This design comes from an exercise in tuning for small area, a short achievable clock period and few clock cycles on the open sky130 flow, not from production work. The RTL was checked by simulation tests, not by an equivalence proof against the original design. Not every run is shown, and edits may drop behaviour that the tests do not exercise.

`run.sh`:
```
#!/bin/bash
# synth_recipe.tcl (not shown) runs the flow's synth.tcl, then flattens the netlist and writes it again
# the make line also repeats each setting of config.mk as NAME=value (left out here)
make -C /OpenROAD-flow-scripts/flow DESIGN_CONFIG=/design/flow/config.mk WORK_HOME=/design/flow/orfs CLKGATE_MAP_FILE= SYNTH_SCRIPT=/design/flow/synth_recipe.tcl finish
```
`config.mk`:
```
export PLATFORM = sky130hd
export DESIGN_NAME = riscv_core
export DESIGN_NICKNAME = riscv_core
export VERILOG_FILES = /design/flow/design.v
export SDC_FILE = /design/flow/constraint.sdc
export NUM_CORES = 8
export LEC_CHECK = 0
export CAP_MARGIN = 20
export CORE_MARGIN = 2
export CORE_UTILIZATION = 30
export GPL_ROUTABILITY_DRIVEN = 1
export SLEW_MARGIN = 20
```
`constraint.sdc`:
```
create_clock -name core_clock -period 13.0 [get_ports {clk_i}]
set_input_delay 2.6000 -clock core_clock [delete_from_list [all_inputs] [get_ports {clk_i}]]
set_output_delay 2.6000 -clock core_clock [all_outputs]
set_load 0.01 [all_outputs]
```
`design.v`:
```
module riscv_alu
(
     input  [  3:0]  alu_op_i
    ,input  [ 31:0]  alu_a_i
    ,input  [ 31:0]  alu_b_i
    ,output [ 31:0]  alu_p_o
);
reg [31:0]      result_r;
reg [31:16]     shift_right_fill_r;
reg [31:0]      shift_right_1_r;
reg [31:0]      shift_right_2_r;
reg [31:0]      shift_right_4_r;
reg [31:0]      shift_right_8_r;
reg [31:0]      shift_left_1_r;
reg [31:0]      shift_left_2_r;
reg [31:0]      shift_left_4_r;
reg [31:0]      shift_left_8_r;
wire [31:0]     sub_res_w = alu_a_i - alu_b_i;
always @ (alu_op_i or alu_a_i or alu_b_i or sub_res_w)
begin
    shift_right_fill_r = 16'b0;
    shift_right_1_r = 32'b0;
    shift_right_2_r = 32'b0;
    shift_right_4_r = 32'b0;
    shift_right_8_r = 32'b0;
    shift_left_1_r = 32'b0;
    shift_left_2_r = 32'b0;
    shift_left_4_r = 32'b0;
    shift_left_8_r = 32'b0;
    case (alu_op_i)
       4'b0001 :
       begin
            if (alu_b_i[0] == 1'b1)
                shift_left_1_r = {alu_a_i[30:0],1'b0};
            else
                shift_left_1_r = alu_a_i;
            if (alu_b_i[1] == 1'b1)
                shift_left_2_r = {shift_left_1_r[29:0],2'b00};
            else
                shift_left_2_r = shift_left_1_r;
            if (alu_b_i[2] == 1'b1)
                shift_left_4_r = {shift_left_2_r[27:0],4'b0000};
            else
                shift_left_4_r = shift_left_2_r;
            if (alu_b_i[3] == 1'b1)
                shift_left_8_r = {shift_left_4_r[23:0],8'b00000000};
            else
                shift_left_8_r = shift_left_4_r;
            if (alu_b_i[4] == 1'b1)
                result_r = {shift_left_8_r[15:0],16'b0000000000000000};
            else
                result_r = shift_left_8_r;
       end
       4'b0010, 4'b0011:
       begin
            if (alu_a_i[31] == 1'b1 && alu_op_i == 4'b0011)
                shift_right_fill_r = 16'b1111111111111111;
            else
                shift_right_fill_r = 16'b0000000000000000;
            if (alu_b_i[0] == 1'b1)
                shift_right_1_r = {shift_right_fill_r[31], alu_a_i[31:1]};
            else
                shift_right_1_r = alu_a_i;
            if (alu_b_i[1] == 1'b1)
                shift_right_2_r = {shift_right_fill_r[31:30], shift_right_1_r[31:2]};
            else
                shift_right_2_r = shift_right_1_r;
            if (alu_b_i[2] == 1'b1)
                shift_right_4_r = {shift_right_fill_r[31:28], shift_right_2_r[31:4]};
            else
                shift_right_4_r = shift_right_2_r;
            if (alu_b_i[3] == 1'b1)
                shift_right_8_r = {shift_right_fill_r[31:24], shift_right_4_r[31:8]};
            else
                shift_right_8_r = shift_right_4_r;
            if (alu_b_i[4] == 1'b1)
                result_r = {shift_right_fill_r[31:16], shift_right_8_r[31:16]};
            else
                result_r = shift_right_8_r;
       end       
       4'b0100 : 
       begin
            result_r      = (alu_a_i + alu_b_i);
       end
       4'b0110 : 
       begin
            result_r      = sub_res_w;
       end
       4'b0111 : 
       begin
            result_r      = (alu_a_i & alu_b_i);
       end
       4'b1000  : 
       begin
            result_r      = (alu_a_i | alu_b_i);
       end
       4'b1001 : 
       begin
            result_r      = (alu_a_i ^ alu_b_i);
       end
       4'b1010 : 
       begin
            result_r      = (alu_a_i < alu_b_i) ? 32'h1 : 32'h0;
       end
       4'b1011 : 
       begin
            if (alu_a_i[31] != alu_b_i[31])
                result_r  = alu_a_i[31] ? 32'h1 : 32'h0;
            else
                result_r  = sub_res_w[31] ? 32'h1 : 32'h0;            
       end       
       default  : 
       begin
            result_r      = alu_a_i;
       end
    endcase
end
assign alu_p_o    = result_r;
endmodule
module riscv_csr_regfile
#(
     parameter SUPPORT_MTIMECMP    = 1,
     parameter SUPPORT_SUPER       = 0
)
(
     input           clk_i
    ,input           rst_i
    ,input           ext_intr_i
    ,input           timer_intr_i
    ,input [31:0]    cpu_id_i
    ,input [31:0]    misa_i
    ,input [5:0]     exception_i
    ,input [31:0]    exception_pc_i
    ,input [31:0]    exception_addr_i
    ,input           csr_ren_i
    ,input  [11:0]   csr_raddr_i
    ,output [31:0]   csr_rdata_o
    ,input  [11:0]   csr_waddr_i
    ,input  [31:0]   csr_wdata_i
    ,output          csr_branch_o
    ,output [31:0]   csr_target_o
    ,output [1:0]    priv_o
    ,output [31:0]   status_o
    ,output [31:0]   satp_o
    ,output [31:0]   interrupt_o
);
reg [31:0]  csr_mepc_q;
reg [31:0]  csr_mcause_q;
reg [31:0]  csr_sr_q;
reg [31:0]  csr_mtvec_q;
reg [31:0]  csr_mip_q;
reg [31:0]  csr_mie_q;
reg [1:0]   csr_mpriv_q;
reg [31:0]  csr_mcycle_q;
reg [31:0]  csr_mcycle_h_q;
reg [31:0]  csr_mscratch_q;
reg [31:0]  csr_mtval_q;
reg [31:0]  csr_mtimecmp_q;
reg         csr_mtime_ie_q;
reg [31:0]  csr_medeleg_q;
reg [31:0]  csr_mideleg_q;
reg [31:0]  csr_sepc_q;
reg [31:0]  csr_stvec_q;
reg [31:0]  csr_scause_q;
reg [31:0]  csr_stval_q;
reg [31:0]  csr_satp_q;
reg [31:0]  csr_sscratch_q;
reg [31:0] irq_pending_r;
reg [31:0] irq_masked_r;
reg [1:0]  irq_priv_r;
reg        m_enabled_r;
reg [31:0] m_interrupts_r;
reg        s_enabled_r;
reg [31:0] s_interrupts_r;
always @ *
begin
    if (SUPPORT_SUPER)
    begin
        irq_pending_r   = (csr_mip_q & csr_mie_q);
        m_enabled_r     = (csr_mpriv_q < 2'd3) || (csr_mpriv_q == 2'd3 && csr_sr_q[3]);
        s_enabled_r     = (csr_mpriv_q < 2'd1)   || (csr_mpriv_q == 2'd1   && csr_sr_q[1]);
        m_interrupts_r  = m_enabled_r    ? (irq_pending_r & ~csr_mideleg_q) : 32'b0;
        s_interrupts_r  = s_enabled_r    ? (irq_pending_r &  csr_mideleg_q) : 32'b0;
        irq_masked_r    = (|m_interrupts_r) ? m_interrupts_r : s_interrupts_r;
        irq_priv_r      = (|m_interrupts_r) ? 2'd3 : 2'd1;
    end
    else
    begin
        irq_pending_r   = (csr_mip_q & csr_mie_q);
        irq_masked_r    = csr_sr_q[3] ? irq_pending_r : 32'b0;
        irq_priv_r      = 2'd3;
    end
end
reg [1:0] irq_priv_q;
always @ (posedge clk_i or posedge rst_i)
if (rst_i)
    irq_priv_q <= 2'd3;
else if (|irq_masked_r)
    irq_priv_q <= irq_priv_r;
assign interrupt_o = irq_masked_r;
reg csr_mip_upd_q;
always @ (posedge clk_i or posedge rst_i)
if (rst_i)
    csr_mip_upd_q <= 1'b0;
else if ((csr_ren_i && csr_raddr_i == 12'h344) || (csr_ren_i && csr_raddr_i == 12'h144))
    csr_mip_upd_q <= 1'b1;
else if (csr_waddr_i == 12'h344 || csr_waddr_i == 12'h144 || (|exception_i))
    csr_mip_upd_q <= 1'b0;
wire buffer_mip_w = (csr_ren_i && csr_raddr_i == 12'h344) | (csr_ren_i && csr_raddr_i == 12'h144) | csr_mip_upd_q;
reg [31:0] rdata_r;
always @ *
begin
    rdata_r = 32'b0;
    case (csr_raddr_i)
    12'h340: rdata_r = csr_mscratch_q & 32'hFFFFFFFF;
    12'h341:     rdata_r = csr_mepc_q & 32'hFFFFFFFF;
    12'h305:    rdata_r = csr_mtvec_q & 32'hFFFFFFFF;
    12'h342:   rdata_r = csr_mcause_q & 32'h8000000F;
    12'h343:    rdata_r = csr_mtval_q & 32'hFFFFFFFF;
    12'h300:  rdata_r = csr_sr_q & 32'hFFFFFFFF;
    12'h344:      rdata_r = csr_mip_q & ((1 << 11)   | (1 << 9)   |                       (1 << 7) | (1 << 5) |                       (1 << 3)  | (1 << 1));
    12'h304:      rdata_r = csr_mie_q & ((1 << 11)   | (1 << 9)   |                       (1 << 7) | (1 << 5) |                       (1 << 3)  | (1 << 1));
    12'hc00,
    12'hc01:    rdata_r = csr_mcycle_q;
    12'hc81:   rdata_r = csr_mcycle_h_q;
    12'hF14:  rdata_r = cpu_id_i;
    12'h301:     rdata_r = misa_i;
    12'h302:  rdata_r = SUPPORT_SUPER ? (csr_medeleg_q & 32'h0000FFFF) : 32'b0;
    12'h303:  rdata_r = SUPPORT_SUPER ? (csr_mideleg_q & 32'h0000FFFF) : 32'b0;
    12'h7c0: rdata_r = SUPPORT_MTIMECMP ? csr_mtimecmp_q : 32'b0;
    12'h100:  rdata_r = SUPPORT_SUPER ? (csr_sr_q       & ((1 << 0) | (1 << 1) | (1 << 4) | (1 << 5) | (1 << 8) | (1 << 18)))  : 32'b0;
    12'h144:      rdata_r = SUPPORT_SUPER ? (csr_mip_q      & ((1 << 9) | (1 << 5) | (1 << 1)))      : 32'b0;
    12'h104:      rdata_r = SUPPORT_SUPER ? (csr_mie_q      & ((1 << 9) | (1 << 5) | (1 << 1)))      : 32'b0;
    12'h141:     rdata_r = SUPPORT_SUPER ? (csr_sepc_q     & 32'hFFFFFFFF)     : 32'b0;
    12'h105:    rdata_r = SUPPORT_SUPER ? (csr_stvec_q    & 32'hFFFFFFFF)    : 32'b0;
    12'h142:   rdata_r = SUPPORT_SUPER ? (csr_scause_q   & 32'h8000000F)   : 32'b0;
    12'h143:    rdata_r = SUPPORT_SUPER ? (csr_stval_q    & 32'hFFFFFFFF)    : 32'b0;
    12'h180:     rdata_r = SUPPORT_SUPER ? (csr_satp_q     & 32'hFFFFFFFF)     : 32'b0;
    12'h140: rdata_r = SUPPORT_SUPER ? (csr_sscratch_q & 32'hFFFFFFFF) : 32'b0;
    default:       rdata_r = 32'b0;
    endcase
end
assign csr_rdata_o = rdata_r;
assign priv_o      = csr_mpriv_q;
assign status_o    = csr_sr_q;
assign satp_o      = csr_satp_q;
reg [31:0]  csr_mepc_r;
reg [31:0]  csr_mcause_r;
reg [31:0]  csr_mtval_r;
reg [31:0]  csr_sr_r;
reg [31:0]  csr_mtvec_r;
reg [31:0]  csr_mip_r;
reg [31:0]  csr_mie_r;
reg [1:0]   csr_mpriv_r;
reg [31:0]  csr_mcycle_r;
reg [31:0]  csr_mscratch_r;
reg [31:0]  csr_mtimecmp_r;
reg         csr_mtime_ie_r;
reg [31:0]  csr_medeleg_r;
reg [31:0]  csr_mideleg_r;
reg [31:0]  csr_mip_next_q;
reg [31:0]  csr_mip_next_r;
reg [31:0]  csr_sepc_r;
reg [31:0]  csr_stvec_r;
reg [31:0]  csr_scause_r;
reg [31:0]  csr_stval_r;
reg [31:0]  csr_satp_r;
reg [31:0]  csr_sscratch_r;
wire is_exception_w = ((exception_i & 6'h30) == 6'h10);
wire exception_s_w  = SUPPORT_SUPER ? ((csr_mpriv_q <= 2'd1) & is_exception_w & csr_medeleg_q[{1'b0, exception_i[3:0]}]) : 1'b0;
always @ *
begin
    csr_mip_next_r  = csr_mip_next_q;
    csr_mepc_r      = csr_mepc_q;
    csr_sr_r        = csr_sr_q;
    csr_mcause_r    = csr_mcause_q;
    csr_mtval_r     = csr_mtval_q;
    csr_mtvec_r     = csr_mtvec_q;
    csr_mip_r       = csr_mip_q;
    csr_mie_r       = csr_mie_q;
    csr_mpriv_r     = csr_mpriv_q;
    csr_mscratch_r  = csr_mscratch_q;
    csr_mcycle_r    = csr_mcycle_q + 32'd1;
    csr_mtimecmp_r  = csr_mtimecmp_q;
    csr_mtime_ie_r  = csr_mtime_ie_q;
    csr_medeleg_r   = csr_medeleg_q;
    csr_mideleg_r   = csr_mideleg_q;
    csr_sepc_r      = csr_sepc_q;
    csr_stvec_r     = csr_stvec_q;
    csr_scause_r    = csr_scause_q;
    csr_stval_r     = csr_stval_q;
    csr_satp_r      = csr_satp_q;
    csr_sscratch_r  = csr_sscratch_q;
    if ((exception_i & 6'h30) == 6'h20)
    begin
        if (irq_priv_q == 2'd3)
        begin
            csr_sr_r[7] = csr_sr_r[3];
            csr_sr_r[12:11]  = csr_mpriv_q;
            csr_sr_r[3]  = 1'b0;
            csr_mpriv_r          = 2'd3;
            csr_mepc_r           = exception_pc_i;
            csr_mtval_r          = 32'b0;
            if (interrupt_o[3])
                csr_mcause_r = (1 << 31) + 32'd3;
            else if (interrupt_o[7])
                csr_mcause_r = (1 << 31) + 32'd7;
            else if (interrupt_o[11])
                csr_mcause_r = (1 << 31) + 32'd11;
        end
        else
        begin
            csr_sr_r[5] = csr_sr_r[1];
            csr_sr_r[8]  = (csr_mpriv_q == 2'd1);
            csr_sr_r[1]  = 1'b0;
            csr_mpriv_r  = 2'd1;
            csr_sepc_r   = exception_pc_i;
            csr_stval_r  = 32'b0;
            if (interrupt_o[1])
                csr_scause_r = (1 << 31) + 32'd1;
            else if (interrupt_o[5])
                csr_scause_r = (1 << 31) + 32'd5;
            else if (interrupt_o[9])
                csr_scause_r = (1 << 31) + 32'd9;
        end
    end
    else if (exception_i >= 6'h30 && exception_i <= 6'h33)
    begin
        if (exception_i[1:0] == 2'd3)
        begin
            csr_mpriv_r          = csr_sr_r[12:11];
            csr_sr_r[3]  = csr_sr_r[7];
            csr_sr_r[7] = 1'b1;
            csr_sr_r[12:11] = 2'd0;
        end
        else
        begin
            csr_mpriv_r          = csr_sr_r[8] ? 2'd1 : 2'd0;
            csr_sr_r[1]  = csr_sr_r[5];
            csr_sr_r[5] = 1'b1;
            csr_sr_r[8] = 1'b0;
        end
    end
    else if (is_exception_w && exception_s_w)
    begin
        csr_sr_r[5] = csr_sr_r[1];
        csr_sr_r[8]  = (csr_mpriv_q == 2'd1);
        csr_sr_r[1]  = 1'b0;
        csr_mpriv_r  = 2'd1;
        csr_sepc_r   = exception_pc_i;
        case (exception_i)
        6'h10,
        6'h11,
        6'h1c:     csr_stval_r = exception_pc_i;
        6'h12,
        6'h14,
        6'h15,
        6'h16,
        6'h17,
        6'h1d,
        6'h1f:    csr_stval_r = exception_addr_i;
        default:                        csr_stval_r = 32'b0;
        endcase
        csr_scause_r = {28'b0, exception_i[3:0]};
    end
    else if (is_exception_w)
    begin
        csr_sr_r[7] = csr_sr_r[3];
        csr_sr_r[12:11]  = csr_mpriv_q;
        csr_sr_r[3]  = 1'b0;
        csr_mpriv_r  = 2'd3;
        csr_mepc_r   = exception_pc_i;
        case (exception_i)
        6'h10,
        6'h11,
        6'h1c:     csr_mtval_r = exception_pc_i;
        6'h12,
        6'h14,
        6'h15,
        6'h16,
        6'h17,
        6'h1d,
        6'h1f:    csr_mtval_r = exception_addr_i;
        default:                        csr_mtval_r = 32'b0;
        endcase        
        csr_mcause_r = {28'b0, exception_i[3:0]};
    end
    else
    begin
        case (csr_waddr_i)
        12'h340: csr_mscratch_r = csr_wdata_i & 32'hFFFFFFFF;
        12'h341:     csr_mepc_r     = csr_wdata_i & 32'hFFFFFFFF;
        12'h305:    csr_mtvec_r    = csr_wdata_i & 32'hFFFFFFFF;
        12'h342:   csr_mcause_r   = csr_wdata_i & 32'h8000000F;
        12'h343:    csr_mtval_r    = csr_wdata_i & 32'hFFFFFFFF;
        12'h300:  csr_sr_r       = csr_wdata_i & 32'hFFFFFFFF;
        12'h344:      csr_mip_r      = csr_wdata_i & ((1 << 11)   | (1 << 9)   |                       (1 << 7) | (1 << 5) |                       (1 << 3)  | (1 << 1));
        12'h304:      csr_mie_r      = csr_wdata_i & ((1 << 11)   | (1 << 9)   |                       (1 << 7) | (1 << 5) |                       (1 << 3)  | (1 << 1));
        12'h302:  csr_medeleg_r  = csr_wdata_i & 32'h0000FFFF;
        12'h303:  csr_mideleg_r  = csr_wdata_i & 32'h0000FFFF;
        12'h7c0:
        begin
            csr_mtimecmp_r = csr_wdata_i & 32'hFFFFFFFF;
            csr_mtime_ie_r = 1'b1;
        end
        12'h141:     csr_sepc_r     = csr_wdata_i & 32'hFFFFFFFF;
        12'h105:    csr_stvec_r    = csr_wdata_i & 32'hFFFFFFFF;
        12'h142:   csr_scause_r   = csr_wdata_i & 32'h8000000F;
        12'h143:    csr_stval_r    = csr_wdata_i & 32'hFFFFFFFF;
        12'h180:     csr_satp_r     = csr_wdata_i & 32'hFFFFFFFF;
        12'h140: csr_sscratch_r = csr_wdata_i & 32'hFFFFFFFF;
        12'h100:  csr_sr_r       = (csr_sr_r & ~((1 << 0) | (1 << 1) | (1 << 4) | (1 << 5) | (1 << 8) | (1 << 18))) | (csr_wdata_i & ((1 << 0) | (1 << 1) | (1 << 4) | (1 << 5) | (1 << 8) | (1 << 18)));
        12'h144:      csr_mip_r      = (csr_mip_r & ~((1 << 9) | (1 << 5) | (1 << 1))) | (csr_wdata_i & ((1 << 9) | (1 << 5) | (1 << 1)));
        12'h104:      csr_mie_r      = (csr_mie_r & ~((1 << 9) | (1 << 5) | (1 << 1))) | (csr_wdata_i & ((1 << 9) | (1 << 5) | (1 << 1)));
        default:
            ;
        endcase
    end
    if (ext_intr_i   &&  csr_mideleg_q[11]) csr_mip_next_r[9] = 1'b1;
    if (ext_intr_i   && ~csr_mideleg_q[11]) csr_mip_next_r[11] = 1'b1;
    if (timer_intr_i &&  csr_mideleg_q[7]) csr_mip_next_r[5] = 1'b1;
    if (timer_intr_i && ~csr_mideleg_q[7]) csr_mip_next_r[7] = 1'b1;
    if (SUPPORT_MTIMECMP && csr_mcycle_q == csr_mtimecmp_q)
    begin
        if (csr_mideleg_q[7])
            csr_mip_next_r[5] = csr_mtime_ie_q;
        else
            csr_mip_next_r[7] = csr_mtime_ie_q;
        csr_mtime_ie_r  = 1'b0;
    end
    csr_mip_r = csr_mip_r | csr_mip_next_r;
end
always @ (posedge clk_i or posedge rst_i)
if (rst_i)
begin
    csr_mepc_q         <= 32'b0;
    csr_sr_q           <= 32'b0;
    csr_mcause_q       <= 32'b0;
    csr_mtval_q        <= 32'b0;
    csr_mtvec_q        <= 32'b0;
    csr_mip_q          <= 32'b0;
    csr_mie_q          <= 32'b0;
    csr_mpriv_q        <= 2'd3;
    csr_mcycle_q       <= 32'b0;
    csr_mcycle_h_q     <= 32'b0;
    csr_mscratch_q     <= 32'b0;
    csr_mtimecmp_q     <= 32'b0;
    csr_mtime_ie_q     <= 1'b0;
    csr_medeleg_q      <= 32'b0;
    csr_mideleg_q      <= 32'b0;
    csr_sepc_q         <= 32'b0;
    csr_stvec_q        <= 32'b0;
    csr_scause_q       <= 32'b0;
    csr_stval_q        <= 32'b0;
    csr_satp_q         <= 32'b0;
    csr_sscratch_q     <= 32'b0;
    csr_mip_next_q     <= 32'b0;
end
else
begin
    csr_mepc_q         <= csr_mepc_r;
    csr_sr_q           <= csr_sr_r;
    csr_mcause_q       <= csr_mcause_r;
    csr_mtval_q        <= csr_mtval_r;
    csr_mtvec_q        <= csr_mtvec_r;
    csr_mip_q          <= csr_mip_r;
    csr_mie_q          <= csr_mie_r;
    csr_mpriv_q        <= SUPPORT_SUPER ? csr_mpriv_r : 2'd3;
    csr_mcycle_q       <= csr_mcycle_r;
    csr_mscratch_q     <= csr_mscratch_r;
    csr_mtimecmp_q     <= SUPPORT_MTIMECMP ? csr_mtimecmp_r : 32'b0;
    csr_mtime_ie_q     <= SUPPORT_MTIMECMP ? csr_mtime_ie_r : 1'b0;
    csr_medeleg_q      <= SUPPORT_SUPER ? (csr_medeleg_r   & 32'h0000FFFF) : 32'b0;
    csr_mideleg_q      <= SUPPORT_SUPER ? (csr_mideleg_r   & 32'h0000FFFF) : 32'b0;
    csr_sepc_q         <= SUPPORT_SUPER ? (csr_sepc_r     & 32'hFFFFFFFF)     : 32'b0;
    csr_stvec_q        <= SUPPORT_SUPER ? (csr_stvec_r    & 32'hFFFFFFFF)    : 32'b0;
    csr_scause_q       <= SUPPORT_SUPER ? (csr_scause_r   & 32'h8000000F)   : 32'b0;
    csr_stval_q        <= SUPPORT_SUPER ? (csr_stval_r    & 32'hFFFFFFFF)    : 32'b0;
    csr_satp_q         <= SUPPORT_SUPER ? (csr_satp_r     & 32'hFFFFFFFF)     : 32'b0;
    csr_sscratch_q     <= SUPPORT_SUPER ? (csr_sscratch_r & 32'hFFFFFFFF) : 32'b0;
    csr_mip_next_q     <= buffer_mip_w ? csr_mip_next_r : 32'b0;
    if (csr_mcycle_q == 32'hFFFFFFFF)
        csr_mcycle_h_q <= csr_mcycle_h_q + 32'd1;
end
reg        branch_r;
reg [31:0] branch_target_r;
always @ *
begin
    branch_r        = 1'b0;
    branch_target_r = 32'b0;
    if (exception_i == 6'h20)
    begin
        branch_r        = 1'b1;
        branch_target_r = (irq_priv_q == 2'd3) ? csr_mtvec_q : csr_stvec_q;
    end
    else if (exception_i >= 6'h30 && exception_i <= 6'h33)
    begin
        if (exception_i[1:0] == 2'd3)
        begin    
            branch_r        = 1'b1;
            branch_target_r = csr_mepc_q;
        end
        else
        begin
            branch_r        = 1'b1;
            branch_target_r = csr_sepc_q;
        end
    end
    else if (is_exception_w && exception_s_w)
    begin
        branch_r        = 1'b1;
        branch_target_r = csr_stvec_q;
    end
    else if (is_exception_w)
    begin
        branch_r        = 1'b1;
        branch_target_r = csr_mtvec_q;
    end
    else if (exception_i == 6'h34)
    begin
        branch_r        = 1'b1;
        branch_target_r = exception_pc_i + 32'd4;
    end
end
assign csr_branch_o = branch_r;
assign csr_target_o = branch_target_r;
endmodule
module riscv_csr
#(
     parameter SUPPORT_MULDIV   = 1
    ,parameter SUPPORT_SUPER    = 1
)
(
     input           clk_i
    ,input           rst_i
    ,input           intr_i
    ,input           opcode_valid_i
    ,input  [ 31:0]  opcode_opcode_i
    ,input  [ 31:0]  opcode_pc_i
    ,input           opcode_invalid_i
    ,input  [  4:0]  opcode_rd_idx_i
    ,input  [  4:0]  opcode_ra_idx_i
    ,input  [  4:0]  opcode_rb_idx_i
    ,input  [ 31:0]  opcode_ra_operand_i
    ,input  [ 31:0]  opcode_rb_operand_i
    ,input           csr_writeback_write_i
    ,input  [ 11:0]  csr_writeback_waddr_i
    ,input  [ 31:0]  csr_writeback_wdata_i
    ,input  [  5:0]  csr_writeback_exception_i
    ,input  [ 31:0]  csr_writeback_exception_pc_i
    ,input  [ 31:0]  csr_writeback_exception_addr_i
    ,input  [ 31:0]  cpu_id_i
    ,input  [ 31:0]  reset_vector_i
    ,input           interrupt_inhibit_i
    ,output [ 31:0]  csr_result_e1_value_o
    ,output          csr_result_e1_write_o
    ,output [ 31:0]  csr_result_e1_wdata_o
    ,output [  5:0]  csr_result_e1_exception_o
    ,output          branch_csr_request_o
    ,output [ 31:0]  branch_csr_pc_o
    ,output [  1:0]  branch_csr_priv_o
    ,output          take_interrupt_o
    ,output          ifence_o
    ,output [  1:0]  mmu_priv_d_o
    ,output          mmu_sum_o
    ,output          mmu_mxr_o
    ,output          mmu_flush_o
    ,output [ 31:0]  mmu_satp_o
);
wire ecall_w             = opcode_valid_i && ((opcode_opcode_i & 32'hffffffff)      == 32'h73);
wire ebreak_w            = opcode_valid_i && ((opcode_opcode_i & 32'hffffffff)     == 32'h100073);
wire eret_w              = opcode_valid_i && ((opcode_opcode_i & 32'hcfffffff)       == 32'h200073);
wire [1:0] eret_priv_w   = opcode_opcode_i[29:28];
wire csrrw_w             = opcode_valid_i && ((opcode_opcode_i & 32'h707f)      == 32'h1073);
wire csrrs_w             = opcode_valid_i && ((opcode_opcode_i & 32'h707f)      == 32'h2073);
wire csrrc_w             = opcode_valid_i && ((opcode_opcode_i & 32'h707f)      == 32'h3073);
wire csrrwi_w            = opcode_valid_i && ((opcode_opcode_i & 32'h707f)     == 32'h5073);
wire csrrsi_w            = opcode_valid_i && ((opcode_opcode_i & 32'h707f)     == 32'h6073);
wire csrrci_w            = opcode_valid_i && ((opcode_opcode_i & 32'h707f)     == 32'h7073);
wire wfi_w               = opcode_valid_i && ((opcode_opcode_i & 32'hffff8fff)        == 32'h10500073);
wire fence_w             = opcode_valid_i && ((opcode_opcode_i & 32'h707f)      == 32'hf);
wire sfence_w            = opcode_valid_i && ((opcode_opcode_i & 32'hfe007fff)     == 32'h12000073);
wire ifence_w            = opcode_valid_i && ((opcode_opcode_i & 32'h707f)     == 32'h100f);
wire [1:0]  current_priv_w;
reg [1:0]   csr_priv_r;
reg         csr_readonly_r;
reg         csr_write_r;
reg         set_r;
reg         clr_r;
reg         csr_fault_r;
reg [31:0]  data_r;
always @ *
begin
    set_r           = csrrw_w | csrrs_w | csrrwi_w | csrrsi_w;
    clr_r           = csrrw_w | csrrc_w | csrrwi_w | csrrci_w;
    csr_priv_r      = opcode_opcode_i[29:28];
    csr_readonly_r  = (opcode_opcode_i[31:30] == 2'd3);
    csr_write_r     = (opcode_ra_idx_i != 5'b0) | csrrw_w | csrrwi_w;
    data_r          = (csrrwi_w | 
                       csrrsi_w | 
                       csrrci_w) ?
                            {27'b0, opcode_ra_idx_i} : opcode_ra_operand_i;
    csr_fault_r     = SUPPORT_SUPER ? (opcode_valid_i && (set_r | clr_r) && ((csr_write_r && csr_readonly_r) || (current_priv_w < csr_priv_r))) : 1'b0;
end
wire satp_update_w = (opcode_valid_i && (set_r || clr_r) && csr_write_r && (opcode_opcode_i[31:20] == 12'h180));
wire timer_irq_w = 1'b0;
wire [31:0] misa_w = SUPPORT_MULDIV ? (32'h40000000 | 32'h00000100 | 32'h00001000): (32'h40000000 | 32'h00000100);
wire [31:0] csr_rdata_w;
wire        csr_branch_w;
wire [31:0] csr_target_w;
wire [31:0] interrupt_w;
wire [31:0] status_reg_w;
wire [31:0] satp_reg_w;
riscv_csr_regfile
#( .SUPPORT_MTIMECMP(1)
  ,.SUPPORT_SUPER(SUPPORT_SUPER) )
u_csrfile
(
     .clk_i(clk_i)
    ,.rst_i(rst_i)
    ,.ext_intr_i(intr_i)
    ,.timer_intr_i(timer_irq_w)
    ,.cpu_id_i(cpu_id_i)
    ,.misa_i(misa_w)
    ,.csr_ren_i(opcode_valid_i)
    ,.csr_raddr_i(opcode_opcode_i[31:20])
    ,.csr_rdata_o(csr_rdata_w)
    ,.exception_i(csr_writeback_exception_i)
    ,.exception_pc_i(csr_writeback_exception_pc_i)
    ,.exception_addr_i(csr_writeback_exception_addr_i)
    ,.csr_waddr_i(csr_writeback_write_i ? csr_writeback_waddr_i : 12'b0)
    ,.csr_wdata_i(csr_writeback_wdata_i)
    ,.csr_branch_o(csr_branch_w)
    ,.csr_target_o(csr_target_w)
    ,.priv_o(current_priv_w)
    ,.status_o(status_reg_w)
    ,.satp_o(satp_reg_w)
    ,.interrupt_o(interrupt_w)
);
reg                     rd_valid_e1_q;
reg [ 31:0]             rd_result_e1_q;
reg [ 31:0]             csr_wdata_e1_q;
reg [6-1:0]  exception_e1_q;
wire                    eret_fault_w = eret_w && (current_priv_w < eret_priv_w);
always @ (posedge clk_i or posedge rst_i)
if (rst_i)
begin
    rd_valid_e1_q   <= 1'b0;
    rd_result_e1_q  <= 32'b0;
    csr_wdata_e1_q  <= 32'b0;
    exception_e1_q  <= 6'b0;
end
else if (opcode_valid_i)
begin
    rd_valid_e1_q   <= (set_r || clr_r) && ~csr_fault_r;
    if (opcode_invalid_i || csr_fault_r || eret_fault_w)
        rd_result_e1_q  <= opcode_opcode_i;
    else    
        rd_result_e1_q  <= csr_rdata_w;
    if ((opcode_opcode_i & 32'hffffffff) == 32'h73)
        exception_e1_q  <= 6'h18 + {4'b0, current_priv_w};
    else if (eret_fault_w)
        exception_e1_q  <= 6'h12;
    else if ((opcode_opcode_i & 32'hcfffffff) == 32'h200073)
        exception_e1_q  <= 6'h30 + {4'b0, eret_priv_w};
    else if ((opcode_opcode_i & 32'hffffffff) == 32'h100073)
        exception_e1_q  <= 6'h13;
    else if (opcode_invalid_i || csr_fault_r)
        exception_e1_q  <= 6'h12;
    else if (satp_update_w || ifence_w || sfence_w)
        exception_e1_q  <= 6'h34;
    else
        exception_e1_q  <= 6'b0;
    if (set_r && clr_r)
        csr_wdata_e1_q <= data_r;
    else if (set_r)
        csr_wdata_e1_q <= csr_rdata_w | data_r;
    else if (clr_r)
        csr_wdata_e1_q <= csr_rdata_w & ~data_r;
end
else
begin
    rd_valid_e1_q   <= 1'b0;
    rd_result_e1_q  <= 32'b0;
    csr_wdata_e1_q  <= 32'b0;
    exception_e1_q  <= 6'b0;
end
assign csr_result_e1_value_o     = rd_result_e1_q;
assign csr_result_e1_write_o     = rd_valid_e1_q;
assign csr_result_e1_wdata_o     = csr_wdata_e1_q;
assign csr_result_e1_exception_o = exception_e1_q;
reg take_interrupt_q;
always @ (posedge clk_i or posedge rst_i)
if (rst_i)
    take_interrupt_q    <= 1'b0;
else
    take_interrupt_q    <= (|interrupt_w) & ~interrupt_inhibit_i;
assign take_interrupt_o = take_interrupt_q;
reg tlb_flush_q;
always @ (posedge clk_i or posedge rst_i)
if (rst_i)
    tlb_flush_q <= 1'b0;
else
    tlb_flush_q <= satp_update_w || sfence_w;
reg ifence_q;
always @ (posedge clk_i or posedge rst_i)
if (rst_i)
    ifence_q    <= 1'b0;
else
    ifence_q    <= ifence_w;
assign ifence_o = ifence_q;
reg        branch_q;
reg [31:0] branch_target_q;
reg        reset_q;
always @ (posedge clk_i or posedge rst_i)
if (rst_i)
begin
    branch_target_q <= 32'b0;
    branch_q        <= 1'b0;
    reset_q         <= 1'b1;
end
else if (reset_q)
begin
    branch_target_q <= reset_vector_i;
    branch_q        <= 1'b1;
    reset_q         <= 1'b0;
end
else
begin
    branch_q        <= csr_branch_w;
    branch_target_q <= csr_target_w;
end
assign branch_csr_request_o = branch_q;
assign branch_csr_pc_o      = branch_target_q;
assign branch_csr_priv_o    = satp_reg_w[31] ? current_priv_w : 2'd3;
assign mmu_priv_d_o     = status_reg_w[17] ? status_reg_w[12:11] : current_priv_w;
assign mmu_satp_o       = satp_reg_w;
assign mmu_flush_o      = tlb_flush_q;
assign mmu_sum_o        = status_reg_w[18];
assign mmu_mxr_o        = status_reg_w[19];
endmodule
module riscv_decoder
(
     input                        valid_i
    ,input                        fetch_fault_i
    ,input                        enable_muldiv_i
    ,input  [31:0]                opcode_i
    ,output                       invalid_o
    ,output                       exec_o
    ,output                       lsu_o
    ,output                       branch_o
    ,output                       mul_o
    ,output                       div_o
    ,output                       csr_o
    ,output                       rd_valid_o
);
wire invalid_w =    valid_i && 
                   ~(((opcode_i & 32'h707f) == 32'h7013)             ||
                    ((opcode_i & 32'h707f) == 32'h13)              ||
                    ((opcode_i & 32'h707f) == 32'h2013)              ||
                    ((opcode_i & 32'h707f) == 32'h3013)            ||
                    ((opcode_i & 32'h707f) == 32'h6013)                ||
                    ((opcode_i & 32'h707f) == 32'h4013)              ||
                    ((opcode_i & 32'hfc00707f) == 32'h1013)              ||
                    ((opcode_i & 32'hfc00707f) == 32'h5013)              ||
                    ((opcode_i & 32'hfc00707f) == 32'h40005013)              ||
                    ((opcode_i & 32'h7f) == 32'h37)                ||
                    ((opcode_i & 32'h7f) == 32'h17)            ||
                    ((opcode_i & 32'hfe00707f) == 32'h33)                ||
                    ((opcode_i & 32'hfe00707f) == 32'h40000033)                ||
                    ((opcode_i & 32'hfe00707f) == 32'h2033)                ||
                    ((opcode_i & 32'hfe00707f) == 32'h3033)              ||
                    ((opcode_i & 32'hfe00707f) == 32'h4033)                ||
                    ((opcode_i & 32'hfe00707f) == 32'h6033)                  ||
                    ((opcode_i & 32'hfe00707f) == 32'h7033)                ||
                    ((opcode_i & 32'hfe00707f) == 32'h1033)                ||
                    ((opcode_i & 32'hfe00707f) == 32'h5033)                ||
                    ((opcode_i & 32'hfe00707f) == 32'h40005033)                ||
                    ((opcode_i & 32'h7f) == 32'h6f)                ||
                    ((opcode_i & 32'h707f) == 32'h67)              ||
                    ((opcode_i & 32'h707f) == 32'h63)                ||
                    ((opcode_i & 32'h707f) == 32'h1063)                ||
                    ((opcode_i & 32'h707f) == 32'h4063)                ||
                    ((opcode_i & 32'h707f) == 32'h5063)                ||
                    ((opcode_i & 32'h707f) == 32'h6063)              ||
                    ((opcode_i & 32'h707f) == 32'h7063)              ||
                    ((opcode_i & 32'h707f) == 32'h3)                  ||
                    ((opcode_i & 32'h707f) == 32'h1003)                  ||
                    ((opcode_i & 32'h707f) == 32'h2003)                  ||
                    ((opcode_i & 32'h707f) == 32'h4003)                ||
                    ((opcode_i & 32'h707f) == 32'h5003)                ||
                    ((opcode_i & 32'h707f) == 32'h6003)                ||
                    ((opcode_i & 32'h707f) == 32'h23)                  ||
                    ((opcode_i & 32'h707f) == 32'h1023)                  ||
                    ((opcode_i & 32'h707f) == 32'h2023)                  ||
                    ((opcode_i & 32'hffffffff) == 32'h73)            ||
                    ((opcode_i & 32'hffffffff) == 32'h100073)          ||
                    ((opcode_i & 32'hcfffffff) == 32'h200073)              ||
                    ((opcode_i & 32'h707f) == 32'h1073)            ||
                    ((opcode_i & 32'h707f) == 32'h2073)            ||
                    ((opcode_i & 32'h707f) == 32'h3073)            ||
                    ((opcode_i & 32'h707f) == 32'h5073)          ||
                    ((opcode_i & 32'h707f) == 32'h6073)          ||
                    ((opcode_i & 32'h707f) == 32'h7073)          ||
                    ((opcode_i & 32'hffff8fff) == 32'h10500073)                ||
                    ((opcode_i & 32'h707f) == 32'hf)            ||
                    ((opcode_i & 32'h707f) == 32'h100f)          ||
                    ((opcode_i & 32'hfe007fff) == 32'h12000073)          ||
                    (enable_muldiv_i && (opcode_i & 32'hfe00707f) == 32'h2000033)       ||
                    (enable_muldiv_i && (opcode_i & 32'hfe00707f) == 32'h2001033)     ||
                    (enable_muldiv_i && (opcode_i & 32'hfe00707f) == 32'h2002033) ||
                    (enable_muldiv_i && (opcode_i & 32'hfe00707f) == 32'h2003033)   ||
                    (enable_muldiv_i && (opcode_i & 32'hfe00707f) == 32'h2004033)       ||
                    (enable_muldiv_i && (opcode_i & 32'hfe00707f) == 32'h2005033)     ||
                    (enable_muldiv_i && (opcode_i & 32'hfe00707f) == 32'h2006033)       ||
                    (enable_muldiv_i && (opcode_i & 32'hfe00707f) == 32'h2007033));
assign invalid_o = invalid_w;
assign rd_valid_o = ((opcode_i & 32'h707f) == 32'h67)     ||
                    ((opcode_i & 32'h7f) == 32'h6f)       ||
                    ((opcode_i & 32'h7f) == 32'h37)       ||
                    ((opcode_i & 32'h7f) == 32'h17)   ||
                    ((opcode_i & 32'h707f) == 32'h13)     ||
                    ((opcode_i & 32'hfc00707f) == 32'h1013)     ||
                    ((opcode_i & 32'h707f) == 32'h2013)     ||
                    ((opcode_i & 32'h707f) == 32'h3013)   ||
                    ((opcode_i & 32'h707f) == 32'h4013)     ||
                    ((opcode_i & 32'hfc00707f) == 32'h5013)     ||
                    ((opcode_i & 32'hfc00707f) == 32'h40005013)     ||
                    ((opcode_i & 32'h707f) == 32'h6013)       ||
                    ((opcode_i & 32'h707f) == 32'h7013)     ||
                    ((opcode_i & 32'hfe00707f) == 32'h33)       ||
                    ((opcode_i & 32'hfe00707f) == 32'h40000033)       ||
                    ((opcode_i & 32'hfe00707f) == 32'h1033)       ||
                    ((opcode_i & 32'hfe00707f) == 32'h2033)       ||
                    ((opcode_i & 32'hfe00707f) == 32'h3033)     ||
                    ((opcode_i & 32'hfe00707f) == 32'h4033)       ||
                    ((opcode_i & 32'hfe00707f) == 32'h5033)       ||
                    ((opcode_i & 32'hfe00707f) == 32'h40005033)       ||
                    ((opcode_i & 32'hfe00707f) == 32'h6033)         ||
                    ((opcode_i & 32'hfe00707f) == 32'h7033)       ||
                    ((opcode_i & 32'h707f) == 32'h3)         ||
                    ((opcode_i & 32'h707f) == 32'h1003)         ||
                    ((opcode_i & 32'h707f) == 32'h2003)         ||
                    ((opcode_i & 32'h707f) == 32'h4003)       ||
                    ((opcode_i & 32'h707f) == 32'h5003)       ||
                    ((opcode_i & 32'h707f) == 32'h6003)       ||
                    ((opcode_i & 32'hfe00707f) == 32'h2000033)       ||
                    ((opcode_i & 32'hfe00707f) == 32'h2001033)     ||
                    ((opcode_i & 32'hfe00707f) == 32'h2002033) ||
                    ((opcode_i & 32'hfe00707f) == 32'h2003033)   ||
                    ((opcode_i & 32'hfe00707f) == 32'h2004033)       ||
                    ((opcode_i & 32'hfe00707f) == 32'h2005033)     ||
                    ((opcode_i & 32'hfe00707f) == 32'h2006033)       ||
                    ((opcode_i & 32'hfe00707f) == 32'h2007033)     ||
                    ((opcode_i & 32'h707f) == 32'h1073)   ||
                    ((opcode_i & 32'h707f) == 32'h2073)   ||
                    ((opcode_i & 32'h707f) == 32'h3073)   ||
                    ((opcode_i & 32'h707f) == 32'h5073) ||
                    ((opcode_i & 32'h707f) == 32'h6073) ||
                    ((opcode_i & 32'h707f) == 32'h7073);
assign exec_o =     ((opcode_i & 32'h707f) == 32'h7013)  ||
                    ((opcode_i & 32'h707f) == 32'h13)  ||
                    ((opcode_i & 32'h707f) == 32'h2013)  ||
                    ((opcode_i & 32'h707f) == 32'h3013)||
                    ((opcode_i & 32'h707f) == 32'h6013)    ||
                    ((opcode_i & 32'h707f) == 32'h4013)  ||
                    ((opcode_i & 32'hfc00707f) == 32'h1013)  ||
                    ((opcode_i & 32'hfc00707f) == 32'h5013)  ||
                    ((opcode_i & 32'hfc00707f) == 32'h40005013)  ||
                    ((opcode_i & 32'h7f) == 32'h37)    ||
                    ((opcode_i & 32'h7f) == 32'h17)||
                    ((opcode_i & 32'hfe00707f) == 32'h33)    ||
                    ((opcode_i & 32'hfe00707f) == 32'h40000033)    ||
                    ((opcode_i & 32'hfe00707f) == 32'h2033)    ||
                    ((opcode_i & 32'hfe00707f) == 32'h3033)  ||
                    ((opcode_i & 32'hfe00707f) == 32'h4033)    ||
                    ((opcode_i & 32'hfe00707f) == 32'h6033)      ||
                    ((opcode_i & 32'hfe00707f) == 32'h7033)    ||
                    ((opcode_i & 32'hfe00707f) == 32'h1033)    ||
                    ((opcode_i & 32'hfe00707f) == 32'h5033)    ||
                    ((opcode_i & 32'hfe00707f) == 32'h40005033);
assign lsu_o =      ((opcode_i & 32'h707f) == 32'h3)   ||
                    ((opcode_i & 32'h707f) == 32'h1003)   ||
                    ((opcode_i & 32'h707f) == 32'h2003)   ||
                    ((opcode_i & 32'h707f) == 32'h4003) ||
                    ((opcode_i & 32'h707f) == 32'h5003) ||
                    ((opcode_i & 32'h707f) == 32'h6003) ||
                    ((opcode_i & 32'h707f) == 32'h23)   ||
                    ((opcode_i & 32'h707f) == 32'h1023)   ||
                    ((opcode_i & 32'h707f) == 32'h2023);
assign branch_o =   ((opcode_i & 32'h7f) == 32'h6f)   ||
                    ((opcode_i & 32'h707f) == 32'h67) ||
                    ((opcode_i & 32'h707f) == 32'h63)   ||
                    ((opcode_i & 32'h707f) == 32'h1063)   ||
                    ((opcode_i & 32'h707f) == 32'h4063)   ||
                    ((opcode_i & 32'h707f) == 32'h5063)   ||
                    ((opcode_i & 32'h707f) == 32'h6063) ||
                    ((opcode_i & 32'h707f) == 32'h7063);
assign mul_o =      enable_muldiv_i &&
                    (((opcode_i & 32'hfe00707f) == 32'h2000033)    ||
                    ((opcode_i & 32'hfe00707f) == 32'h2001033)   ||
                    ((opcode_i & 32'hfe00707f) == 32'h2002033) ||
                    ((opcode_i & 32'hfe00707f) == 32'h2003033));
assign div_o =      enable_muldiv_i &&
                    (((opcode_i & 32'hfe00707f) == 32'h2004033) ||
                    ((opcode_i & 32'hfe00707f) == 32'h2005033) ||
                    ((opcode_i & 32'hfe00707f) == 32'h2006033) ||
                    ((opcode_i & 32'hfe00707f) == 32'h2007033));
assign csr_o =      ((opcode_i & 32'hffffffff) == 32'h73)            ||
                    ((opcode_i & 32'hffffffff) == 32'h100073)          ||
                    ((opcode_i & 32'hcfffffff) == 32'h200073)              ||
                    ((opcode_i & 32'h707f) == 32'h1073)            ||
                    ((opcode_i & 32'h707f) == 32'h2073)            ||
                    ((opcode_i & 32'h707f) == 32'h3073)            ||
                    ((opcode_i & 32'h707f) == 32'h5073)          ||
                    ((opcode_i & 32'h707f) == 32'h6073)          ||
                    ((opcode_i & 32'h707f) == 32'h7073)          ||
                    ((opcode_i & 32'hffff8fff) == 32'h10500073)                ||
                    ((opcode_i & 32'h707f) == 32'hf)            ||
                    ((opcode_i & 32'h707f) == 32'h100f)          ||
                    ((opcode_i & 32'hfe007fff) == 32'h12000073)          ||
                    invalid_w || fetch_fault_i;
endmodule
module riscv_decode
#(
     parameter SUPPORT_MULDIV   = 1
    ,parameter EXTRA_DECODE_STAGE = 0
)
(
     input           clk_i
    ,input           rst_i
    ,input           fetch_in_valid_i
    ,input  [ 31:0]  fetch_in_instr_i
    ,input  [ 31:0]  fetch_in_pc_i
    ,input           fetch_in_fault_fetch_i
    ,input           fetch_in_fault_page_i
    ,input           fetch_out_accept_i
    ,input           squash_decode_i
    ,output          fetch_in_accept_o
    ,output          fetch_out_valid_o
    ,output [ 31:0]  fetch_out_instr_o
    ,output [ 31:0]  fetch_out_pc_o
    ,output          fetch_out_fault_fetch_o
    ,output          fetch_out_fault_page_o
    ,output          fetch_out_instr_exec_o
    ,output          fetch_out_instr_lsu_o
    ,output          fetch_out_instr_branch_o
    ,output          fetch_out_instr_mul_o
    ,output          fetch_out_instr_div_o
    ,output          fetch_out_instr_csr_o
    ,output          fetch_out_instr_rd_valid_o
    ,output          fetch_out_instr_invalid_o
);
wire        enable_muldiv_w     = SUPPORT_MULDIV;
generate
if (EXTRA_DECODE_STAGE)
begin
    wire [31:0] fetch_in_instr_w = (fetch_in_fault_page_i | fetch_in_fault_fetch_i) ? 32'b0 : fetch_in_instr_i;
    reg [66:0]  buffer_q;
    always @(posedge clk_i or posedge rst_i)
    if (rst_i)
        buffer_q <= 67'b0;
    else if (squash_decode_i)
        buffer_q <= 67'b0;
    else if (fetch_out_accept_i || !fetch_out_valid_o)
        buffer_q <= {fetch_in_valid_i, fetch_in_fault_page_i, fetch_in_fault_fetch_i, fetch_in_instr_w, fetch_in_pc_i};
    assign {fetch_out_valid_o,
            fetch_out_fault_page_o,
            fetch_out_fault_fetch_o,
            fetch_out_instr_o,
            fetch_out_pc_o} = buffer_q;
    riscv_decoder
    u_dec
    (
         .valid_i(fetch_out_valid_o)
        ,.fetch_fault_i(fetch_out_fault_page_o | fetch_out_fault_fetch_o)
        ,.enable_muldiv_i(enable_muldiv_w)
        ,.opcode_i(fetch_out_instr_o)
        ,.invalid_o(fetch_out_instr_invalid_o)
        ,.exec_o(fetch_out_instr_exec_o)
        ,.lsu_o(fetch_out_instr_lsu_o)
        ,.branch_o(fetch_out_instr_branch_o)
        ,.mul_o(fetch_out_instr_mul_o)
        ,.div_o(fetch_out_instr_div_o)
        ,.csr_o(fetch_out_instr_csr_o)
        ,.rd_valid_o(fetch_out_instr_rd_valid_o)
    );
    assign fetch_in_accept_o        = fetch_out_accept_i;
end
else
begin
    wire [31:0] fetch_in_instr_w = (fetch_in_fault_page_i | fetch_in_fault_fetch_i) ? 32'b0 : fetch_in_instr_i;
    riscv_decoder
    u_dec
    (
         .valid_i(fetch_in_valid_i)
        ,.fetch_fault_i(fetch_in_fault_fetch_i | fetch_in_fault_page_i)
        ,.enable_muldiv_i(enable_muldiv_w)
        ,.opcode_i(fetch_out_instr_o)
        ,.invalid_o(fetch_out_instr_invalid_o)
        ,.exec_o(fetch_out_instr_exec_o)
        ,.lsu_o(fetch_out_instr_lsu_o)
        ,.branch_o(fetch_out_instr_branch_o)
        ,.mul_o(fetch_out_instr_mul_o)
        ,.div_o(fetch_out_instr_div_o)
        ,.csr_o(fetch_out_instr_csr_o)
        ,.rd_valid_o(fetch_out_instr_rd_valid_o)
    );
    assign fetch_out_valid_o        = fetch_in_valid_i;
    assign fetch_out_pc_o           = fetch_in_pc_i;
    assign fetch_out_instr_o        = fetch_in_instr_w;
    assign fetch_out_fault_page_o   = fetch_in_fault_page_i;
    assign fetch_out_fault_fetch_o  = fetch_in_fault_fetch_i;
    assign fetch_in_accept_o        = fetch_out_accept_i;
end
endgenerate
endmodule
module riscv_divider
(
     input           clk_i
    ,input           rst_i
    ,input           opcode_valid_i
    ,input  [ 31:0]  opcode_opcode_i
    ,input  [ 31:0]  opcode_pc_i
    ,input           opcode_invalid_i
    ,input  [  4:0]  opcode_rd_idx_i
    ,input  [  4:0]  opcode_ra_idx_i
    ,input  [  4:0]  opcode_rb_idx_i
    ,input  [ 31:0]  opcode_ra_operand_i
    ,input  [ 31:0]  opcode_rb_operand_i
    ,output          writeback_valid_o
    ,output [ 31:0]  writeback_value_o
);
reg          valid_q;
reg  [31:0]  wb_result_q;
wire inst_div_w         = (opcode_opcode_i & 32'hfe00707f) == 32'h2004033;
wire inst_divu_w        = (opcode_opcode_i & 32'hfe00707f) == 32'h2005033;
wire inst_rem_w         = (opcode_opcode_i & 32'hfe00707f) == 32'h2006033;
wire inst_remu_w        = (opcode_opcode_i & 32'hfe00707f) == 32'h2007033;
wire div_rem_inst_w     = ((opcode_opcode_i & 32'hfe00707f) == 32'h2004033)  || 
                          ((opcode_opcode_i & 32'hfe00707f) == 32'h2005033) ||
                          ((opcode_opcode_i & 32'hfe00707f) == 32'h2006033)  ||
                          ((opcode_opcode_i & 32'hfe00707f) == 32'h2007033);
wire signed_operation_w = ((opcode_opcode_i & 32'hfe00707f) == 32'h2004033) || ((opcode_opcode_i & 32'hfe00707f) == 32'h2006033);
wire div_operation_w    = ((opcode_opcode_i & 32'hfe00707f) == 32'h2004033) || ((opcode_opcode_i & 32'hfe00707f) == 32'h2005033);
reg [31:0] dividend_q;
reg [62:0] divisor_q;
reg [31:0] quotient_q;
reg [31:0] q_mask_q;
reg        div_inst_q;
reg        div_busy_q;
reg        invert_res_q;
wire div_start_w    = opcode_valid_i & div_rem_inst_w;
wire div_complete_w = !(|q_mask_q) & div_busy_q;
always @(posedge clk_i or posedge rst_i)
if (rst_i)
begin
    div_busy_q     <= 1'b0;
    dividend_q     <= 32'b0;
    divisor_q      <= 63'b0;
    invert_res_q   <= 1'b0;
    quotient_q     <= 32'b0;
    q_mask_q       <= 32'b0;
    div_inst_q     <= 1'b0;
end
else if (div_start_w)
begin
    div_busy_q     <= 1'b1;
    div_inst_q     <= div_operation_w;
    if (signed_operation_w && opcode_ra_operand_i[31])
        dividend_q <= -opcode_ra_operand_i;
    else
        dividend_q <= opcode_ra_operand_i;
    if (signed_operation_w && opcode_rb_operand_i[31])
        divisor_q <= {-opcode_rb_operand_i, 31'b0};
    else
        divisor_q <= {opcode_rb_operand_i, 31'b0};
    invert_res_q  <= (((opcode_opcode_i & 32'hfe00707f) == 32'h2004033) && (opcode_ra_operand_i[31] != opcode_rb_operand_i[31]) && |opcode_rb_operand_i) || 
                     (((opcode_opcode_i & 32'hfe00707f) == 32'h2006033) && opcode_ra_operand_i[31]);
    quotient_q     <= 32'b0;
    q_mask_q       <= 32'h80000000;
end
else if (div_complete_w)
begin
    div_busy_q <= 1'b0;
end
else if (div_busy_q)
begin
    if (divisor_q <= {31'b0, dividend_q})
    begin
        dividend_q <= dividend_q - divisor_q[31:0];
        quotient_q <= quotient_q | q_mask_q;
    end
    divisor_q <= {1'b0, divisor_q[62:1]};
    q_mask_q  <= {1'b0, q_mask_q[31:1]};
end
reg [31:0] div_result_r;
always @ *
begin
    div_result_r = 32'b0;
    if (div_inst_q)
        div_result_r = invert_res_q ? -quotient_q : quotient_q;
    else
        div_result_r = invert_res_q ? -dividend_q : dividend_q;
end
always @(posedge clk_i or posedge rst_i)
if (rst_i)
    valid_q <= 1'b0;
else
    valid_q <= div_complete_w;
always @(posedge clk_i or posedge rst_i)
if (rst_i)
    wb_result_q <= 32'b0;
else if (div_complete_w)
    wb_result_q <= div_result_r;
assign writeback_valid_o = valid_q;
assign writeback_value_o  = wb_result_q;
endmodule
module riscv_exec
(
     input           clk_i
    ,input           rst_i
    ,input           opcode_valid_i
    ,input  [ 31:0]  opcode_opcode_i
    ,input  [ 31:0]  opcode_pc_i
    ,input           opcode_invalid_i
    ,input  [  4:0]  opcode_rd_idx_i
    ,input  [  4:0]  opcode_ra_idx_i
    ,input  [  4:0]  opcode_rb_idx_i
    ,input  [ 31:0]  opcode_ra_operand_i
    ,input  [ 31:0]  opcode_rb_operand_i
    ,input           hold_i
    ,output          branch_request_o
    ,output          branch_is_taken_o
    ,output          branch_is_not_taken_o
    ,output [ 31:0]  branch_source_o
    ,output          branch_is_call_o
    ,output          branch_is_ret_o
    ,output          branch_is_jmp_o
    ,output [ 31:0]  branch_pc_o
    ,output          branch_d_request_o
    ,output [ 31:0]  branch_d_pc_o
    ,output [  1:0]  branch_d_priv_o
    ,output [ 31:0]  writeback_value_o
);
reg [31:0]  imm20_r;
reg [31:0]  imm12_r;
reg [31:0]  bimm_r;
reg [31:0]  jimm20_r;
reg [4:0]   shamt_r;
always @ *
begin
    imm20_r     = {opcode_opcode_i[31:12], 12'b0};
    imm12_r     = {{20{opcode_opcode_i[31]}}, opcode_opcode_i[31:20]};
    bimm_r      = {{19{opcode_opcode_i[31]}}, opcode_opcode_i[31], opcode_opcode_i[7], opcode_opcode_i[30:25], opcode_opcode_i[11:8], 1'b0};
    jimm20_r    = {{12{opcode_opcode_i[31]}}, opcode_opcode_i[19:12], opcode_opcode_i[20], opcode_opcode_i[30:25], opcode_opcode_i[24:21], 1'b0};
    shamt_r     = opcode_opcode_i[24:20];
end
reg [3:0]  alu_func_r;
reg [31:0] alu_input_a_r;
reg [31:0] alu_input_b_r;
always @ *
begin
    alu_func_r     = 4'b0000;
    alu_input_a_r  = 32'b0;
    alu_input_b_r  = 32'b0;
    if ((opcode_opcode_i & 32'hfe00707f) == 32'h33)  
    begin
        alu_func_r     = 4'b0100;
        alu_input_a_r  = opcode_ra_operand_i;
        alu_input_b_r  = opcode_rb_operand_i;
    end
    else if ((opcode_opcode_i & 32'hfe00707f) == 32'h7033)  
    begin
        alu_func_r     = 4'b0111;
        alu_input_a_r  = opcode_ra_operand_i;
        alu_input_b_r  = opcode_rb_operand_i;
    end
    else if ((opcode_opcode_i & 32'hfe00707f) == 32'h6033)  
    begin
        alu_func_r     = 4'b1000;
        alu_input_a_r  = opcode_ra_operand_i;
        alu_input_b_r  = opcode_rb_operand_i;
    end
    else if ((opcode_opcode_i & 32'hfe00707f) == 32'h1033)  
    begin
        alu_func_r     = 4'b0001;
        alu_input_a_r  = opcode_ra_operand_i;
        alu_input_b_r  = opcode_rb_operand_i;
    end
    else if ((opcode_opcode_i & 32'hfe00707f) == 32'h40005033)  
    begin
        alu_func_r     = 4'b0011;
        alu_input_a_r  = opcode_ra_operand_i;
        alu_input_b_r  = opcode_rb_operand_i;
    end
    else if ((opcode_opcode_i & 32'hfe00707f) == 32'h5033)  
    begin
        alu_func_r     = 4'b0010;
        alu_input_a_r  = opcode_ra_operand_i;
        alu_input_b_r  = opcode_rb_operand_i;
    end
    else if ((opcode_opcode_i & 32'hfe00707f) == 32'h40000033)  
    begin
        alu_func_r     = 4'b0110;
        alu_input_a_r  = opcode_ra_operand_i;
        alu_input_b_r  = opcode_rb_operand_i;
    end
    else if ((opcode_opcode_i & 32'hfe00707f) == 32'h4033)  
    begin
        alu_func_r     = 4'b1001;
        alu_input_a_r  = opcode_ra_operand_i;
        alu_input_b_r  = opcode_rb_operand_i;
    end
    else if ((opcode_opcode_i & 32'hfe00707f) == 32'h2033)  
    begin
        alu_func_r     = 4'b1011;
        alu_input_a_r  = opcode_ra_operand_i;
        alu_input_b_r  = opcode_rb_operand_i;
    end
    else if ((opcode_opcode_i & 32'hfe00707f) == 32'h3033)  
    begin
        alu_func_r     = 4'b1010;
        alu_input_a_r  = opcode_ra_operand_i;
        alu_input_b_r  = opcode_rb_operand_i;
    end
    else if ((opcode_opcode_i & 32'h707f) == 32'h13)  
    begin
        alu_func_r     = 4'b0100;
        alu_input_a_r  = opcode_ra_operand_i;
        alu_input_b_r  = imm12_r;
    end
    else if ((opcode_opcode_i & 32'h707f) == 32'h7013)  
    begin
        alu_func_r     = 4'b0111;
        alu_input_a_r  = opcode_ra_operand_i;
        alu_input_b_r  = imm12_r;
    end
    else if ((opcode_opcode_i & 32'h707f) == 32'h2013)  
    begin
        alu_func_r     = 4'b1011;
        alu_input_a_r  = opcode_ra_operand_i;
        alu_input_b_r  = imm12_r;
    end
    else if ((opcode_opcode_i & 32'h707f) == 32'h3013)  
    begin
        alu_func_r     = 4'b1010;
        alu_input_a_r  = opcode_ra_operand_i;
        alu_input_b_r  = imm12_r;
    end
    else if ((opcode_opcode_i & 32'h707f) == 32'h6013)  
    begin
        alu_func_r     = 4'b1000;
        alu_input_a_r  = opcode_ra_operand_i;
        alu_input_b_r  = imm12_r;
    end
    else if ((opcode_opcode_i & 32'h707f) == 32'h4013)  
    begin
        alu_func_r     = 4'b1001;
        alu_input_a_r  = opcode_ra_operand_i;
        alu_input_b_r  = imm12_r;
    end
    else if ((opcode_opcode_i & 32'hfc00707f) == 32'h1013)  
    begin
        alu_func_r     = 4'b0001;
        alu_input_a_r  = opcode_ra_operand_i;
        alu_input_b_r  = {27'b0, shamt_r};
    end
    else if ((opcode_opcode_i & 32'hfc00707f) == 32'h5013)  
    begin
        alu_func_r     = 4'b0010;
        alu_input_a_r  = opcode_ra_operand_i;
        alu_input_b_r  = {27'b0, shamt_r};
    end
    else if ((opcode_opcode_i & 32'hfc00707f) == 32'h40005013)  
    begin
        alu_func_r     = 4'b0011;
        alu_input_a_r  = opcode_ra_operand_i;
        alu_input_b_r  = {27'b0, shamt_r};
    end
    else if ((opcode_opcode_i & 32'h7f) == 32'h37)  
    begin
        alu_input_a_r  = imm20_r;
    end
    else if ((opcode_opcode_i & 32'h7f) == 32'h17)  
    begin
        alu_func_r     = 4'b0100;
        alu_input_a_r  = opcode_pc_i;
        alu_input_b_r  = imm20_r;
    end     
    else if (((opcode_opcode_i & 32'h7f) == 32'h6f) || ((opcode_opcode_i & 32'h707f) == 32'h67))  
    begin
        alu_func_r     = 4'b0100;
        alu_input_a_r  = opcode_pc_i;
        alu_input_b_r  = 32'd4;
    end
end
wire [31:0]  alu_p_w;
riscv_alu
u_alu
(
    .alu_op_i(alu_func_r),
    .alu_a_i(alu_input_a_r),
    .alu_b_i(alu_input_b_r),
    .alu_p_o(alu_p_w)
);
reg [31:0] result_q;
always @ (posedge clk_i or posedge rst_i)
if (rst_i)
    result_q  <= 32'b0;
else if (~hold_i)
    result_q <= alu_p_w;
assign writeback_value_o  = result_q;
function [0:0] less_than_signed;
    input  [31:0] x;
    input  [31:0] y;
    reg [31:0] v;
begin
    v = (x - y);
    if (x[31] != y[31])
        less_than_signed = x[31];
    else
        less_than_signed = v[31];
end
endfunction
function [0:0] greater_than_signed;
    input  [31:0] x;
    input  [31:0] y;
    reg [31:0] v;
begin
    v = (y - x);
    if (x[31] != y[31])
        greater_than_signed = y[31];
    else
        greater_than_signed = v[31];
end
endfunction
reg        branch_r;
reg        branch_taken_r;
reg [31:0] branch_target_r;
reg        branch_call_r;
reg        branch_ret_r;
reg        branch_jmp_r;
always @ *
begin
    branch_r        = 1'b0;
    branch_taken_r  = 1'b0;
    branch_call_r   = 1'b0;
    branch_ret_r    = 1'b0;
    branch_jmp_r    = 1'b0;
    branch_target_r = opcode_pc_i + bimm_r;
    if ((opcode_opcode_i & 32'h7f) == 32'h6f)  
    begin
        branch_r        = 1'b1;
        branch_taken_r  = 1'b1;
        branch_target_r = opcode_pc_i + jimm20_r;
        branch_call_r   = (opcode_rd_idx_i == 5'd1);  
        branch_jmp_r    = 1'b1;
    end
    else if ((opcode_opcode_i & 32'h707f) == 32'h67)  
    begin
        branch_r            = 1'b1;
        branch_taken_r      = 1'b1;
        branch_target_r     = opcode_ra_operand_i + imm12_r;
        branch_target_r[0]  = 1'b0;
        branch_ret_r        = (opcode_ra_idx_i == 5'd1 && imm12_r[11:0] == 12'b0);  
        branch_call_r       = ~branch_ret_r && (opcode_rd_idx_i == 5'd1);  
        branch_jmp_r        = ~(branch_call_r | branch_ret_r);
    end
    else if ((opcode_opcode_i & 32'h707f) == 32'h63)  
    begin
        branch_r      = 1'b1;
        branch_taken_r= (opcode_ra_operand_i == opcode_rb_operand_i);
    end
    else if ((opcode_opcode_i & 32'h707f) == 32'h1063)  
    begin
        branch_r      = 1'b1;    
        branch_taken_r= (opcode_ra_operand_i != opcode_rb_operand_i);
    end
    else if ((opcode_opcode_i & 32'h707f) == 32'h4063)  
    begin
        branch_r      = 1'b1;
        branch_taken_r= less_than_signed(opcode_ra_operand_i, opcode_rb_operand_i);
    end
    else if ((opcode_opcode_i & 32'h707f) == 32'h5063)  
    begin
        branch_r      = 1'b1;    
        branch_taken_r= greater_than_signed(opcode_ra_operand_i,opcode_rb_operand_i) | (opcode_ra_operand_i == opcode_rb_operand_i);
    end
    else if ((opcode_opcode_i & 32'h707f) == 32'h6063)  
    begin
        branch_r      = 1'b1;    
        branch_taken_r= (opcode_ra_operand_i < opcode_rb_operand_i);
    end
    else if ((opcode_opcode_i & 32'h707f) == 32'h7063)  
    begin
        branch_r      = 1'b1;
        branch_taken_r= (opcode_ra_operand_i >= opcode_rb_operand_i);
    end
end
reg        branch_taken_q;
reg        branch_ntaken_q;
reg [31:0] pc_x_q;
reg [31:0] pc_m_q;
reg        branch_call_q;
reg        branch_ret_q;
reg        branch_jmp_q;
always @ (posedge clk_i or posedge rst_i)
if (rst_i)
begin
    branch_taken_q   <= 1'b0;
    branch_ntaken_q  <= 1'b0;
    pc_x_q           <= 32'b0;
    pc_m_q           <= 32'b0;
    branch_call_q    <= 1'b0;
    branch_ret_q     <= 1'b0;
    branch_jmp_q     <= 1'b0;
end
else if (opcode_valid_i)
begin
    branch_taken_q   <= branch_r && opcode_valid_i & branch_taken_r;
    branch_ntaken_q  <= branch_r && opcode_valid_i & ~branch_taken_r;
    pc_x_q           <= branch_taken_r ? branch_target_r : opcode_pc_i + 32'd4;
    branch_call_q    <= branch_r && opcode_valid_i && branch_call_r;
    branch_ret_q     <= branch_r && opcode_valid_i && branch_ret_r;
    branch_jmp_q     <= branch_r && opcode_valid_i && branch_jmp_r;
    pc_m_q           <= opcode_pc_i;
end
assign branch_request_o   = branch_taken_q | branch_ntaken_q;
assign branch_is_taken_o  = branch_taken_q;
assign branch_is_not_taken_o = branch_ntaken_q;
assign branch_source_o    = pc_m_q;
assign branch_pc_o        = pc_x_q;
assign branch_is_call_o   = branch_call_q;
assign branch_is_ret_o    = branch_ret_q;
assign branch_is_jmp_o    = branch_jmp_q;
assign branch_d_request_o = (branch_r && opcode_valid_i && branch_taken_r);
assign branch_d_pc_o      = branch_target_r;
assign branch_d_priv_o    = 2'b0;  
endmodule
module riscv_fetch
#(
     parameter SUPPORT_MMU      = 1
)
(
     input           clk_i
    ,input           rst_i
    ,input           fetch_accept_i
    ,input           icache_accept_i
    ,input           icache_valid_i
    ,input           icache_error_i
    ,input  [ 31:0]  icache_inst_i
    ,input           icache_page_fault_i
    ,input           fetch_invalidate_i
    ,input           branch_request_i
    ,input  [ 31:0]  branch_pc_i
    ,input  [  1:0]  branch_priv_i
    ,output          fetch_valid_o
    ,output [ 31:0]  fetch_instr_o
    ,output [ 31:0]  fetch_pc_o
    ,output          fetch_fault_fetch_o
    ,output          fetch_fault_page_o
    ,output          icache_rd_o
    ,output          icache_flush_o
    ,output          icache_invalidate_o
    ,output [ 31:0]  icache_pc_o
    ,output [  1:0]  icache_priv_o
    ,output          squash_decode_o
);
reg         active_q;
wire        icache_busy_w;
wire        stall_w       = !fetch_accept_i || icache_busy_w || !icache_accept_i;
reg         branch_q;
reg [31:0]  branch_pc_q;
reg [1:0]   branch_priv_q;
always @ (posedge clk_i or posedge rst_i)
if (rst_i)
begin
    branch_q       <= 1'b0;
    branch_pc_q    <= 32'b0;
    branch_priv_q  <= 2'd3;
end
else if (branch_request_i)
begin
    branch_q       <= 1'b1;
    branch_pc_q    <= branch_pc_i;
    branch_priv_q  <= branch_priv_i;
end
else if (icache_rd_o && icache_accept_i)
begin
    branch_q       <= 1'b0;
    branch_pc_q    <= 32'b0;
end
wire        branch_w      = branch_q;
wire [31:0] branch_pc_w   = branch_pc_q;
wire [1:0]  branch_priv_w = branch_priv_q;
assign squash_decode_o    = branch_request_i;
always @ (posedge clk_i or posedge rst_i)
if (rst_i)
    active_q    <= 1'b0;
else if (branch_w && ~stall_w)
    active_q    <= 1'b1;
reg stall_q;
always @ (posedge clk_i or posedge rst_i)
if (rst_i)
    stall_q    <= 1'b0;
else
    stall_q    <= stall_w;
reg icache_fetch_q;
reg icache_invalidate_q;
always @ (posedge clk_i or posedge rst_i)
if (rst_i)
    icache_fetch_q <= 1'b0;
else if (icache_rd_o && icache_accept_i)
    icache_fetch_q <= 1'b1;
else if (icache_valid_i)
    icache_fetch_q <= 1'b0;
always @ (posedge clk_i or posedge rst_i)
if (rst_i)
    icache_invalidate_q <= 1'b0;
else if (icache_invalidate_o && !icache_accept_i)
    icache_invalidate_q <= 1'b1;
else
    icache_invalidate_q <= 1'b0;
reg [31:0]  pc_f_q;
reg [31:0]  pc_d_q;
wire [31:0] icache_pc_w;
wire [1:0]  icache_priv_w;
wire        fetch_resp_drop_w;
always @ (posedge clk_i or posedge rst_i)
if (rst_i)
    pc_f_q  <= 32'b0;
else if (branch_w && ~stall_w)
    pc_f_q  <= branch_pc_w;
else if (!stall_w)
    pc_f_q  <= {icache_pc_w[31:2],2'b0} + 32'd4;
reg [1:0] priv_f_q;
reg       branch_d_q;
always @ (posedge clk_i or posedge rst_i)
if (rst_i)
    priv_f_q  <= 2'd3;
else if (branch_w && ~stall_w)
    priv_f_q  <= branch_priv_w;
always @ (posedge clk_i or posedge rst_i)
if (rst_i)
    branch_d_q  <= 1'b0;
else if (branch_w && ~stall_w)
    branch_d_q  <= 1'b1;
else if (!stall_w)
    branch_d_q  <= 1'b0;
assign icache_pc_w       = pc_f_q;
assign icache_priv_w     = priv_f_q;
assign fetch_resp_drop_w = branch_w | branch_d_q;
always @ (posedge clk_i or posedge rst_i)
if (rst_i)
    pc_d_q <= 32'b0;
else if (icache_rd_o && icache_accept_i)
    pc_d_q <= icache_pc_w;
assign icache_rd_o         = active_q & fetch_accept_i & !icache_busy_w;
assign icache_pc_o         = {icache_pc_w[31:2],2'b0};
assign icache_priv_o       = icache_priv_w;
assign icache_flush_o      = fetch_invalidate_i | icache_invalidate_q;
assign icache_invalidate_o = 1'b0;
assign icache_busy_w       =  icache_fetch_q && !icache_valid_i;
reg [65:0]  skid_buffer_q;
reg         skid_valid_q;
always @ (posedge clk_i or posedge rst_i)
if (rst_i)
begin
    skid_buffer_q  <= 66'b0;
    skid_valid_q   <= 1'b0;
end 
else if (fetch_valid_o && !fetch_accept_i)
begin
    skid_valid_q  <= 1'b1;
    skid_buffer_q <= {fetch_fault_page_o, fetch_fault_fetch_o, fetch_pc_o, fetch_instr_o};
end
else
begin
    skid_valid_q  <= 1'b0;
    skid_buffer_q <= 66'b0;
end
assign fetch_valid_o       = (icache_valid_i || skid_valid_q) & !fetch_resp_drop_w;
assign fetch_pc_o          = skid_valid_q ? skid_buffer_q[63:32] : {pc_d_q[31:2],2'b0};
assign fetch_instr_o       = skid_valid_q ? skid_buffer_q[31:0]  : icache_inst_i;
assign fetch_fault_fetch_o = skid_valid_q ? skid_buffer_q[64] : icache_error_i;
assign fetch_fault_page_o  = skid_valid_q ? skid_buffer_q[65] : icache_page_fault_i;
endmodule
module riscv_lsu
#(
     parameter MEM_CACHE_ADDR_MIN = 32'h80000000
    ,parameter MEM_CACHE_ADDR_MAX = 32'h8fffffff
)
(
     input           clk_i
    ,input           rst_i
    ,input           opcode_valid_i
    ,input  [ 31:0]  opcode_opcode_i
    ,input  [ 31:0]  opcode_pc_i
    ,input           opcode_invalid_i
    ,input  [  4:0]  opcode_rd_idx_i
    ,input  [  4:0]  opcode_ra_idx_i
    ,input  [  4:0]  opcode_rb_idx_i
    ,input  [ 31:0]  opcode_ra_operand_i
    ,input  [ 31:0]  opcode_rb_operand_i
    ,input  [ 31:0]  mem_data_rd_i
    ,input           mem_accept_i
    ,input           mem_ack_i
    ,input           mem_error_i
    ,input  [ 10:0]  mem_resp_tag_i
    ,input           mem_load_fault_i
    ,input           mem_store_fault_i
    ,output [ 31:0]  mem_addr_o
    ,output [ 31:0]  mem_data_wr_o
    ,output          mem_rd_o
    ,output [  3:0]  mem_wr_o
    ,output          mem_cacheable_o
    ,output [ 10:0]  mem_req_tag_o
    ,output          mem_invalidate_o
    ,output          mem_writeback_o
    ,output          mem_flush_o
    ,output          writeback_valid_o
    ,output [ 31:0]  writeback_value_o
    ,output [  5:0]  writeback_exception_o
    ,output          stall_o
);
reg [ 31:0]  mem_addr_q;
reg [ 31:0]  mem_data_wr_q;
reg          mem_rd_q;
reg [  3:0]  mem_wr_q;
reg          mem_cacheable_q;
reg          mem_invalidate_q;
reg          mem_writeback_q;
reg          mem_flush_q;
reg          mem_unaligned_e1_q;
reg          mem_unaligned_e2_q;
reg          mem_load_q;
reg          mem_xb_q;
reg          mem_xh_q;
reg          mem_ls_q;
reg pending_lsu_e2_q;
wire issue_lsu_e1_w    = (mem_rd_o || (|mem_wr_o) || mem_writeback_o || mem_invalidate_o || mem_flush_o) && mem_accept_i;
wire complete_ok_e2_w  = mem_ack_i & ~mem_error_i;
wire complete_err_e2_w = mem_ack_i & mem_error_i;
always @ (posedge clk_i or posedge rst_i)
if (rst_i)
    pending_lsu_e2_q <= 1'b0;
else if (issue_lsu_e1_w)
    pending_lsu_e2_q <= 1'b1;
else if (complete_ok_e2_w || complete_err_e2_w)
    pending_lsu_e2_q <= 1'b0;
wire delay_lsu_e2_w = pending_lsu_e2_q && !complete_ok_e2_w;
always @ (posedge clk_i or posedge rst_i)
if (rst_i)
    mem_unaligned_e2_q <= 1'b0;
else
    mem_unaligned_e2_q <= mem_unaligned_e1_q & ~delay_lsu_e2_w;
wire load_inst_w = (((opcode_opcode_i & 32'h707f) == 32'h3)  || 
                    ((opcode_opcode_i & 32'h707f) == 32'h1003)  || 
                    ((opcode_opcode_i & 32'h707f) == 32'h2003)  || 
                    ((opcode_opcode_i & 32'h707f) == 32'h4003) || 
                    ((opcode_opcode_i & 32'h707f) == 32'h5003) || 
                    ((opcode_opcode_i & 32'h707f) == 32'h6003));
wire load_signed_inst_w = (((opcode_opcode_i & 32'h707f) == 32'h3)  || 
                           ((opcode_opcode_i & 32'h707f) == 32'h1003)  || 
                           ((opcode_opcode_i & 32'h707f) == 32'h2003));
wire store_inst_w = (((opcode_opcode_i & 32'h707f) == 32'h23)  || 
                     ((opcode_opcode_i & 32'h707f) == 32'h1023)  || 
                     ((opcode_opcode_i & 32'h707f) == 32'h2023));
wire req_lb_w = ((opcode_opcode_i & 32'h707f) == 32'h3) || ((opcode_opcode_i & 32'h707f) == 32'h4003);
wire req_lh_w = ((opcode_opcode_i & 32'h707f) == 32'h1003) || ((opcode_opcode_i & 32'h707f) == 32'h5003);
wire req_lw_w = ((opcode_opcode_i & 32'h707f) == 32'h2003) || ((opcode_opcode_i & 32'h707f) == 32'h6003);
wire req_sb_w = ((opcode_opcode_i & 32'h707f) == 32'h23);
wire req_sh_w = ((opcode_opcode_i & 32'h707f) == 32'h1023);
wire req_sw_w = ((opcode_opcode_i & 32'h707f) == 32'h2023);
wire req_sw_lw_w = ((opcode_opcode_i & 32'h707f) == 32'h2023) || ((opcode_opcode_i & 32'h707f) == 32'h2003) || ((opcode_opcode_i & 32'h707f) == 32'h6003);
wire req_sh_lh_w = ((opcode_opcode_i & 32'h707f) == 32'h1023) || ((opcode_opcode_i & 32'h707f) == 32'h1003) || ((opcode_opcode_i & 32'h707f) == 32'h5003);
reg [31:0]  mem_addr_r;
reg         mem_unaligned_r;
reg [31:0]  mem_data_r;
reg         mem_rd_r;
reg [3:0]   mem_wr_r;
always @ *
begin
    mem_addr_r      = 32'b0;
    mem_data_r      = 32'b0;
    mem_unaligned_r = 1'b0;
    mem_wr_r        = 4'b0;
    mem_rd_r        = 1'b0;
    if (opcode_valid_i && ((opcode_opcode_i & 32'h707f) == 32'h1073))
        mem_addr_r = opcode_ra_operand_i;
    else if (opcode_valid_i && load_inst_w)
        mem_addr_r = opcode_ra_operand_i + {{20{opcode_opcode_i[31]}}, opcode_opcode_i[31:20]};
    else
        mem_addr_r = opcode_ra_operand_i + {{20{opcode_opcode_i[31]}}, opcode_opcode_i[31:25], opcode_opcode_i[11:7]};
    if (opcode_valid_i && req_sw_lw_w)
        mem_unaligned_r = (mem_addr_r[1:0] != 2'b0);
    else if (opcode_valid_i && req_sh_lh_w)
        mem_unaligned_r = mem_addr_r[0];
    mem_rd_r = (opcode_valid_i && load_inst_w && !mem_unaligned_r);
    if (opcode_valid_i && ((opcode_opcode_i & 32'h707f) == 32'h2023) && !mem_unaligned_r)
    begin
        mem_data_r  = opcode_rb_operand_i;
        mem_wr_r    = 4'hF;
    end
    else if (opcode_valid_i && ((opcode_opcode_i & 32'h707f) == 32'h1023) && !mem_unaligned_r)
    begin
        case (mem_addr_r[1:0])
        2'h2 :
        begin
            mem_data_r  = {opcode_rb_operand_i[15:0],16'h0000};
            mem_wr_r    = 4'b1100;
        end
        default :
        begin
            mem_data_r  = {16'h0000,opcode_rb_operand_i[15:0]};
            mem_wr_r    = 4'b0011;
        end
        endcase
    end
    else if (opcode_valid_i && ((opcode_opcode_i & 32'h707f) == 32'h23))
    begin
        case (mem_addr_r[1:0])
        2'h3 :
        begin
            mem_data_r  = {opcode_rb_operand_i[7:0],24'h000000};
            mem_wr_r    = 4'b1000;
        end
        2'h2 :
        begin
            mem_data_r  = {{8'h00,opcode_rb_operand_i[7:0]},16'h0000};
            mem_wr_r    = 4'b0100;
        end
        2'h1 :
        begin
            mem_data_r  = {{16'h0000,opcode_rb_operand_i[7:0]},8'h00};
            mem_wr_r    = 4'b0010;
        end
        2'h0 :
        begin
            mem_data_r  = {24'h000000,opcode_rb_operand_i[7:0]};
            mem_wr_r    = 4'b0001;
        end
        default :
        ;
        endcase
    end
    else
        mem_wr_r    = 4'b0;
end
wire dcache_flush_w      = ((opcode_opcode_i & 32'h707f) == 32'h1073) && (opcode_opcode_i[31:20] == 12'h3a0);
wire dcache_writeback_w  = ((opcode_opcode_i & 32'h707f) == 32'h1073) && (opcode_opcode_i[31:20] == 12'h3a1);
wire dcache_invalidate_w = ((opcode_opcode_i & 32'h707f) == 32'h1073) && (opcode_opcode_i[31:20] == 12'h3a2);
always @ (posedge clk_i or posedge rst_i)
if (rst_i)
begin
    mem_addr_q         <= 32'b0;
    mem_data_wr_q      <= 32'b0;
    mem_rd_q           <= 1'b0;
    mem_wr_q           <= 4'b0;
    mem_cacheable_q    <= 1'b0;
    mem_invalidate_q   <= 1'b0;
    mem_writeback_q    <= 1'b0;
    mem_flush_q        <= 1'b0;
    mem_unaligned_e1_q <= 1'b0;
    mem_load_q         <= 1'b0;
    mem_xb_q           <= 1'b0;
    mem_xh_q           <= 1'b0;
    mem_ls_q           <= 1'b0;
end
else if (complete_err_e2_w || mem_unaligned_e2_q)
begin
    mem_addr_q         <= 32'b0;
    mem_data_wr_q      <= 32'b0;
    mem_rd_q           <= 1'b0;
    mem_wr_q           <= 4'b0;
    mem_cacheable_q    <= 1'b0;
    mem_invalidate_q   <= 1'b0;
    mem_writeback_q    <= 1'b0;
    mem_flush_q        <= 1'b0;
    mem_unaligned_e1_q <= 1'b0;
    mem_load_q         <= 1'b0;
    mem_xb_q           <= 1'b0;
    mem_xh_q           <= 1'b0;
    mem_ls_q           <= 1'b0;
end
else if ((mem_rd_q || (|mem_wr_q) || mem_unaligned_e1_q) && delay_lsu_e2_w)
    ;
else if (!((mem_writeback_o || mem_invalidate_o || mem_flush_o || mem_rd_o || mem_wr_o != 4'b0) && !mem_accept_i))
begin
    mem_addr_q         <= 32'b0;
    mem_data_wr_q      <= mem_data_r;
    mem_rd_q           <= mem_rd_r;
    mem_wr_q           <= mem_wr_r;
    mem_cacheable_q    <= 1'b0;
    mem_invalidate_q   <= 1'b0;
    mem_writeback_q    <= 1'b0;
    mem_flush_q        <= 1'b0;
    mem_unaligned_e1_q <= mem_unaligned_r;
    mem_load_q         <= opcode_valid_i && load_inst_w;
    mem_xb_q           <= req_lb_w | req_sb_w;
    mem_xh_q           <= req_lh_w | req_sh_w;
    mem_ls_q           <= load_signed_inst_w;
/*verilator lint_off UNSIGNED*/
/*verilator lint_off CMPCONST*/
    mem_cacheable_q  <= (mem_addr_r >= MEM_CACHE_ADDR_MIN && mem_addr_r <= MEM_CACHE_ADDR_MAX) ||
                        (opcode_valid_i && (dcache_invalidate_w || dcache_writeback_w || dcache_flush_w));
/*verilator lint_on CMPCONST*/
/*verilator lint_on UNSIGNED*/
    mem_invalidate_q <= opcode_valid_i & dcache_invalidate_w;
    mem_writeback_q  <= opcode_valid_i & dcache_writeback_w;
    mem_flush_q      <= opcode_valid_i & dcache_flush_w;
    mem_addr_q       <= mem_addr_r;
end
assign mem_addr_o       = {mem_addr_q[31:2], 2'b0};
assign mem_data_wr_o    = mem_data_wr_q;
assign mem_rd_o         = mem_rd_q & ~delay_lsu_e2_w;
assign mem_wr_o         = mem_wr_q & ~{4{delay_lsu_e2_w}};
assign mem_cacheable_o  = mem_cacheable_q;
assign mem_req_tag_o    = 11'b0;
assign mem_invalidate_o = mem_invalidate_q;
assign mem_writeback_o  = mem_writeback_q;
assign mem_flush_o      = mem_flush_q;
assign stall_o          = ((mem_writeback_o || mem_invalidate_o || mem_flush_o || mem_rd_o || mem_wr_o != 4'b0) && !mem_accept_i) || delay_lsu_e2_w || mem_unaligned_e1_q;
wire        resp_load_w;
wire [31:0] resp_addr_w;
wire        resp_byte_w;
wire        resp_half_w;
wire        resp_signed_w;
riscv_lsu_fifo
#(
     .WIDTH(36)
    ,.DEPTH(2)
    ,.ADDR_W(1)
)
u_lsu_request
(
     .clk_i(clk_i)
    ,.rst_i(rst_i)
    ,.push_i(((mem_rd_o || (|mem_wr_o) || mem_writeback_o || mem_invalidate_o || mem_flush_o) && mem_accept_i) || (mem_unaligned_e1_q && ~delay_lsu_e2_w))
    ,.data_in_i({mem_addr_q, mem_ls_q, mem_xh_q, mem_xb_q, mem_load_q})
    ,.accept_o()
    ,.valid_o()
    ,.data_out_o({resp_addr_w, resp_signed_w, resp_half_w, resp_byte_w, resp_load_w})
    ,.pop_i(mem_ack_i || mem_unaligned_e2_q)
);
reg [1:0]  addr_lsb_r;
reg        load_byte_r;
reg        load_half_r;
reg        load_signed_r;
reg [31:0] wb_result_r;
always @ *
begin
    wb_result_r   = 32'b0;
    addr_lsb_r    = resp_addr_w[1:0];
    load_byte_r   = resp_byte_w;
    load_half_r   = resp_half_w;
    load_signed_r = resp_signed_w;
    if ((mem_ack_i && mem_error_i) || mem_unaligned_e2_q)
        wb_result_r = resp_addr_w;
    else if (mem_ack_i && resp_load_w)
    begin
        if (load_byte_r)
        begin
            case (addr_lsb_r[1:0])
            2'h3: wb_result_r = {24'b0, mem_data_rd_i[31:24]};
            2'h2: wb_result_r = {24'b0, mem_data_rd_i[23:16]};
            2'h1: wb_result_r = {24'b0, mem_data_rd_i[15:8]};
            2'h0: wb_result_r = {24'b0, mem_data_rd_i[7:0]};
            endcase
            if (load_signed_r && wb_result_r[7])
                wb_result_r = {24'hFFFFFF, wb_result_r[7:0]};
        end
        else if (load_half_r)
        begin
            if (addr_lsb_r[1])
                wb_result_r = {16'b0, mem_data_rd_i[31:16]};
            else
                wb_result_r = {16'b0, mem_data_rd_i[15:0]};
            if (load_signed_r && wb_result_r[15])
                wb_result_r = {16'hFFFF, wb_result_r[15:0]};
        end
        else
            wb_result_r = mem_data_rd_i;
    end
end
assign writeback_valid_o    = mem_ack_i | mem_unaligned_e2_q;
assign writeback_value_o    = wb_result_r;
wire fault_load_align_w     = mem_unaligned_e2_q & resp_load_w;
wire fault_store_align_w    = mem_unaligned_e2_q & ~resp_load_w;
wire fault_load_bus_w       = mem_error_i &&  resp_load_w;
wire fault_store_bus_w      = mem_error_i && ~resp_load_w;
wire fault_load_page_w      = mem_error_i && mem_load_fault_i;
wire fault_store_page_w     = mem_error_i && mem_store_fault_i;
assign writeback_exception_o         = fault_load_align_w  ? 6'h14:
                                       fault_store_align_w ? 6'h16:
                                       fault_load_page_w   ? 6'h1d:
                                       fault_store_page_w  ? 6'h1f:
                                       fault_load_bus_w    ? 6'h15:
                                       fault_store_bus_w   ? 6'h17:
                                       6'b0;
endmodule 
module riscv_lsu_fifo
#(
    parameter WIDTH   = 8,
    parameter DEPTH   = 4,
    parameter ADDR_W  = 2
)
(
     input               clk_i
    ,input               rst_i
    ,input  [WIDTH-1:0]  data_in_i
    ,input               push_i
    ,input               pop_i
    ,output [WIDTH-1:0]  data_out_o
    ,output              accept_o
    ,output              valid_o
);
localparam COUNT_W = ADDR_W + 1;
reg [WIDTH-1:0]   ram_q[DEPTH-1:0];
reg [ADDR_W-1:0]  rd_ptr_q;
reg [ADDR_W-1:0]  wr_ptr_q;
reg [COUNT_W-1:0] count_q;
integer i;
always @ (posedge clk_i or posedge rst_i)
if (rst_i)
begin
    count_q   <= {(COUNT_W) {1'b0}};
    rd_ptr_q  <= {(ADDR_W) {1'b0}};
    wr_ptr_q  <= {(ADDR_W) {1'b0}};
    for (i=0;i<DEPTH;i=i+1)
    begin
        ram_q[i] <= {(WIDTH) {1'b0}};
    end
end
else
begin
    if (push_i & accept_o)
    begin
        ram_q[wr_ptr_q] <= data_in_i;
        wr_ptr_q        <= wr_ptr_q + 1;
    end
    if (pop_i & valid_o)
        rd_ptr_q      <= rd_ptr_q + 1;
    if ((push_i & accept_o) & ~(pop_i & valid_o))
        count_q <= count_q + 1;
    else if (~(push_i & accept_o) & (pop_i & valid_o))
        count_q <= count_q - 1;
end
/*verilator lint_off WIDTH*/
assign valid_o       = (count_q != 0);
assign accept_o      = (count_q != DEPTH);
/*verilator lint_on WIDTH*/
assign data_out_o    = ram_q[rd_ptr_q];
endmodule
module riscv_mmu
#(
     parameter MEM_CACHE_ADDR_MIN = 32'h80000000
    ,parameter MEM_CACHE_ADDR_MAX = 32'h8fffffff
    ,parameter SUPPORT_MMU      = 1
)
(
     input           clk_i
    ,input           rst_i
    ,input  [  1:0]  priv_d_i
    ,input           sum_i
    ,input           mxr_i
    ,input           flush_i
    ,input  [ 31:0]  satp_i
    ,input           fetch_in_rd_i
    ,input           fetch_in_flush_i
    ,input           fetch_in_invalidate_i
    ,input  [ 31:0]  fetch_in_pc_i
    ,input  [  1:0]  fetch_in_priv_i
    ,input           fetch_out_accept_i
    ,input           fetch_out_valid_i
    ,input           fetch_out_error_i
    ,input  [ 31:0]  fetch_out_inst_i
    ,input  [ 31:0]  lsu_in_addr_i
    ,input  [ 31:0]  lsu_in_data_wr_i
    ,input           lsu_in_rd_i
    ,input  [  3:0]  lsu_in_wr_i
    ,input           lsu_in_cacheable_i
    ,input  [ 10:0]  lsu_in_req_tag_i
    ,input           lsu_in_invalidate_i
    ,input           lsu_in_writeback_i
    ,input           lsu_in_flush_i
    ,input  [ 31:0]  lsu_out_data_rd_i
    ,input           lsu_out_accept_i
    ,input           lsu_out_ack_i
    ,input           lsu_out_error_i
    ,input  [ 10:0]  lsu_out_resp_tag_i
    ,output          fetch_in_accept_o
    ,output          fetch_in_valid_o
    ,output          fetch_in_error_o
    ,output [ 31:0]  fetch_in_inst_o
    ,output          fetch_out_rd_o
    ,output          fetch_out_flush_o
    ,output          fetch_out_invalidate_o
    ,output [ 31:0]  fetch_out_pc_o
    ,output          fetch_in_fault_o
    ,output [ 31:0]  lsu_in_data_rd_o
    ,output          lsu_in_accept_o
    ,output          lsu_in_ack_o
    ,output          lsu_in_error_o
    ,output [ 10:0]  lsu_in_resp_tag_o
    ,output [ 31:0]  lsu_out_addr_o
    ,output [ 31:0]  lsu_out_data_wr_o
    ,output          lsu_out_rd_o
    ,output [  3:0]  lsu_out_wr_o
    ,output          lsu_out_cacheable_o
    ,output [ 10:0]  lsu_out_req_tag_o
    ,output          lsu_out_invalidate_o
    ,output          lsu_out_writeback_o
    ,output          lsu_out_flush_o
    ,output          lsu_in_load_fault_o
    ,output          lsu_in_store_fault_o
);
localparam  STATE_W            = 2;
localparam  STATE_IDLE         = 0;
localparam  STATE_LEVEL_FIRST  = 1;
localparam  STATE_LEVEL_SECOND = 2;
localparam  STATE_UPDATE       = 3;
generate
if (SUPPORT_MMU)
begin
    reg [STATE_W-1:0] state_q;
    wire              idle_w = (state_q == STATE_IDLE);
    wire        resp_mmu_w   = (lsu_out_resp_tag_i[9:7] == 3'b111);
    wire        resp_valid_w = resp_mmu_w & lsu_out_ack_i;
    wire        resp_error_w = resp_mmu_w & lsu_out_error_i;
    wire [31:0] resp_data_w  = lsu_out_data_rd_i;
    wire        cpu_accept_w;
    reg       load_q;
    reg [3:0] store_q;
    always @ (posedge clk_i or posedge rst_i)
    if (rst_i)
        load_q <= 1'b0;
    else if (lsu_in_rd_i)
        load_q <= ~lsu_in_accept_o;
    always @ (posedge clk_i or posedge rst_i)
    if (rst_i)
        store_q <= 4'b0;
    else if (|lsu_in_wr_i)
        store_q <= lsu_in_accept_o ? 4'b0 : lsu_in_wr_i;
    wire       load_w  = lsu_in_rd_i | load_q;
    wire [3:0] store_w = lsu_in_wr_i | store_q;
    reg [31:0] lsu_in_addr_q;
    always @ (posedge clk_i or posedge rst_i)
    if (rst_i)
        lsu_in_addr_q <= 32'b0;
    else if (load_w || (|store_w))
        lsu_in_addr_q <= lsu_in_addr_i;
    wire [31:0] lsu_addr_w = (load_w || (|store_w)) ? lsu_in_addr_i : lsu_in_addr_q;
    wire        itlb_hit_w;
    wire        dtlb_hit_w;
    reg         dtlb_req_q;
    wire        vm_enable_w = satp_i[31];
    wire [31:0] ptbr_w      = {satp_i[19:0], 12'b0};
    wire        ifetch_vm_w = (fetch_in_priv_i != 2'd3);
    wire        dfetch_vm_w = (priv_d_i != 2'd3);
    wire        supervisor_i_w = (fetch_in_priv_i == 2'd1);
    wire        supervisor_d_w = (priv_d_i == 2'd1);
    wire        vm_i_enable_w = (ifetch_vm_w);
    wire        vm_d_enable_w = (vm_enable_w & dfetch_vm_w);
    wire        itlb_miss_w = fetch_in_rd_i & vm_i_enable_w & ~itlb_hit_w;
    wire        dtlb_miss_w = (load_w || (|store_w)) & vm_d_enable_w & ~dtlb_hit_w;
    wire [31:0] request_addr_w = idle_w ? 
                                (dtlb_miss_w ? lsu_addr_w : fetch_in_pc_i) :
                                 dtlb_req_q ? lsu_addr_w : fetch_in_pc_i;
    reg [31:0]  pte_addr_q;
    reg [31:0]  pte_entry_q;
    reg [31:0]  virt_addr_q;
    wire [31:0] pte_ppn_w   = {10'b0, resp_data_w[31:10]};
    wire [9:0]  pte_flags_w = resp_data_w[9:0];
    always @ (posedge clk_i or posedge rst_i)
    if (rst_i)
    begin
        pte_addr_q  <= 32'b0;
        pte_entry_q <= 32'b0;
        virt_addr_q <= 32'b0;
        dtlb_req_q  <= 1'b0;
        state_q     <= STATE_IDLE;
    end
    else
    begin
        if (state_q == STATE_IDLE && (itlb_miss_w || dtlb_miss_w))
        begin
            pte_addr_q  <= ptbr_w + {20'b0, request_addr_w[31:22], 2'b0};
            virt_addr_q <= request_addr_w;
            dtlb_req_q  <= dtlb_miss_w;
            state_q     <= STATE_LEVEL_FIRST;
        end
        else if (state_q == STATE_LEVEL_FIRST && resp_valid_w)
        begin
            if (resp_error_w || !resp_data_w[0])
            begin
                pte_entry_q <= 32'b0;
                state_q     <= STATE_UPDATE;
            end
            else if (!(resp_data_w[1] || resp_data_w[2] || resp_data_w[3]))
            begin
                pte_addr_q  <= {resp_data_w[29:10], 12'b0} + {20'b0, request_addr_w[21:12], 2'b0};
                state_q     <= STATE_LEVEL_SECOND;
            end
            else
            begin
                pte_entry_q <= ((pte_ppn_w | {22'b0, request_addr_w[21:12]}) << (10 + 2)) | {22'b0, pte_flags_w};
                state_q     <= STATE_UPDATE;
            end
        end
        else if (state_q == STATE_LEVEL_SECOND && resp_valid_w)
        begin
            if (resp_data_w[0])
            begin
                pte_entry_q <= (pte_ppn_w << (10 + 2)) | {22'b0, pte_flags_w};
                state_q     <= STATE_UPDATE;
            end
            else
            begin
                pte_entry_q <= 32'b0;
                state_q     <= STATE_UPDATE;
            end
        end
        else if (state_q == STATE_UPDATE)
        begin
            state_q    <= STATE_IDLE;
        end
    end
    reg         itlb_valid_q;
    reg [31:12] itlb_va_addr_q;
    reg [31:0]  itlb_entry_q;
    always @ (posedge clk_i or posedge rst_i)
    if (rst_i)
        itlb_valid_q <= 1'b0;
    else if (flush_i)
        itlb_valid_q <= 1'b0;
    else if (state_q == STATE_UPDATE && !dtlb_req_q)
        itlb_valid_q <= (itlb_va_addr_q == fetch_in_pc_i[31:12]);  
    else if (state_q != STATE_IDLE && !dtlb_req_q)
        itlb_valid_q <= 1'b0;
    always @ (posedge clk_i or posedge rst_i)
    if (rst_i)
    begin
        itlb_va_addr_q <= 20'b0;
        itlb_entry_q   <= 32'b0;
    end
    else if (state_q == STATE_UPDATE && !dtlb_req_q)
    begin
        itlb_va_addr_q <= virt_addr_q[31:12];
        itlb_entry_q   <= pte_entry_q;
    end
    assign itlb_hit_w   = fetch_in_rd_i & itlb_valid_q & (itlb_va_addr_q == fetch_in_pc_i[31:12]);
    reg pc_fault_r;
    always @ *
    begin
        pc_fault_r = 1'b0;
        if (vm_i_enable_w && itlb_hit_w)
        begin
            if (supervisor_i_w)
            begin
                if (itlb_entry_q[4])
                    pc_fault_r = 1'b1;
                else
                    pc_fault_r = ~itlb_entry_q[3];
            end
            else
                pc_fault_r = (~itlb_entry_q[3]) | (~itlb_entry_q[4]);
        end
    end
    reg pc_fault_q;
    always @ (posedge clk_i or posedge rst_i)
    if (rst_i)
        pc_fault_q <= 1'b0;
    else
        pc_fault_q <= pc_fault_r;
    assign fetch_out_rd_o         = (~vm_i_enable_w & fetch_in_rd_i) || (itlb_hit_w & ~pc_fault_r);
    assign fetch_out_pc_o         = vm_i_enable_w ? {itlb_entry_q[31:12], fetch_in_pc_i[11:0]} : fetch_in_pc_i;
    assign fetch_out_flush_o      = fetch_in_flush_i;
    assign fetch_out_invalidate_o = fetch_in_invalidate_i;  
    assign fetch_in_accept_o      = (~vm_i_enable_w & fetch_out_accept_i) | (vm_i_enable_w & itlb_hit_w & fetch_out_accept_i) | pc_fault_r;
    assign fetch_in_valid_o       = fetch_out_valid_i | pc_fault_q;
    assign fetch_in_error_o       = fetch_out_valid_i & fetch_out_error_i;
    assign fetch_in_fault_o       = pc_fault_q;
    assign fetch_in_inst_o        = fetch_out_inst_i;
    reg         dtlb_valid_q;
    reg [31:12] dtlb_va_addr_q;
    reg [31:0]  dtlb_entry_q;
    always @ (posedge clk_i or posedge rst_i)
    if (rst_i)
        dtlb_valid_q <= 1'b0;
    else if (flush_i)
        dtlb_valid_q <= 1'b0;
    else if (state_q == STATE_UPDATE && dtlb_req_q)
        dtlb_valid_q <= 1'b1;
    always @ (posedge clk_i or posedge rst_i)
    if (rst_i)
    begin
        dtlb_va_addr_q <= 20'b0;
        dtlb_entry_q   <= 32'b0;
    end
    else if (state_q == STATE_UPDATE && dtlb_req_q)
    begin
        dtlb_va_addr_q <= virt_addr_q[31:12];
        dtlb_entry_q   <= pte_entry_q;
    end
    assign dtlb_hit_w   = dtlb_valid_q & (dtlb_va_addr_q == lsu_addr_w[31:12]);
    reg load_fault_r;
    always @ *
    begin
        load_fault_r = 1'b0;
        if (vm_d_enable_w && load_w && dtlb_hit_w)
        begin
            if (supervisor_d_w)
            begin
                if (dtlb_entry_q[4] && !sum_i)
                    load_fault_r = 1'b1;
                else
                    load_fault_r = ~(dtlb_entry_q[1] | (mxr_i & dtlb_entry_q[3]));
            end
            else
                load_fault_r = (~dtlb_entry_q[1]) | (~dtlb_entry_q[4]);
        end
    end
    reg store_fault_r;
    always @ *
    begin
        store_fault_r = 1'b0;
        if (vm_d_enable_w && (|store_w) && dtlb_hit_w)
        begin
            if (supervisor_d_w)
            begin
                if (dtlb_entry_q[4] && !sum_i)
                    store_fault_r = 1'b1;
                else
                    store_fault_r = (~dtlb_entry_q[1]) | (~dtlb_entry_q[2]);
            end
            else
                store_fault_r = (~dtlb_entry_q[1]) | (~dtlb_entry_q[2]) | (~dtlb_entry_q[4]);
        end
    end
    reg store_fault_q;
    reg load_fault_q;
    always @ (posedge clk_i or posedge rst_i)
    if (rst_i)
        store_fault_q <= 1'b0;
    else
        store_fault_q <= store_fault_r;
    always @ (posedge clk_i or posedge rst_i)
    if (rst_i)
        load_fault_q <= 1'b0;
    else
        load_fault_q <= load_fault_r;   
    wire        lsu_out_rd_w         = vm_d_enable_w ? (load_w  & dtlb_hit_w & ~load_fault_r)       : lsu_in_rd_i;
    wire [3:0]  lsu_out_wr_w         = vm_d_enable_w ? (store_w & {4{dtlb_hit_w & ~store_fault_r}}) : lsu_in_wr_i;
    wire [31:0] lsu_out_addr_w       = vm_d_enable_w ? {dtlb_entry_q[31:12], lsu_addr_w[11:0]}      : lsu_addr_w;
    wire [31:0] lsu_out_data_wr_w    = lsu_in_data_wr_i;
    wire        lsu_out_invalidate_w = lsu_in_invalidate_i;
    wire        lsu_out_writeback_w  = lsu_in_writeback_i;
    reg         lsu_out_cacheable_r;
    always @ *
    begin
/*verilator lint_off UNSIGNED*/
/*verilator lint_off CMPCONST*/
        if (lsu_in_invalidate_i || lsu_in_writeback_i || lsu_in_flush_i)
            lsu_out_cacheable_r = 1'b1;
        else
            lsu_out_cacheable_r = (lsu_out_addr_w >= MEM_CACHE_ADDR_MIN && lsu_out_addr_w <= MEM_CACHE_ADDR_MAX);
/*verilator lint_on CMPCONST*/
/*verilator lint_on UNSIGNED*/
    end
    wire [10:0] lsu_out_req_tag_w    = lsu_in_req_tag_i;
    wire        lsu_out_flush_w      = lsu_in_flush_i;
    assign lsu_in_ack_o         = (lsu_out_ack_i & ~resp_mmu_w) | store_fault_q | load_fault_q;
    assign lsu_in_resp_tag_o    = lsu_out_resp_tag_i;
    assign lsu_in_error_o       = (lsu_out_error_i & ~resp_mmu_w) | store_fault_q | load_fault_q;
    assign lsu_in_data_rd_o     = lsu_out_data_rd_i;
    assign lsu_in_store_fault_o = store_fault_q;
    assign lsu_in_load_fault_o  = load_fault_q;
    assign lsu_in_accept_o      = (~vm_d_enable_w & cpu_accept_w) | (vm_d_enable_w & dtlb_hit_w & cpu_accept_w) | store_fault_r | load_fault_r;
    reg mem_req_q;
    wire mmu_accept_w;
    always @ (posedge clk_i or posedge rst_i)
    if (rst_i)
        mem_req_q <= 1'b0;
    else if (state_q == STATE_IDLE && (itlb_miss_w || dtlb_miss_w))
        mem_req_q <= 1'b1;
    else if (state_q == STATE_LEVEL_FIRST && resp_valid_w && !resp_error_w && resp_data_w[0] && (!(resp_data_w[1] || resp_data_w[2] || resp_data_w[3])))
        mem_req_q <= 1'b1;    
    else if (mmu_accept_w)
        mem_req_q <= 1'b0;
    reg  read_hold_q;
    reg  src_mmu_q;
    wire src_mmu_w = read_hold_q ? src_mmu_q : mem_req_q;
    always @ (posedge clk_i or posedge rst_i)
    if (rst_i)
    begin
        read_hold_q  <= 1'b0;
        src_mmu_q    <= 1'b0;
    end
    else if ((lsu_out_rd_o || (|lsu_out_wr_o)) && !lsu_out_accept_i)
    begin
        read_hold_q  <= 1'b1;
        src_mmu_q    <= src_mmu_w;
    end
    else if (lsu_out_accept_i)
        read_hold_q  <= 1'b0;
    assign mmu_accept_w         = src_mmu_w  & lsu_out_accept_i;
    assign cpu_accept_w         = ~src_mmu_w & lsu_out_accept_i;
    assign lsu_out_rd_o         = src_mmu_w ? mem_req_q  : lsu_out_rd_w;
    assign lsu_out_wr_o         = src_mmu_w ? 4'b0       : lsu_out_wr_w;
    assign lsu_out_addr_o       = src_mmu_w ? pte_addr_q : lsu_out_addr_w;
    assign lsu_out_data_wr_o    = lsu_out_data_wr_w;
    assign lsu_out_invalidate_o = src_mmu_w ? 1'b0 : lsu_out_invalidate_w;
    assign lsu_out_writeback_o  = src_mmu_w ? 1'b0 : lsu_out_writeback_w;
    assign lsu_out_cacheable_o  = src_mmu_w ? 1'b1 : lsu_out_cacheable_r;
    assign lsu_out_req_tag_o    = src_mmu_w ? {1'b0, 3'b111, 7'b0} : lsu_out_req_tag_w;
    assign lsu_out_flush_o      = src_mmu_w ? 1'b0 : lsu_out_flush_w;
end
else
begin
    assign fetch_out_rd_o         = fetch_in_rd_i;
    assign fetch_out_pc_o         = fetch_in_pc_i;
    assign fetch_out_flush_o      = fetch_in_flush_i;
    assign fetch_out_invalidate_o = fetch_in_invalidate_i;
    assign fetch_in_accept_o      = fetch_out_accept_i;
    assign fetch_in_valid_o       = fetch_out_valid_i;
    assign fetch_in_error_o       = fetch_out_error_i;
    assign fetch_in_fault_o       = 1'b0;
    assign fetch_in_inst_o        = fetch_out_inst_i;
    assign lsu_out_rd_o           = lsu_in_rd_i;
    assign lsu_out_wr_o           = lsu_in_wr_i;
    assign lsu_out_addr_o         = lsu_in_addr_i;
    assign lsu_out_data_wr_o      = lsu_in_data_wr_i;
    assign lsu_out_invalidate_o   = lsu_in_invalidate_i;
    assign lsu_out_writeback_o    = lsu_in_writeback_i;
    assign lsu_out_cacheable_o    = lsu_in_cacheable_i;
    assign lsu_out_req_tag_o      = lsu_in_req_tag_i;
    assign lsu_out_flush_o        = lsu_in_flush_i;
    assign lsu_in_ack_o           = lsu_out_ack_i;
    assign lsu_in_resp_tag_o      = lsu_out_resp_tag_i;
    assign lsu_in_error_o         = lsu_out_error_i;
    assign lsu_in_data_rd_o       = lsu_out_data_rd_i;
    assign lsu_in_store_fault_o   = 1'b0;
    assign lsu_in_load_fault_o    = 1'b0;
    assign lsu_in_accept_o        = lsu_out_accept_i;
end
endgenerate
endmodule
module riscv_multiplier
(
     input           clk_i
    ,input           rst_i
    ,input           opcode_valid_i
    ,input  [ 31:0]  opcode_opcode_i
    ,input  [ 31:0]  opcode_pc_i
    ,input           opcode_invalid_i
    ,input  [  4:0]  opcode_rd_idx_i
    ,input  [  4:0]  opcode_ra_idx_i
    ,input  [  4:0]  opcode_rb_idx_i
    ,input  [ 31:0]  opcode_ra_operand_i
    ,input  [ 31:0]  opcode_rb_operand_i
    ,input           hold_i
    ,output [ 31:0]  writeback_value_o
);
localparam MULT_STAGES = 2;  
reg  [31:0]  result_e2_q;
reg  [31:0]  result_e3_q;
reg [32:0]   operand_a_e1_q;
reg [32:0]   operand_b_e1_q;
reg          mulhi_sel_e1_q;
wire [64:0]  mult_result_w;
reg  [32:0]  operand_b_r;
reg  [32:0]  operand_a_r;
reg  [31:0]  result_r;
wire mult_inst_w    = ((opcode_opcode_i & 32'hfe00707f) == 32'h2000033)        || 
                      ((opcode_opcode_i & 32'hfe00707f) == 32'h2001033)      ||
                      ((opcode_opcode_i & 32'hfe00707f) == 32'h2002033)  ||
                      ((opcode_opcode_i & 32'hfe00707f) == 32'h2003033);
always @ *
begin
    if ((opcode_opcode_i & 32'hfe00707f) == 32'h2002033)
        operand_a_r = {opcode_ra_operand_i[31], opcode_ra_operand_i[31:0]};
    else if ((opcode_opcode_i & 32'hfe00707f) == 32'h2001033)
        operand_a_r = {opcode_ra_operand_i[31], opcode_ra_operand_i[31:0]};
    else  
        operand_a_r = {1'b0, opcode_ra_operand_i[31:0]};
end
always @ *
begin
    if ((opcode_opcode_i & 32'hfe00707f) == 32'h2002033)
        operand_b_r = {1'b0, opcode_rb_operand_i[31:0]};
    else if ((opcode_opcode_i & 32'hfe00707f) == 32'h2001033)
        operand_b_r = {opcode_rb_operand_i[31], opcode_rb_operand_i[31:0]};
    else  
        operand_b_r = {1'b0, opcode_rb_operand_i[31:0]};
end
always @(posedge clk_i or posedge rst_i)
if (rst_i)
begin
    operand_a_e1_q <= 33'b0;
    operand_b_e1_q <= 33'b0;
    mulhi_sel_e1_q <= 1'b0;
end
else if (hold_i)
    ;
else if (opcode_valid_i && mult_inst_w)
begin
    operand_a_e1_q <= operand_a_r;
    operand_b_e1_q <= operand_b_r;
    mulhi_sel_e1_q <= ~((opcode_opcode_i & 32'hfe00707f) == 32'h2000033);
end
else
begin
    operand_a_e1_q <= 33'b0;
    operand_b_e1_q <= 33'b0;
    mulhi_sel_e1_q <= 1'b0;
end
assign mult_result_w = {{ 32 {operand_a_e1_q[32]}}, operand_a_e1_q}*{{ 32 {operand_b_e1_q[32]}}, operand_b_e1_q};
always @ *
begin
    result_r = mulhi_sel_e1_q ? mult_result_w[63:32] : mult_result_w[31:0];
end
always @(posedge clk_i or posedge rst_i)
if (rst_i)
    result_e2_q <= 32'b0;
else if (~hold_i)
    result_e2_q <= result_r;
always @(posedge clk_i or posedge rst_i)
if (rst_i)
    result_e3_q <= 32'b0;
else if (~hold_i)
    result_e3_q <= result_e2_q;
assign writeback_value_o  = (MULT_STAGES == 3) ? result_e3_q : result_e2_q;
endmodule
module riscv_pipe_ctrl
#(
     parameter SUPPORT_LOAD_BYPASS = 1
    ,parameter SUPPORT_MUL_BYPASS  = 1
)
(
     input           clk_i
    ,input           rst_i
    ,input           issue_valid_i
    ,input           issue_accept_i
    ,input           issue_stall_i
    ,input           issue_lsu_i
    ,input           issue_csr_i
    ,input           issue_div_i
    ,input           issue_mul_i
    ,input           issue_branch_i
    ,input           issue_rd_valid_i
    ,input  [4:0]    issue_rd_i
    ,input  [5:0]    issue_exception_i
    ,input           take_interrupt_i
    ,input           issue_branch_taken_i
    ,input [31:0]    issue_branch_target_i
    ,input [31:0]    issue_pc_i
    ,input [31:0]    issue_opcode_i
    ,input [31:0]    issue_operand_ra_i
    ,input [31:0]    issue_operand_rb_i
    ,input [31:0]    alu_result_e1_i
    ,input [ 31:0]   csr_result_value_e1_i
    ,input           csr_result_write_e1_i
    ,input [ 31:0]   csr_result_wdata_e1_i
    ,input [  5:0]   csr_result_exception_e1_i
    ,output          load_e1_o
    ,output          store_e1_o
    ,output          mul_e1_o
    ,output          branch_e1_o
    ,output [  4:0]  rd_e1_o
    ,output [31:0]   pc_e1_o
    ,output [31:0]   opcode_e1_o
    ,output [31:0]   operand_ra_e1_o
    ,output [31:0]   operand_rb_e1_o
    ,input           mem_complete_i
    ,input [31:0]    mem_result_e2_i
    ,input  [5:0]    mem_exception_e2_i
    ,input [31:0]    mul_result_e2_i
    ,output          load_e2_o
    ,output          mul_e2_o
    ,output [  4:0]  rd_e2_o
    ,output [31:0]   result_e2_o
    ,input           div_complete_i
    ,input  [31:0]   div_result_i
    ,output          valid_wb_o
    ,output          csr_wb_o
    ,output [  4:0]  rd_wb_o
    ,output [31:0]   result_wb_o
    ,output [31:0]   pc_wb_o
    ,output [31:0]   opcode_wb_o
    ,output [31:0]   operand_ra_wb_o
    ,output [31:0]   operand_rb_wb_o
    ,output [5:0]    exception_wb_o
    ,output          csr_write_wb_o
    ,output [11:0]   csr_waddr_wb_o
    ,output [31:0]   csr_wdata_wb_o
    ,output          stall_o
    ,output          squash_e1_e2_o
    ,input           squash_e1_e2_i
    ,input           squash_wb_i
);
wire squash_e1_e2_w;
wire branch_misaligned_w = (issue_branch_taken_i && issue_branch_target_i[1:0] != 2'b0);
reg                     valid_e1_q;
reg [10-1:0]     ctrl_e1_q;
reg [31:0]              pc_e1_q;
reg [31:0]              npc_e1_q;
reg [31:0]              opcode_e1_q;
reg [31:0]              operand_ra_e1_q;
reg [31:0]              operand_rb_e1_q;
reg [6-1:0]  exception_e1_q;
always @ (posedge clk_i or posedge rst_i)
if (rst_i)
begin
    valid_e1_q      <= 1'b0;
    ctrl_e1_q       <= 10'b0;
    pc_e1_q         <= 32'b0;
    npc_e1_q        <= 32'b0;
    opcode_e1_q     <= 32'b0;
    operand_ra_e1_q <= 32'b0;
    operand_rb_e1_q <= 32'b0;
    exception_e1_q  <= 6'b0;
end
else if (issue_stall_i)
    ;
else if ((issue_valid_i && issue_accept_i) && ~(squash_e1_e2_o || squash_e1_e2_i))
begin
    valid_e1_q                  <= 1'b1;
    ctrl_e1_q[0]      <= ~(issue_lsu_i | issue_csr_i | issue_div_i | issue_mul_i);
    ctrl_e1_q[1]     <= issue_lsu_i &  issue_rd_valid_i & ~take_interrupt_i;  
    ctrl_e1_q[2]    <= issue_lsu_i & ~issue_rd_valid_i & ~take_interrupt_i;
    ctrl_e1_q[3]      <= issue_csr_i & ~take_interrupt_i;
    ctrl_e1_q[4]      <= issue_div_i & ~take_interrupt_i;
    ctrl_e1_q[5]      <= issue_mul_i & ~take_interrupt_i;
    ctrl_e1_q[6]   <= issue_branch_i & ~take_interrupt_i;
    ctrl_e1_q[7] <= issue_rd_valid_i & ~take_interrupt_i;
    ctrl_e1_q[8]     <= take_interrupt_i;
    ctrl_e1_q[9] <= 1'b1;
    pc_e1_q         <= issue_pc_i;
    npc_e1_q        <= issue_branch_taken_i ? issue_branch_target_i : issue_pc_i + 32'd4;
    opcode_e1_q     <= issue_opcode_i;
    operand_ra_e1_q <= issue_operand_ra_i;
    operand_rb_e1_q <= issue_operand_rb_i;
    exception_e1_q  <= (|issue_exception_i) ? issue_exception_i : 
                       branch_misaligned_w  ? 6'h10 : 6'b0;
end
else
begin
    valid_e1_q      <= 1'b0;
    ctrl_e1_q       <= 10'b0;
    pc_e1_q         <= 32'b0;
    npc_e1_q        <= 32'b0;
    opcode_e1_q     <= 32'b0;
    operand_ra_e1_q <= 32'b0;
    operand_rb_e1_q <= 32'b0;
    exception_e1_q  <= 6'b0;
end
wire   alu_e1_w        = ctrl_e1_q[0];
assign load_e1_o       = ctrl_e1_q[1];
assign store_e1_o      = ctrl_e1_q[2];
wire   csr_e1_w        = ctrl_e1_q[3];
wire   div_e1_w        = ctrl_e1_q[4];
assign mul_e1_o        = ctrl_e1_q[5];
assign branch_e1_o     = ctrl_e1_q[6];
assign rd_e1_o         = {5{ctrl_e1_q[7]}} & opcode_e1_q[11:7];
assign pc_e1_o         = pc_e1_q;
assign opcode_e1_o     = opcode_e1_q;
assign operand_ra_e1_o = operand_ra_e1_q;
assign operand_rb_e1_o = operand_rb_e1_q;
reg                     valid_e2_q;
reg [10-1:0]     ctrl_e2_q;
reg                     csr_wr_e2_q;
reg [31:0]              csr_wdata_e2_q;
reg [31:0]              result_e2_q;
reg [31:0]              pc_e2_q;
reg [31:0]              npc_e2_q;
reg [31:0]              opcode_e2_q;
reg [31:0]              operand_ra_e2_q;
reg [31:0]              operand_rb_e2_q;
reg [6-1:0]  exception_e2_q;
always @ (posedge clk_i or posedge rst_i)
if (rst_i)
begin
    valid_e2_q      <= 1'b0;
    ctrl_e2_q       <= 10'b0;
    csr_wr_e2_q     <= 1'b0;
    csr_wdata_e2_q  <= 32'b0;
    pc_e2_q         <= 32'b0;
    npc_e2_q        <= 32'b0;
    opcode_e2_q     <= 32'b0;
    operand_ra_e2_q <= 32'b0;
    operand_rb_e2_q <= 32'b0;
    result_e2_q     <= 32'b0;
    exception_e2_q  <= 6'b0;
end
else if (issue_stall_i)
    ;
else if (squash_e1_e2_o || squash_e1_e2_i)
begin
    valid_e2_q      <= 1'b0;
    ctrl_e2_q       <= 10'b0;
    csr_wr_e2_q     <= 1'b0;
    csr_wdata_e2_q  <= 32'b0;
    pc_e2_q         <= 32'b0;
    npc_e2_q        <= 32'b0;
    opcode_e2_q     <= 32'b0;
    operand_ra_e2_q <= 32'b0;
    operand_rb_e2_q <= 32'b0;
    result_e2_q     <= 32'b0;
    exception_e2_q  <= 6'b0;
end
else
begin
    valid_e2_q      <= valid_e1_q;
    ctrl_e2_q       <= ctrl_e1_q;
    csr_wr_e2_q     <= csr_result_write_e1_i;
    csr_wdata_e2_q  <= csr_result_wdata_e1_i;
    pc_e2_q         <= pc_e1_q;
    npc_e2_q        <= npc_e1_q;
    opcode_e2_q     <= opcode_e1_q;
    operand_ra_e2_q <= operand_ra_e1_q;
    operand_rb_e2_q <= operand_rb_e1_q;
    if (ctrl_e1_q[8])
        exception_e2_q  <= 6'h20;
    else if (|exception_e1_q)
    begin
        valid_e2_q      <= 1'b0;
        exception_e2_q  <= exception_e1_q;
    end
    else
        exception_e2_q  <= csr_result_exception_e1_i;
    if (ctrl_e1_q[4])
        result_e2_q <= div_result_i; 
    else if (ctrl_e1_q[3])
        result_e2_q <= csr_result_value_e1_i;
    else
        result_e2_q <= alu_result_e1_i;
end
reg [31:0] result_e2_r;
wire valid_e2_w      = valid_e2_q & ~issue_stall_i;
always @ *
begin
    result_e2_r = result_e2_q;
    if (SUPPORT_LOAD_BYPASS && valid_e2_w && (ctrl_e2_q[1] || ctrl_e2_q[2]))
        result_e2_r = mem_result_e2_i;
    else if (SUPPORT_MUL_BYPASS && valid_e2_w && ctrl_e2_q[5])
        result_e2_r = mul_result_e2_i;
end
wire   load_store_e2_w = ctrl_e2_q[1] | ctrl_e2_q[2];
assign load_e2_o       = ctrl_e2_q[1];
assign mul_e2_o        = ctrl_e2_q[5];
assign rd_e2_o         = {5{(valid_e2_w && ctrl_e2_q[7] && ~stall_o)}} & opcode_e2_q[11:7];
assign result_e2_o     = result_e2_r;
assign stall_o         = (ctrl_e1_q[4] && ~div_complete_i) || ((ctrl_e2_q[1] | ctrl_e2_q[2]) & ~mem_complete_i);
reg [6-1:0] exception_e2_r;
always @ *
begin
    if (valid_e2_q && (ctrl_e2_q[1] || ctrl_e2_q[2]) && mem_complete_i)
        exception_e2_r = mem_exception_e2_i;
    else
        exception_e2_r = exception_e2_q;
end
assign squash_e1_e2_w = |exception_e2_r;
reg squash_e1_e2_q;
always @ (posedge clk_i or posedge rst_i)
if (rst_i)
    squash_e1_e2_q <= 1'b0;
else if (~issue_stall_i)
    squash_e1_e2_q <= squash_e1_e2_w;
assign squash_e1_e2_o = squash_e1_e2_w | squash_e1_e2_q;
reg                     valid_wb_q;
reg [10-1:0]     ctrl_wb_q;
reg                     csr_wr_wb_q;
reg [31:0]              csr_wdata_wb_q;
reg [31:0]              result_wb_q;
reg [31:0]              pc_wb_q;
reg [31:0]              npc_wb_q;
reg [31:0]              opcode_wb_q;
reg [31:0]              operand_ra_wb_q;
reg [31:0]              operand_rb_wb_q;
reg [6-1:0]  exception_wb_q;
always @ (posedge clk_i or posedge rst_i)
if (rst_i)
begin
    valid_wb_q      <= 1'b0;
    ctrl_wb_q       <= 10'b0;
    csr_wr_wb_q     <= 1'b0;
    csr_wdata_wb_q  <= 32'b0;
    pc_wb_q         <= 32'b0;
    npc_wb_q        <= 32'b0;
    opcode_wb_q     <= 32'b0;
    operand_ra_wb_q <= 32'b0;
    operand_rb_wb_q <= 32'b0;
    result_wb_q     <= 32'b0;
    exception_wb_q  <= 6'b0;
end
else if (issue_stall_i)
    ;
else if (squash_wb_i)
begin
    valid_wb_q      <= 1'b0;
    ctrl_wb_q       <= 10'b0;
    csr_wr_wb_q     <= 1'b0;
    csr_wdata_wb_q  <= 32'b0;
    pc_wb_q         <= 32'b0;
    npc_wb_q        <= 32'b0;
    opcode_wb_q     <= 32'b0;
    operand_ra_wb_q <= 32'b0;
    operand_rb_wb_q <= 32'b0;
    result_wb_q     <= 32'b0;
    exception_wb_q  <= 6'b0;
end
else
begin
    case (exception_e2_r)
    6'h14,
    6'h15,
    6'h16,
    6'h17,
    6'h1d,
    6'h1f:
        valid_wb_q      <= 1'b0;
    default:
        valid_wb_q      <= valid_e2_q;
    endcase
    csr_wr_wb_q     <= csr_wr_e2_q;   
    csr_wdata_wb_q  <= csr_wdata_e2_q;
    if (|exception_e2_r)
        ctrl_wb_q       <= ctrl_e2_q & ~(1 << 7);
    else
        ctrl_wb_q       <= ctrl_e2_q;
    pc_wb_q         <= pc_e2_q;
    npc_wb_q        <= npc_e2_q;
    opcode_wb_q     <= opcode_e2_q;
    operand_ra_wb_q <= operand_ra_e2_q;
    operand_rb_wb_q <= operand_rb_e2_q;
    exception_wb_q  <= exception_e2_r;
    if (valid_e2_w && (ctrl_e2_q[1] || ctrl_e2_q[2]))
        result_wb_q <= mem_result_e2_i;
    else if (valid_e2_w && ctrl_e2_q[5])
        result_wb_q <= mul_result_e2_i;
    else
        result_wb_q <= result_e2_q;
end
wire complete_wb_w     = ctrl_wb_q[9] & ~issue_stall_i;
assign valid_wb_o      = valid_wb_q & ~issue_stall_i;
assign csr_wb_o        = ctrl_wb_q[3] & ~issue_stall_i;  
assign rd_wb_o         = {5{(valid_wb_o && ctrl_wb_q[7] && ~stall_o)}} & opcode_wb_q[11:7];
assign result_wb_o     = result_wb_q;
assign pc_wb_o         = pc_wb_q;
assign opcode_wb_o     = opcode_wb_q;
assign operand_ra_wb_o = operand_ra_wb_q;
assign operand_rb_wb_o = operand_rb_wb_q;
assign exception_wb_o  = exception_wb_q;
assign csr_write_wb_o  = csr_wr_wb_q;
assign csr_waddr_wb_o  = opcode_wb_q[31:20];
assign csr_wdata_wb_o  = csr_wdata_wb_q;
endmodule
module riscv_regfile
#(
     parameter SUPPORT_REGFILE_XILINX = 0
)
(
     input           clk_i
    ,input           rst_i
    ,input  [  4:0]  rd0_i
    ,input  [ 31:0]  rd0_value_i
    ,input  [  4:0]  ra0_i
    ,input  [  4:0]  rb0_i
    ,output [ 31:0]  ra0_value_o
    ,output [ 31:0]  rb0_value_o
);
generate
if (SUPPORT_REGFILE_XILINX)
begin: REGFILE_XILINX_SINGLE
    riscv_xilinx_2r1w
    u_reg
    (
         .clk_i(clk_i)
        ,.rst_i(rst_i)
        ,.rd0_i(rd0_i)
        ,.rd0_value_i(rd0_value_i)
        ,.ra_i(ra0_i)
        ,.rb_i(rb0_i)
        ,.ra_value_o(ra0_value_o)
        ,.rb_value_o(rb0_value_o)
    );
end
else
begin: REGFILE
    reg [31:0] reg_r1_q;
    reg [31:0] reg_r2_q;
    reg [31:0] reg_r3_q;
    reg [31:0] reg_r4_q;
    reg [31:0] reg_r5_q;
    reg [31:0] reg_r6_q;
    reg [31:0] reg_r7_q;
    reg [31:0] reg_r8_q;
    reg [31:0] reg_r9_q;
    reg [31:0] reg_r10_q;
    reg [31:0] reg_r11_q;
    reg [31:0] reg_r12_q;
    reg [31:0] reg_r13_q;
    reg [31:0] reg_r14_q;
    reg [31:0] reg_r15_q;
    reg [31:0] reg_r16_q;
    reg [31:0] reg_r17_q;
    reg [31:0] reg_r18_q;
    reg [31:0] reg_r19_q;
    reg [31:0] reg_r20_q;
    reg [31:0] reg_r21_q;
    reg [31:0] reg_r22_q;
    reg [31:0] reg_r23_q;
    reg [31:0] reg_r24_q;
    reg [31:0] reg_r25_q;
    reg [31:0] reg_r26_q;
    reg [31:0] reg_r27_q;
    reg [31:0] reg_r28_q;
    reg [31:0] reg_r29_q;
    reg [31:0] reg_r30_q;
    reg [31:0] reg_r31_q;
    wire [31:0] x0_zero_w = 32'b0;
    wire [31:0] x1_ra_w   = reg_r1_q;
    wire [31:0] x2_sp_w   = reg_r2_q;
    wire [31:0] x3_gp_w   = reg_r3_q;
    wire [31:0] x4_tp_w   = reg_r4_q;
    wire [31:0] x5_t0_w   = reg_r5_q;
    wire [31:0] x6_t1_w   = reg_r6_q;
    wire [31:0] x7_t2_w   = reg_r7_q;
    wire [31:0] x8_s0_w   = reg_r8_q;
    wire [31:0] x9_s1_w   = reg_r9_q;
    wire [31:0] x10_a0_w  = reg_r10_q;
    wire [31:0] x11_a1_w  = reg_r11_q;
    wire [31:0] x12_a2_w  = reg_r12_q;
    wire [31:0] x13_a3_w  = reg_r13_q;
    wire [31:0] x14_a4_w  = reg_r14_q;
    wire [31:0] x15_a5_w  = reg_r15_q;
    wire [31:0] x16_a6_w  = reg_r16_q;
    wire [31:0] x17_a7_w  = reg_r17_q;
    wire [31:0] x18_s2_w  = reg_r18_q;
    wire [31:0] x19_s3_w  = reg_r19_q;
    wire [31:0] x20_s4_w  = reg_r20_q;
    wire [31:0] x21_s5_w  = reg_r21_q;
    wire [31:0] x22_s6_w  = reg_r22_q;
    wire [31:0] x23_s7_w  = reg_r23_q;
    wire [31:0] x24_s8_w  = reg_r24_q;
    wire [31:0] x25_s9_w  = reg_r25_q;
    wire [31:0] x26_s10_w = reg_r26_q;
    wire [31:0] x27_s11_w = reg_r27_q;
    wire [31:0] x28_t3_w  = reg_r28_q;
    wire [31:0] x29_t4_w  = reg_r29_q;
    wire [31:0] x30_t5_w  = reg_r30_q;
    wire [31:0] x31_t6_w  = reg_r31_q;
    always @ (posedge clk_i )
    if (rst_i)
    begin
        reg_r1_q       <= 32'h00000000;
        reg_r2_q       <= 32'h00000000;
        reg_r3_q       <= 32'h00000000;
        reg_r4_q       <= 32'h00000000;
        reg_r5_q       <= 32'h00000000;
        reg_r6_q       <= 32'h00000000;
        reg_r7_q       <= 32'h00000000;
        reg_r8_q       <= 32'h00000000;
        reg_r9_q       <= 32'h00000000;
        reg_r10_q      <= 32'h00000000;
        reg_r11_q      <= 32'h00000000;
        reg_r12_q      <= 32'h00000000;
        reg_r13_q      <= 32'h00000000;
        reg_r14_q      <= 32'h00000000;
        reg_r15_q      <= 32'h00000000;
        reg_r16_q      <= 32'h00000000;
        reg_r17_q      <= 32'h00000000;
        reg_r18_q      <= 32'h00000000;
        reg_r19_q      <= 32'h00000000;
        reg_r20_q      <= 32'h00000000;
        reg_r21_q      <= 32'h00000000;
        reg_r22_q      <= 32'h00000000;
        reg_r23_q      <= 32'h00000000;
        reg_r24_q      <= 32'h00000000;
        reg_r25_q      <= 32'h00000000;
        reg_r26_q      <= 32'h00000000;
        reg_r27_q      <= 32'h00000000;
        reg_r28_q      <= 32'h00000000;
        reg_r29_q      <= 32'h00000000;
        reg_r30_q      <= 32'h00000000;
        reg_r31_q      <= 32'h00000000;
    end
    else
    begin
        if      (rd0_i == 5'd1) reg_r1_q <= rd0_value_i;
        if      (rd0_i == 5'd2) reg_r2_q <= rd0_value_i;
        if      (rd0_i == 5'd3) reg_r3_q <= rd0_value_i;
        if      (rd0_i == 5'd4) reg_r4_q <= rd0_value_i;
        if      (rd0_i == 5'd5) reg_r5_q <= rd0_value_i;
        if      (rd0_i == 5'd6) reg_r6_q <= rd0_value_i;
        if      (rd0_i == 5'd7) reg_r7_q <= rd0_value_i;
        if      (rd0_i == 5'd8) reg_r8_q <= rd0_value_i;
        if      (rd0_i == 5'd9) reg_r9_q <= rd0_value_i;
        if      (rd0_i == 5'd10) reg_r10_q <= rd0_value_i;
        if      (rd0_i == 5'd11) reg_r11_q <= rd0_value_i;
        if      (rd0_i == 5'd12) reg_r12_q <= rd0_value_i;
        if      (rd0_i == 5'd13) reg_r13_q <= rd0_value_i;
        if      (rd0_i == 5'd14) reg_r14_q <= rd0_value_i;
        if      (rd0_i == 5'd15) reg_r15_q <= rd0_value_i;
        if      (rd0_i == 5'd16) reg_r16_q <= rd0_value_i;
        if      (rd0_i == 5'd17) reg_r17_q <= rd0_value_i;
        if      (rd0_i == 5'd18) reg_r18_q <= rd0_value_i;
        if      (rd0_i == 5'd19) reg_r19_q <= rd0_value_i;
        if      (rd0_i == 5'd20) reg_r20_q <= rd0_value_i;
        if      (rd0_i == 5'd21) reg_r21_q <= rd0_value_i;
        if      (rd0_i == 5'd22) reg_r22_q <= rd0_value_i;
        if      (rd0_i == 5'd23) reg_r23_q <= rd0_value_i;
        if      (rd0_i == 5'd24) reg_r24_q <= rd0_value_i;
        if      (rd0_i == 5'd25) reg_r25_q <= rd0_value_i;
        if      (rd0_i == 5'd26) reg_r26_q <= rd0_value_i;
        if      (rd0_i == 5'd27) reg_r27_q <= rd0_value_i;
        if      (rd0_i == 5'd28) reg_r28_q <= rd0_value_i;
        if      (rd0_i == 5'd29) reg_r29_q <= rd0_value_i;
        if      (rd0_i == 5'd30) reg_r30_q <= rd0_value_i;
        if      (rd0_i == 5'd31) reg_r31_q <= rd0_value_i;
    end
    reg [31:0] ra0_value_r;
    reg [31:0] rb0_value_r;
    always @ *
    begin
        case (ra0_i)
        5'd1: ra0_value_r = reg_r1_q;
        5'd2: ra0_value_r = reg_r2_q;
        5'd3: ra0_value_r = reg_r3_q;
        5'd4: ra0_value_r = reg_r4_q;
        5'd5: ra0_value_r = reg_r5_q;
        5'd6: ra0_value_r = reg_r6_q;
        5'd7: ra0_value_r = reg_r7_q;
        5'd8: ra0_value_r = reg_r8_q;
        5'd9: ra0_value_r = reg_r9_q;
        5'd10: ra0_value_r = reg_r10_q;
        5'd11: ra0_value_r = reg_r11_q;
        5'd12: ra0_value_r = reg_r12_q;
        5'd13: ra0_value_r = reg_r13_q;
        5'd14: ra0_value_r = reg_r14_q;
        5'd15: ra0_value_r = reg_r15_q;
        5'd16: ra0_value_r = reg_r16_q;
        5'd17: ra0_value_r = reg_r17_q;
        5'd18: ra0_value_r = reg_r18_q;
        5'd19: ra0_value_r = reg_r19_q;
        5'd20: ra0_value_r = reg_r20_q;
        5'd21: ra0_value_r = reg_r21_q;
        5'd22: ra0_value_r = reg_r22_q;
        5'd23: ra0_value_r = reg_r23_q;
        5'd24: ra0_value_r = reg_r24_q;
        5'd25: ra0_value_r = reg_r25_q;
        5'd26: ra0_value_r = reg_r26_q;
        5'd27: ra0_value_r = reg_r27_q;
        5'd28: ra0_value_r = reg_r28_q;
        5'd29: ra0_value_r = reg_r29_q;
        5'd30: ra0_value_r = reg_r30_q;
        5'd31: ra0_value_r = reg_r31_q;
        default : ra0_value_r = 32'h00000000;
        endcase
        case (rb0_i)
        5'd1: rb0_value_r = reg_r1_q;
        5'd2: rb0_value_r = reg_r2_q;
        5'd3: rb0_value_r = reg_r3_q;
        5'd4: rb0_value_r = reg_r4_q;
        5'd5: rb0_value_r = reg_r5_q;
        5'd6: rb0_value_r = reg_r6_q;
        5'd7: rb0_value_r = reg_r7_q;
        5'd8: rb0_value_r = reg_r8_q;
        5'd9: rb0_value_r = reg_r9_q;
        5'd10: rb0_value_r = reg_r10_q;
        5'd11: rb0_value_r = reg_r11_q;
        5'd12: rb0_value_r = reg_r12_q;
        5'd13: rb0_value_r = reg_r13_q;
        5'd14: rb0_value_r = reg_r14_q;
        5'd15: rb0_value_r = reg_r15_q;
        5'd16: rb0_value_r = reg_r16_q;
        5'd17: rb0_value_r = reg_r17_q;
        5'd18: rb0_value_r = reg_r18_q;
        5'd19: rb0_value_r = reg_r19_q;
        5'd20: rb0_value_r = reg_r20_q;
        5'd21: rb0_value_r = reg_r21_q;
        5'd22: rb0_value_r = reg_r22_q;
        5'd23: rb0_value_r = reg_r23_q;
        5'd24: rb0_value_r = reg_r24_q;
        5'd25: rb0_value_r = reg_r25_q;
        5'd26: rb0_value_r = reg_r26_q;
        5'd27: rb0_value_r = reg_r27_q;
        5'd28: rb0_value_r = reg_r28_q;
        5'd29: rb0_value_r = reg_r29_q;
        5'd30: rb0_value_r = reg_r30_q;
        5'd31: rb0_value_r = reg_r31_q;
        default : rb0_value_r = 32'h00000000;
        endcase
    end
    assign ra0_value_o = ra0_value_r;
    assign rb0_value_o = rb0_value_r;
end
endgenerate
endmodule
module riscv_issue
#(
     parameter SUPPORT_MULDIV   = 1
    ,parameter SUPPORT_DUAL_ISSUE = 1
    ,parameter SUPPORT_LOAD_BYPASS = 1
    ,parameter SUPPORT_MUL_BYPASS = 1
    ,parameter SUPPORT_REGFILE_XILINX = 0
)
(
     input           clk_i
    ,input           rst_i
    ,input           fetch_valid_i
    ,input  [ 31:0]  fetch_instr_i
    ,input  [ 31:0]  fetch_pc_i
    ,input           fetch_fault_fetch_i
    ,input           fetch_fault_page_i
    ,input           fetch_instr_exec_i
    ,input           fetch_instr_lsu_i
    ,input           fetch_instr_branch_i
    ,input           fetch_instr_mul_i
    ,input           fetch_instr_div_i
    ,input           fetch_instr_csr_i
    ,input           fetch_instr_rd_valid_i
    ,input           fetch_instr_invalid_i
    ,input           branch_exec_request_i
    ,input           branch_exec_is_taken_i
    ,input           branch_exec_is_not_taken_i
    ,input  [ 31:0]  branch_exec_source_i
    ,input           branch_exec_is_call_i
    ,input           branch_exec_is_ret_i
    ,input           branch_exec_is_jmp_i
    ,input  [ 31:0]  branch_exec_pc_i
    ,input           branch_d_exec_request_i
    ,input  [ 31:0]  branch_d_exec_pc_i
    ,input  [  1:0]  branch_d_exec_priv_i
    ,input           branch_csr_request_i
    ,input  [ 31:0]  branch_csr_pc_i
    ,input  [  1:0]  branch_csr_priv_i
    ,input  [ 31:0]  writeback_exec_value_i
    ,input           writeback_mem_valid_i
    ,input  [ 31:0]  writeback_mem_value_i
    ,input  [  5:0]  writeback_mem_exception_i
    ,input  [ 31:0]  writeback_mul_value_i
    ,input           writeback_div_valid_i
    ,input  [ 31:0]  writeback_div_value_i
    ,input  [ 31:0]  csr_result_e1_value_i
    ,input           csr_result_e1_write_i
    ,input  [ 31:0]  csr_result_e1_wdata_i
    ,input  [  5:0]  csr_result_e1_exception_i
    ,input           lsu_stall_i
    ,input           take_interrupt_i
    ,output          fetch_accept_o
    ,output          branch_request_o
    ,output [ 31:0]  branch_pc_o
    ,output [  1:0]  branch_priv_o
    ,output          exec_opcode_valid_o
    ,output          lsu_opcode_valid_o
    ,output          csr_opcode_valid_o
    ,output          mul_opcode_valid_o
    ,output          div_opcode_valid_o
    ,output [ 31:0]  opcode_opcode_o
    ,output [ 31:0]  opcode_pc_o
    ,output          opcode_invalid_o
    ,output [  4:0]  opcode_rd_idx_o
    ,output [  4:0]  opcode_ra_idx_o
    ,output [  4:0]  opcode_rb_idx_o
    ,output [ 31:0]  opcode_ra_operand_o
    ,output [ 31:0]  opcode_rb_operand_o
    ,output [ 31:0]  lsu_opcode_opcode_o
    ,output [ 31:0]  lsu_opcode_pc_o
    ,output          lsu_opcode_invalid_o
    ,output [  4:0]  lsu_opcode_rd_idx_o
    ,output [  4:0]  lsu_opcode_ra_idx_o
    ,output [  4:0]  lsu_opcode_rb_idx_o
    ,output [ 31:0]  lsu_opcode_ra_operand_o
    ,output [ 31:0]  lsu_opcode_rb_operand_o
    ,output [ 31:0]  mul_opcode_opcode_o
    ,output [ 31:0]  mul_opcode_pc_o
    ,output          mul_opcode_invalid_o
    ,output [  4:0]  mul_opcode_rd_idx_o
    ,output [  4:0]  mul_opcode_ra_idx_o
    ,output [  4:0]  mul_opcode_rb_idx_o
    ,output [ 31:0]  mul_opcode_ra_operand_o
    ,output [ 31:0]  mul_opcode_rb_operand_o
    ,output [ 31:0]  csr_opcode_opcode_o
    ,output [ 31:0]  csr_opcode_pc_o
    ,output          csr_opcode_invalid_o
    ,output [  4:0]  csr_opcode_rd_idx_o
    ,output [  4:0]  csr_opcode_ra_idx_o
    ,output [  4:0]  csr_opcode_rb_idx_o
    ,output [ 31:0]  csr_opcode_ra_operand_o
    ,output [ 31:0]  csr_opcode_rb_operand_o
    ,output          csr_writeback_write_o
    ,output [ 11:0]  csr_writeback_waddr_o
    ,output [ 31:0]  csr_writeback_wdata_o
    ,output [  5:0]  csr_writeback_exception_o
    ,output [ 31:0]  csr_writeback_exception_pc_o
    ,output [ 31:0]  csr_writeback_exception_addr_o
    ,output          exec_hold_o
    ,output          mul_hold_o
    ,output          interrupt_inhibit_o
);
wire enable_muldiv_w     = SUPPORT_MULDIV;
wire enable_mul_bypass_w = SUPPORT_MUL_BYPASS;
wire stall_w;
wire squash_w;
reg [1:0] priv_x_q;
always @ (posedge clk_i or posedge rst_i)
if (rst_i)
    priv_x_q <= 2'd3;
else if (branch_csr_request_i)
    priv_x_q <= branch_csr_priv_i;
wire opcode_valid_w = fetch_valid_i & ~squash_w & ~branch_csr_request_i;
assign branch_request_o     = branch_csr_request_i | branch_d_exec_request_i;
assign branch_pc_o          = branch_csr_request_i ? branch_csr_pc_i   : branch_d_exec_pc_i;
assign branch_priv_o        = branch_csr_request_i ? branch_csr_priv_i : priv_x_q;
wire [4:0] issue_ra_idx_w   = fetch_instr_i[19:15];
wire [4:0] issue_rb_idx_w   = fetch_instr_i[24:20];
wire [4:0] issue_rd_idx_w   = fetch_instr_i[11:7];
wire       issue_sb_alloc_w = fetch_instr_rd_valid_i;
wire       issue_exec_w     = fetch_instr_exec_i;
wire       issue_lsu_w      = fetch_instr_lsu_i;
wire       issue_branch_w   = fetch_instr_branch_i;
wire       issue_mul_w      = fetch_instr_mul_i;
wire       issue_div_w      = fetch_instr_div_i;
wire       issue_csr_w      = fetch_instr_csr_i;
wire       issue_invalid_w  = fetch_instr_invalid_i;
wire        pipe_squash_e1_e2_w;
reg         opcode_issue_r;
reg         opcode_accept_r;
wire        pipe_stall_raw_w;
wire        pipe_load_e1_w;
wire        pipe_store_e1_w;
wire        pipe_mul_e1_w;
wire        pipe_branch_e1_w;
wire [4:0]  pipe_rd_e1_w;
wire [31:0] pipe_pc_e1_w;
wire [31:0] pipe_opcode_e1_w;
wire [31:0] pipe_operand_ra_e1_w;
wire [31:0] pipe_operand_rb_e1_w;
wire        pipe_load_e2_w;
wire        pipe_mul_e2_w;
wire [4:0]  pipe_rd_e2_w;
wire [31:0] pipe_result_e2_w;
wire        pipe_valid_wb_w;
wire        pipe_csr_wb_w;
wire [4:0]  pipe_rd_wb_w;
wire [31:0] pipe_result_wb_w;
wire [31:0] pipe_pc_wb_w;
wire [31:0] pipe_opc_wb_w;
wire [31:0] pipe_ra_val_wb_w;
wire [31:0] pipe_rb_val_wb_w;
wire [6-1:0] pipe_exception_wb_w;
wire [6-1:0] issue_fault_w = fetch_fault_fetch_i ? 6'h11:
                                        fetch_fault_page_i  ? 6'h1c: 6'b0;
riscv_pipe_ctrl
#( 
     .SUPPORT_LOAD_BYPASS(SUPPORT_LOAD_BYPASS)
    ,.SUPPORT_MUL_BYPASS(SUPPORT_MUL_BYPASS)
)
u_pipe_ctrl
(
     .clk_i(clk_i)
    ,.rst_i(rst_i)    
    ,.issue_valid_i(opcode_issue_r)
    ,.issue_accept_i(opcode_accept_r)
    ,.issue_stall_i(stall_w)
    ,.issue_lsu_i(issue_lsu_w)
    ,.issue_csr_i(issue_csr_w)
    ,.issue_div_i(issue_div_w)
    ,.issue_mul_i(issue_mul_w)
    ,.issue_branch_i(issue_branch_w)
    ,.issue_rd_valid_i(issue_sb_alloc_w)
    ,.issue_rd_i(issue_rd_idx_w)
    ,.issue_exception_i(issue_fault_w)
    ,.issue_pc_i(opcode_pc_o)
    ,.issue_opcode_i(opcode_opcode_o)
    ,.issue_operand_ra_i(opcode_ra_operand_o)
    ,.issue_operand_rb_i(opcode_rb_operand_o)
    ,.issue_branch_taken_i(branch_d_exec_request_i)
    ,.issue_branch_target_i(branch_d_exec_pc_i)
    ,.take_interrupt_i(take_interrupt_i)
    ,.alu_result_e1_i(writeback_exec_value_i)
    ,.csr_result_value_e1_i(csr_result_e1_value_i)
    ,.csr_result_write_e1_i(csr_result_e1_write_i)
    ,.csr_result_wdata_e1_i(csr_result_e1_wdata_i)
    ,.csr_result_exception_e1_i(csr_result_e1_exception_i)
    ,.load_e1_o(pipe_load_e1_w)
    ,.store_e1_o(pipe_store_e1_w)
    ,.mul_e1_o(pipe_mul_e1_w)
    ,.branch_e1_o(pipe_branch_e1_w)
    ,.rd_e1_o(pipe_rd_e1_w)
    ,.pc_e1_o(pipe_pc_e1_w)
    ,.opcode_e1_o(pipe_opcode_e1_w)
    ,.operand_ra_e1_o(pipe_operand_ra_e1_w)
    ,.operand_rb_e1_o(pipe_operand_rb_e1_w)
    ,.mem_complete_i(writeback_mem_valid_i)
    ,.mem_result_e2_i(writeback_mem_value_i)
    ,.mem_exception_e2_i(writeback_mem_exception_i)
    ,.mul_result_e2_i(writeback_mul_value_i)
    ,.load_e2_o(pipe_load_e2_w)
    ,.mul_e2_o(pipe_mul_e2_w)
    ,.rd_e2_o(pipe_rd_e2_w)
    ,.result_e2_o(pipe_result_e2_w)
    ,.stall_o(pipe_stall_raw_w)
    ,.squash_e1_e2_o(pipe_squash_e1_e2_w)
    ,.squash_e1_e2_i(1'b0)
    ,.squash_wb_i(1'b0)
    ,.div_complete_i(writeback_div_valid_i)
    ,.div_result_i(writeback_div_value_i)
    ,.valid_wb_o(pipe_valid_wb_w)
    ,.csr_wb_o(pipe_csr_wb_w)
    ,.rd_wb_o(pipe_rd_wb_w)
    ,.result_wb_o(pipe_result_wb_w)
    ,.pc_wb_o(pipe_pc_wb_w)
    ,.opcode_wb_o(pipe_opc_wb_w)
    ,.operand_ra_wb_o(pipe_ra_val_wb_w)
    ,.operand_rb_wb_o(pipe_rb_val_wb_w)
    ,.exception_wb_o(pipe_exception_wb_w)
    ,.csr_write_wb_o(csr_writeback_write_o)
    ,.csr_waddr_wb_o(csr_writeback_waddr_o)
    ,.csr_wdata_wb_o(csr_writeback_wdata_o)   
);
assign exec_hold_o = stall_w;
assign mul_hold_o  = stall_w;
assign csr_writeback_exception_o      = pipe_exception_wb_w;
assign csr_writeback_exception_pc_o   = pipe_pc_wb_w;
assign csr_writeback_exception_addr_o = pipe_result_wb_w;
reg div_pending_q;
reg csr_pending_q;
always @ (posedge clk_i or posedge rst_i)
if (rst_i)
    div_pending_q <= 1'b0;
else if (pipe_squash_e1_e2_w)
    div_pending_q <= 1'b0;
else if (div_opcode_valid_o && issue_div_w)
    div_pending_q <= 1'b1;
else if (writeback_div_valid_i)
    div_pending_q <= 1'b0;
always @ (posedge clk_i or posedge rst_i)
if (rst_i)
    csr_pending_q <= 1'b0;
else if (pipe_squash_e1_e2_w)
    csr_pending_q <= 1'b0;
else if (csr_opcode_valid_o && issue_csr_w)
    csr_pending_q <= 1'b1;
else if (pipe_csr_wb_w)
    csr_pending_q <= 1'b0;
assign squash_w = pipe_squash_e1_e2_w;
reg [31:0] scoreboard_r;
always @ *
begin
    opcode_issue_r     = 1'b0;
    opcode_accept_r    = 1'b0;
    scoreboard_r       = 32'b0;
    if (SUPPORT_LOAD_BYPASS == 0)
    begin
        if (pipe_load_e2_w)
            scoreboard_r[pipe_rd_e2_w] = 1'b1;
    end
    if (SUPPORT_MUL_BYPASS == 0)
    begin
        if (pipe_mul_e2_w)
            scoreboard_r[pipe_rd_e2_w] = 1'b1;
    end
    if (pipe_load_e1_w || pipe_mul_e1_w)
        scoreboard_r[pipe_rd_e1_w] = 1'b1;
    if ((pipe_load_e1_w || pipe_store_e1_w) && (issue_mul_w || issue_div_w || issue_csr_w))
        scoreboard_r = 32'hFFFFFFFF;
    if (lsu_stall_i || stall_w || div_pending_q || csr_pending_q)
        ;
    else if (opcode_valid_w &&
        !(scoreboard_r[issue_ra_idx_w] || 
          scoreboard_r[issue_rb_idx_w] ||
          scoreboard_r[issue_rd_idx_w]))
    begin
        opcode_issue_r  = 1'b1;
        opcode_accept_r = 1'b1;
        if (opcode_accept_r && issue_sb_alloc_w && (|issue_rd_idx_w))
            scoreboard_r[issue_rd_idx_w] = 1'b1;
    end 
end
assign lsu_opcode_valid_o   = opcode_issue_r & ~take_interrupt_i;
assign exec_opcode_valid_o  = opcode_issue_r;
assign mul_opcode_valid_o   = enable_muldiv_w & opcode_issue_r;
assign div_opcode_valid_o   = enable_muldiv_w & opcode_issue_r;
assign interrupt_inhibit_o  = csr_pending_q || issue_csr_w;
assign fetch_accept_o       = opcode_valid_w ? (opcode_accept_r & ~take_interrupt_i) : 1'b1;
assign stall_w              = pipe_stall_raw_w;
wire [31:0] issue_ra_value_w;
wire [31:0] issue_rb_value_w;
wire [31:0] issue_b_ra_value_w;
wire [31:0] issue_b_rb_value_w;
riscv_regfile
#(
     .SUPPORT_REGFILE_XILINX(SUPPORT_REGFILE_XILINX)
)
u_regfile
(
    .clk_i(clk_i),
    .rst_i(rst_i),
    .rd0_i(pipe_rd_wb_w),
    .rd0_value_i(pipe_result_wb_w),
    .ra0_i(issue_ra_idx_w),
    .rb0_i(issue_rb_idx_w),
    .ra0_value_o(issue_ra_value_w),
    .rb0_value_o(issue_rb_value_w)
);
assign opcode_opcode_o = fetch_instr_i;
assign opcode_pc_o     = fetch_pc_i;
assign opcode_rd_idx_o = issue_rd_idx_w;
assign opcode_ra_idx_o = issue_ra_idx_w;
assign opcode_rb_idx_o = issue_rb_idx_w;
assign opcode_invalid_o= 1'b0; 
reg [31:0] issue_ra_value_r;
reg [31:0] issue_rb_value_r;
always @ *
begin
    issue_ra_value_r = issue_ra_value_w;
    issue_rb_value_r = issue_rb_value_w;
    if (pipe_rd_wb_w == issue_ra_idx_w)
        issue_ra_value_r = pipe_result_wb_w;
    if (pipe_rd_wb_w == issue_rb_idx_w)
        issue_rb_value_r = pipe_result_wb_w;
    if (pipe_rd_e2_w == issue_ra_idx_w)
        issue_ra_value_r = pipe_result_e2_w;
    if (pipe_rd_e2_w == issue_rb_idx_w)
        issue_rb_value_r = pipe_result_e2_w;
    if (pipe_rd_e1_w == issue_ra_idx_w)
        issue_ra_value_r = writeback_exec_value_i;
    if (pipe_rd_e1_w == issue_rb_idx_w)
        issue_rb_value_r = writeback_exec_value_i;
    if (issue_ra_idx_w == 5'b0)
        issue_ra_value_r = 32'b0;
    if (issue_rb_idx_w == 5'b0)
        issue_rb_value_r = 32'b0;
end
assign opcode_ra_operand_o = issue_ra_value_r;
assign opcode_rb_operand_o = issue_rb_value_r;
assign lsu_opcode_opcode_o      = opcode_opcode_o;
assign lsu_opcode_pc_o          = opcode_pc_o;
assign lsu_opcode_rd_idx_o      = opcode_rd_idx_o;
assign lsu_opcode_ra_idx_o      = opcode_ra_idx_o;
assign lsu_opcode_rb_idx_o      = opcode_rb_idx_o;
assign lsu_opcode_ra_operand_o  = opcode_ra_operand_o;
assign lsu_opcode_rb_operand_o  = opcode_rb_operand_o;
assign lsu_opcode_invalid_o     = 1'b0;
assign mul_opcode_opcode_o      = opcode_opcode_o;
assign mul_opcode_pc_o          = opcode_pc_o;
assign mul_opcode_rd_idx_o      = opcode_rd_idx_o;
assign mul_opcode_ra_idx_o      = opcode_ra_idx_o;
assign mul_opcode_rb_idx_o      = opcode_rb_idx_o;
assign mul_opcode_ra_operand_o  = opcode_ra_operand_o;
assign mul_opcode_rb_operand_o  = opcode_rb_operand_o;
assign mul_opcode_invalid_o     = 1'b0;
assign csr_opcode_valid_o       = opcode_issue_r & ~take_interrupt_i;
assign csr_opcode_opcode_o      = opcode_opcode_o;
assign csr_opcode_pc_o          = opcode_pc_o;
assign csr_opcode_rd_idx_o      = opcode_rd_idx_o;
assign csr_opcode_ra_idx_o      = opcode_ra_idx_o;
assign csr_opcode_rb_idx_o      = opcode_rb_idx_o;
assign csr_opcode_ra_operand_o  = opcode_ra_operand_o;
assign csr_opcode_rb_operand_o  = opcode_rb_operand_o;
assign csr_opcode_invalid_o     = opcode_issue_r && issue_invalid_w;
endmodule
module riscv_core
#(
     parameter SUPPORT_MULDIV   = 1
    ,parameter SUPPORT_SUPER    = 0
    ,parameter SUPPORT_MMU      = 0
    ,parameter SUPPORT_LOAD_BYPASS = 1
    ,parameter SUPPORT_MUL_BYPASS = 1
    ,parameter SUPPORT_REGFILE_XILINX = 0
    ,parameter EXTRA_DECODE_STAGE = 0
    ,parameter MEM_CACHE_ADDR_MIN = 32'h80000000
    ,parameter MEM_CACHE_ADDR_MAX = 32'h8fffffff
)
(
     input           clk_i
    ,input           rst_i
    ,input  [ 31:0]  mem_d_data_rd_i
    ,input           mem_d_accept_i
    ,input           mem_d_ack_i
    ,input           mem_d_error_i
    ,input  [ 10:0]  mem_d_resp_tag_i
    ,input           mem_i_accept_i
    ,input           mem_i_valid_i
    ,input           mem_i_error_i
    ,input  [ 31:0]  mem_i_inst_i
    ,input           intr_i
    ,input  [ 31:0]  reset_vector_i
    ,input  [ 31:0]  cpu_id_i
    ,output [ 31:0]  mem_d_addr_o
    ,output [ 31:0]  mem_d_data_wr_o
    ,output          mem_d_rd_o
    ,output [  3:0]  mem_d_wr_o
    ,output          mem_d_cacheable_o
    ,output [ 10:0]  mem_d_req_tag_o
    ,output          mem_d_invalidate_o
    ,output          mem_d_writeback_o
    ,output          mem_d_flush_o
    ,output          mem_i_rd_o
    ,output          mem_i_flush_o
    ,output          mem_i_invalidate_o
    ,output [ 31:0]  mem_i_pc_o
);
wire           mmu_lsu_writeback_w;
wire  [  1:0]  fetch_in_priv_w;
wire  [  4:0]  mul_opcode_rd_idx_w;
wire           mmu_flush_w;
wire  [ 31:0]  lsu_opcode_pc_w;
wire           fetch_accept_w;
wire  [  4:0]  csr_opcode_rd_idx_w;
wire  [ 31:0]  branch_exec_source_w;
wire  [ 31:0]  csr_opcode_rb_operand_w;
wire  [ 31:0]  writeback_div_value_w;
wire           csr_opcode_valid_w;
wire           branch_csr_request_w;
wire  [ 31:0]  mmu_ifetch_inst_w;
wire  [ 31:0]  opcode_pc_w;
wire  [  4:0]  opcode_rb_idx_w;
wire           mmu_lsu_error_w;
wire           mul_opcode_valid_w;
wire           mmu_mxr_w;
wire  [  1:0]  branch_d_exec_priv_w;
wire           mmu_ifetch_valid_w;
wire           csr_opcode_invalid_w;
wire  [  5:0]  csr_writeback_exception_w;
wire           fetch_instr_mul_w;
wire           branch_exec_is_ret_w;
wire  [ 31:0]  csr_writeback_exception_addr_w;
wire  [  3:0]  mmu_lsu_wr_w;
wire           fetch_in_fault_w;
wire           branch_request_w;
wire  [ 31:0]  csr_opcode_pc_w;
wire           writeback_mem_valid_w;
wire  [  5:0]  csr_result_e1_exception_w;
wire  [ 31:0]  branch_csr_pc_w;
wire  [ 31:0]  mmu_lsu_data_wr_w;
wire           fetch_fault_page_w;
wire  [ 10:0]  mmu_lsu_resp_tag_w;
wire  [ 10:0]  mmu_lsu_req_tag_w;
wire  [ 31:0]  opcode_ra_operand_w;
wire           squash_decode_w;
wire           fetch_dec_fault_page_w;
wire  [ 31:0]  mul_opcode_opcode_w;
wire           exec_hold_w;
wire           fetch_instr_invalid_w;
wire  [ 31:0]  branch_pc_w;
wire  [  4:0]  mul_opcode_ra_idx_w;
wire  [  4:0]  csr_opcode_rb_idx_w;
wire           lsu_stall_w;
wire           branch_exec_is_not_taken_w;
wire  [ 31:0]  branch_exec_pc_w;
wire  [ 31:0]  opcode_opcode_w;
wire  [ 31:0]  mul_opcode_pc_w;
wire           branch_d_exec_request_w;
wire  [ 31:0]  mul_opcode_ra_operand_w;
wire           branch_exec_is_taken_w;
wire           fetch_dec_fault_fetch_w;
wire           fetch_dec_valid_w;
wire           fetch_fault_fetch_w;
wire           lsu_opcode_invalid_w;
wire  [ 31:0]  mmu_lsu_addr_w;
wire           mul_hold_w;
wire           mmu_ifetch_accept_w;
wire           mmu_lsu_ack_w;
wire  [ 31:0]  fetch_pc_w;
wire           mmu_ifetch_invalidate_w;
wire  [ 31:0]  mul_opcode_rb_operand_w;
wire  [  1:0]  branch_csr_priv_w;
wire           branch_exec_request_w;
wire  [ 31:0]  lsu_opcode_ra_operand_w;
wire           div_opcode_valid_w;
wire  [  1:0]  branch_priv_w;
wire           mmu_lsu_rd_w;
wire  [ 31:0]  fetch_dec_pc_w;
wire           interrupt_inhibit_w;
wire           mmu_ifetch_error_w;
wire  [  5:0]  writeback_mem_exception_w;
wire           fetch_instr_lsu_w;
wire  [  1:0]  mmu_priv_d_w;
wire  [  4:0]  opcode_ra_idx_w;
wire  [ 31:0]  csr_opcode_ra_operand_w;
wire  [ 31:0]  writeback_mem_value_w;
wire           writeback_div_valid_w;
wire  [  4:0]  mul_opcode_rb_idx_w;
wire           opcode_invalid_w;
wire           fetch_instr_branch_w;
wire  [ 31:0]  mmu_ifetch_pc_w;
wire           mmu_ifetch_rd_w;
wire           mmu_ifetch_flush_w;
wire  [  4:0]  lsu_opcode_rd_idx_w;
wire  [ 31:0]  lsu_opcode_opcode_w;
wire           mmu_load_fault_w;
wire  [ 31:0]  mmu_satp_w;
wire  [ 31:0]  csr_result_e1_wdata_w;
wire  [ 31:0]  opcode_rb_operand_w;
wire           mmu_lsu_invalidate_w;
wire           fetch_dec_accept_w;
wire  [  4:0]  csr_opcode_ra_idx_w;
wire           ifence_w;
wire           fetch_instr_exec_w;
wire  [  4:0]  opcode_rd_idx_w;
wire  [ 31:0]  csr_writeback_wdata_w;
wire           csr_writeback_write_w;
wire           take_interrupt_w;
wire  [ 31:0]  csr_result_e1_value_w;
wire  [ 31:0]  branch_d_exec_pc_w;
wire           fetch_valid_w;
wire  [ 11:0]  csr_writeback_waddr_w;
wire           branch_exec_is_jmp_w;
wire           mmu_lsu_cacheable_w;
wire           fetch_instr_csr_w;
wire           lsu_opcode_valid_w;
wire  [ 31:0]  fetch_dec_instr_w;
wire           csr_result_e1_write_w;
wire  [ 31:0]  csr_opcode_opcode_w;
wire           fetch_instr_div_w;
wire  [ 31:0]  fetch_instr_w;
wire           mul_opcode_invalid_w;
wire           fetch_instr_rd_valid_w;
wire  [ 31:0]  mmu_lsu_data_rd_w;
wire           exec_opcode_valid_w;
wire  [ 31:0]  writeback_mul_value_w;
wire           mmu_lsu_flush_w;
wire  [  4:0]  lsu_opcode_rb_idx_w;
wire           mmu_lsu_accept_w;
wire  [ 31:0]  lsu_opcode_rb_operand_w;
wire           mmu_sum_w;
wire  [ 31:0]  writeback_exec_value_w;
wire  [  4:0]  lsu_opcode_ra_idx_w;
wire  [ 31:0]  csr_writeback_exception_pc_w;
wire           mmu_store_fault_w;
wire           branch_exec_is_call_w;
riscv_exec
u_exec
(
     .clk_i(clk_i)
    ,.rst_i(rst_i)
    ,.opcode_valid_i(exec_opcode_valid_w)
    ,.opcode_opcode_i(opcode_opcode_w)
    ,.opcode_pc_i(opcode_pc_w)
    ,.opcode_invalid_i(opcode_invalid_w)
    ,.opcode_rd_idx_i(opcode_rd_idx_w)
    ,.opcode_ra_idx_i(opcode_ra_idx_w)
    ,.opcode_rb_idx_i(opcode_rb_idx_w)
    ,.opcode_ra_operand_i(opcode_ra_operand_w)
    ,.opcode_rb_operand_i(opcode_rb_operand_w)
    ,.hold_i(exec_hold_w)
    ,.branch_request_o(branch_exec_request_w)
    ,.branch_is_taken_o(branch_exec_is_taken_w)
    ,.branch_is_not_taken_o(branch_exec_is_not_taken_w)
    ,.branch_source_o(branch_exec_source_w)
    ,.branch_is_call_o(branch_exec_is_call_w)
    ,.branch_is_ret_o(branch_exec_is_ret_w)
    ,.branch_is_jmp_o(branch_exec_is_jmp_w)
    ,.branch_pc_o(branch_exec_pc_w)
    ,.branch_d_request_o(branch_d_exec_request_w)
    ,.branch_d_pc_o(branch_d_exec_pc_w)
    ,.branch_d_priv_o(branch_d_exec_priv_w)
    ,.writeback_value_o(writeback_exec_value_w)
);
riscv_decode
#(
     .EXTRA_DECODE_STAGE(EXTRA_DECODE_STAGE)
    ,.SUPPORT_MULDIV(SUPPORT_MULDIV)
)
u_decode
(
     .clk_i(clk_i)
    ,.rst_i(rst_i)
    ,.fetch_in_valid_i(fetch_dec_valid_w)
    ,.fetch_in_instr_i(fetch_dec_instr_w)
    ,.fetch_in_pc_i(fetch_dec_pc_w)
    ,.fetch_in_fault_fetch_i(fetch_dec_fault_fetch_w)
    ,.fetch_in_fault_page_i(fetch_dec_fault_page_w)
    ,.fetch_out_accept_i(fetch_accept_w)
    ,.squash_decode_i(squash_decode_w)
    ,.fetch_in_accept_o(fetch_dec_accept_w)
    ,.fetch_out_valid_o(fetch_valid_w)
    ,.fetch_out_instr_o(fetch_instr_w)
    ,.fetch_out_pc_o(fetch_pc_w)
    ,.fetch_out_fault_fetch_o(fetch_fault_fetch_w)
    ,.fetch_out_fault_page_o(fetch_fault_page_w)
    ,.fetch_out_instr_exec_o(fetch_instr_exec_w)
    ,.fetch_out_instr_lsu_o(fetch_instr_lsu_w)
    ,.fetch_out_instr_branch_o(fetch_instr_branch_w)
    ,.fetch_out_instr_mul_o(fetch_instr_mul_w)
    ,.fetch_out_instr_div_o(fetch_instr_div_w)
    ,.fetch_out_instr_csr_o(fetch_instr_csr_w)
    ,.fetch_out_instr_rd_valid_o(fetch_instr_rd_valid_w)
    ,.fetch_out_instr_invalid_o(fetch_instr_invalid_w)
);
riscv_mmu
#(
     .MEM_CACHE_ADDR_MAX(MEM_CACHE_ADDR_MAX)
    ,.SUPPORT_MMU(SUPPORT_MMU)
    ,.MEM_CACHE_ADDR_MIN(MEM_CACHE_ADDR_MIN)
)
u_mmu
(
     .clk_i(clk_i)
    ,.rst_i(rst_i)
    ,.priv_d_i(mmu_priv_d_w)
    ,.sum_i(mmu_sum_w)
    ,.mxr_i(mmu_mxr_w)
    ,.flush_i(mmu_flush_w)
    ,.satp_i(mmu_satp_w)
    ,.fetch_in_rd_i(mmu_ifetch_rd_w)
    ,.fetch_in_flush_i(mmu_ifetch_flush_w)
    ,.fetch_in_invalidate_i(mmu_ifetch_invalidate_w)
    ,.fetch_in_pc_i(mmu_ifetch_pc_w)
    ,.fetch_in_priv_i(fetch_in_priv_w)
    ,.fetch_out_accept_i(mem_i_accept_i)
    ,.fetch_out_valid_i(mem_i_valid_i)
    ,.fetch_out_error_i(mem_i_error_i)
    ,.fetch_out_inst_i(mem_i_inst_i)
    ,.lsu_in_addr_i(mmu_lsu_addr_w)
    ,.lsu_in_data_wr_i(mmu_lsu_data_wr_w)
    ,.lsu_in_rd_i(mmu_lsu_rd_w)
    ,.lsu_in_wr_i(mmu_lsu_wr_w)
    ,.lsu_in_cacheable_i(mmu_lsu_cacheable_w)
    ,.lsu_in_req_tag_i(mmu_lsu_req_tag_w)
    ,.lsu_in_invalidate_i(mmu_lsu_invalidate_w)
    ,.lsu_in_writeback_i(mmu_lsu_writeback_w)
    ,.lsu_in_flush_i(mmu_lsu_flush_w)
    ,.lsu_out_data_rd_i(mem_d_data_rd_i)
    ,.lsu_out_accept_i(mem_d_accept_i)
    ,.lsu_out_ack_i(mem_d_ack_i)
    ,.lsu_out_error_i(mem_d_error_i)
    ,.lsu_out_resp_tag_i(mem_d_resp_tag_i)
    ,.fetch_in_accept_o(mmu_ifetch_accept_w)
    ,.fetch_in_valid_o(mmu_ifetch_valid_w)
    ,.fetch_in_error_o(mmu_ifetch_error_w)
    ,.fetch_in_inst_o(mmu_ifetch_inst_w)
    ,.fetch_out_rd_o(mem_i_rd_o)
    ,.fetch_out_flush_o(mem_i_flush_o)
    ,.fetch_out_invalidate_o(mem_i_invalidate_o)
    ,.fetch_out_pc_o(mem_i_pc_o)
    ,.fetch_in_fault_o(fetch_in_fault_w)
    ,.lsu_in_data_rd_o(mmu_lsu_data_rd_w)
    ,.lsu_in_accept_o(mmu_lsu_accept_w)
    ,.lsu_in_ack_o(mmu_lsu_ack_w)
    ,.lsu_in_error_o(mmu_lsu_error_w)
    ,.lsu_in_resp_tag_o(mmu_lsu_resp_tag_w)
    ,.lsu_out_addr_o(mem_d_addr_o)
    ,.lsu_out_data_wr_o(mem_d_data_wr_o)
    ,.lsu_out_rd_o(mem_d_rd_o)
    ,.lsu_out_wr_o(mem_d_wr_o)
    ,.lsu_out_cacheable_o(mem_d_cacheable_o)
    ,.lsu_out_req_tag_o(mem_d_req_tag_o)
    ,.lsu_out_invalidate_o(mem_d_invalidate_o)
    ,.lsu_out_writeback_o(mem_d_writeback_o)
    ,.lsu_out_flush_o(mem_d_flush_o)
    ,.lsu_in_load_fault_o(mmu_load_fault_w)
    ,.lsu_in_store_fault_o(mmu_store_fault_w)
);
riscv_lsu
#(
     .MEM_CACHE_ADDR_MAX(MEM_CACHE_ADDR_MAX)
    ,.MEM_CACHE_ADDR_MIN(MEM_CACHE_ADDR_MIN)
)
u_lsu
(
     .clk_i(clk_i)
    ,.rst_i(rst_i)
    ,.opcode_valid_i(lsu_opcode_valid_w)
    ,.opcode_opcode_i(lsu_opcode_opcode_w)
    ,.opcode_pc_i(lsu_opcode_pc_w)
    ,.opcode_invalid_i(lsu_opcode_invalid_w)
    ,.opcode_rd_idx_i(lsu_opcode_rd_idx_w)
    ,.opcode_ra_idx_i(lsu_opcode_ra_idx_w)
    ,.opcode_rb_idx_i(lsu_opcode_rb_idx_w)
    ,.opcode_ra_operand_i(lsu_opcode_ra_operand_w)
    ,.opcode_rb_operand_i(lsu_opcode_rb_operand_w)
    ,.mem_data_rd_i(mmu_lsu_data_rd_w)
    ,.mem_accept_i(mmu_lsu_accept_w)
    ,.mem_ack_i(mmu_lsu_ack_w)
    ,.mem_error_i(mmu_lsu_error_w)
    ,.mem_resp_tag_i(mmu_lsu_resp_tag_w)
    ,.mem_load_fault_i(mmu_load_fault_w)
    ,.mem_store_fault_i(mmu_store_fault_w)
    ,.mem_addr_o(mmu_lsu_addr_w)
    ,.mem_data_wr_o(mmu_lsu_data_wr_w)
    ,.mem_rd_o(mmu_lsu_rd_w)
    ,.mem_wr_o(mmu_lsu_wr_w)
    ,.mem_cacheable_o(mmu_lsu_cacheable_w)
    ,.mem_req_tag_o(mmu_lsu_req_tag_w)
    ,.mem_invalidate_o(mmu_lsu_invalidate_w)
    ,.mem_writeback_o(mmu_lsu_writeback_w)
    ,.mem_flush_o(mmu_lsu_flush_w)
    ,.writeback_valid_o(writeback_mem_valid_w)
    ,.writeback_value_o(writeback_mem_value_w)
    ,.writeback_exception_o(writeback_mem_exception_w)
    ,.stall_o(lsu_stall_w)
);
riscv_csr
#(
     .SUPPORT_SUPER(SUPPORT_SUPER)
    ,.SUPPORT_MULDIV(SUPPORT_MULDIV)
)
u_csr
(
     .clk_i(clk_i)
    ,.rst_i(rst_i)
    ,.intr_i(intr_i)
    ,.opcode_valid_i(csr_opcode_valid_w)
    ,.opcode_opcode_i(csr_opcode_opcode_w)
    ,.opcode_pc_i(csr_opcode_pc_w)
    ,.opcode_invalid_i(csr_opcode_invalid_w)
    ,.opcode_rd_idx_i(csr_opcode_rd_idx_w)
    ,.opcode_ra_idx_i(csr_opcode_ra_idx_w)
    ,.opcode_rb_idx_i(csr_opcode_rb_idx_w)
    ,.opcode_ra_operand_i(csr_opcode_ra_operand_w)
    ,.opcode_rb_operand_i(csr_opcode_rb_operand_w)
    ,.csr_writeback_write_i(csr_writeback_write_w)
    ,.csr_writeback_waddr_i(csr_writeback_waddr_w)
    ,.csr_writeback_wdata_i(csr_writeback_wdata_w)
    ,.csr_writeback_exception_i(csr_writeback_exception_w)
    ,.csr_writeback_exception_pc_i(csr_writeback_exception_pc_w)
    ,.csr_writeback_exception_addr_i(csr_writeback_exception_addr_w)
    ,.cpu_id_i(cpu_id_i)
    ,.reset_vector_i(reset_vector_i)
    ,.interrupt_inhibit_i(interrupt_inhibit_w)
    ,.csr_result_e1_value_o(csr_result_e1_value_w)
    ,.csr_result_e1_write_o(csr_result_e1_write_w)
    ,.csr_result_e1_wdata_o(csr_result_e1_wdata_w)
    ,.csr_result_e1_exception_o(csr_result_e1_exception_w)
    ,.branch_csr_request_o(branch_csr_request_w)
    ,.branch_csr_pc_o(branch_csr_pc_w)
    ,.branch_csr_priv_o(branch_csr_priv_w)
    ,.take_interrupt_o(take_interrupt_w)
    ,.ifence_o(ifence_w)
    ,.mmu_priv_d_o(mmu_priv_d_w)
    ,.mmu_sum_o(mmu_sum_w)
    ,.mmu_mxr_o(mmu_mxr_w)
    ,.mmu_flush_o(mmu_flush_w)
    ,.mmu_satp_o(mmu_satp_w)
);
riscv_multiplier
u_mul
(
     .clk_i(clk_i)
    ,.rst_i(rst_i)
    ,.opcode_valid_i(mul_opcode_valid_w)
    ,.opcode_opcode_i(mul_opcode_opcode_w)
    ,.opcode_pc_i(mul_opcode_pc_w)
    ,.opcode_invalid_i(mul_opcode_invalid_w)
    ,.opcode_rd_idx_i(mul_opcode_rd_idx_w)
    ,.opcode_ra_idx_i(mul_opcode_ra_idx_w)
    ,.opcode_rb_idx_i(mul_opcode_rb_idx_w)
    ,.opcode_ra_operand_i(mul_opcode_ra_operand_w)
    ,.opcode_rb_operand_i(mul_opcode_rb_operand_w)
    ,.hold_i(mul_hold_w)
    ,.writeback_value_o(writeback_mul_value_w)
);
riscv_divider
u_div
(
     .clk_i(clk_i)
    ,.rst_i(rst_i)
    ,.opcode_valid_i(div_opcode_valid_w)
    ,.opcode_opcode_i(opcode_opcode_w)
    ,.opcode_pc_i(opcode_pc_w)
    ,.opcode_invalid_i(opcode_invalid_w)
    ,.opcode_rd_idx_i(opcode_rd_idx_w)
    ,.opcode_ra_idx_i(opcode_ra_idx_w)
    ,.opcode_rb_idx_i(opcode_rb_idx_w)
    ,.opcode_ra_operand_i(opcode_ra_operand_w)
    ,.opcode_rb_operand_i(opcode_rb_operand_w)
    ,.writeback_valid_o(writeback_div_valid_w)
    ,.writeback_value_o(writeback_div_value_w)
);
riscv_issue
#(
     .SUPPORT_REGFILE_XILINX(SUPPORT_REGFILE_XILINX)
    ,.SUPPORT_LOAD_BYPASS(SUPPORT_LOAD_BYPASS)
    ,.SUPPORT_MULDIV(SUPPORT_MULDIV)
    ,.SUPPORT_MUL_BYPASS(SUPPORT_MUL_BYPASS)
    ,.SUPPORT_DUAL_ISSUE(1)
)
u_issue
(
     .clk_i(clk_i)
    ,.rst_i(rst_i)
    ,.fetch_valid_i(fetch_valid_w)
    ,.fetch_instr_i(fetch_instr_w)
    ,.fetch_pc_i(fetch_pc_w)
    ,.fetch_fault_fetch_i(fetch_fault_fetch_w)
    ,.fetch_fault_page_i(fetch_fault_page_w)
    ,.fetch_instr_exec_i(fetch_instr_exec_w)
    ,.fetch_instr_lsu_i(fetch_instr_lsu_w)
    ,.fetch_instr_branch_i(fetch_instr_branch_w)
    ,.fetch_instr_mul_i(fetch_instr_mul_w)
    ,.fetch_instr_div_i(fetch_instr_div_w)
    ,.fetch_instr_csr_i(fetch_instr_csr_w)
    ,.fetch_instr_rd_valid_i(fetch_instr_rd_valid_w)
    ,.fetch_instr_invalid_i(fetch_instr_invalid_w)
    ,.branch_exec_request_i(branch_exec_request_w)
    ,.branch_exec_is_taken_i(branch_exec_is_taken_w)
    ,.branch_exec_is_not_taken_i(branch_exec_is_not_taken_w)
    ,.branch_exec_source_i(branch_exec_source_w)
    ,.branch_exec_is_call_i(branch_exec_is_call_w)
    ,.branch_exec_is_ret_i(branch_exec_is_ret_w)
    ,.branch_exec_is_jmp_i(branch_exec_is_jmp_w)
    ,.branch_exec_pc_i(branch_exec_pc_w)
    ,.branch_d_exec_request_i(branch_d_exec_request_w)
    ,.branch_d_exec_pc_i(branch_d_exec_pc_w)
    ,.branch_d_exec_priv_i(branch_d_exec_priv_w)
    ,.branch_csr_request_i(branch_csr_request_w)
    ,.branch_csr_pc_i(branch_csr_pc_w)
    ,.branch_csr_priv_i(branch_csr_priv_w)
    ,.writeback_exec_value_i(writeback_exec_value_w)
    ,.writeback_mem_valid_i(writeback_mem_valid_w)
    ,.writeback_mem_value_i(writeback_mem_value_w)
    ,.writeback_mem_exception_i(writeback_mem_exception_w)
    ,.writeback_mul_value_i(writeback_mul_value_w)
    ,.writeback_div_valid_i(writeback_div_valid_w)
    ,.writeback_div_value_i(writeback_div_value_w)
    ,.csr_result_e1_value_i(csr_result_e1_value_w)
    ,.csr_result_e1_write_i(csr_result_e1_write_w)
    ,.csr_result_e1_wdata_i(csr_result_e1_wdata_w)
    ,.csr_result_e1_exception_i(csr_result_e1_exception_w)
    ,.lsu_stall_i(lsu_stall_w)
    ,.take_interrupt_i(take_interrupt_w)
    ,.fetch_accept_o(fetch_accept_w)
    ,.branch_request_o(branch_request_w)
    ,.branch_pc_o(branch_pc_w)
    ,.branch_priv_o(branch_priv_w)
    ,.exec_opcode_valid_o(exec_opcode_valid_w)
    ,.lsu_opcode_valid_o(lsu_opcode_valid_w)
    ,.csr_opcode_valid_o(csr_opcode_valid_w)
    ,.mul_opcode_valid_o(mul_opcode_valid_w)
    ,.div_opcode_valid_o(div_opcode_valid_w)
    ,.opcode_opcode_o(opcode_opcode_w)
    ,.opcode_pc_o(opcode_pc_w)
    ,.opcode_invalid_o(opcode_invalid_w)
    ,.opcode_rd_idx_o(opcode_rd_idx_w)
    ,.opcode_ra_idx_o(opcode_ra_idx_w)
    ,.opcode_rb_idx_o(opcode_rb_idx_w)
    ,.opcode_ra_operand_o(opcode_ra_operand_w)
    ,.opcode_rb_operand_o(opcode_rb_operand_w)
    ,.lsu_opcode_opcode_o(lsu_opcode_opcode_w)
    ,.lsu_opcode_pc_o(lsu_opcode_pc_w)
    ,.lsu_opcode_invalid_o(lsu_opcode_invalid_w)
    ,.lsu_opcode_rd_idx_o(lsu_opcode_rd_idx_w)
    ,.lsu_opcode_ra_idx_o(lsu_opcode_ra_idx_w)
    ,.lsu_opcode_rb_idx_o(lsu_opcode_rb_idx_w)
    ,.lsu_opcode_ra_operand_o(lsu_opcode_ra_operand_w)
    ,.lsu_opcode_rb_operand_o(lsu_opcode_rb_operand_w)
    ,.mul_opcode_opcode_o(mul_opcode_opcode_w)
    ,.mul_opcode_pc_o(mul_opcode_pc_w)
    ,.mul_opcode_invalid_o(mul_opcode_invalid_w)
    ,.mul_opcode_rd_idx_o(mul_opcode_rd_idx_w)
    ,.mul_opcode_ra_idx_o(mul_opcode_ra_idx_w)
    ,.mul_opcode_rb_idx_o(mul_opcode_rb_idx_w)
    ,.mul_opcode_ra_operand_o(mul_opcode_ra_operand_w)
    ,.mul_opcode_rb_operand_o(mul_opcode_rb_operand_w)
    ,.csr_opcode_opcode_o(csr_opcode_opcode_w)
    ,.csr_opcode_pc_o(csr_opcode_pc_w)
    ,.csr_opcode_invalid_o(csr_opcode_invalid_w)
    ,.csr_opcode_rd_idx_o(csr_opcode_rd_idx_w)
    ,.csr_opcode_ra_idx_o(csr_opcode_ra_idx_w)
    ,.csr_opcode_rb_idx_o(csr_opcode_rb_idx_w)
    ,.csr_opcode_ra_operand_o(csr_opcode_ra_operand_w)
    ,.csr_opcode_rb_operand_o(csr_opcode_rb_operand_w)
    ,.csr_writeback_write_o(csr_writeback_write_w)
    ,.csr_writeback_waddr_o(csr_writeback_waddr_w)
    ,.csr_writeback_wdata_o(csr_writeback_wdata_w)
    ,.csr_writeback_exception_o(csr_writeback_exception_w)
    ,.csr_writeback_exception_pc_o(csr_writeback_exception_pc_w)
    ,.csr_writeback_exception_addr_o(csr_writeback_exception_addr_w)
    ,.exec_hold_o(exec_hold_w)
    ,.mul_hold_o(mul_hold_w)
    ,.interrupt_inhibit_o(interrupt_inhibit_w)
);
riscv_fetch
#(
     .SUPPORT_MMU(SUPPORT_MMU)
)
u_fetch
(
     .clk_i(clk_i)
    ,.rst_i(rst_i)
    ,.fetch_accept_i(fetch_dec_accept_w)
    ,.icache_accept_i(mmu_ifetch_accept_w)
    ,.icache_valid_i(mmu_ifetch_valid_w)
    ,.icache_error_i(mmu_ifetch_error_w)
    ,.icache_inst_i(mmu_ifetch_inst_w)
    ,.icache_page_fault_i(fetch_in_fault_w)
    ,.fetch_invalidate_i(ifence_w)
    ,.branch_request_i(branch_request_w)
    ,.branch_pc_i(branch_pc_w)
    ,.branch_priv_i(branch_priv_w)
    ,.fetch_valid_o(fetch_dec_valid_w)
    ,.fetch_instr_o(fetch_dec_instr_w)
    ,.fetch_pc_o(fetch_dec_pc_w)
    ,.fetch_fault_fetch_o(fetch_dec_fault_fetch_w)
    ,.fetch_fault_page_o(fetch_dec_fault_page_w)
    ,.icache_rd_o(mmu_ifetch_rd_w)
    ,.icache_flush_o(mmu_ifetch_flush_w)
    ,.icache_invalidate_o(mmu_ifetch_invalidate_w)
    ,.icache_pc_o(mmu_ifetch_pc_w)
    ,.icache_priv_o(fetch_in_priv_w)
    ,.squash_decode_o(squash_decode_w)
);
endmodule
```
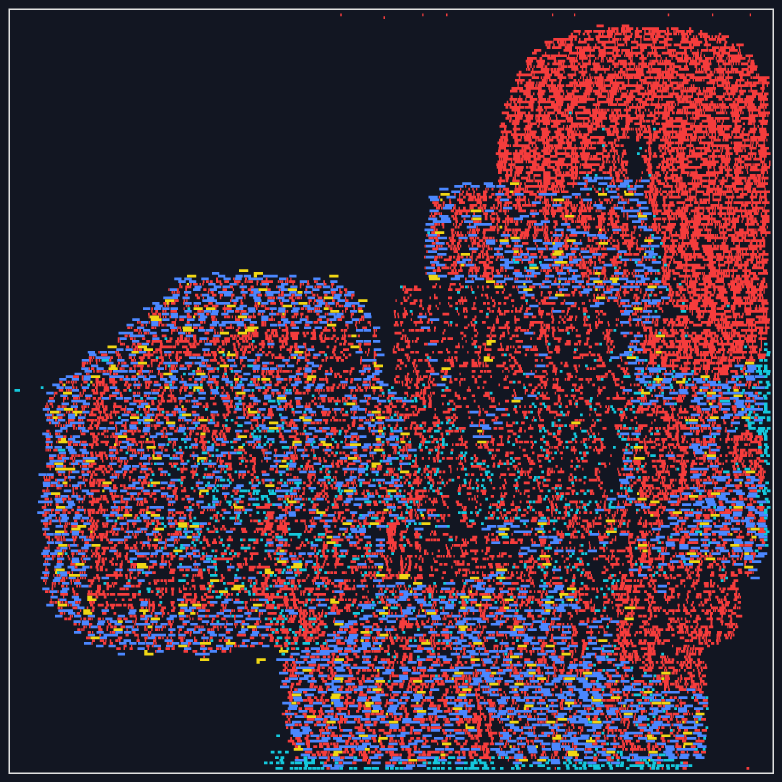
Figure 1: run 1, cells coloured by class.
Scale: 1 px per um.
[cyan] other buffers and delay cells | cells: 1284 | share of their area: 5.8%
[red] combinational and other logic | cells: 16775 | share of their area: 61%
[blue] flops | cells: 2329 | share of their area: 28%
[yellow] clock drivers and dummy loads | cells: 481 | share of their area: 4.9%
sequential share of cell area: 27.1%
design area: 197000 sq um
final core occ: 34.4%

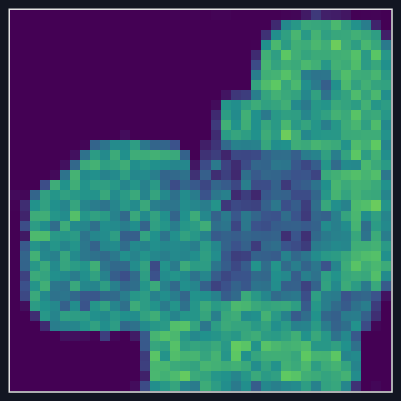
Figure 2: run 1, local utilization.
Scale: 0.5 px per um. 38 x 38 tiles, from dark purple (low) to yellow (high), 0 to 100% covered.
tiles over 75% full: 0.30%
emptiest ninth of the die: top left
fullest tile: 77%
mean over tiles: 32%
nearly empty tiles: 31%
CORE AREA: 573000 sq um
starting density of the core: 30.1%

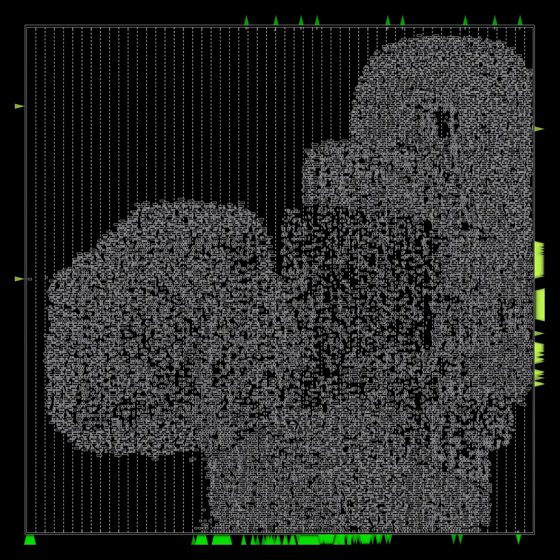
Figure 3: run 1, cell placement.
FF+latch count: 2329
FILL cells: 59500
Non-Filler Instances: 28500
tap cells: 7560
num rows: 278

==> notes.md, run 1 <==
endpoint class of the critical path flip-flop; antenna violations before repair 138; number of non-clock inverters 1396; ant diodes 105; first-pass GRT wire length 1320000 um; DR vias/cell 6.15; Most used DFF post-synth dfrtp_1; M3 GR Usage 12.7%; vias 175000; asr flop ratio synth 57.4%; HPWL Detailed 696000 um; setup TNS 0 ns; Crit Path Class primary input to flip-flop; TritonCTS buffer count 271; crit path from mem_i_inst_i[21]; clock-pin slew on the worst setup and hold paths 0.06 ns; Final nets 22500; post-synthesis adder-cell area fraction 17.0%; met3 wire len 133000 um; largest net degree at the start of global routing 191; pre-CTS setup slack 0.297 ns; Synth area leader dfrtp_1; die width 762 um; Top reg by flops u_lsu.u_lsu_request.ram_q; Placed Cells 27900; RSZ-0062 raised after global routing false; WP buf/inv 7; met1 GRT Util 40.4%; Post-Syn Area 173000 sq um; max-cap viol count 0; GRT Max-Usage Layer met2; Worst-Skew Late Latency 1.03 ns; Max-area cell class multi-input combinational cells; required time of the critical path 13.84 ns; drt drc 0; Worst path depth 44; slowest stage delay, CP 0.73 ns; simple logic cell fraction of the synthesized area 18.9%; worst hold margin 0.439 ns; Final clock-cell share 4.67%; number of distinct library cells after synthesis 146; Bufs on Longest Clock Path 4; I/O Buffers 237; most frequent cells in the layout nand2_1 (4363), a21oi_1 (1901), inv_1 (1369); arrival time worst endpoint 12.91 ns; Final period util 92.9%; Clock H-tree levels 5; most common cell in the netlist nand2_1; fraction of layout cells with a size suffix above 1 11.1%; CTS tree done; run status timing/DRC/antenna clean; CLK BUF 390; CP max-delay cell nor4_2; vias in the first global route 163000; register area share after synthesis 30.9%; leading cell type in the layout, fill and taps excluded nand2_1; Largest register FFs 72; Ports 267; routed length on met1 367000 um; buffer share of cell area 5.48%; hold path depth 2; DIE HEIGHT 762 um; Worst Skew 0.0473 ns; Hold Path End u_csr.u_csrfile.csr_mip_q[11]$_DFF_PP0_; met2 GRT Util 44.2%
Testbench counts for the RTL of run 1, summed over its fixed seeds: cycles 592,794.
## Run 2: large edit since run 1, in outline
design.v: 3909 -> 3781 lines; modules unchanged: 7
  riscv_csr: edited, 214 -> 214 lines
  riscv_divider: edited, 101 -> 92 lines
  riscv_exec: edited, 322 -> 254 lines
  riscv_fetch: edited, 148 -> 155 lines
  riscv_lsu: edited, 314 -> 316 lines
  riscv_pipe_ctrl: edited, 324 -> 313 lines
  riscv_regfile: edited, 242 -> 214 lines
  riscv_issue: edited, 365 -> 356 lines
  riscv_core: edited, 543 -> 531 lines
==> module riscv_divider as of run 2 <==
module riscv_divider
(
     input           clk_i
    ,input           rst_i
    ,input           opcode_valid_i
    ,input  [ 31:0]  opcode_opcode_i
    ,input  [ 31:0]  opcode_pc_i
    ,input           opcode_invalid_i
    ,input  [  4:0]  opcode_rd_idx_i
    ,input  [  4:0]  opcode_ra_idx_i
    ,input  [  4:0]  opcode_rb_idx_i
    ,input  [ 31:0]  opcode_ra_operand_i
    ,input  [ 31:0]  opcode_rb_operand_i
    ,output          writeback_valid_o
    ,output [ 31:0]  writeback_value_o
);
wire div_rem_inst_w     = ((opcode_opcode_i & 32'hfe00707f) == 32'h2004033)  ||
                          ((opcode_opcode_i & 32'hfe00707f) == 32'h2005033) ||
                          ((opcode_opcode_i & 32'hfe00707f) == 32'h2006033)  ||
                          ((opcode_opcode_i & 32'hfe00707f) == 32'h2007033);
wire signed_operation_w = ((opcode_opcode_i & 32'hfe00707f) == 32'h2004033) || ((opcode_opcode_i & 32'hfe00707f) == 32'h2006033);
wire div_operation_w    = ((opcode_opcode_i & 32'hfe00707f) == 32'h2004033) || ((opcode_opcode_i & 32'hfe00707f) == 32'h2005033);
wire div_start_w        = opcode_valid_i & div_rem_inst_w;
reg         busy_q;
reg         first_q;      
reg  [5:0]  cnt_q;        
reg         div_inst_q;
reg         signed_q;
reg         invert_res_q;
reg  [31:0] rem_q;        
reg  [31:0] nq_q;         
reg  [31:0] den_q;        
reg         valid_q;
reg  [31:0] wb_result_q;
wire div_complete_w = busy_q & (cnt_q == 6'd32);
wire [31:0] n_w   = (first_q && signed_q && nq_q[31])  ? (32'b0 - nq_q)  : nq_q;
wire [31:0] d_w   = (first_q && signed_q && den_q[31]) ? (32'b0 - den_q) : den_q;
wire [31:0] r_w   = first_q ? 32'b0 : rem_q;
wire [32:0] shl_w = {r_w, n_w[31]};
wire [33:0] sub_w = {1'b0, shl_w} - {2'b0, d_w};
wire        ge_w  = ~sub_w[33];
always @ (posedge clk_i or posedge rst_i)
if (rst_i)
begin
    busy_q       <= 1'b0;
    first_q      <= 1'b0;
    cnt_q        <= 6'd0;
    div_inst_q   <= 1'b0;
    signed_q     <= 1'b0;
    invert_res_q <= 1'b0;
end
else if (div_start_w)
begin
    busy_q       <= 1'b1;
    first_q      <= 1'b1;
    cnt_q        <= 6'd0;
    div_inst_q   <= div_operation_w;
    signed_q     <= signed_operation_w;
    invert_res_q <= (((opcode_opcode_i & 32'hfe00707f) == 32'h2004033) && (opcode_ra_operand_i[31] != opcode_rb_operand_i[31]) && |opcode_rb_operand_i) ||
                    (((opcode_opcode_i & 32'hfe00707f) == 32'h2006033) && opcode_ra_operand_i[31]);
end
else if (div_complete_w)
    busy_q       <= 1'b0;
else if (busy_q)
begin
    first_q      <= 1'b0;
    cnt_q        <= cnt_q + 6'd1;
end
always @ (posedge clk_i)
if (div_start_w)
begin
    nq_q  <= opcode_ra_operand_i;
    den_q <= opcode_rb_operand_i;
end
else if (busy_q && !div_complete_w)
begin
    rem_q <= ge_w ? sub_w[31:0] : shl_w[31:0];
    nq_q  <= {n_w[30:0], ge_w};
    den_q <= d_w;
end
wire [31:0] res_w = div_inst_q ? nq_q : rem_q;
always @ (posedge clk_i or posedge rst_i)
if (rst_i)
    valid_q <= 1'b0;
else
    valid_q <= div_complete_w;
always @ (posedge clk_i)
if (div_complete_w)
    wb_result_q <= invert_res_q ? (32'b0 - res_w) : res_w;
assign writeback_valid_o = valid_q;
assign writeback_value_o = wb_result_q;
endmodule
==> module riscv_csr as of run 2 <==
module riscv_csr
#(
     parameter SUPPORT_MULDIV   = 1
    ,parameter SUPPORT_SUPER    = 1
)
(
     input           clk_i
    ,input           rst_i
    ,input           intr_i
    ,input           opcode_valid_i
    ,input  [ 31:0]  opcode_opcode_i
    ,input  [ 31:0]  opcode_pc_i
    ,input           opcode_invalid_i
    ,input  [  4:0]  opcode_rd_idx_i
    ,input  [  4:0]  opcode_ra_idx_i
    ,input  [  4:0]  opcode_rb_idx_i
    ,input  [ 31:0]  opcode_ra_operand_i
    ,input  [ 31:0]  opcode_rb_operand_i
    ,input           csr_writeback_write_i
    ,input  [ 11:0]  csr_writeback_waddr_i
    ,input  [ 31:0]  csr_writeback_wdata_i
    ,input  [  5:0]  csr_writeback_exception_i
    ,input  [ 31:0]  csr_writeback_exception_pc_i
    ,input  [ 31:0]  csr_writeback_exception_addr_i
    ,input  [ 31:0]  cpu_id_i
    ,input  [ 31:0]  reset_vector_i
    ,input           interrupt_inhibit_i
    ,output [ 31:0]  csr_result_e1_value_o
    ,output          csr_result_e1_write_o
    ,output [ 31:0]  csr_result_e1_wdata_o
    ,output [  5:0]  csr_result_e1_exception_o
    ,output          branch_csr_request_o
    ,output [ 31:0]  branch_csr_pc_o
    ,output [  1:0]  branch_csr_priv_o
    ,output          take_interrupt_o
    ,output          ifence_o
    ,output [  1:0]  mmu_priv_d_o
    ,output          mmu_sum_o
    ,output          mmu_mxr_o
    ,output          mmu_flush_o
    ,output [ 31:0]  mmu_satp_o
);
wire ecall_w             = opcode_valid_i && ((opcode_opcode_i & 32'hffffffff)      == 32'h73);
wire ebreak_w            = opcode_valid_i && ((opcode_opcode_i & 32'hffffffff)     == 32'h100073);
wire eret_w              = opcode_valid_i && ((opcode_opcode_i & 32'hcfffffff)       == 32'h200073);
wire [1:0] eret_priv_w   = opcode_opcode_i[29:28];
wire csrrw_w             = opcode_valid_i && ((opcode_opcode_i & 32'h707f)      == 32'h1073);
wire csrrs_w             = opcode_valid_i && ((opcode_opcode_i & 32'h707f)      == 32'h2073);
wire csrrc_w             = opcode_valid_i && ((opcode_opcode_i & 32'h707f)      == 32'h3073);
wire csrrwi_w            = opcode_valid_i && ((opcode_opcode_i & 32'h707f)     == 32'h5073);
wire csrrsi_w            = opcode_valid_i && ((opcode_opcode_i & 32'h707f)     == 32'h6073);
wire csrrci_w            = opcode_valid_i && ((opcode_opcode_i & 32'h707f)     == 32'h7073);
wire wfi_w               = opcode_valid_i && ((opcode_opcode_i & 32'hffff8fff)        == 32'h10500073);
wire fence_w             = opcode_valid_i && ((opcode_opcode_i & 32'h707f)      == 32'hf);
wire sfence_w            = opcode_valid_i && ((opcode_opcode_i & 32'hfe007fff)     == 32'h12000073);
wire ifence_w            = opcode_valid_i && ((opcode_opcode_i & 32'h707f)     == 32'h100f);
wire [1:0]  current_priv_w;
reg [1:0]   csr_priv_r;
reg         csr_readonly_r;
reg         csr_write_r;
reg         set_r;
reg         clr_r;
reg         csr_fault_r;
reg [31:0]  data_r;
always @ *
begin
    set_r           = csrrw_w | csrrs_w | csrrwi_w | csrrsi_w;
    clr_r           = csrrw_w | csrrc_w | csrrwi_w | csrrci_w;
    csr_priv_r      = opcode_opcode_i[29:28];
    csr_readonly_r  = (opcode_opcode_i[31:30] == 2'd3);
    csr_write_r     = (opcode_ra_idx_i != 5'b0) | csrrw_w | csrrwi_w;
    data_r          = (csrrwi_w | 
                       csrrsi_w | 
                       csrrci_w) ?
                            {27'b0, opcode_ra_idx_i} : opcode_ra_operand_i;
    csr_fault_r     = SUPPORT_SUPER ? (opcode_valid_i && (set_r | clr_r) && ((csr_write_r && csr_readonly_r) || (current_priv_w < csr_priv_r))) : 1'b0;
end
wire satp_update_w = (opcode_valid_i && (set_r || clr_r) && csr_write_r && (opcode_opcode_i[31:20] == 12'h180));
wire timer_irq_w = 1'b0;
wire [31:0] misa_w = SUPPORT_MULDIV ? (32'h40000000 | 32'h00000100 | 32'h00001000): (32'h40000000 | 32'h00000100);
wire [31:0] csr_rdata_w;
wire        csr_branch_w;
wire [31:0] csr_target_w;
wire [31:0] interrupt_w;
wire [31:0] status_reg_w;
wire [31:0] satp_reg_w;
riscv_csr_regfile
#( .SUPPORT_MTIMECMP(0)
  ,.SUPPORT_SUPER(SUPPORT_SUPER) )
u_csrfile
(
     .clk_i(clk_i)
    ,.rst_i(rst_i)
    ,.ext_intr_i(intr_i)
    ,.timer_intr_i(timer_irq_w)
    ,.cpu_id_i(cpu_id_i)
    ,.misa_i(misa_w)
    ,.csr_ren_i(opcode_valid_i)
    ,.csr_raddr_i(opcode_opcode_i[31:20])
    ,.csr_rdata_o(csr_rdata_w)
    ,.exception_i(csr_writeback_exception_i)
    ,.exception_pc_i(csr_writeback_exception_pc_i)
    ,.exception_addr_i(csr_writeback_exception_addr_i)
    ,.csr_waddr_i(csr_writeback_write_i ? csr_writeback_waddr_i : 12'b0)
    ,.csr_wdata_i(csr_writeback_wdata_i)
    ,.csr_branch_o(csr_branch_w)
    ,.csr_target_o(csr_target_w)
    ,.priv_o(current_priv_w)
    ,.status_o(status_reg_w)
    ,.satp_o(satp_reg_w)
    ,.interrupt_o(interrupt_w)
);
reg                     rd_valid_e1_q;
reg [ 31:0]             rd_result_e1_q;
reg [ 31:0]             csr_wdata_e1_q;
reg [6-1:0]  exception_e1_q;
wire                    eret_fault_w = eret_w && (current_priv_w < eret_priv_w);
always @ (posedge clk_i or posedge rst_i)
if (rst_i)
begin
    rd_valid_e1_q   <= 1'b0;
    rd_result_e1_q  <= 32'b0;
    csr_wdata_e1_q  <= 32'b0;
    exception_e1_q  <= 6'b0;
end
else if (opcode_valid_i)
begin
    rd_valid_e1_q   <= (set_r || clr_r) && ~csr_fault_r;
    if (opcode_invalid_i || csr_fault_r || eret_fault_w)
        rd_result_e1_q  <= opcode_opcode_i;
    else    
        rd_result_e1_q  <= csr_rdata_w;
    if ((opcode_opcode_i & 32'hffffffff) == 32'h73)
        exception_e1_q  <= 6'h18 + {4'b0, current_priv_w};
    else if (eret_fault_w)
        exception_e1_q  <= 6'h12;
    else if ((opcode_opcode_i & 32'hcfffffff) == 32'h200073)
        exception_e1_q  <= 6'h30 + {4'b0, eret_priv_w};
    else if ((opcode_opcode_i & 32'hffffffff) == 32'h100073)
        exception_e1_q  <= 6'h13;
    else if (opcode_invalid_i || csr_fault_r)
        exception_e1_q  <= 6'h12;
    else if (satp_update_w || ifence_w || sfence_w)
        exception_e1_q  <= 6'h34;
    else
        exception_e1_q  <= 6'b0;
    if (set_r && clr_r)
        csr_wdata_e1_q <= data_r;
    else if (set_r)
        csr_wdata_e1_q <= csr_rdata_w | data_r;
    else if (clr_r)
        csr_wdata_e1_q <= csr_rdata_w & ~data_r;
end
else
begin
    rd_valid_e1_q   <= 1'b0;
    rd_result_e1_q  <= 32'b0;
    csr_wdata_e1_q  <= 32'b0;
    exception_e1_q  <= 6'b0;
end
assign csr_result_e1_value_o     = rd_result_e1_q;
assign csr_result_e1_write_o     = rd_valid_e1_q;
assign csr_result_e1_wdata_o     = csr_wdata_e1_q;
assign csr_result_e1_exception_o = exception_e1_q;
reg take_interrupt_q;
always @ (posedge clk_i or posedge rst_i)
if (rst_i)
    take_interrupt_q    <= 1'b0;
else
    take_interrupt_q    <= (|interrupt_w) & ~interrupt_inhibit_i;
assign take_interrupt_o = take_interrupt_q;
reg tlb_flush_q;
always @ (posedge clk_i or posedge rst_i)
if (rst_i)
    tlb_flush_q <= 1'b0;
else
    tlb_flush_q <= satp_update_w || sfence_w;
reg ifence_q;
always @ (posedge clk_i or posedge rst_i)
if (rst_i)
    ifence_q    <= 1'b0;
else
    ifence_q    <= ifence_w;
assign ifence_o = ifence_q;
reg        branch_q;
reg [31:0] branch_target_q;
reg        reset_q;
always @ (posedge clk_i or posedge rst_i)
if (rst_i)
begin
    branch_target_q <= 32'b0;
    branch_q        <= 1'b0;
    reset_q         <= 1'b1;
end
else if (reset_q)
begin
    branch_target_q <= reset_vector_i;
    branch_q        <= 1'b1;
    reset_q         <= 1'b0;
end
else
begin
    branch_q        <= csr_branch_w;
    branch_target_q <= csr_target_w;
end
assign branch_csr_request_o = branch_q;
assign branch_csr_pc_o      = branch_target_q;
assign branch_csr_priv_o    = satp_reg_w[31] ? current_priv_w : 2'd3;
assign mmu_priv_d_o     = status_reg_w[17] ? status_reg_w[12:11] : current_priv_w;
assign mmu_satp_o       = satp_reg_w;
assign mmu_flush_o      = tlb_flush_q;
assign mmu_sum_o        = status_reg_w[18];
assign mmu_mxr_o        = status_reg_w[19];
endmodule
==> module riscv_fetch as of run 2 <==
module riscv_fetch
#(
     parameter SUPPORT_MMU      = 1
)
(
     input           clk_i
    ,input           rst_i
    ,input           fetch_accept_i
    ,input           icache_accept_i
    ,input           icache_valid_i
    ,input           icache_error_i
    ,input  [ 31:0]  icache_inst_i
    ,input           icache_page_fault_i
    ,input           fetch_invalidate_i
    ,input           branch_request_i        
    ,input  [ 31:0]  branch_pc_i
    ,input  [  1:0]  branch_priv_i
    ,input           branch_e1_i             
    ,input  [ 31:0]  branch_e1_pc_i
    ,output          fetch_valid_o
    ,output [ 31:0]  fetch_instr_o
    ,output [ 31:0]  fetch_pc_o
    ,output          fetch_fault_fetch_o
    ,output          fetch_fault_page_o
    ,output          icache_rd_o
    ,output          icache_flush_o
    ,output          icache_invalidate_o
    ,output [ 31:0]  icache_pc_o
    ,output [  1:0]  icache_priv_o
    ,output          squash_decode_o
);
reg         active_q;
wire        icache_busy_w;
wire        stall_w       = !fetch_accept_i || icache_busy_w || !icache_accept_i;
reg         branch_q;
reg [31:0]  branch_pc_q;
reg [1:0]   branch_priv_q;
wire        branch_w      = branch_e1_i | branch_q;
wire [31:0] branch_pc_w   = branch_e1_i ? branch_e1_pc_i : branch_pc_q;
wire [1:0]  branch_priv_w = branch_priv_q;
always @ (posedge clk_i or posedge rst_i)
if (rst_i)
begin
    branch_q       <= 1'b0;
    branch_pc_q    <= 32'b0;
    branch_priv_q  <= 2'd3;
end
else if (branch_request_i)
begin
    branch_q       <= 1'b1;
    branch_pc_q    <= branch_pc_i;
    branch_priv_q  <= branch_priv_i;
end
else if (icache_rd_o && icache_accept_i)
begin
    branch_q       <= 1'b0;
    branch_pc_q    <= 32'b0;
end
else if (branch_e1_i)
begin
    branch_q       <= 1'b1;
    branch_pc_q    <= branch_e1_pc_i;
end
assign squash_decode_o    = branch_request_i;
always @ (posedge clk_i or posedge rst_i)
if (rst_i)
    active_q    <= 1'b0;
else if (branch_w && ~stall_w)
    active_q    <= 1'b1;
reg stall_q;
always @ (posedge clk_i or posedge rst_i)
if (rst_i)
    stall_q    <= 1'b0;
else
    stall_q    <= stall_w;
reg icache_fetch_q;
reg icache_invalidate_q;
always @ (posedge clk_i or posedge rst_i)
if (rst_i)
    icache_fetch_q <= 1'b0;
else if (icache_rd_o && icache_accept_i)
    icache_fetch_q <= 1'b1;
else if (icache_valid_i)
    icache_fetch_q <= 1'b0;
always @ (posedge clk_i or posedge rst_i)
if (rst_i)
    icache_invalidate_q <= 1'b0;
else if (icache_invalidate_o && !icache_accept_i)
    icache_invalidate_q <= 1'b1;
else
    icache_invalidate_q <= 1'b0;
reg [31:0]  pc_f_q;
reg [31:0]  pc_d_q;
wire [31:0] icache_pc_w;
wire [1:0]  icache_priv_w;
wire        fetch_resp_drop_w;
always @ (posedge clk_i or posedge rst_i)
if (rst_i)
    pc_f_q  <= 32'b0;
else if (branch_w && ~stall_w)
    pc_f_q  <= branch_pc_w;
else if (!stall_w)
    pc_f_q  <= {icache_pc_w[31:2],2'b0} + 32'd4;
reg [1:0] priv_f_q;
reg       branch_d_q;
always @ (posedge clk_i or posedge rst_i)
if (rst_i)
    priv_f_q  <= 2'd3;
else if (branch_w && ~stall_w)
    priv_f_q  <= branch_priv_w;
always @ (posedge clk_i or posedge rst_i)
if (rst_i)
    branch_d_q  <= 1'b0;
else if (branch_w && ~stall_w)
    branch_d_q  <= 1'b1;
else if (!stall_w)
    branch_d_q  <= 1'b0;
assign icache_pc_w       = pc_f_q;
assign icache_priv_w     = priv_f_q;
assign fetch_resp_drop_w = branch_w | branch_d_q;
always @ (posedge clk_i or posedge rst_i)
if (rst_i)
    pc_d_q <= 32'b0;
else if (icache_rd_o && icache_accept_i)
    pc_d_q <= icache_pc_w;
assign icache_rd_o         = active_q & fetch_accept_i & !icache_busy_w;
assign icache_pc_o         = {icache_pc_w[31:2],2'b0};
assign icache_priv_o       = icache_priv_w;
assign icache_flush_o      = fetch_invalidate_i | icache_invalidate_q;
assign icache_invalidate_o = 1'b0;
assign icache_busy_w       =  icache_fetch_q && !icache_valid_i;
reg [65:0]  skid_buffer_q;
reg         skid_valid_q;
always @ (posedge clk_i or posedge rst_i)
if (rst_i)
begin
    skid_buffer_q  <= 66'b0;
    skid_valid_q   <= 1'b0;
end 
else if (fetch_valid_o && !fetch_accept_i)
begin
    skid_valid_q  <= 1'b1;
    skid_buffer_q <= {fetch_fault_page_o, fetch_fault_fetch_o, fetch_pc_o, fetch_instr_o};
end
else
begin
    skid_valid_q  <= 1'b0;
    skid_buffer_q <= 66'b0;
end
assign fetch_valid_o       = (icache_valid_i || skid_valid_q) & !fetch_resp_drop_w;
assign fetch_pc_o          = skid_valid_q ? skid_buffer_q[63:32] : {pc_d_q[31:2],2'b0};
assign fetch_instr_o       = skid_valid_q ? skid_buffer_q[31:0]  : icache_inst_i;
assign fetch_fault_fetch_o = skid_valid_q ? skid_buffer_q[64] : icache_error_i;
assign fetch_fault_page_o  = skid_valid_q ? skid_buffer_q[65] : icache_page_fault_i;
endmodule
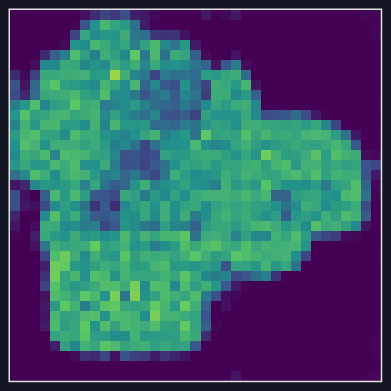
Figure 4: run 2, local utilization.
Scale: 0.5 px per um. 37 x 37 tiles, from dark purple (low) to yellow (high), 0 to 100% covered.
tiles over 75% full: 1.0%
densest ninth of the die: middle
fullest tile: 85%
nearly empty tiles: 36%
final core occ: 34.0%
starting density of the core: 30.1%
CORE AREA: 541000 sq um

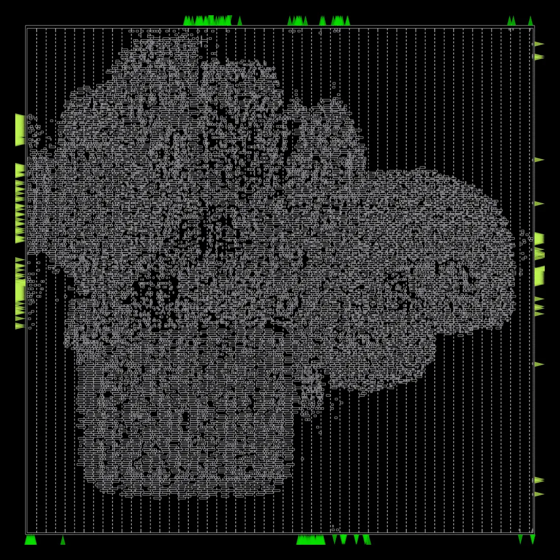
Figure 5: run 2, cell placement.
sequential share of cell area: 35.7%
num rows: 270
tap cells: 7208

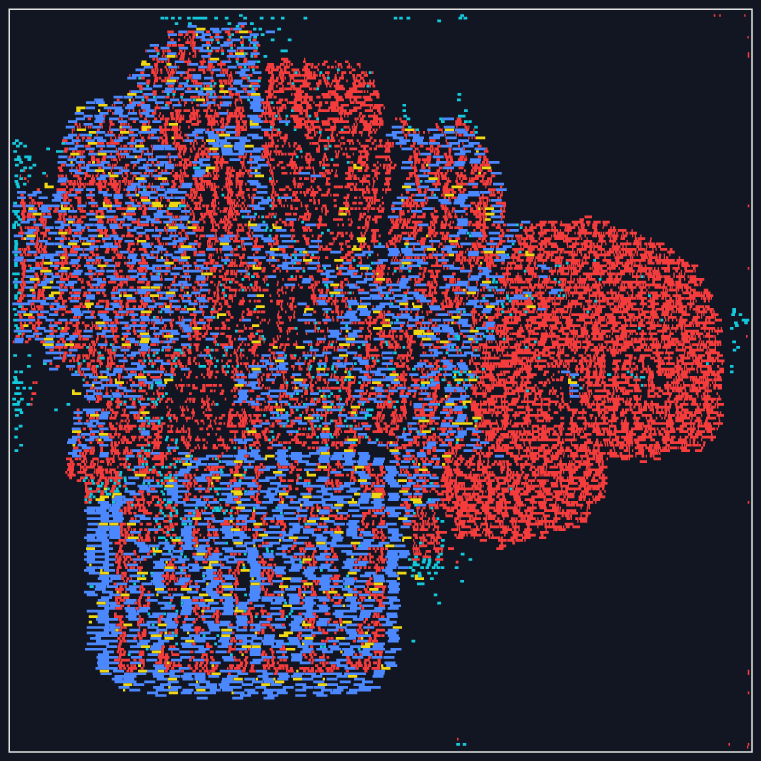
Figure 6: run 2, cells coloured by class.
Scale: 1 px per um.
[red] combinational and other logic | cells: 12453 | share of their area: 54%
[blue] flops | cells: 2368 | share of their area: 38%
[yellow] clock drivers and dummy loads | cells: 474 | share of their area: 5.0%
[cyan] other buffers and delay cells | cells: 796 | share of their area: 3.8%
design area: 184000 sq um

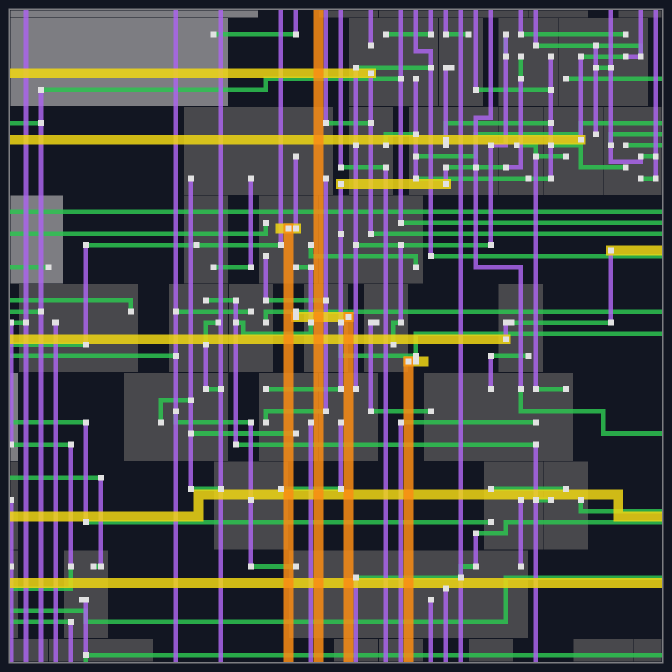
Figure 7: run 2, zoomed window.
Window x 175 to 195, y 546 to 566 um. Cells in grey, sequential cells in the stronger grey; small squares are vias.
[green] metal 1
[yellow] metal 3
[orange] metal 4
[purple] metal 2
sequential cells in the window: 1
cells with their middle in the window: 29
netlist names of flops here include: u_exec.br_imm_q (1)
most frequent: inv_1 (6), a21oi_1 (4), nor2_1 (3)

==> run 2 against run 1 <==
Effect of this change:
- still clean
- flip-flop and latch count rose by 39
- die area is 5.5% lower
- highest routed layer unchanged
==> notes.md, run 2 <==
DIE AREA 549000 sq um; Ports 267 (unchanged); Top reg by flops u_lsu.u_lsu_request.ram_q; Worst-Skew Late Latency 0.96 ns (-0.07 ns); die width 741 um (-2.8%); fraction of layout cells with a size suffix above 1 10.2% (-0.87 points); Clock H-tree levels 5 (unchanged); Post-Syn Area 163000 sq um (-5.5%); Max-area cell class multi-input combinational cells; met2 GRT Util 39.1% (-5.1 points); routed wl met2 318000 um; worst hold margin 0.463 ns (+0.0242 ns); Worst Hold Class flip-flop to flip-flop; Hold Vio Cnt, Final 0; endpoint class of the critical path output pin; FILL cells 54500 (-8.4%); vias in the first global route 133000 (-18%); routed length on met1 277000 um (-25%); Top Metal Used met5; crit path from u_exec.alu_b_q[2]$_DFFE_PN_; largest net degree at the start of global routing 197 (+3.1%); type of origin of the critical path flip-flop; CTS tree done; DIE HEIGHT 741 um (-2.8%); Final nets 17600 (-22%); RSZ-0062 raised after global routing false; M3 GR Usage 9.68% (-3.0 points); antenna violations before repair 127 (-8.0%); Non-Filler Instances 23400 (-18%); pre-CTS setup slack 1.80 ns (+1.50 ns); FF-to-FF Start u_mul.operand_b_e1_q[11]$_DFFE_PP0N_; Final Max Slew Viols 0; Worst path depth 32 (-27%); post-synthesis adder-cell area fraction 17.4% (+0.43 points); area of the multi-input gates 88900 sq um; drt drc 0 (unchanged); CP max FO 25; GRT Max-Usage Layer met2; worst r2r path cells 32; endpoints failing setup 0; clock-pin slew on the worst setup and hold paths 0.07 ns (about the same); DR vias/cell 6.03 (-1.9%); Final period util 95.1% (+2.3 points); met3 wire len 107000 um (-19%); vias 141000 (-20%); CP max-delay cell clkdlybuf4s50_1; CLK BUF 336 (-14%); FF+latch area 65800 sq um; Largest regs u_lsu.u_lsu_request.ram_q: 72 flops, u_fetch.skid_buffer_q: 66 flops; Most used DFF post-synth edfxtp_1; R2R Path End u_mul.result_e2_q[22]$_DFFE_PP0N_; Crit Path Class flip-flop to output pin; post-synth top area share 24.1%; register area share after synthesis 40.4% (+9.5 points); buffer share of cell area 3.63% (-1.9 points); setup TNS 0 ns (unchanged); Hold Path End u_issue.u_pipe_ctrl.pc_wb_q[14]$_DFFE_PP0N_; HPWL Detailed 528000 um (-24%); Multi-In Gates 11100; met1 GRT Util 33.7% (-6.7 points); Synth area leaders edfxtp_1 (24%), dfrtp_1 (16%), fa_1 (14%); syn_area_per_cell 10.3 sq um; required time of the critical path 10.40 ns (-3.44 ns); Post-CTS Setup Repair Bufs 0; run status timing/DRC/antenna clean; number of distinct library cells after synthesis 122 (-16%); hold path depth 2 (unchanged); TritonCTS buffer count 264 (-2.6%); Syn Inst Count 15900; Post-CTS Hold Buffers 0; asr flop ratio synth 44.6% (-13 points); first-pass GRT wire length 1050000 um (-21%); Crit path max-delay family compound AO/OA/AOI/OAI gates; total gr overflow 0; max-cap viol count 0 (unchanged); FF-to-FF setup slack 2.29 ns; Placed Cells 22800 (-18%); ant diodes 62 (-41%); GPL Wtd Cong 1.01; FF+latch count 2368 (+1.7%); Bufs on Longest Clock Path 4 (unchanged); I/O Buffers 237 (unchanged); simple logic cell fraction of the synthesized area 13.5% (-5.3 points); most frequent cells in the layout nand2_1 (2155), edfxtp_1 (1311), inv_1 (1293); arrival time worst endpoint 9.77 ns (-3.14 ns); compound-gate portion of the synthesized area 15.7%; EDFF count, synth 1311; Largest register FFs 72 (unchanged); Synth area leader edfxtp_1; Final clock-cell share 4.75% (+0.088 points); Detailed Route WL 761000 um; Worst Skew 0.0602 ns (+0.0129 ns); WP buf/inv 5 (-2); number of non-clock inverters 1304 (-6.6%); Final ANT Viol Nets 0; slowest stage delay, CP 0.56 ns (-0.17 ns); leading cell type in the layout, fill and taps excluded nand2_1; most common cell in the netlist nand2_1; DR WL/cell 32.6 um; Synth warnings 13; post-cts gate resize count 0
Testbench counts for the RTL of run 2, summed over its fixed seeds: cycles 592,794.

## separate check: timing with driven ports
How much do the figures lean on ideal ports? The routed layouts below were timed once more, with nothing changed but the port constraints.
Step 1 assumes that a clkbuf_16 drives the clock port and a buf_2 every other input.
Step 2 moves the port delays by t, midway between the first and last clock arrival at a register: inputs arrive t later, outputs are due t later. That takes back most of the time a late clock gives input paths.
a / b / c = ideal / step 1 / step 2; a / b = the first two.
| run | shift t [ns] | setup slack, ns | hold slack, ns | worst register clock-pin slew, ns | worst slew at a driven data input, ns |
|---|---|---|---|---|---|
| run 1 | 1.126 | 0.927 / 0.829 / -0.172 | 0.439 / 0.439 / 0.439 | 0.07 / 0.07 | 0.23 |
| run 2 | 1.054 | 0.632 / 0.513 / 1.567 | 0.463 / 0.463 / 0.463 | 0.08 / 0.08 | 0.40 |
With both steps, setup timing fails in run 1, where it was met with ideal ports. The setup slack of run 1, which loses most, moves by -0.098 ns with the drivers and by -1.099 ns with both steps.
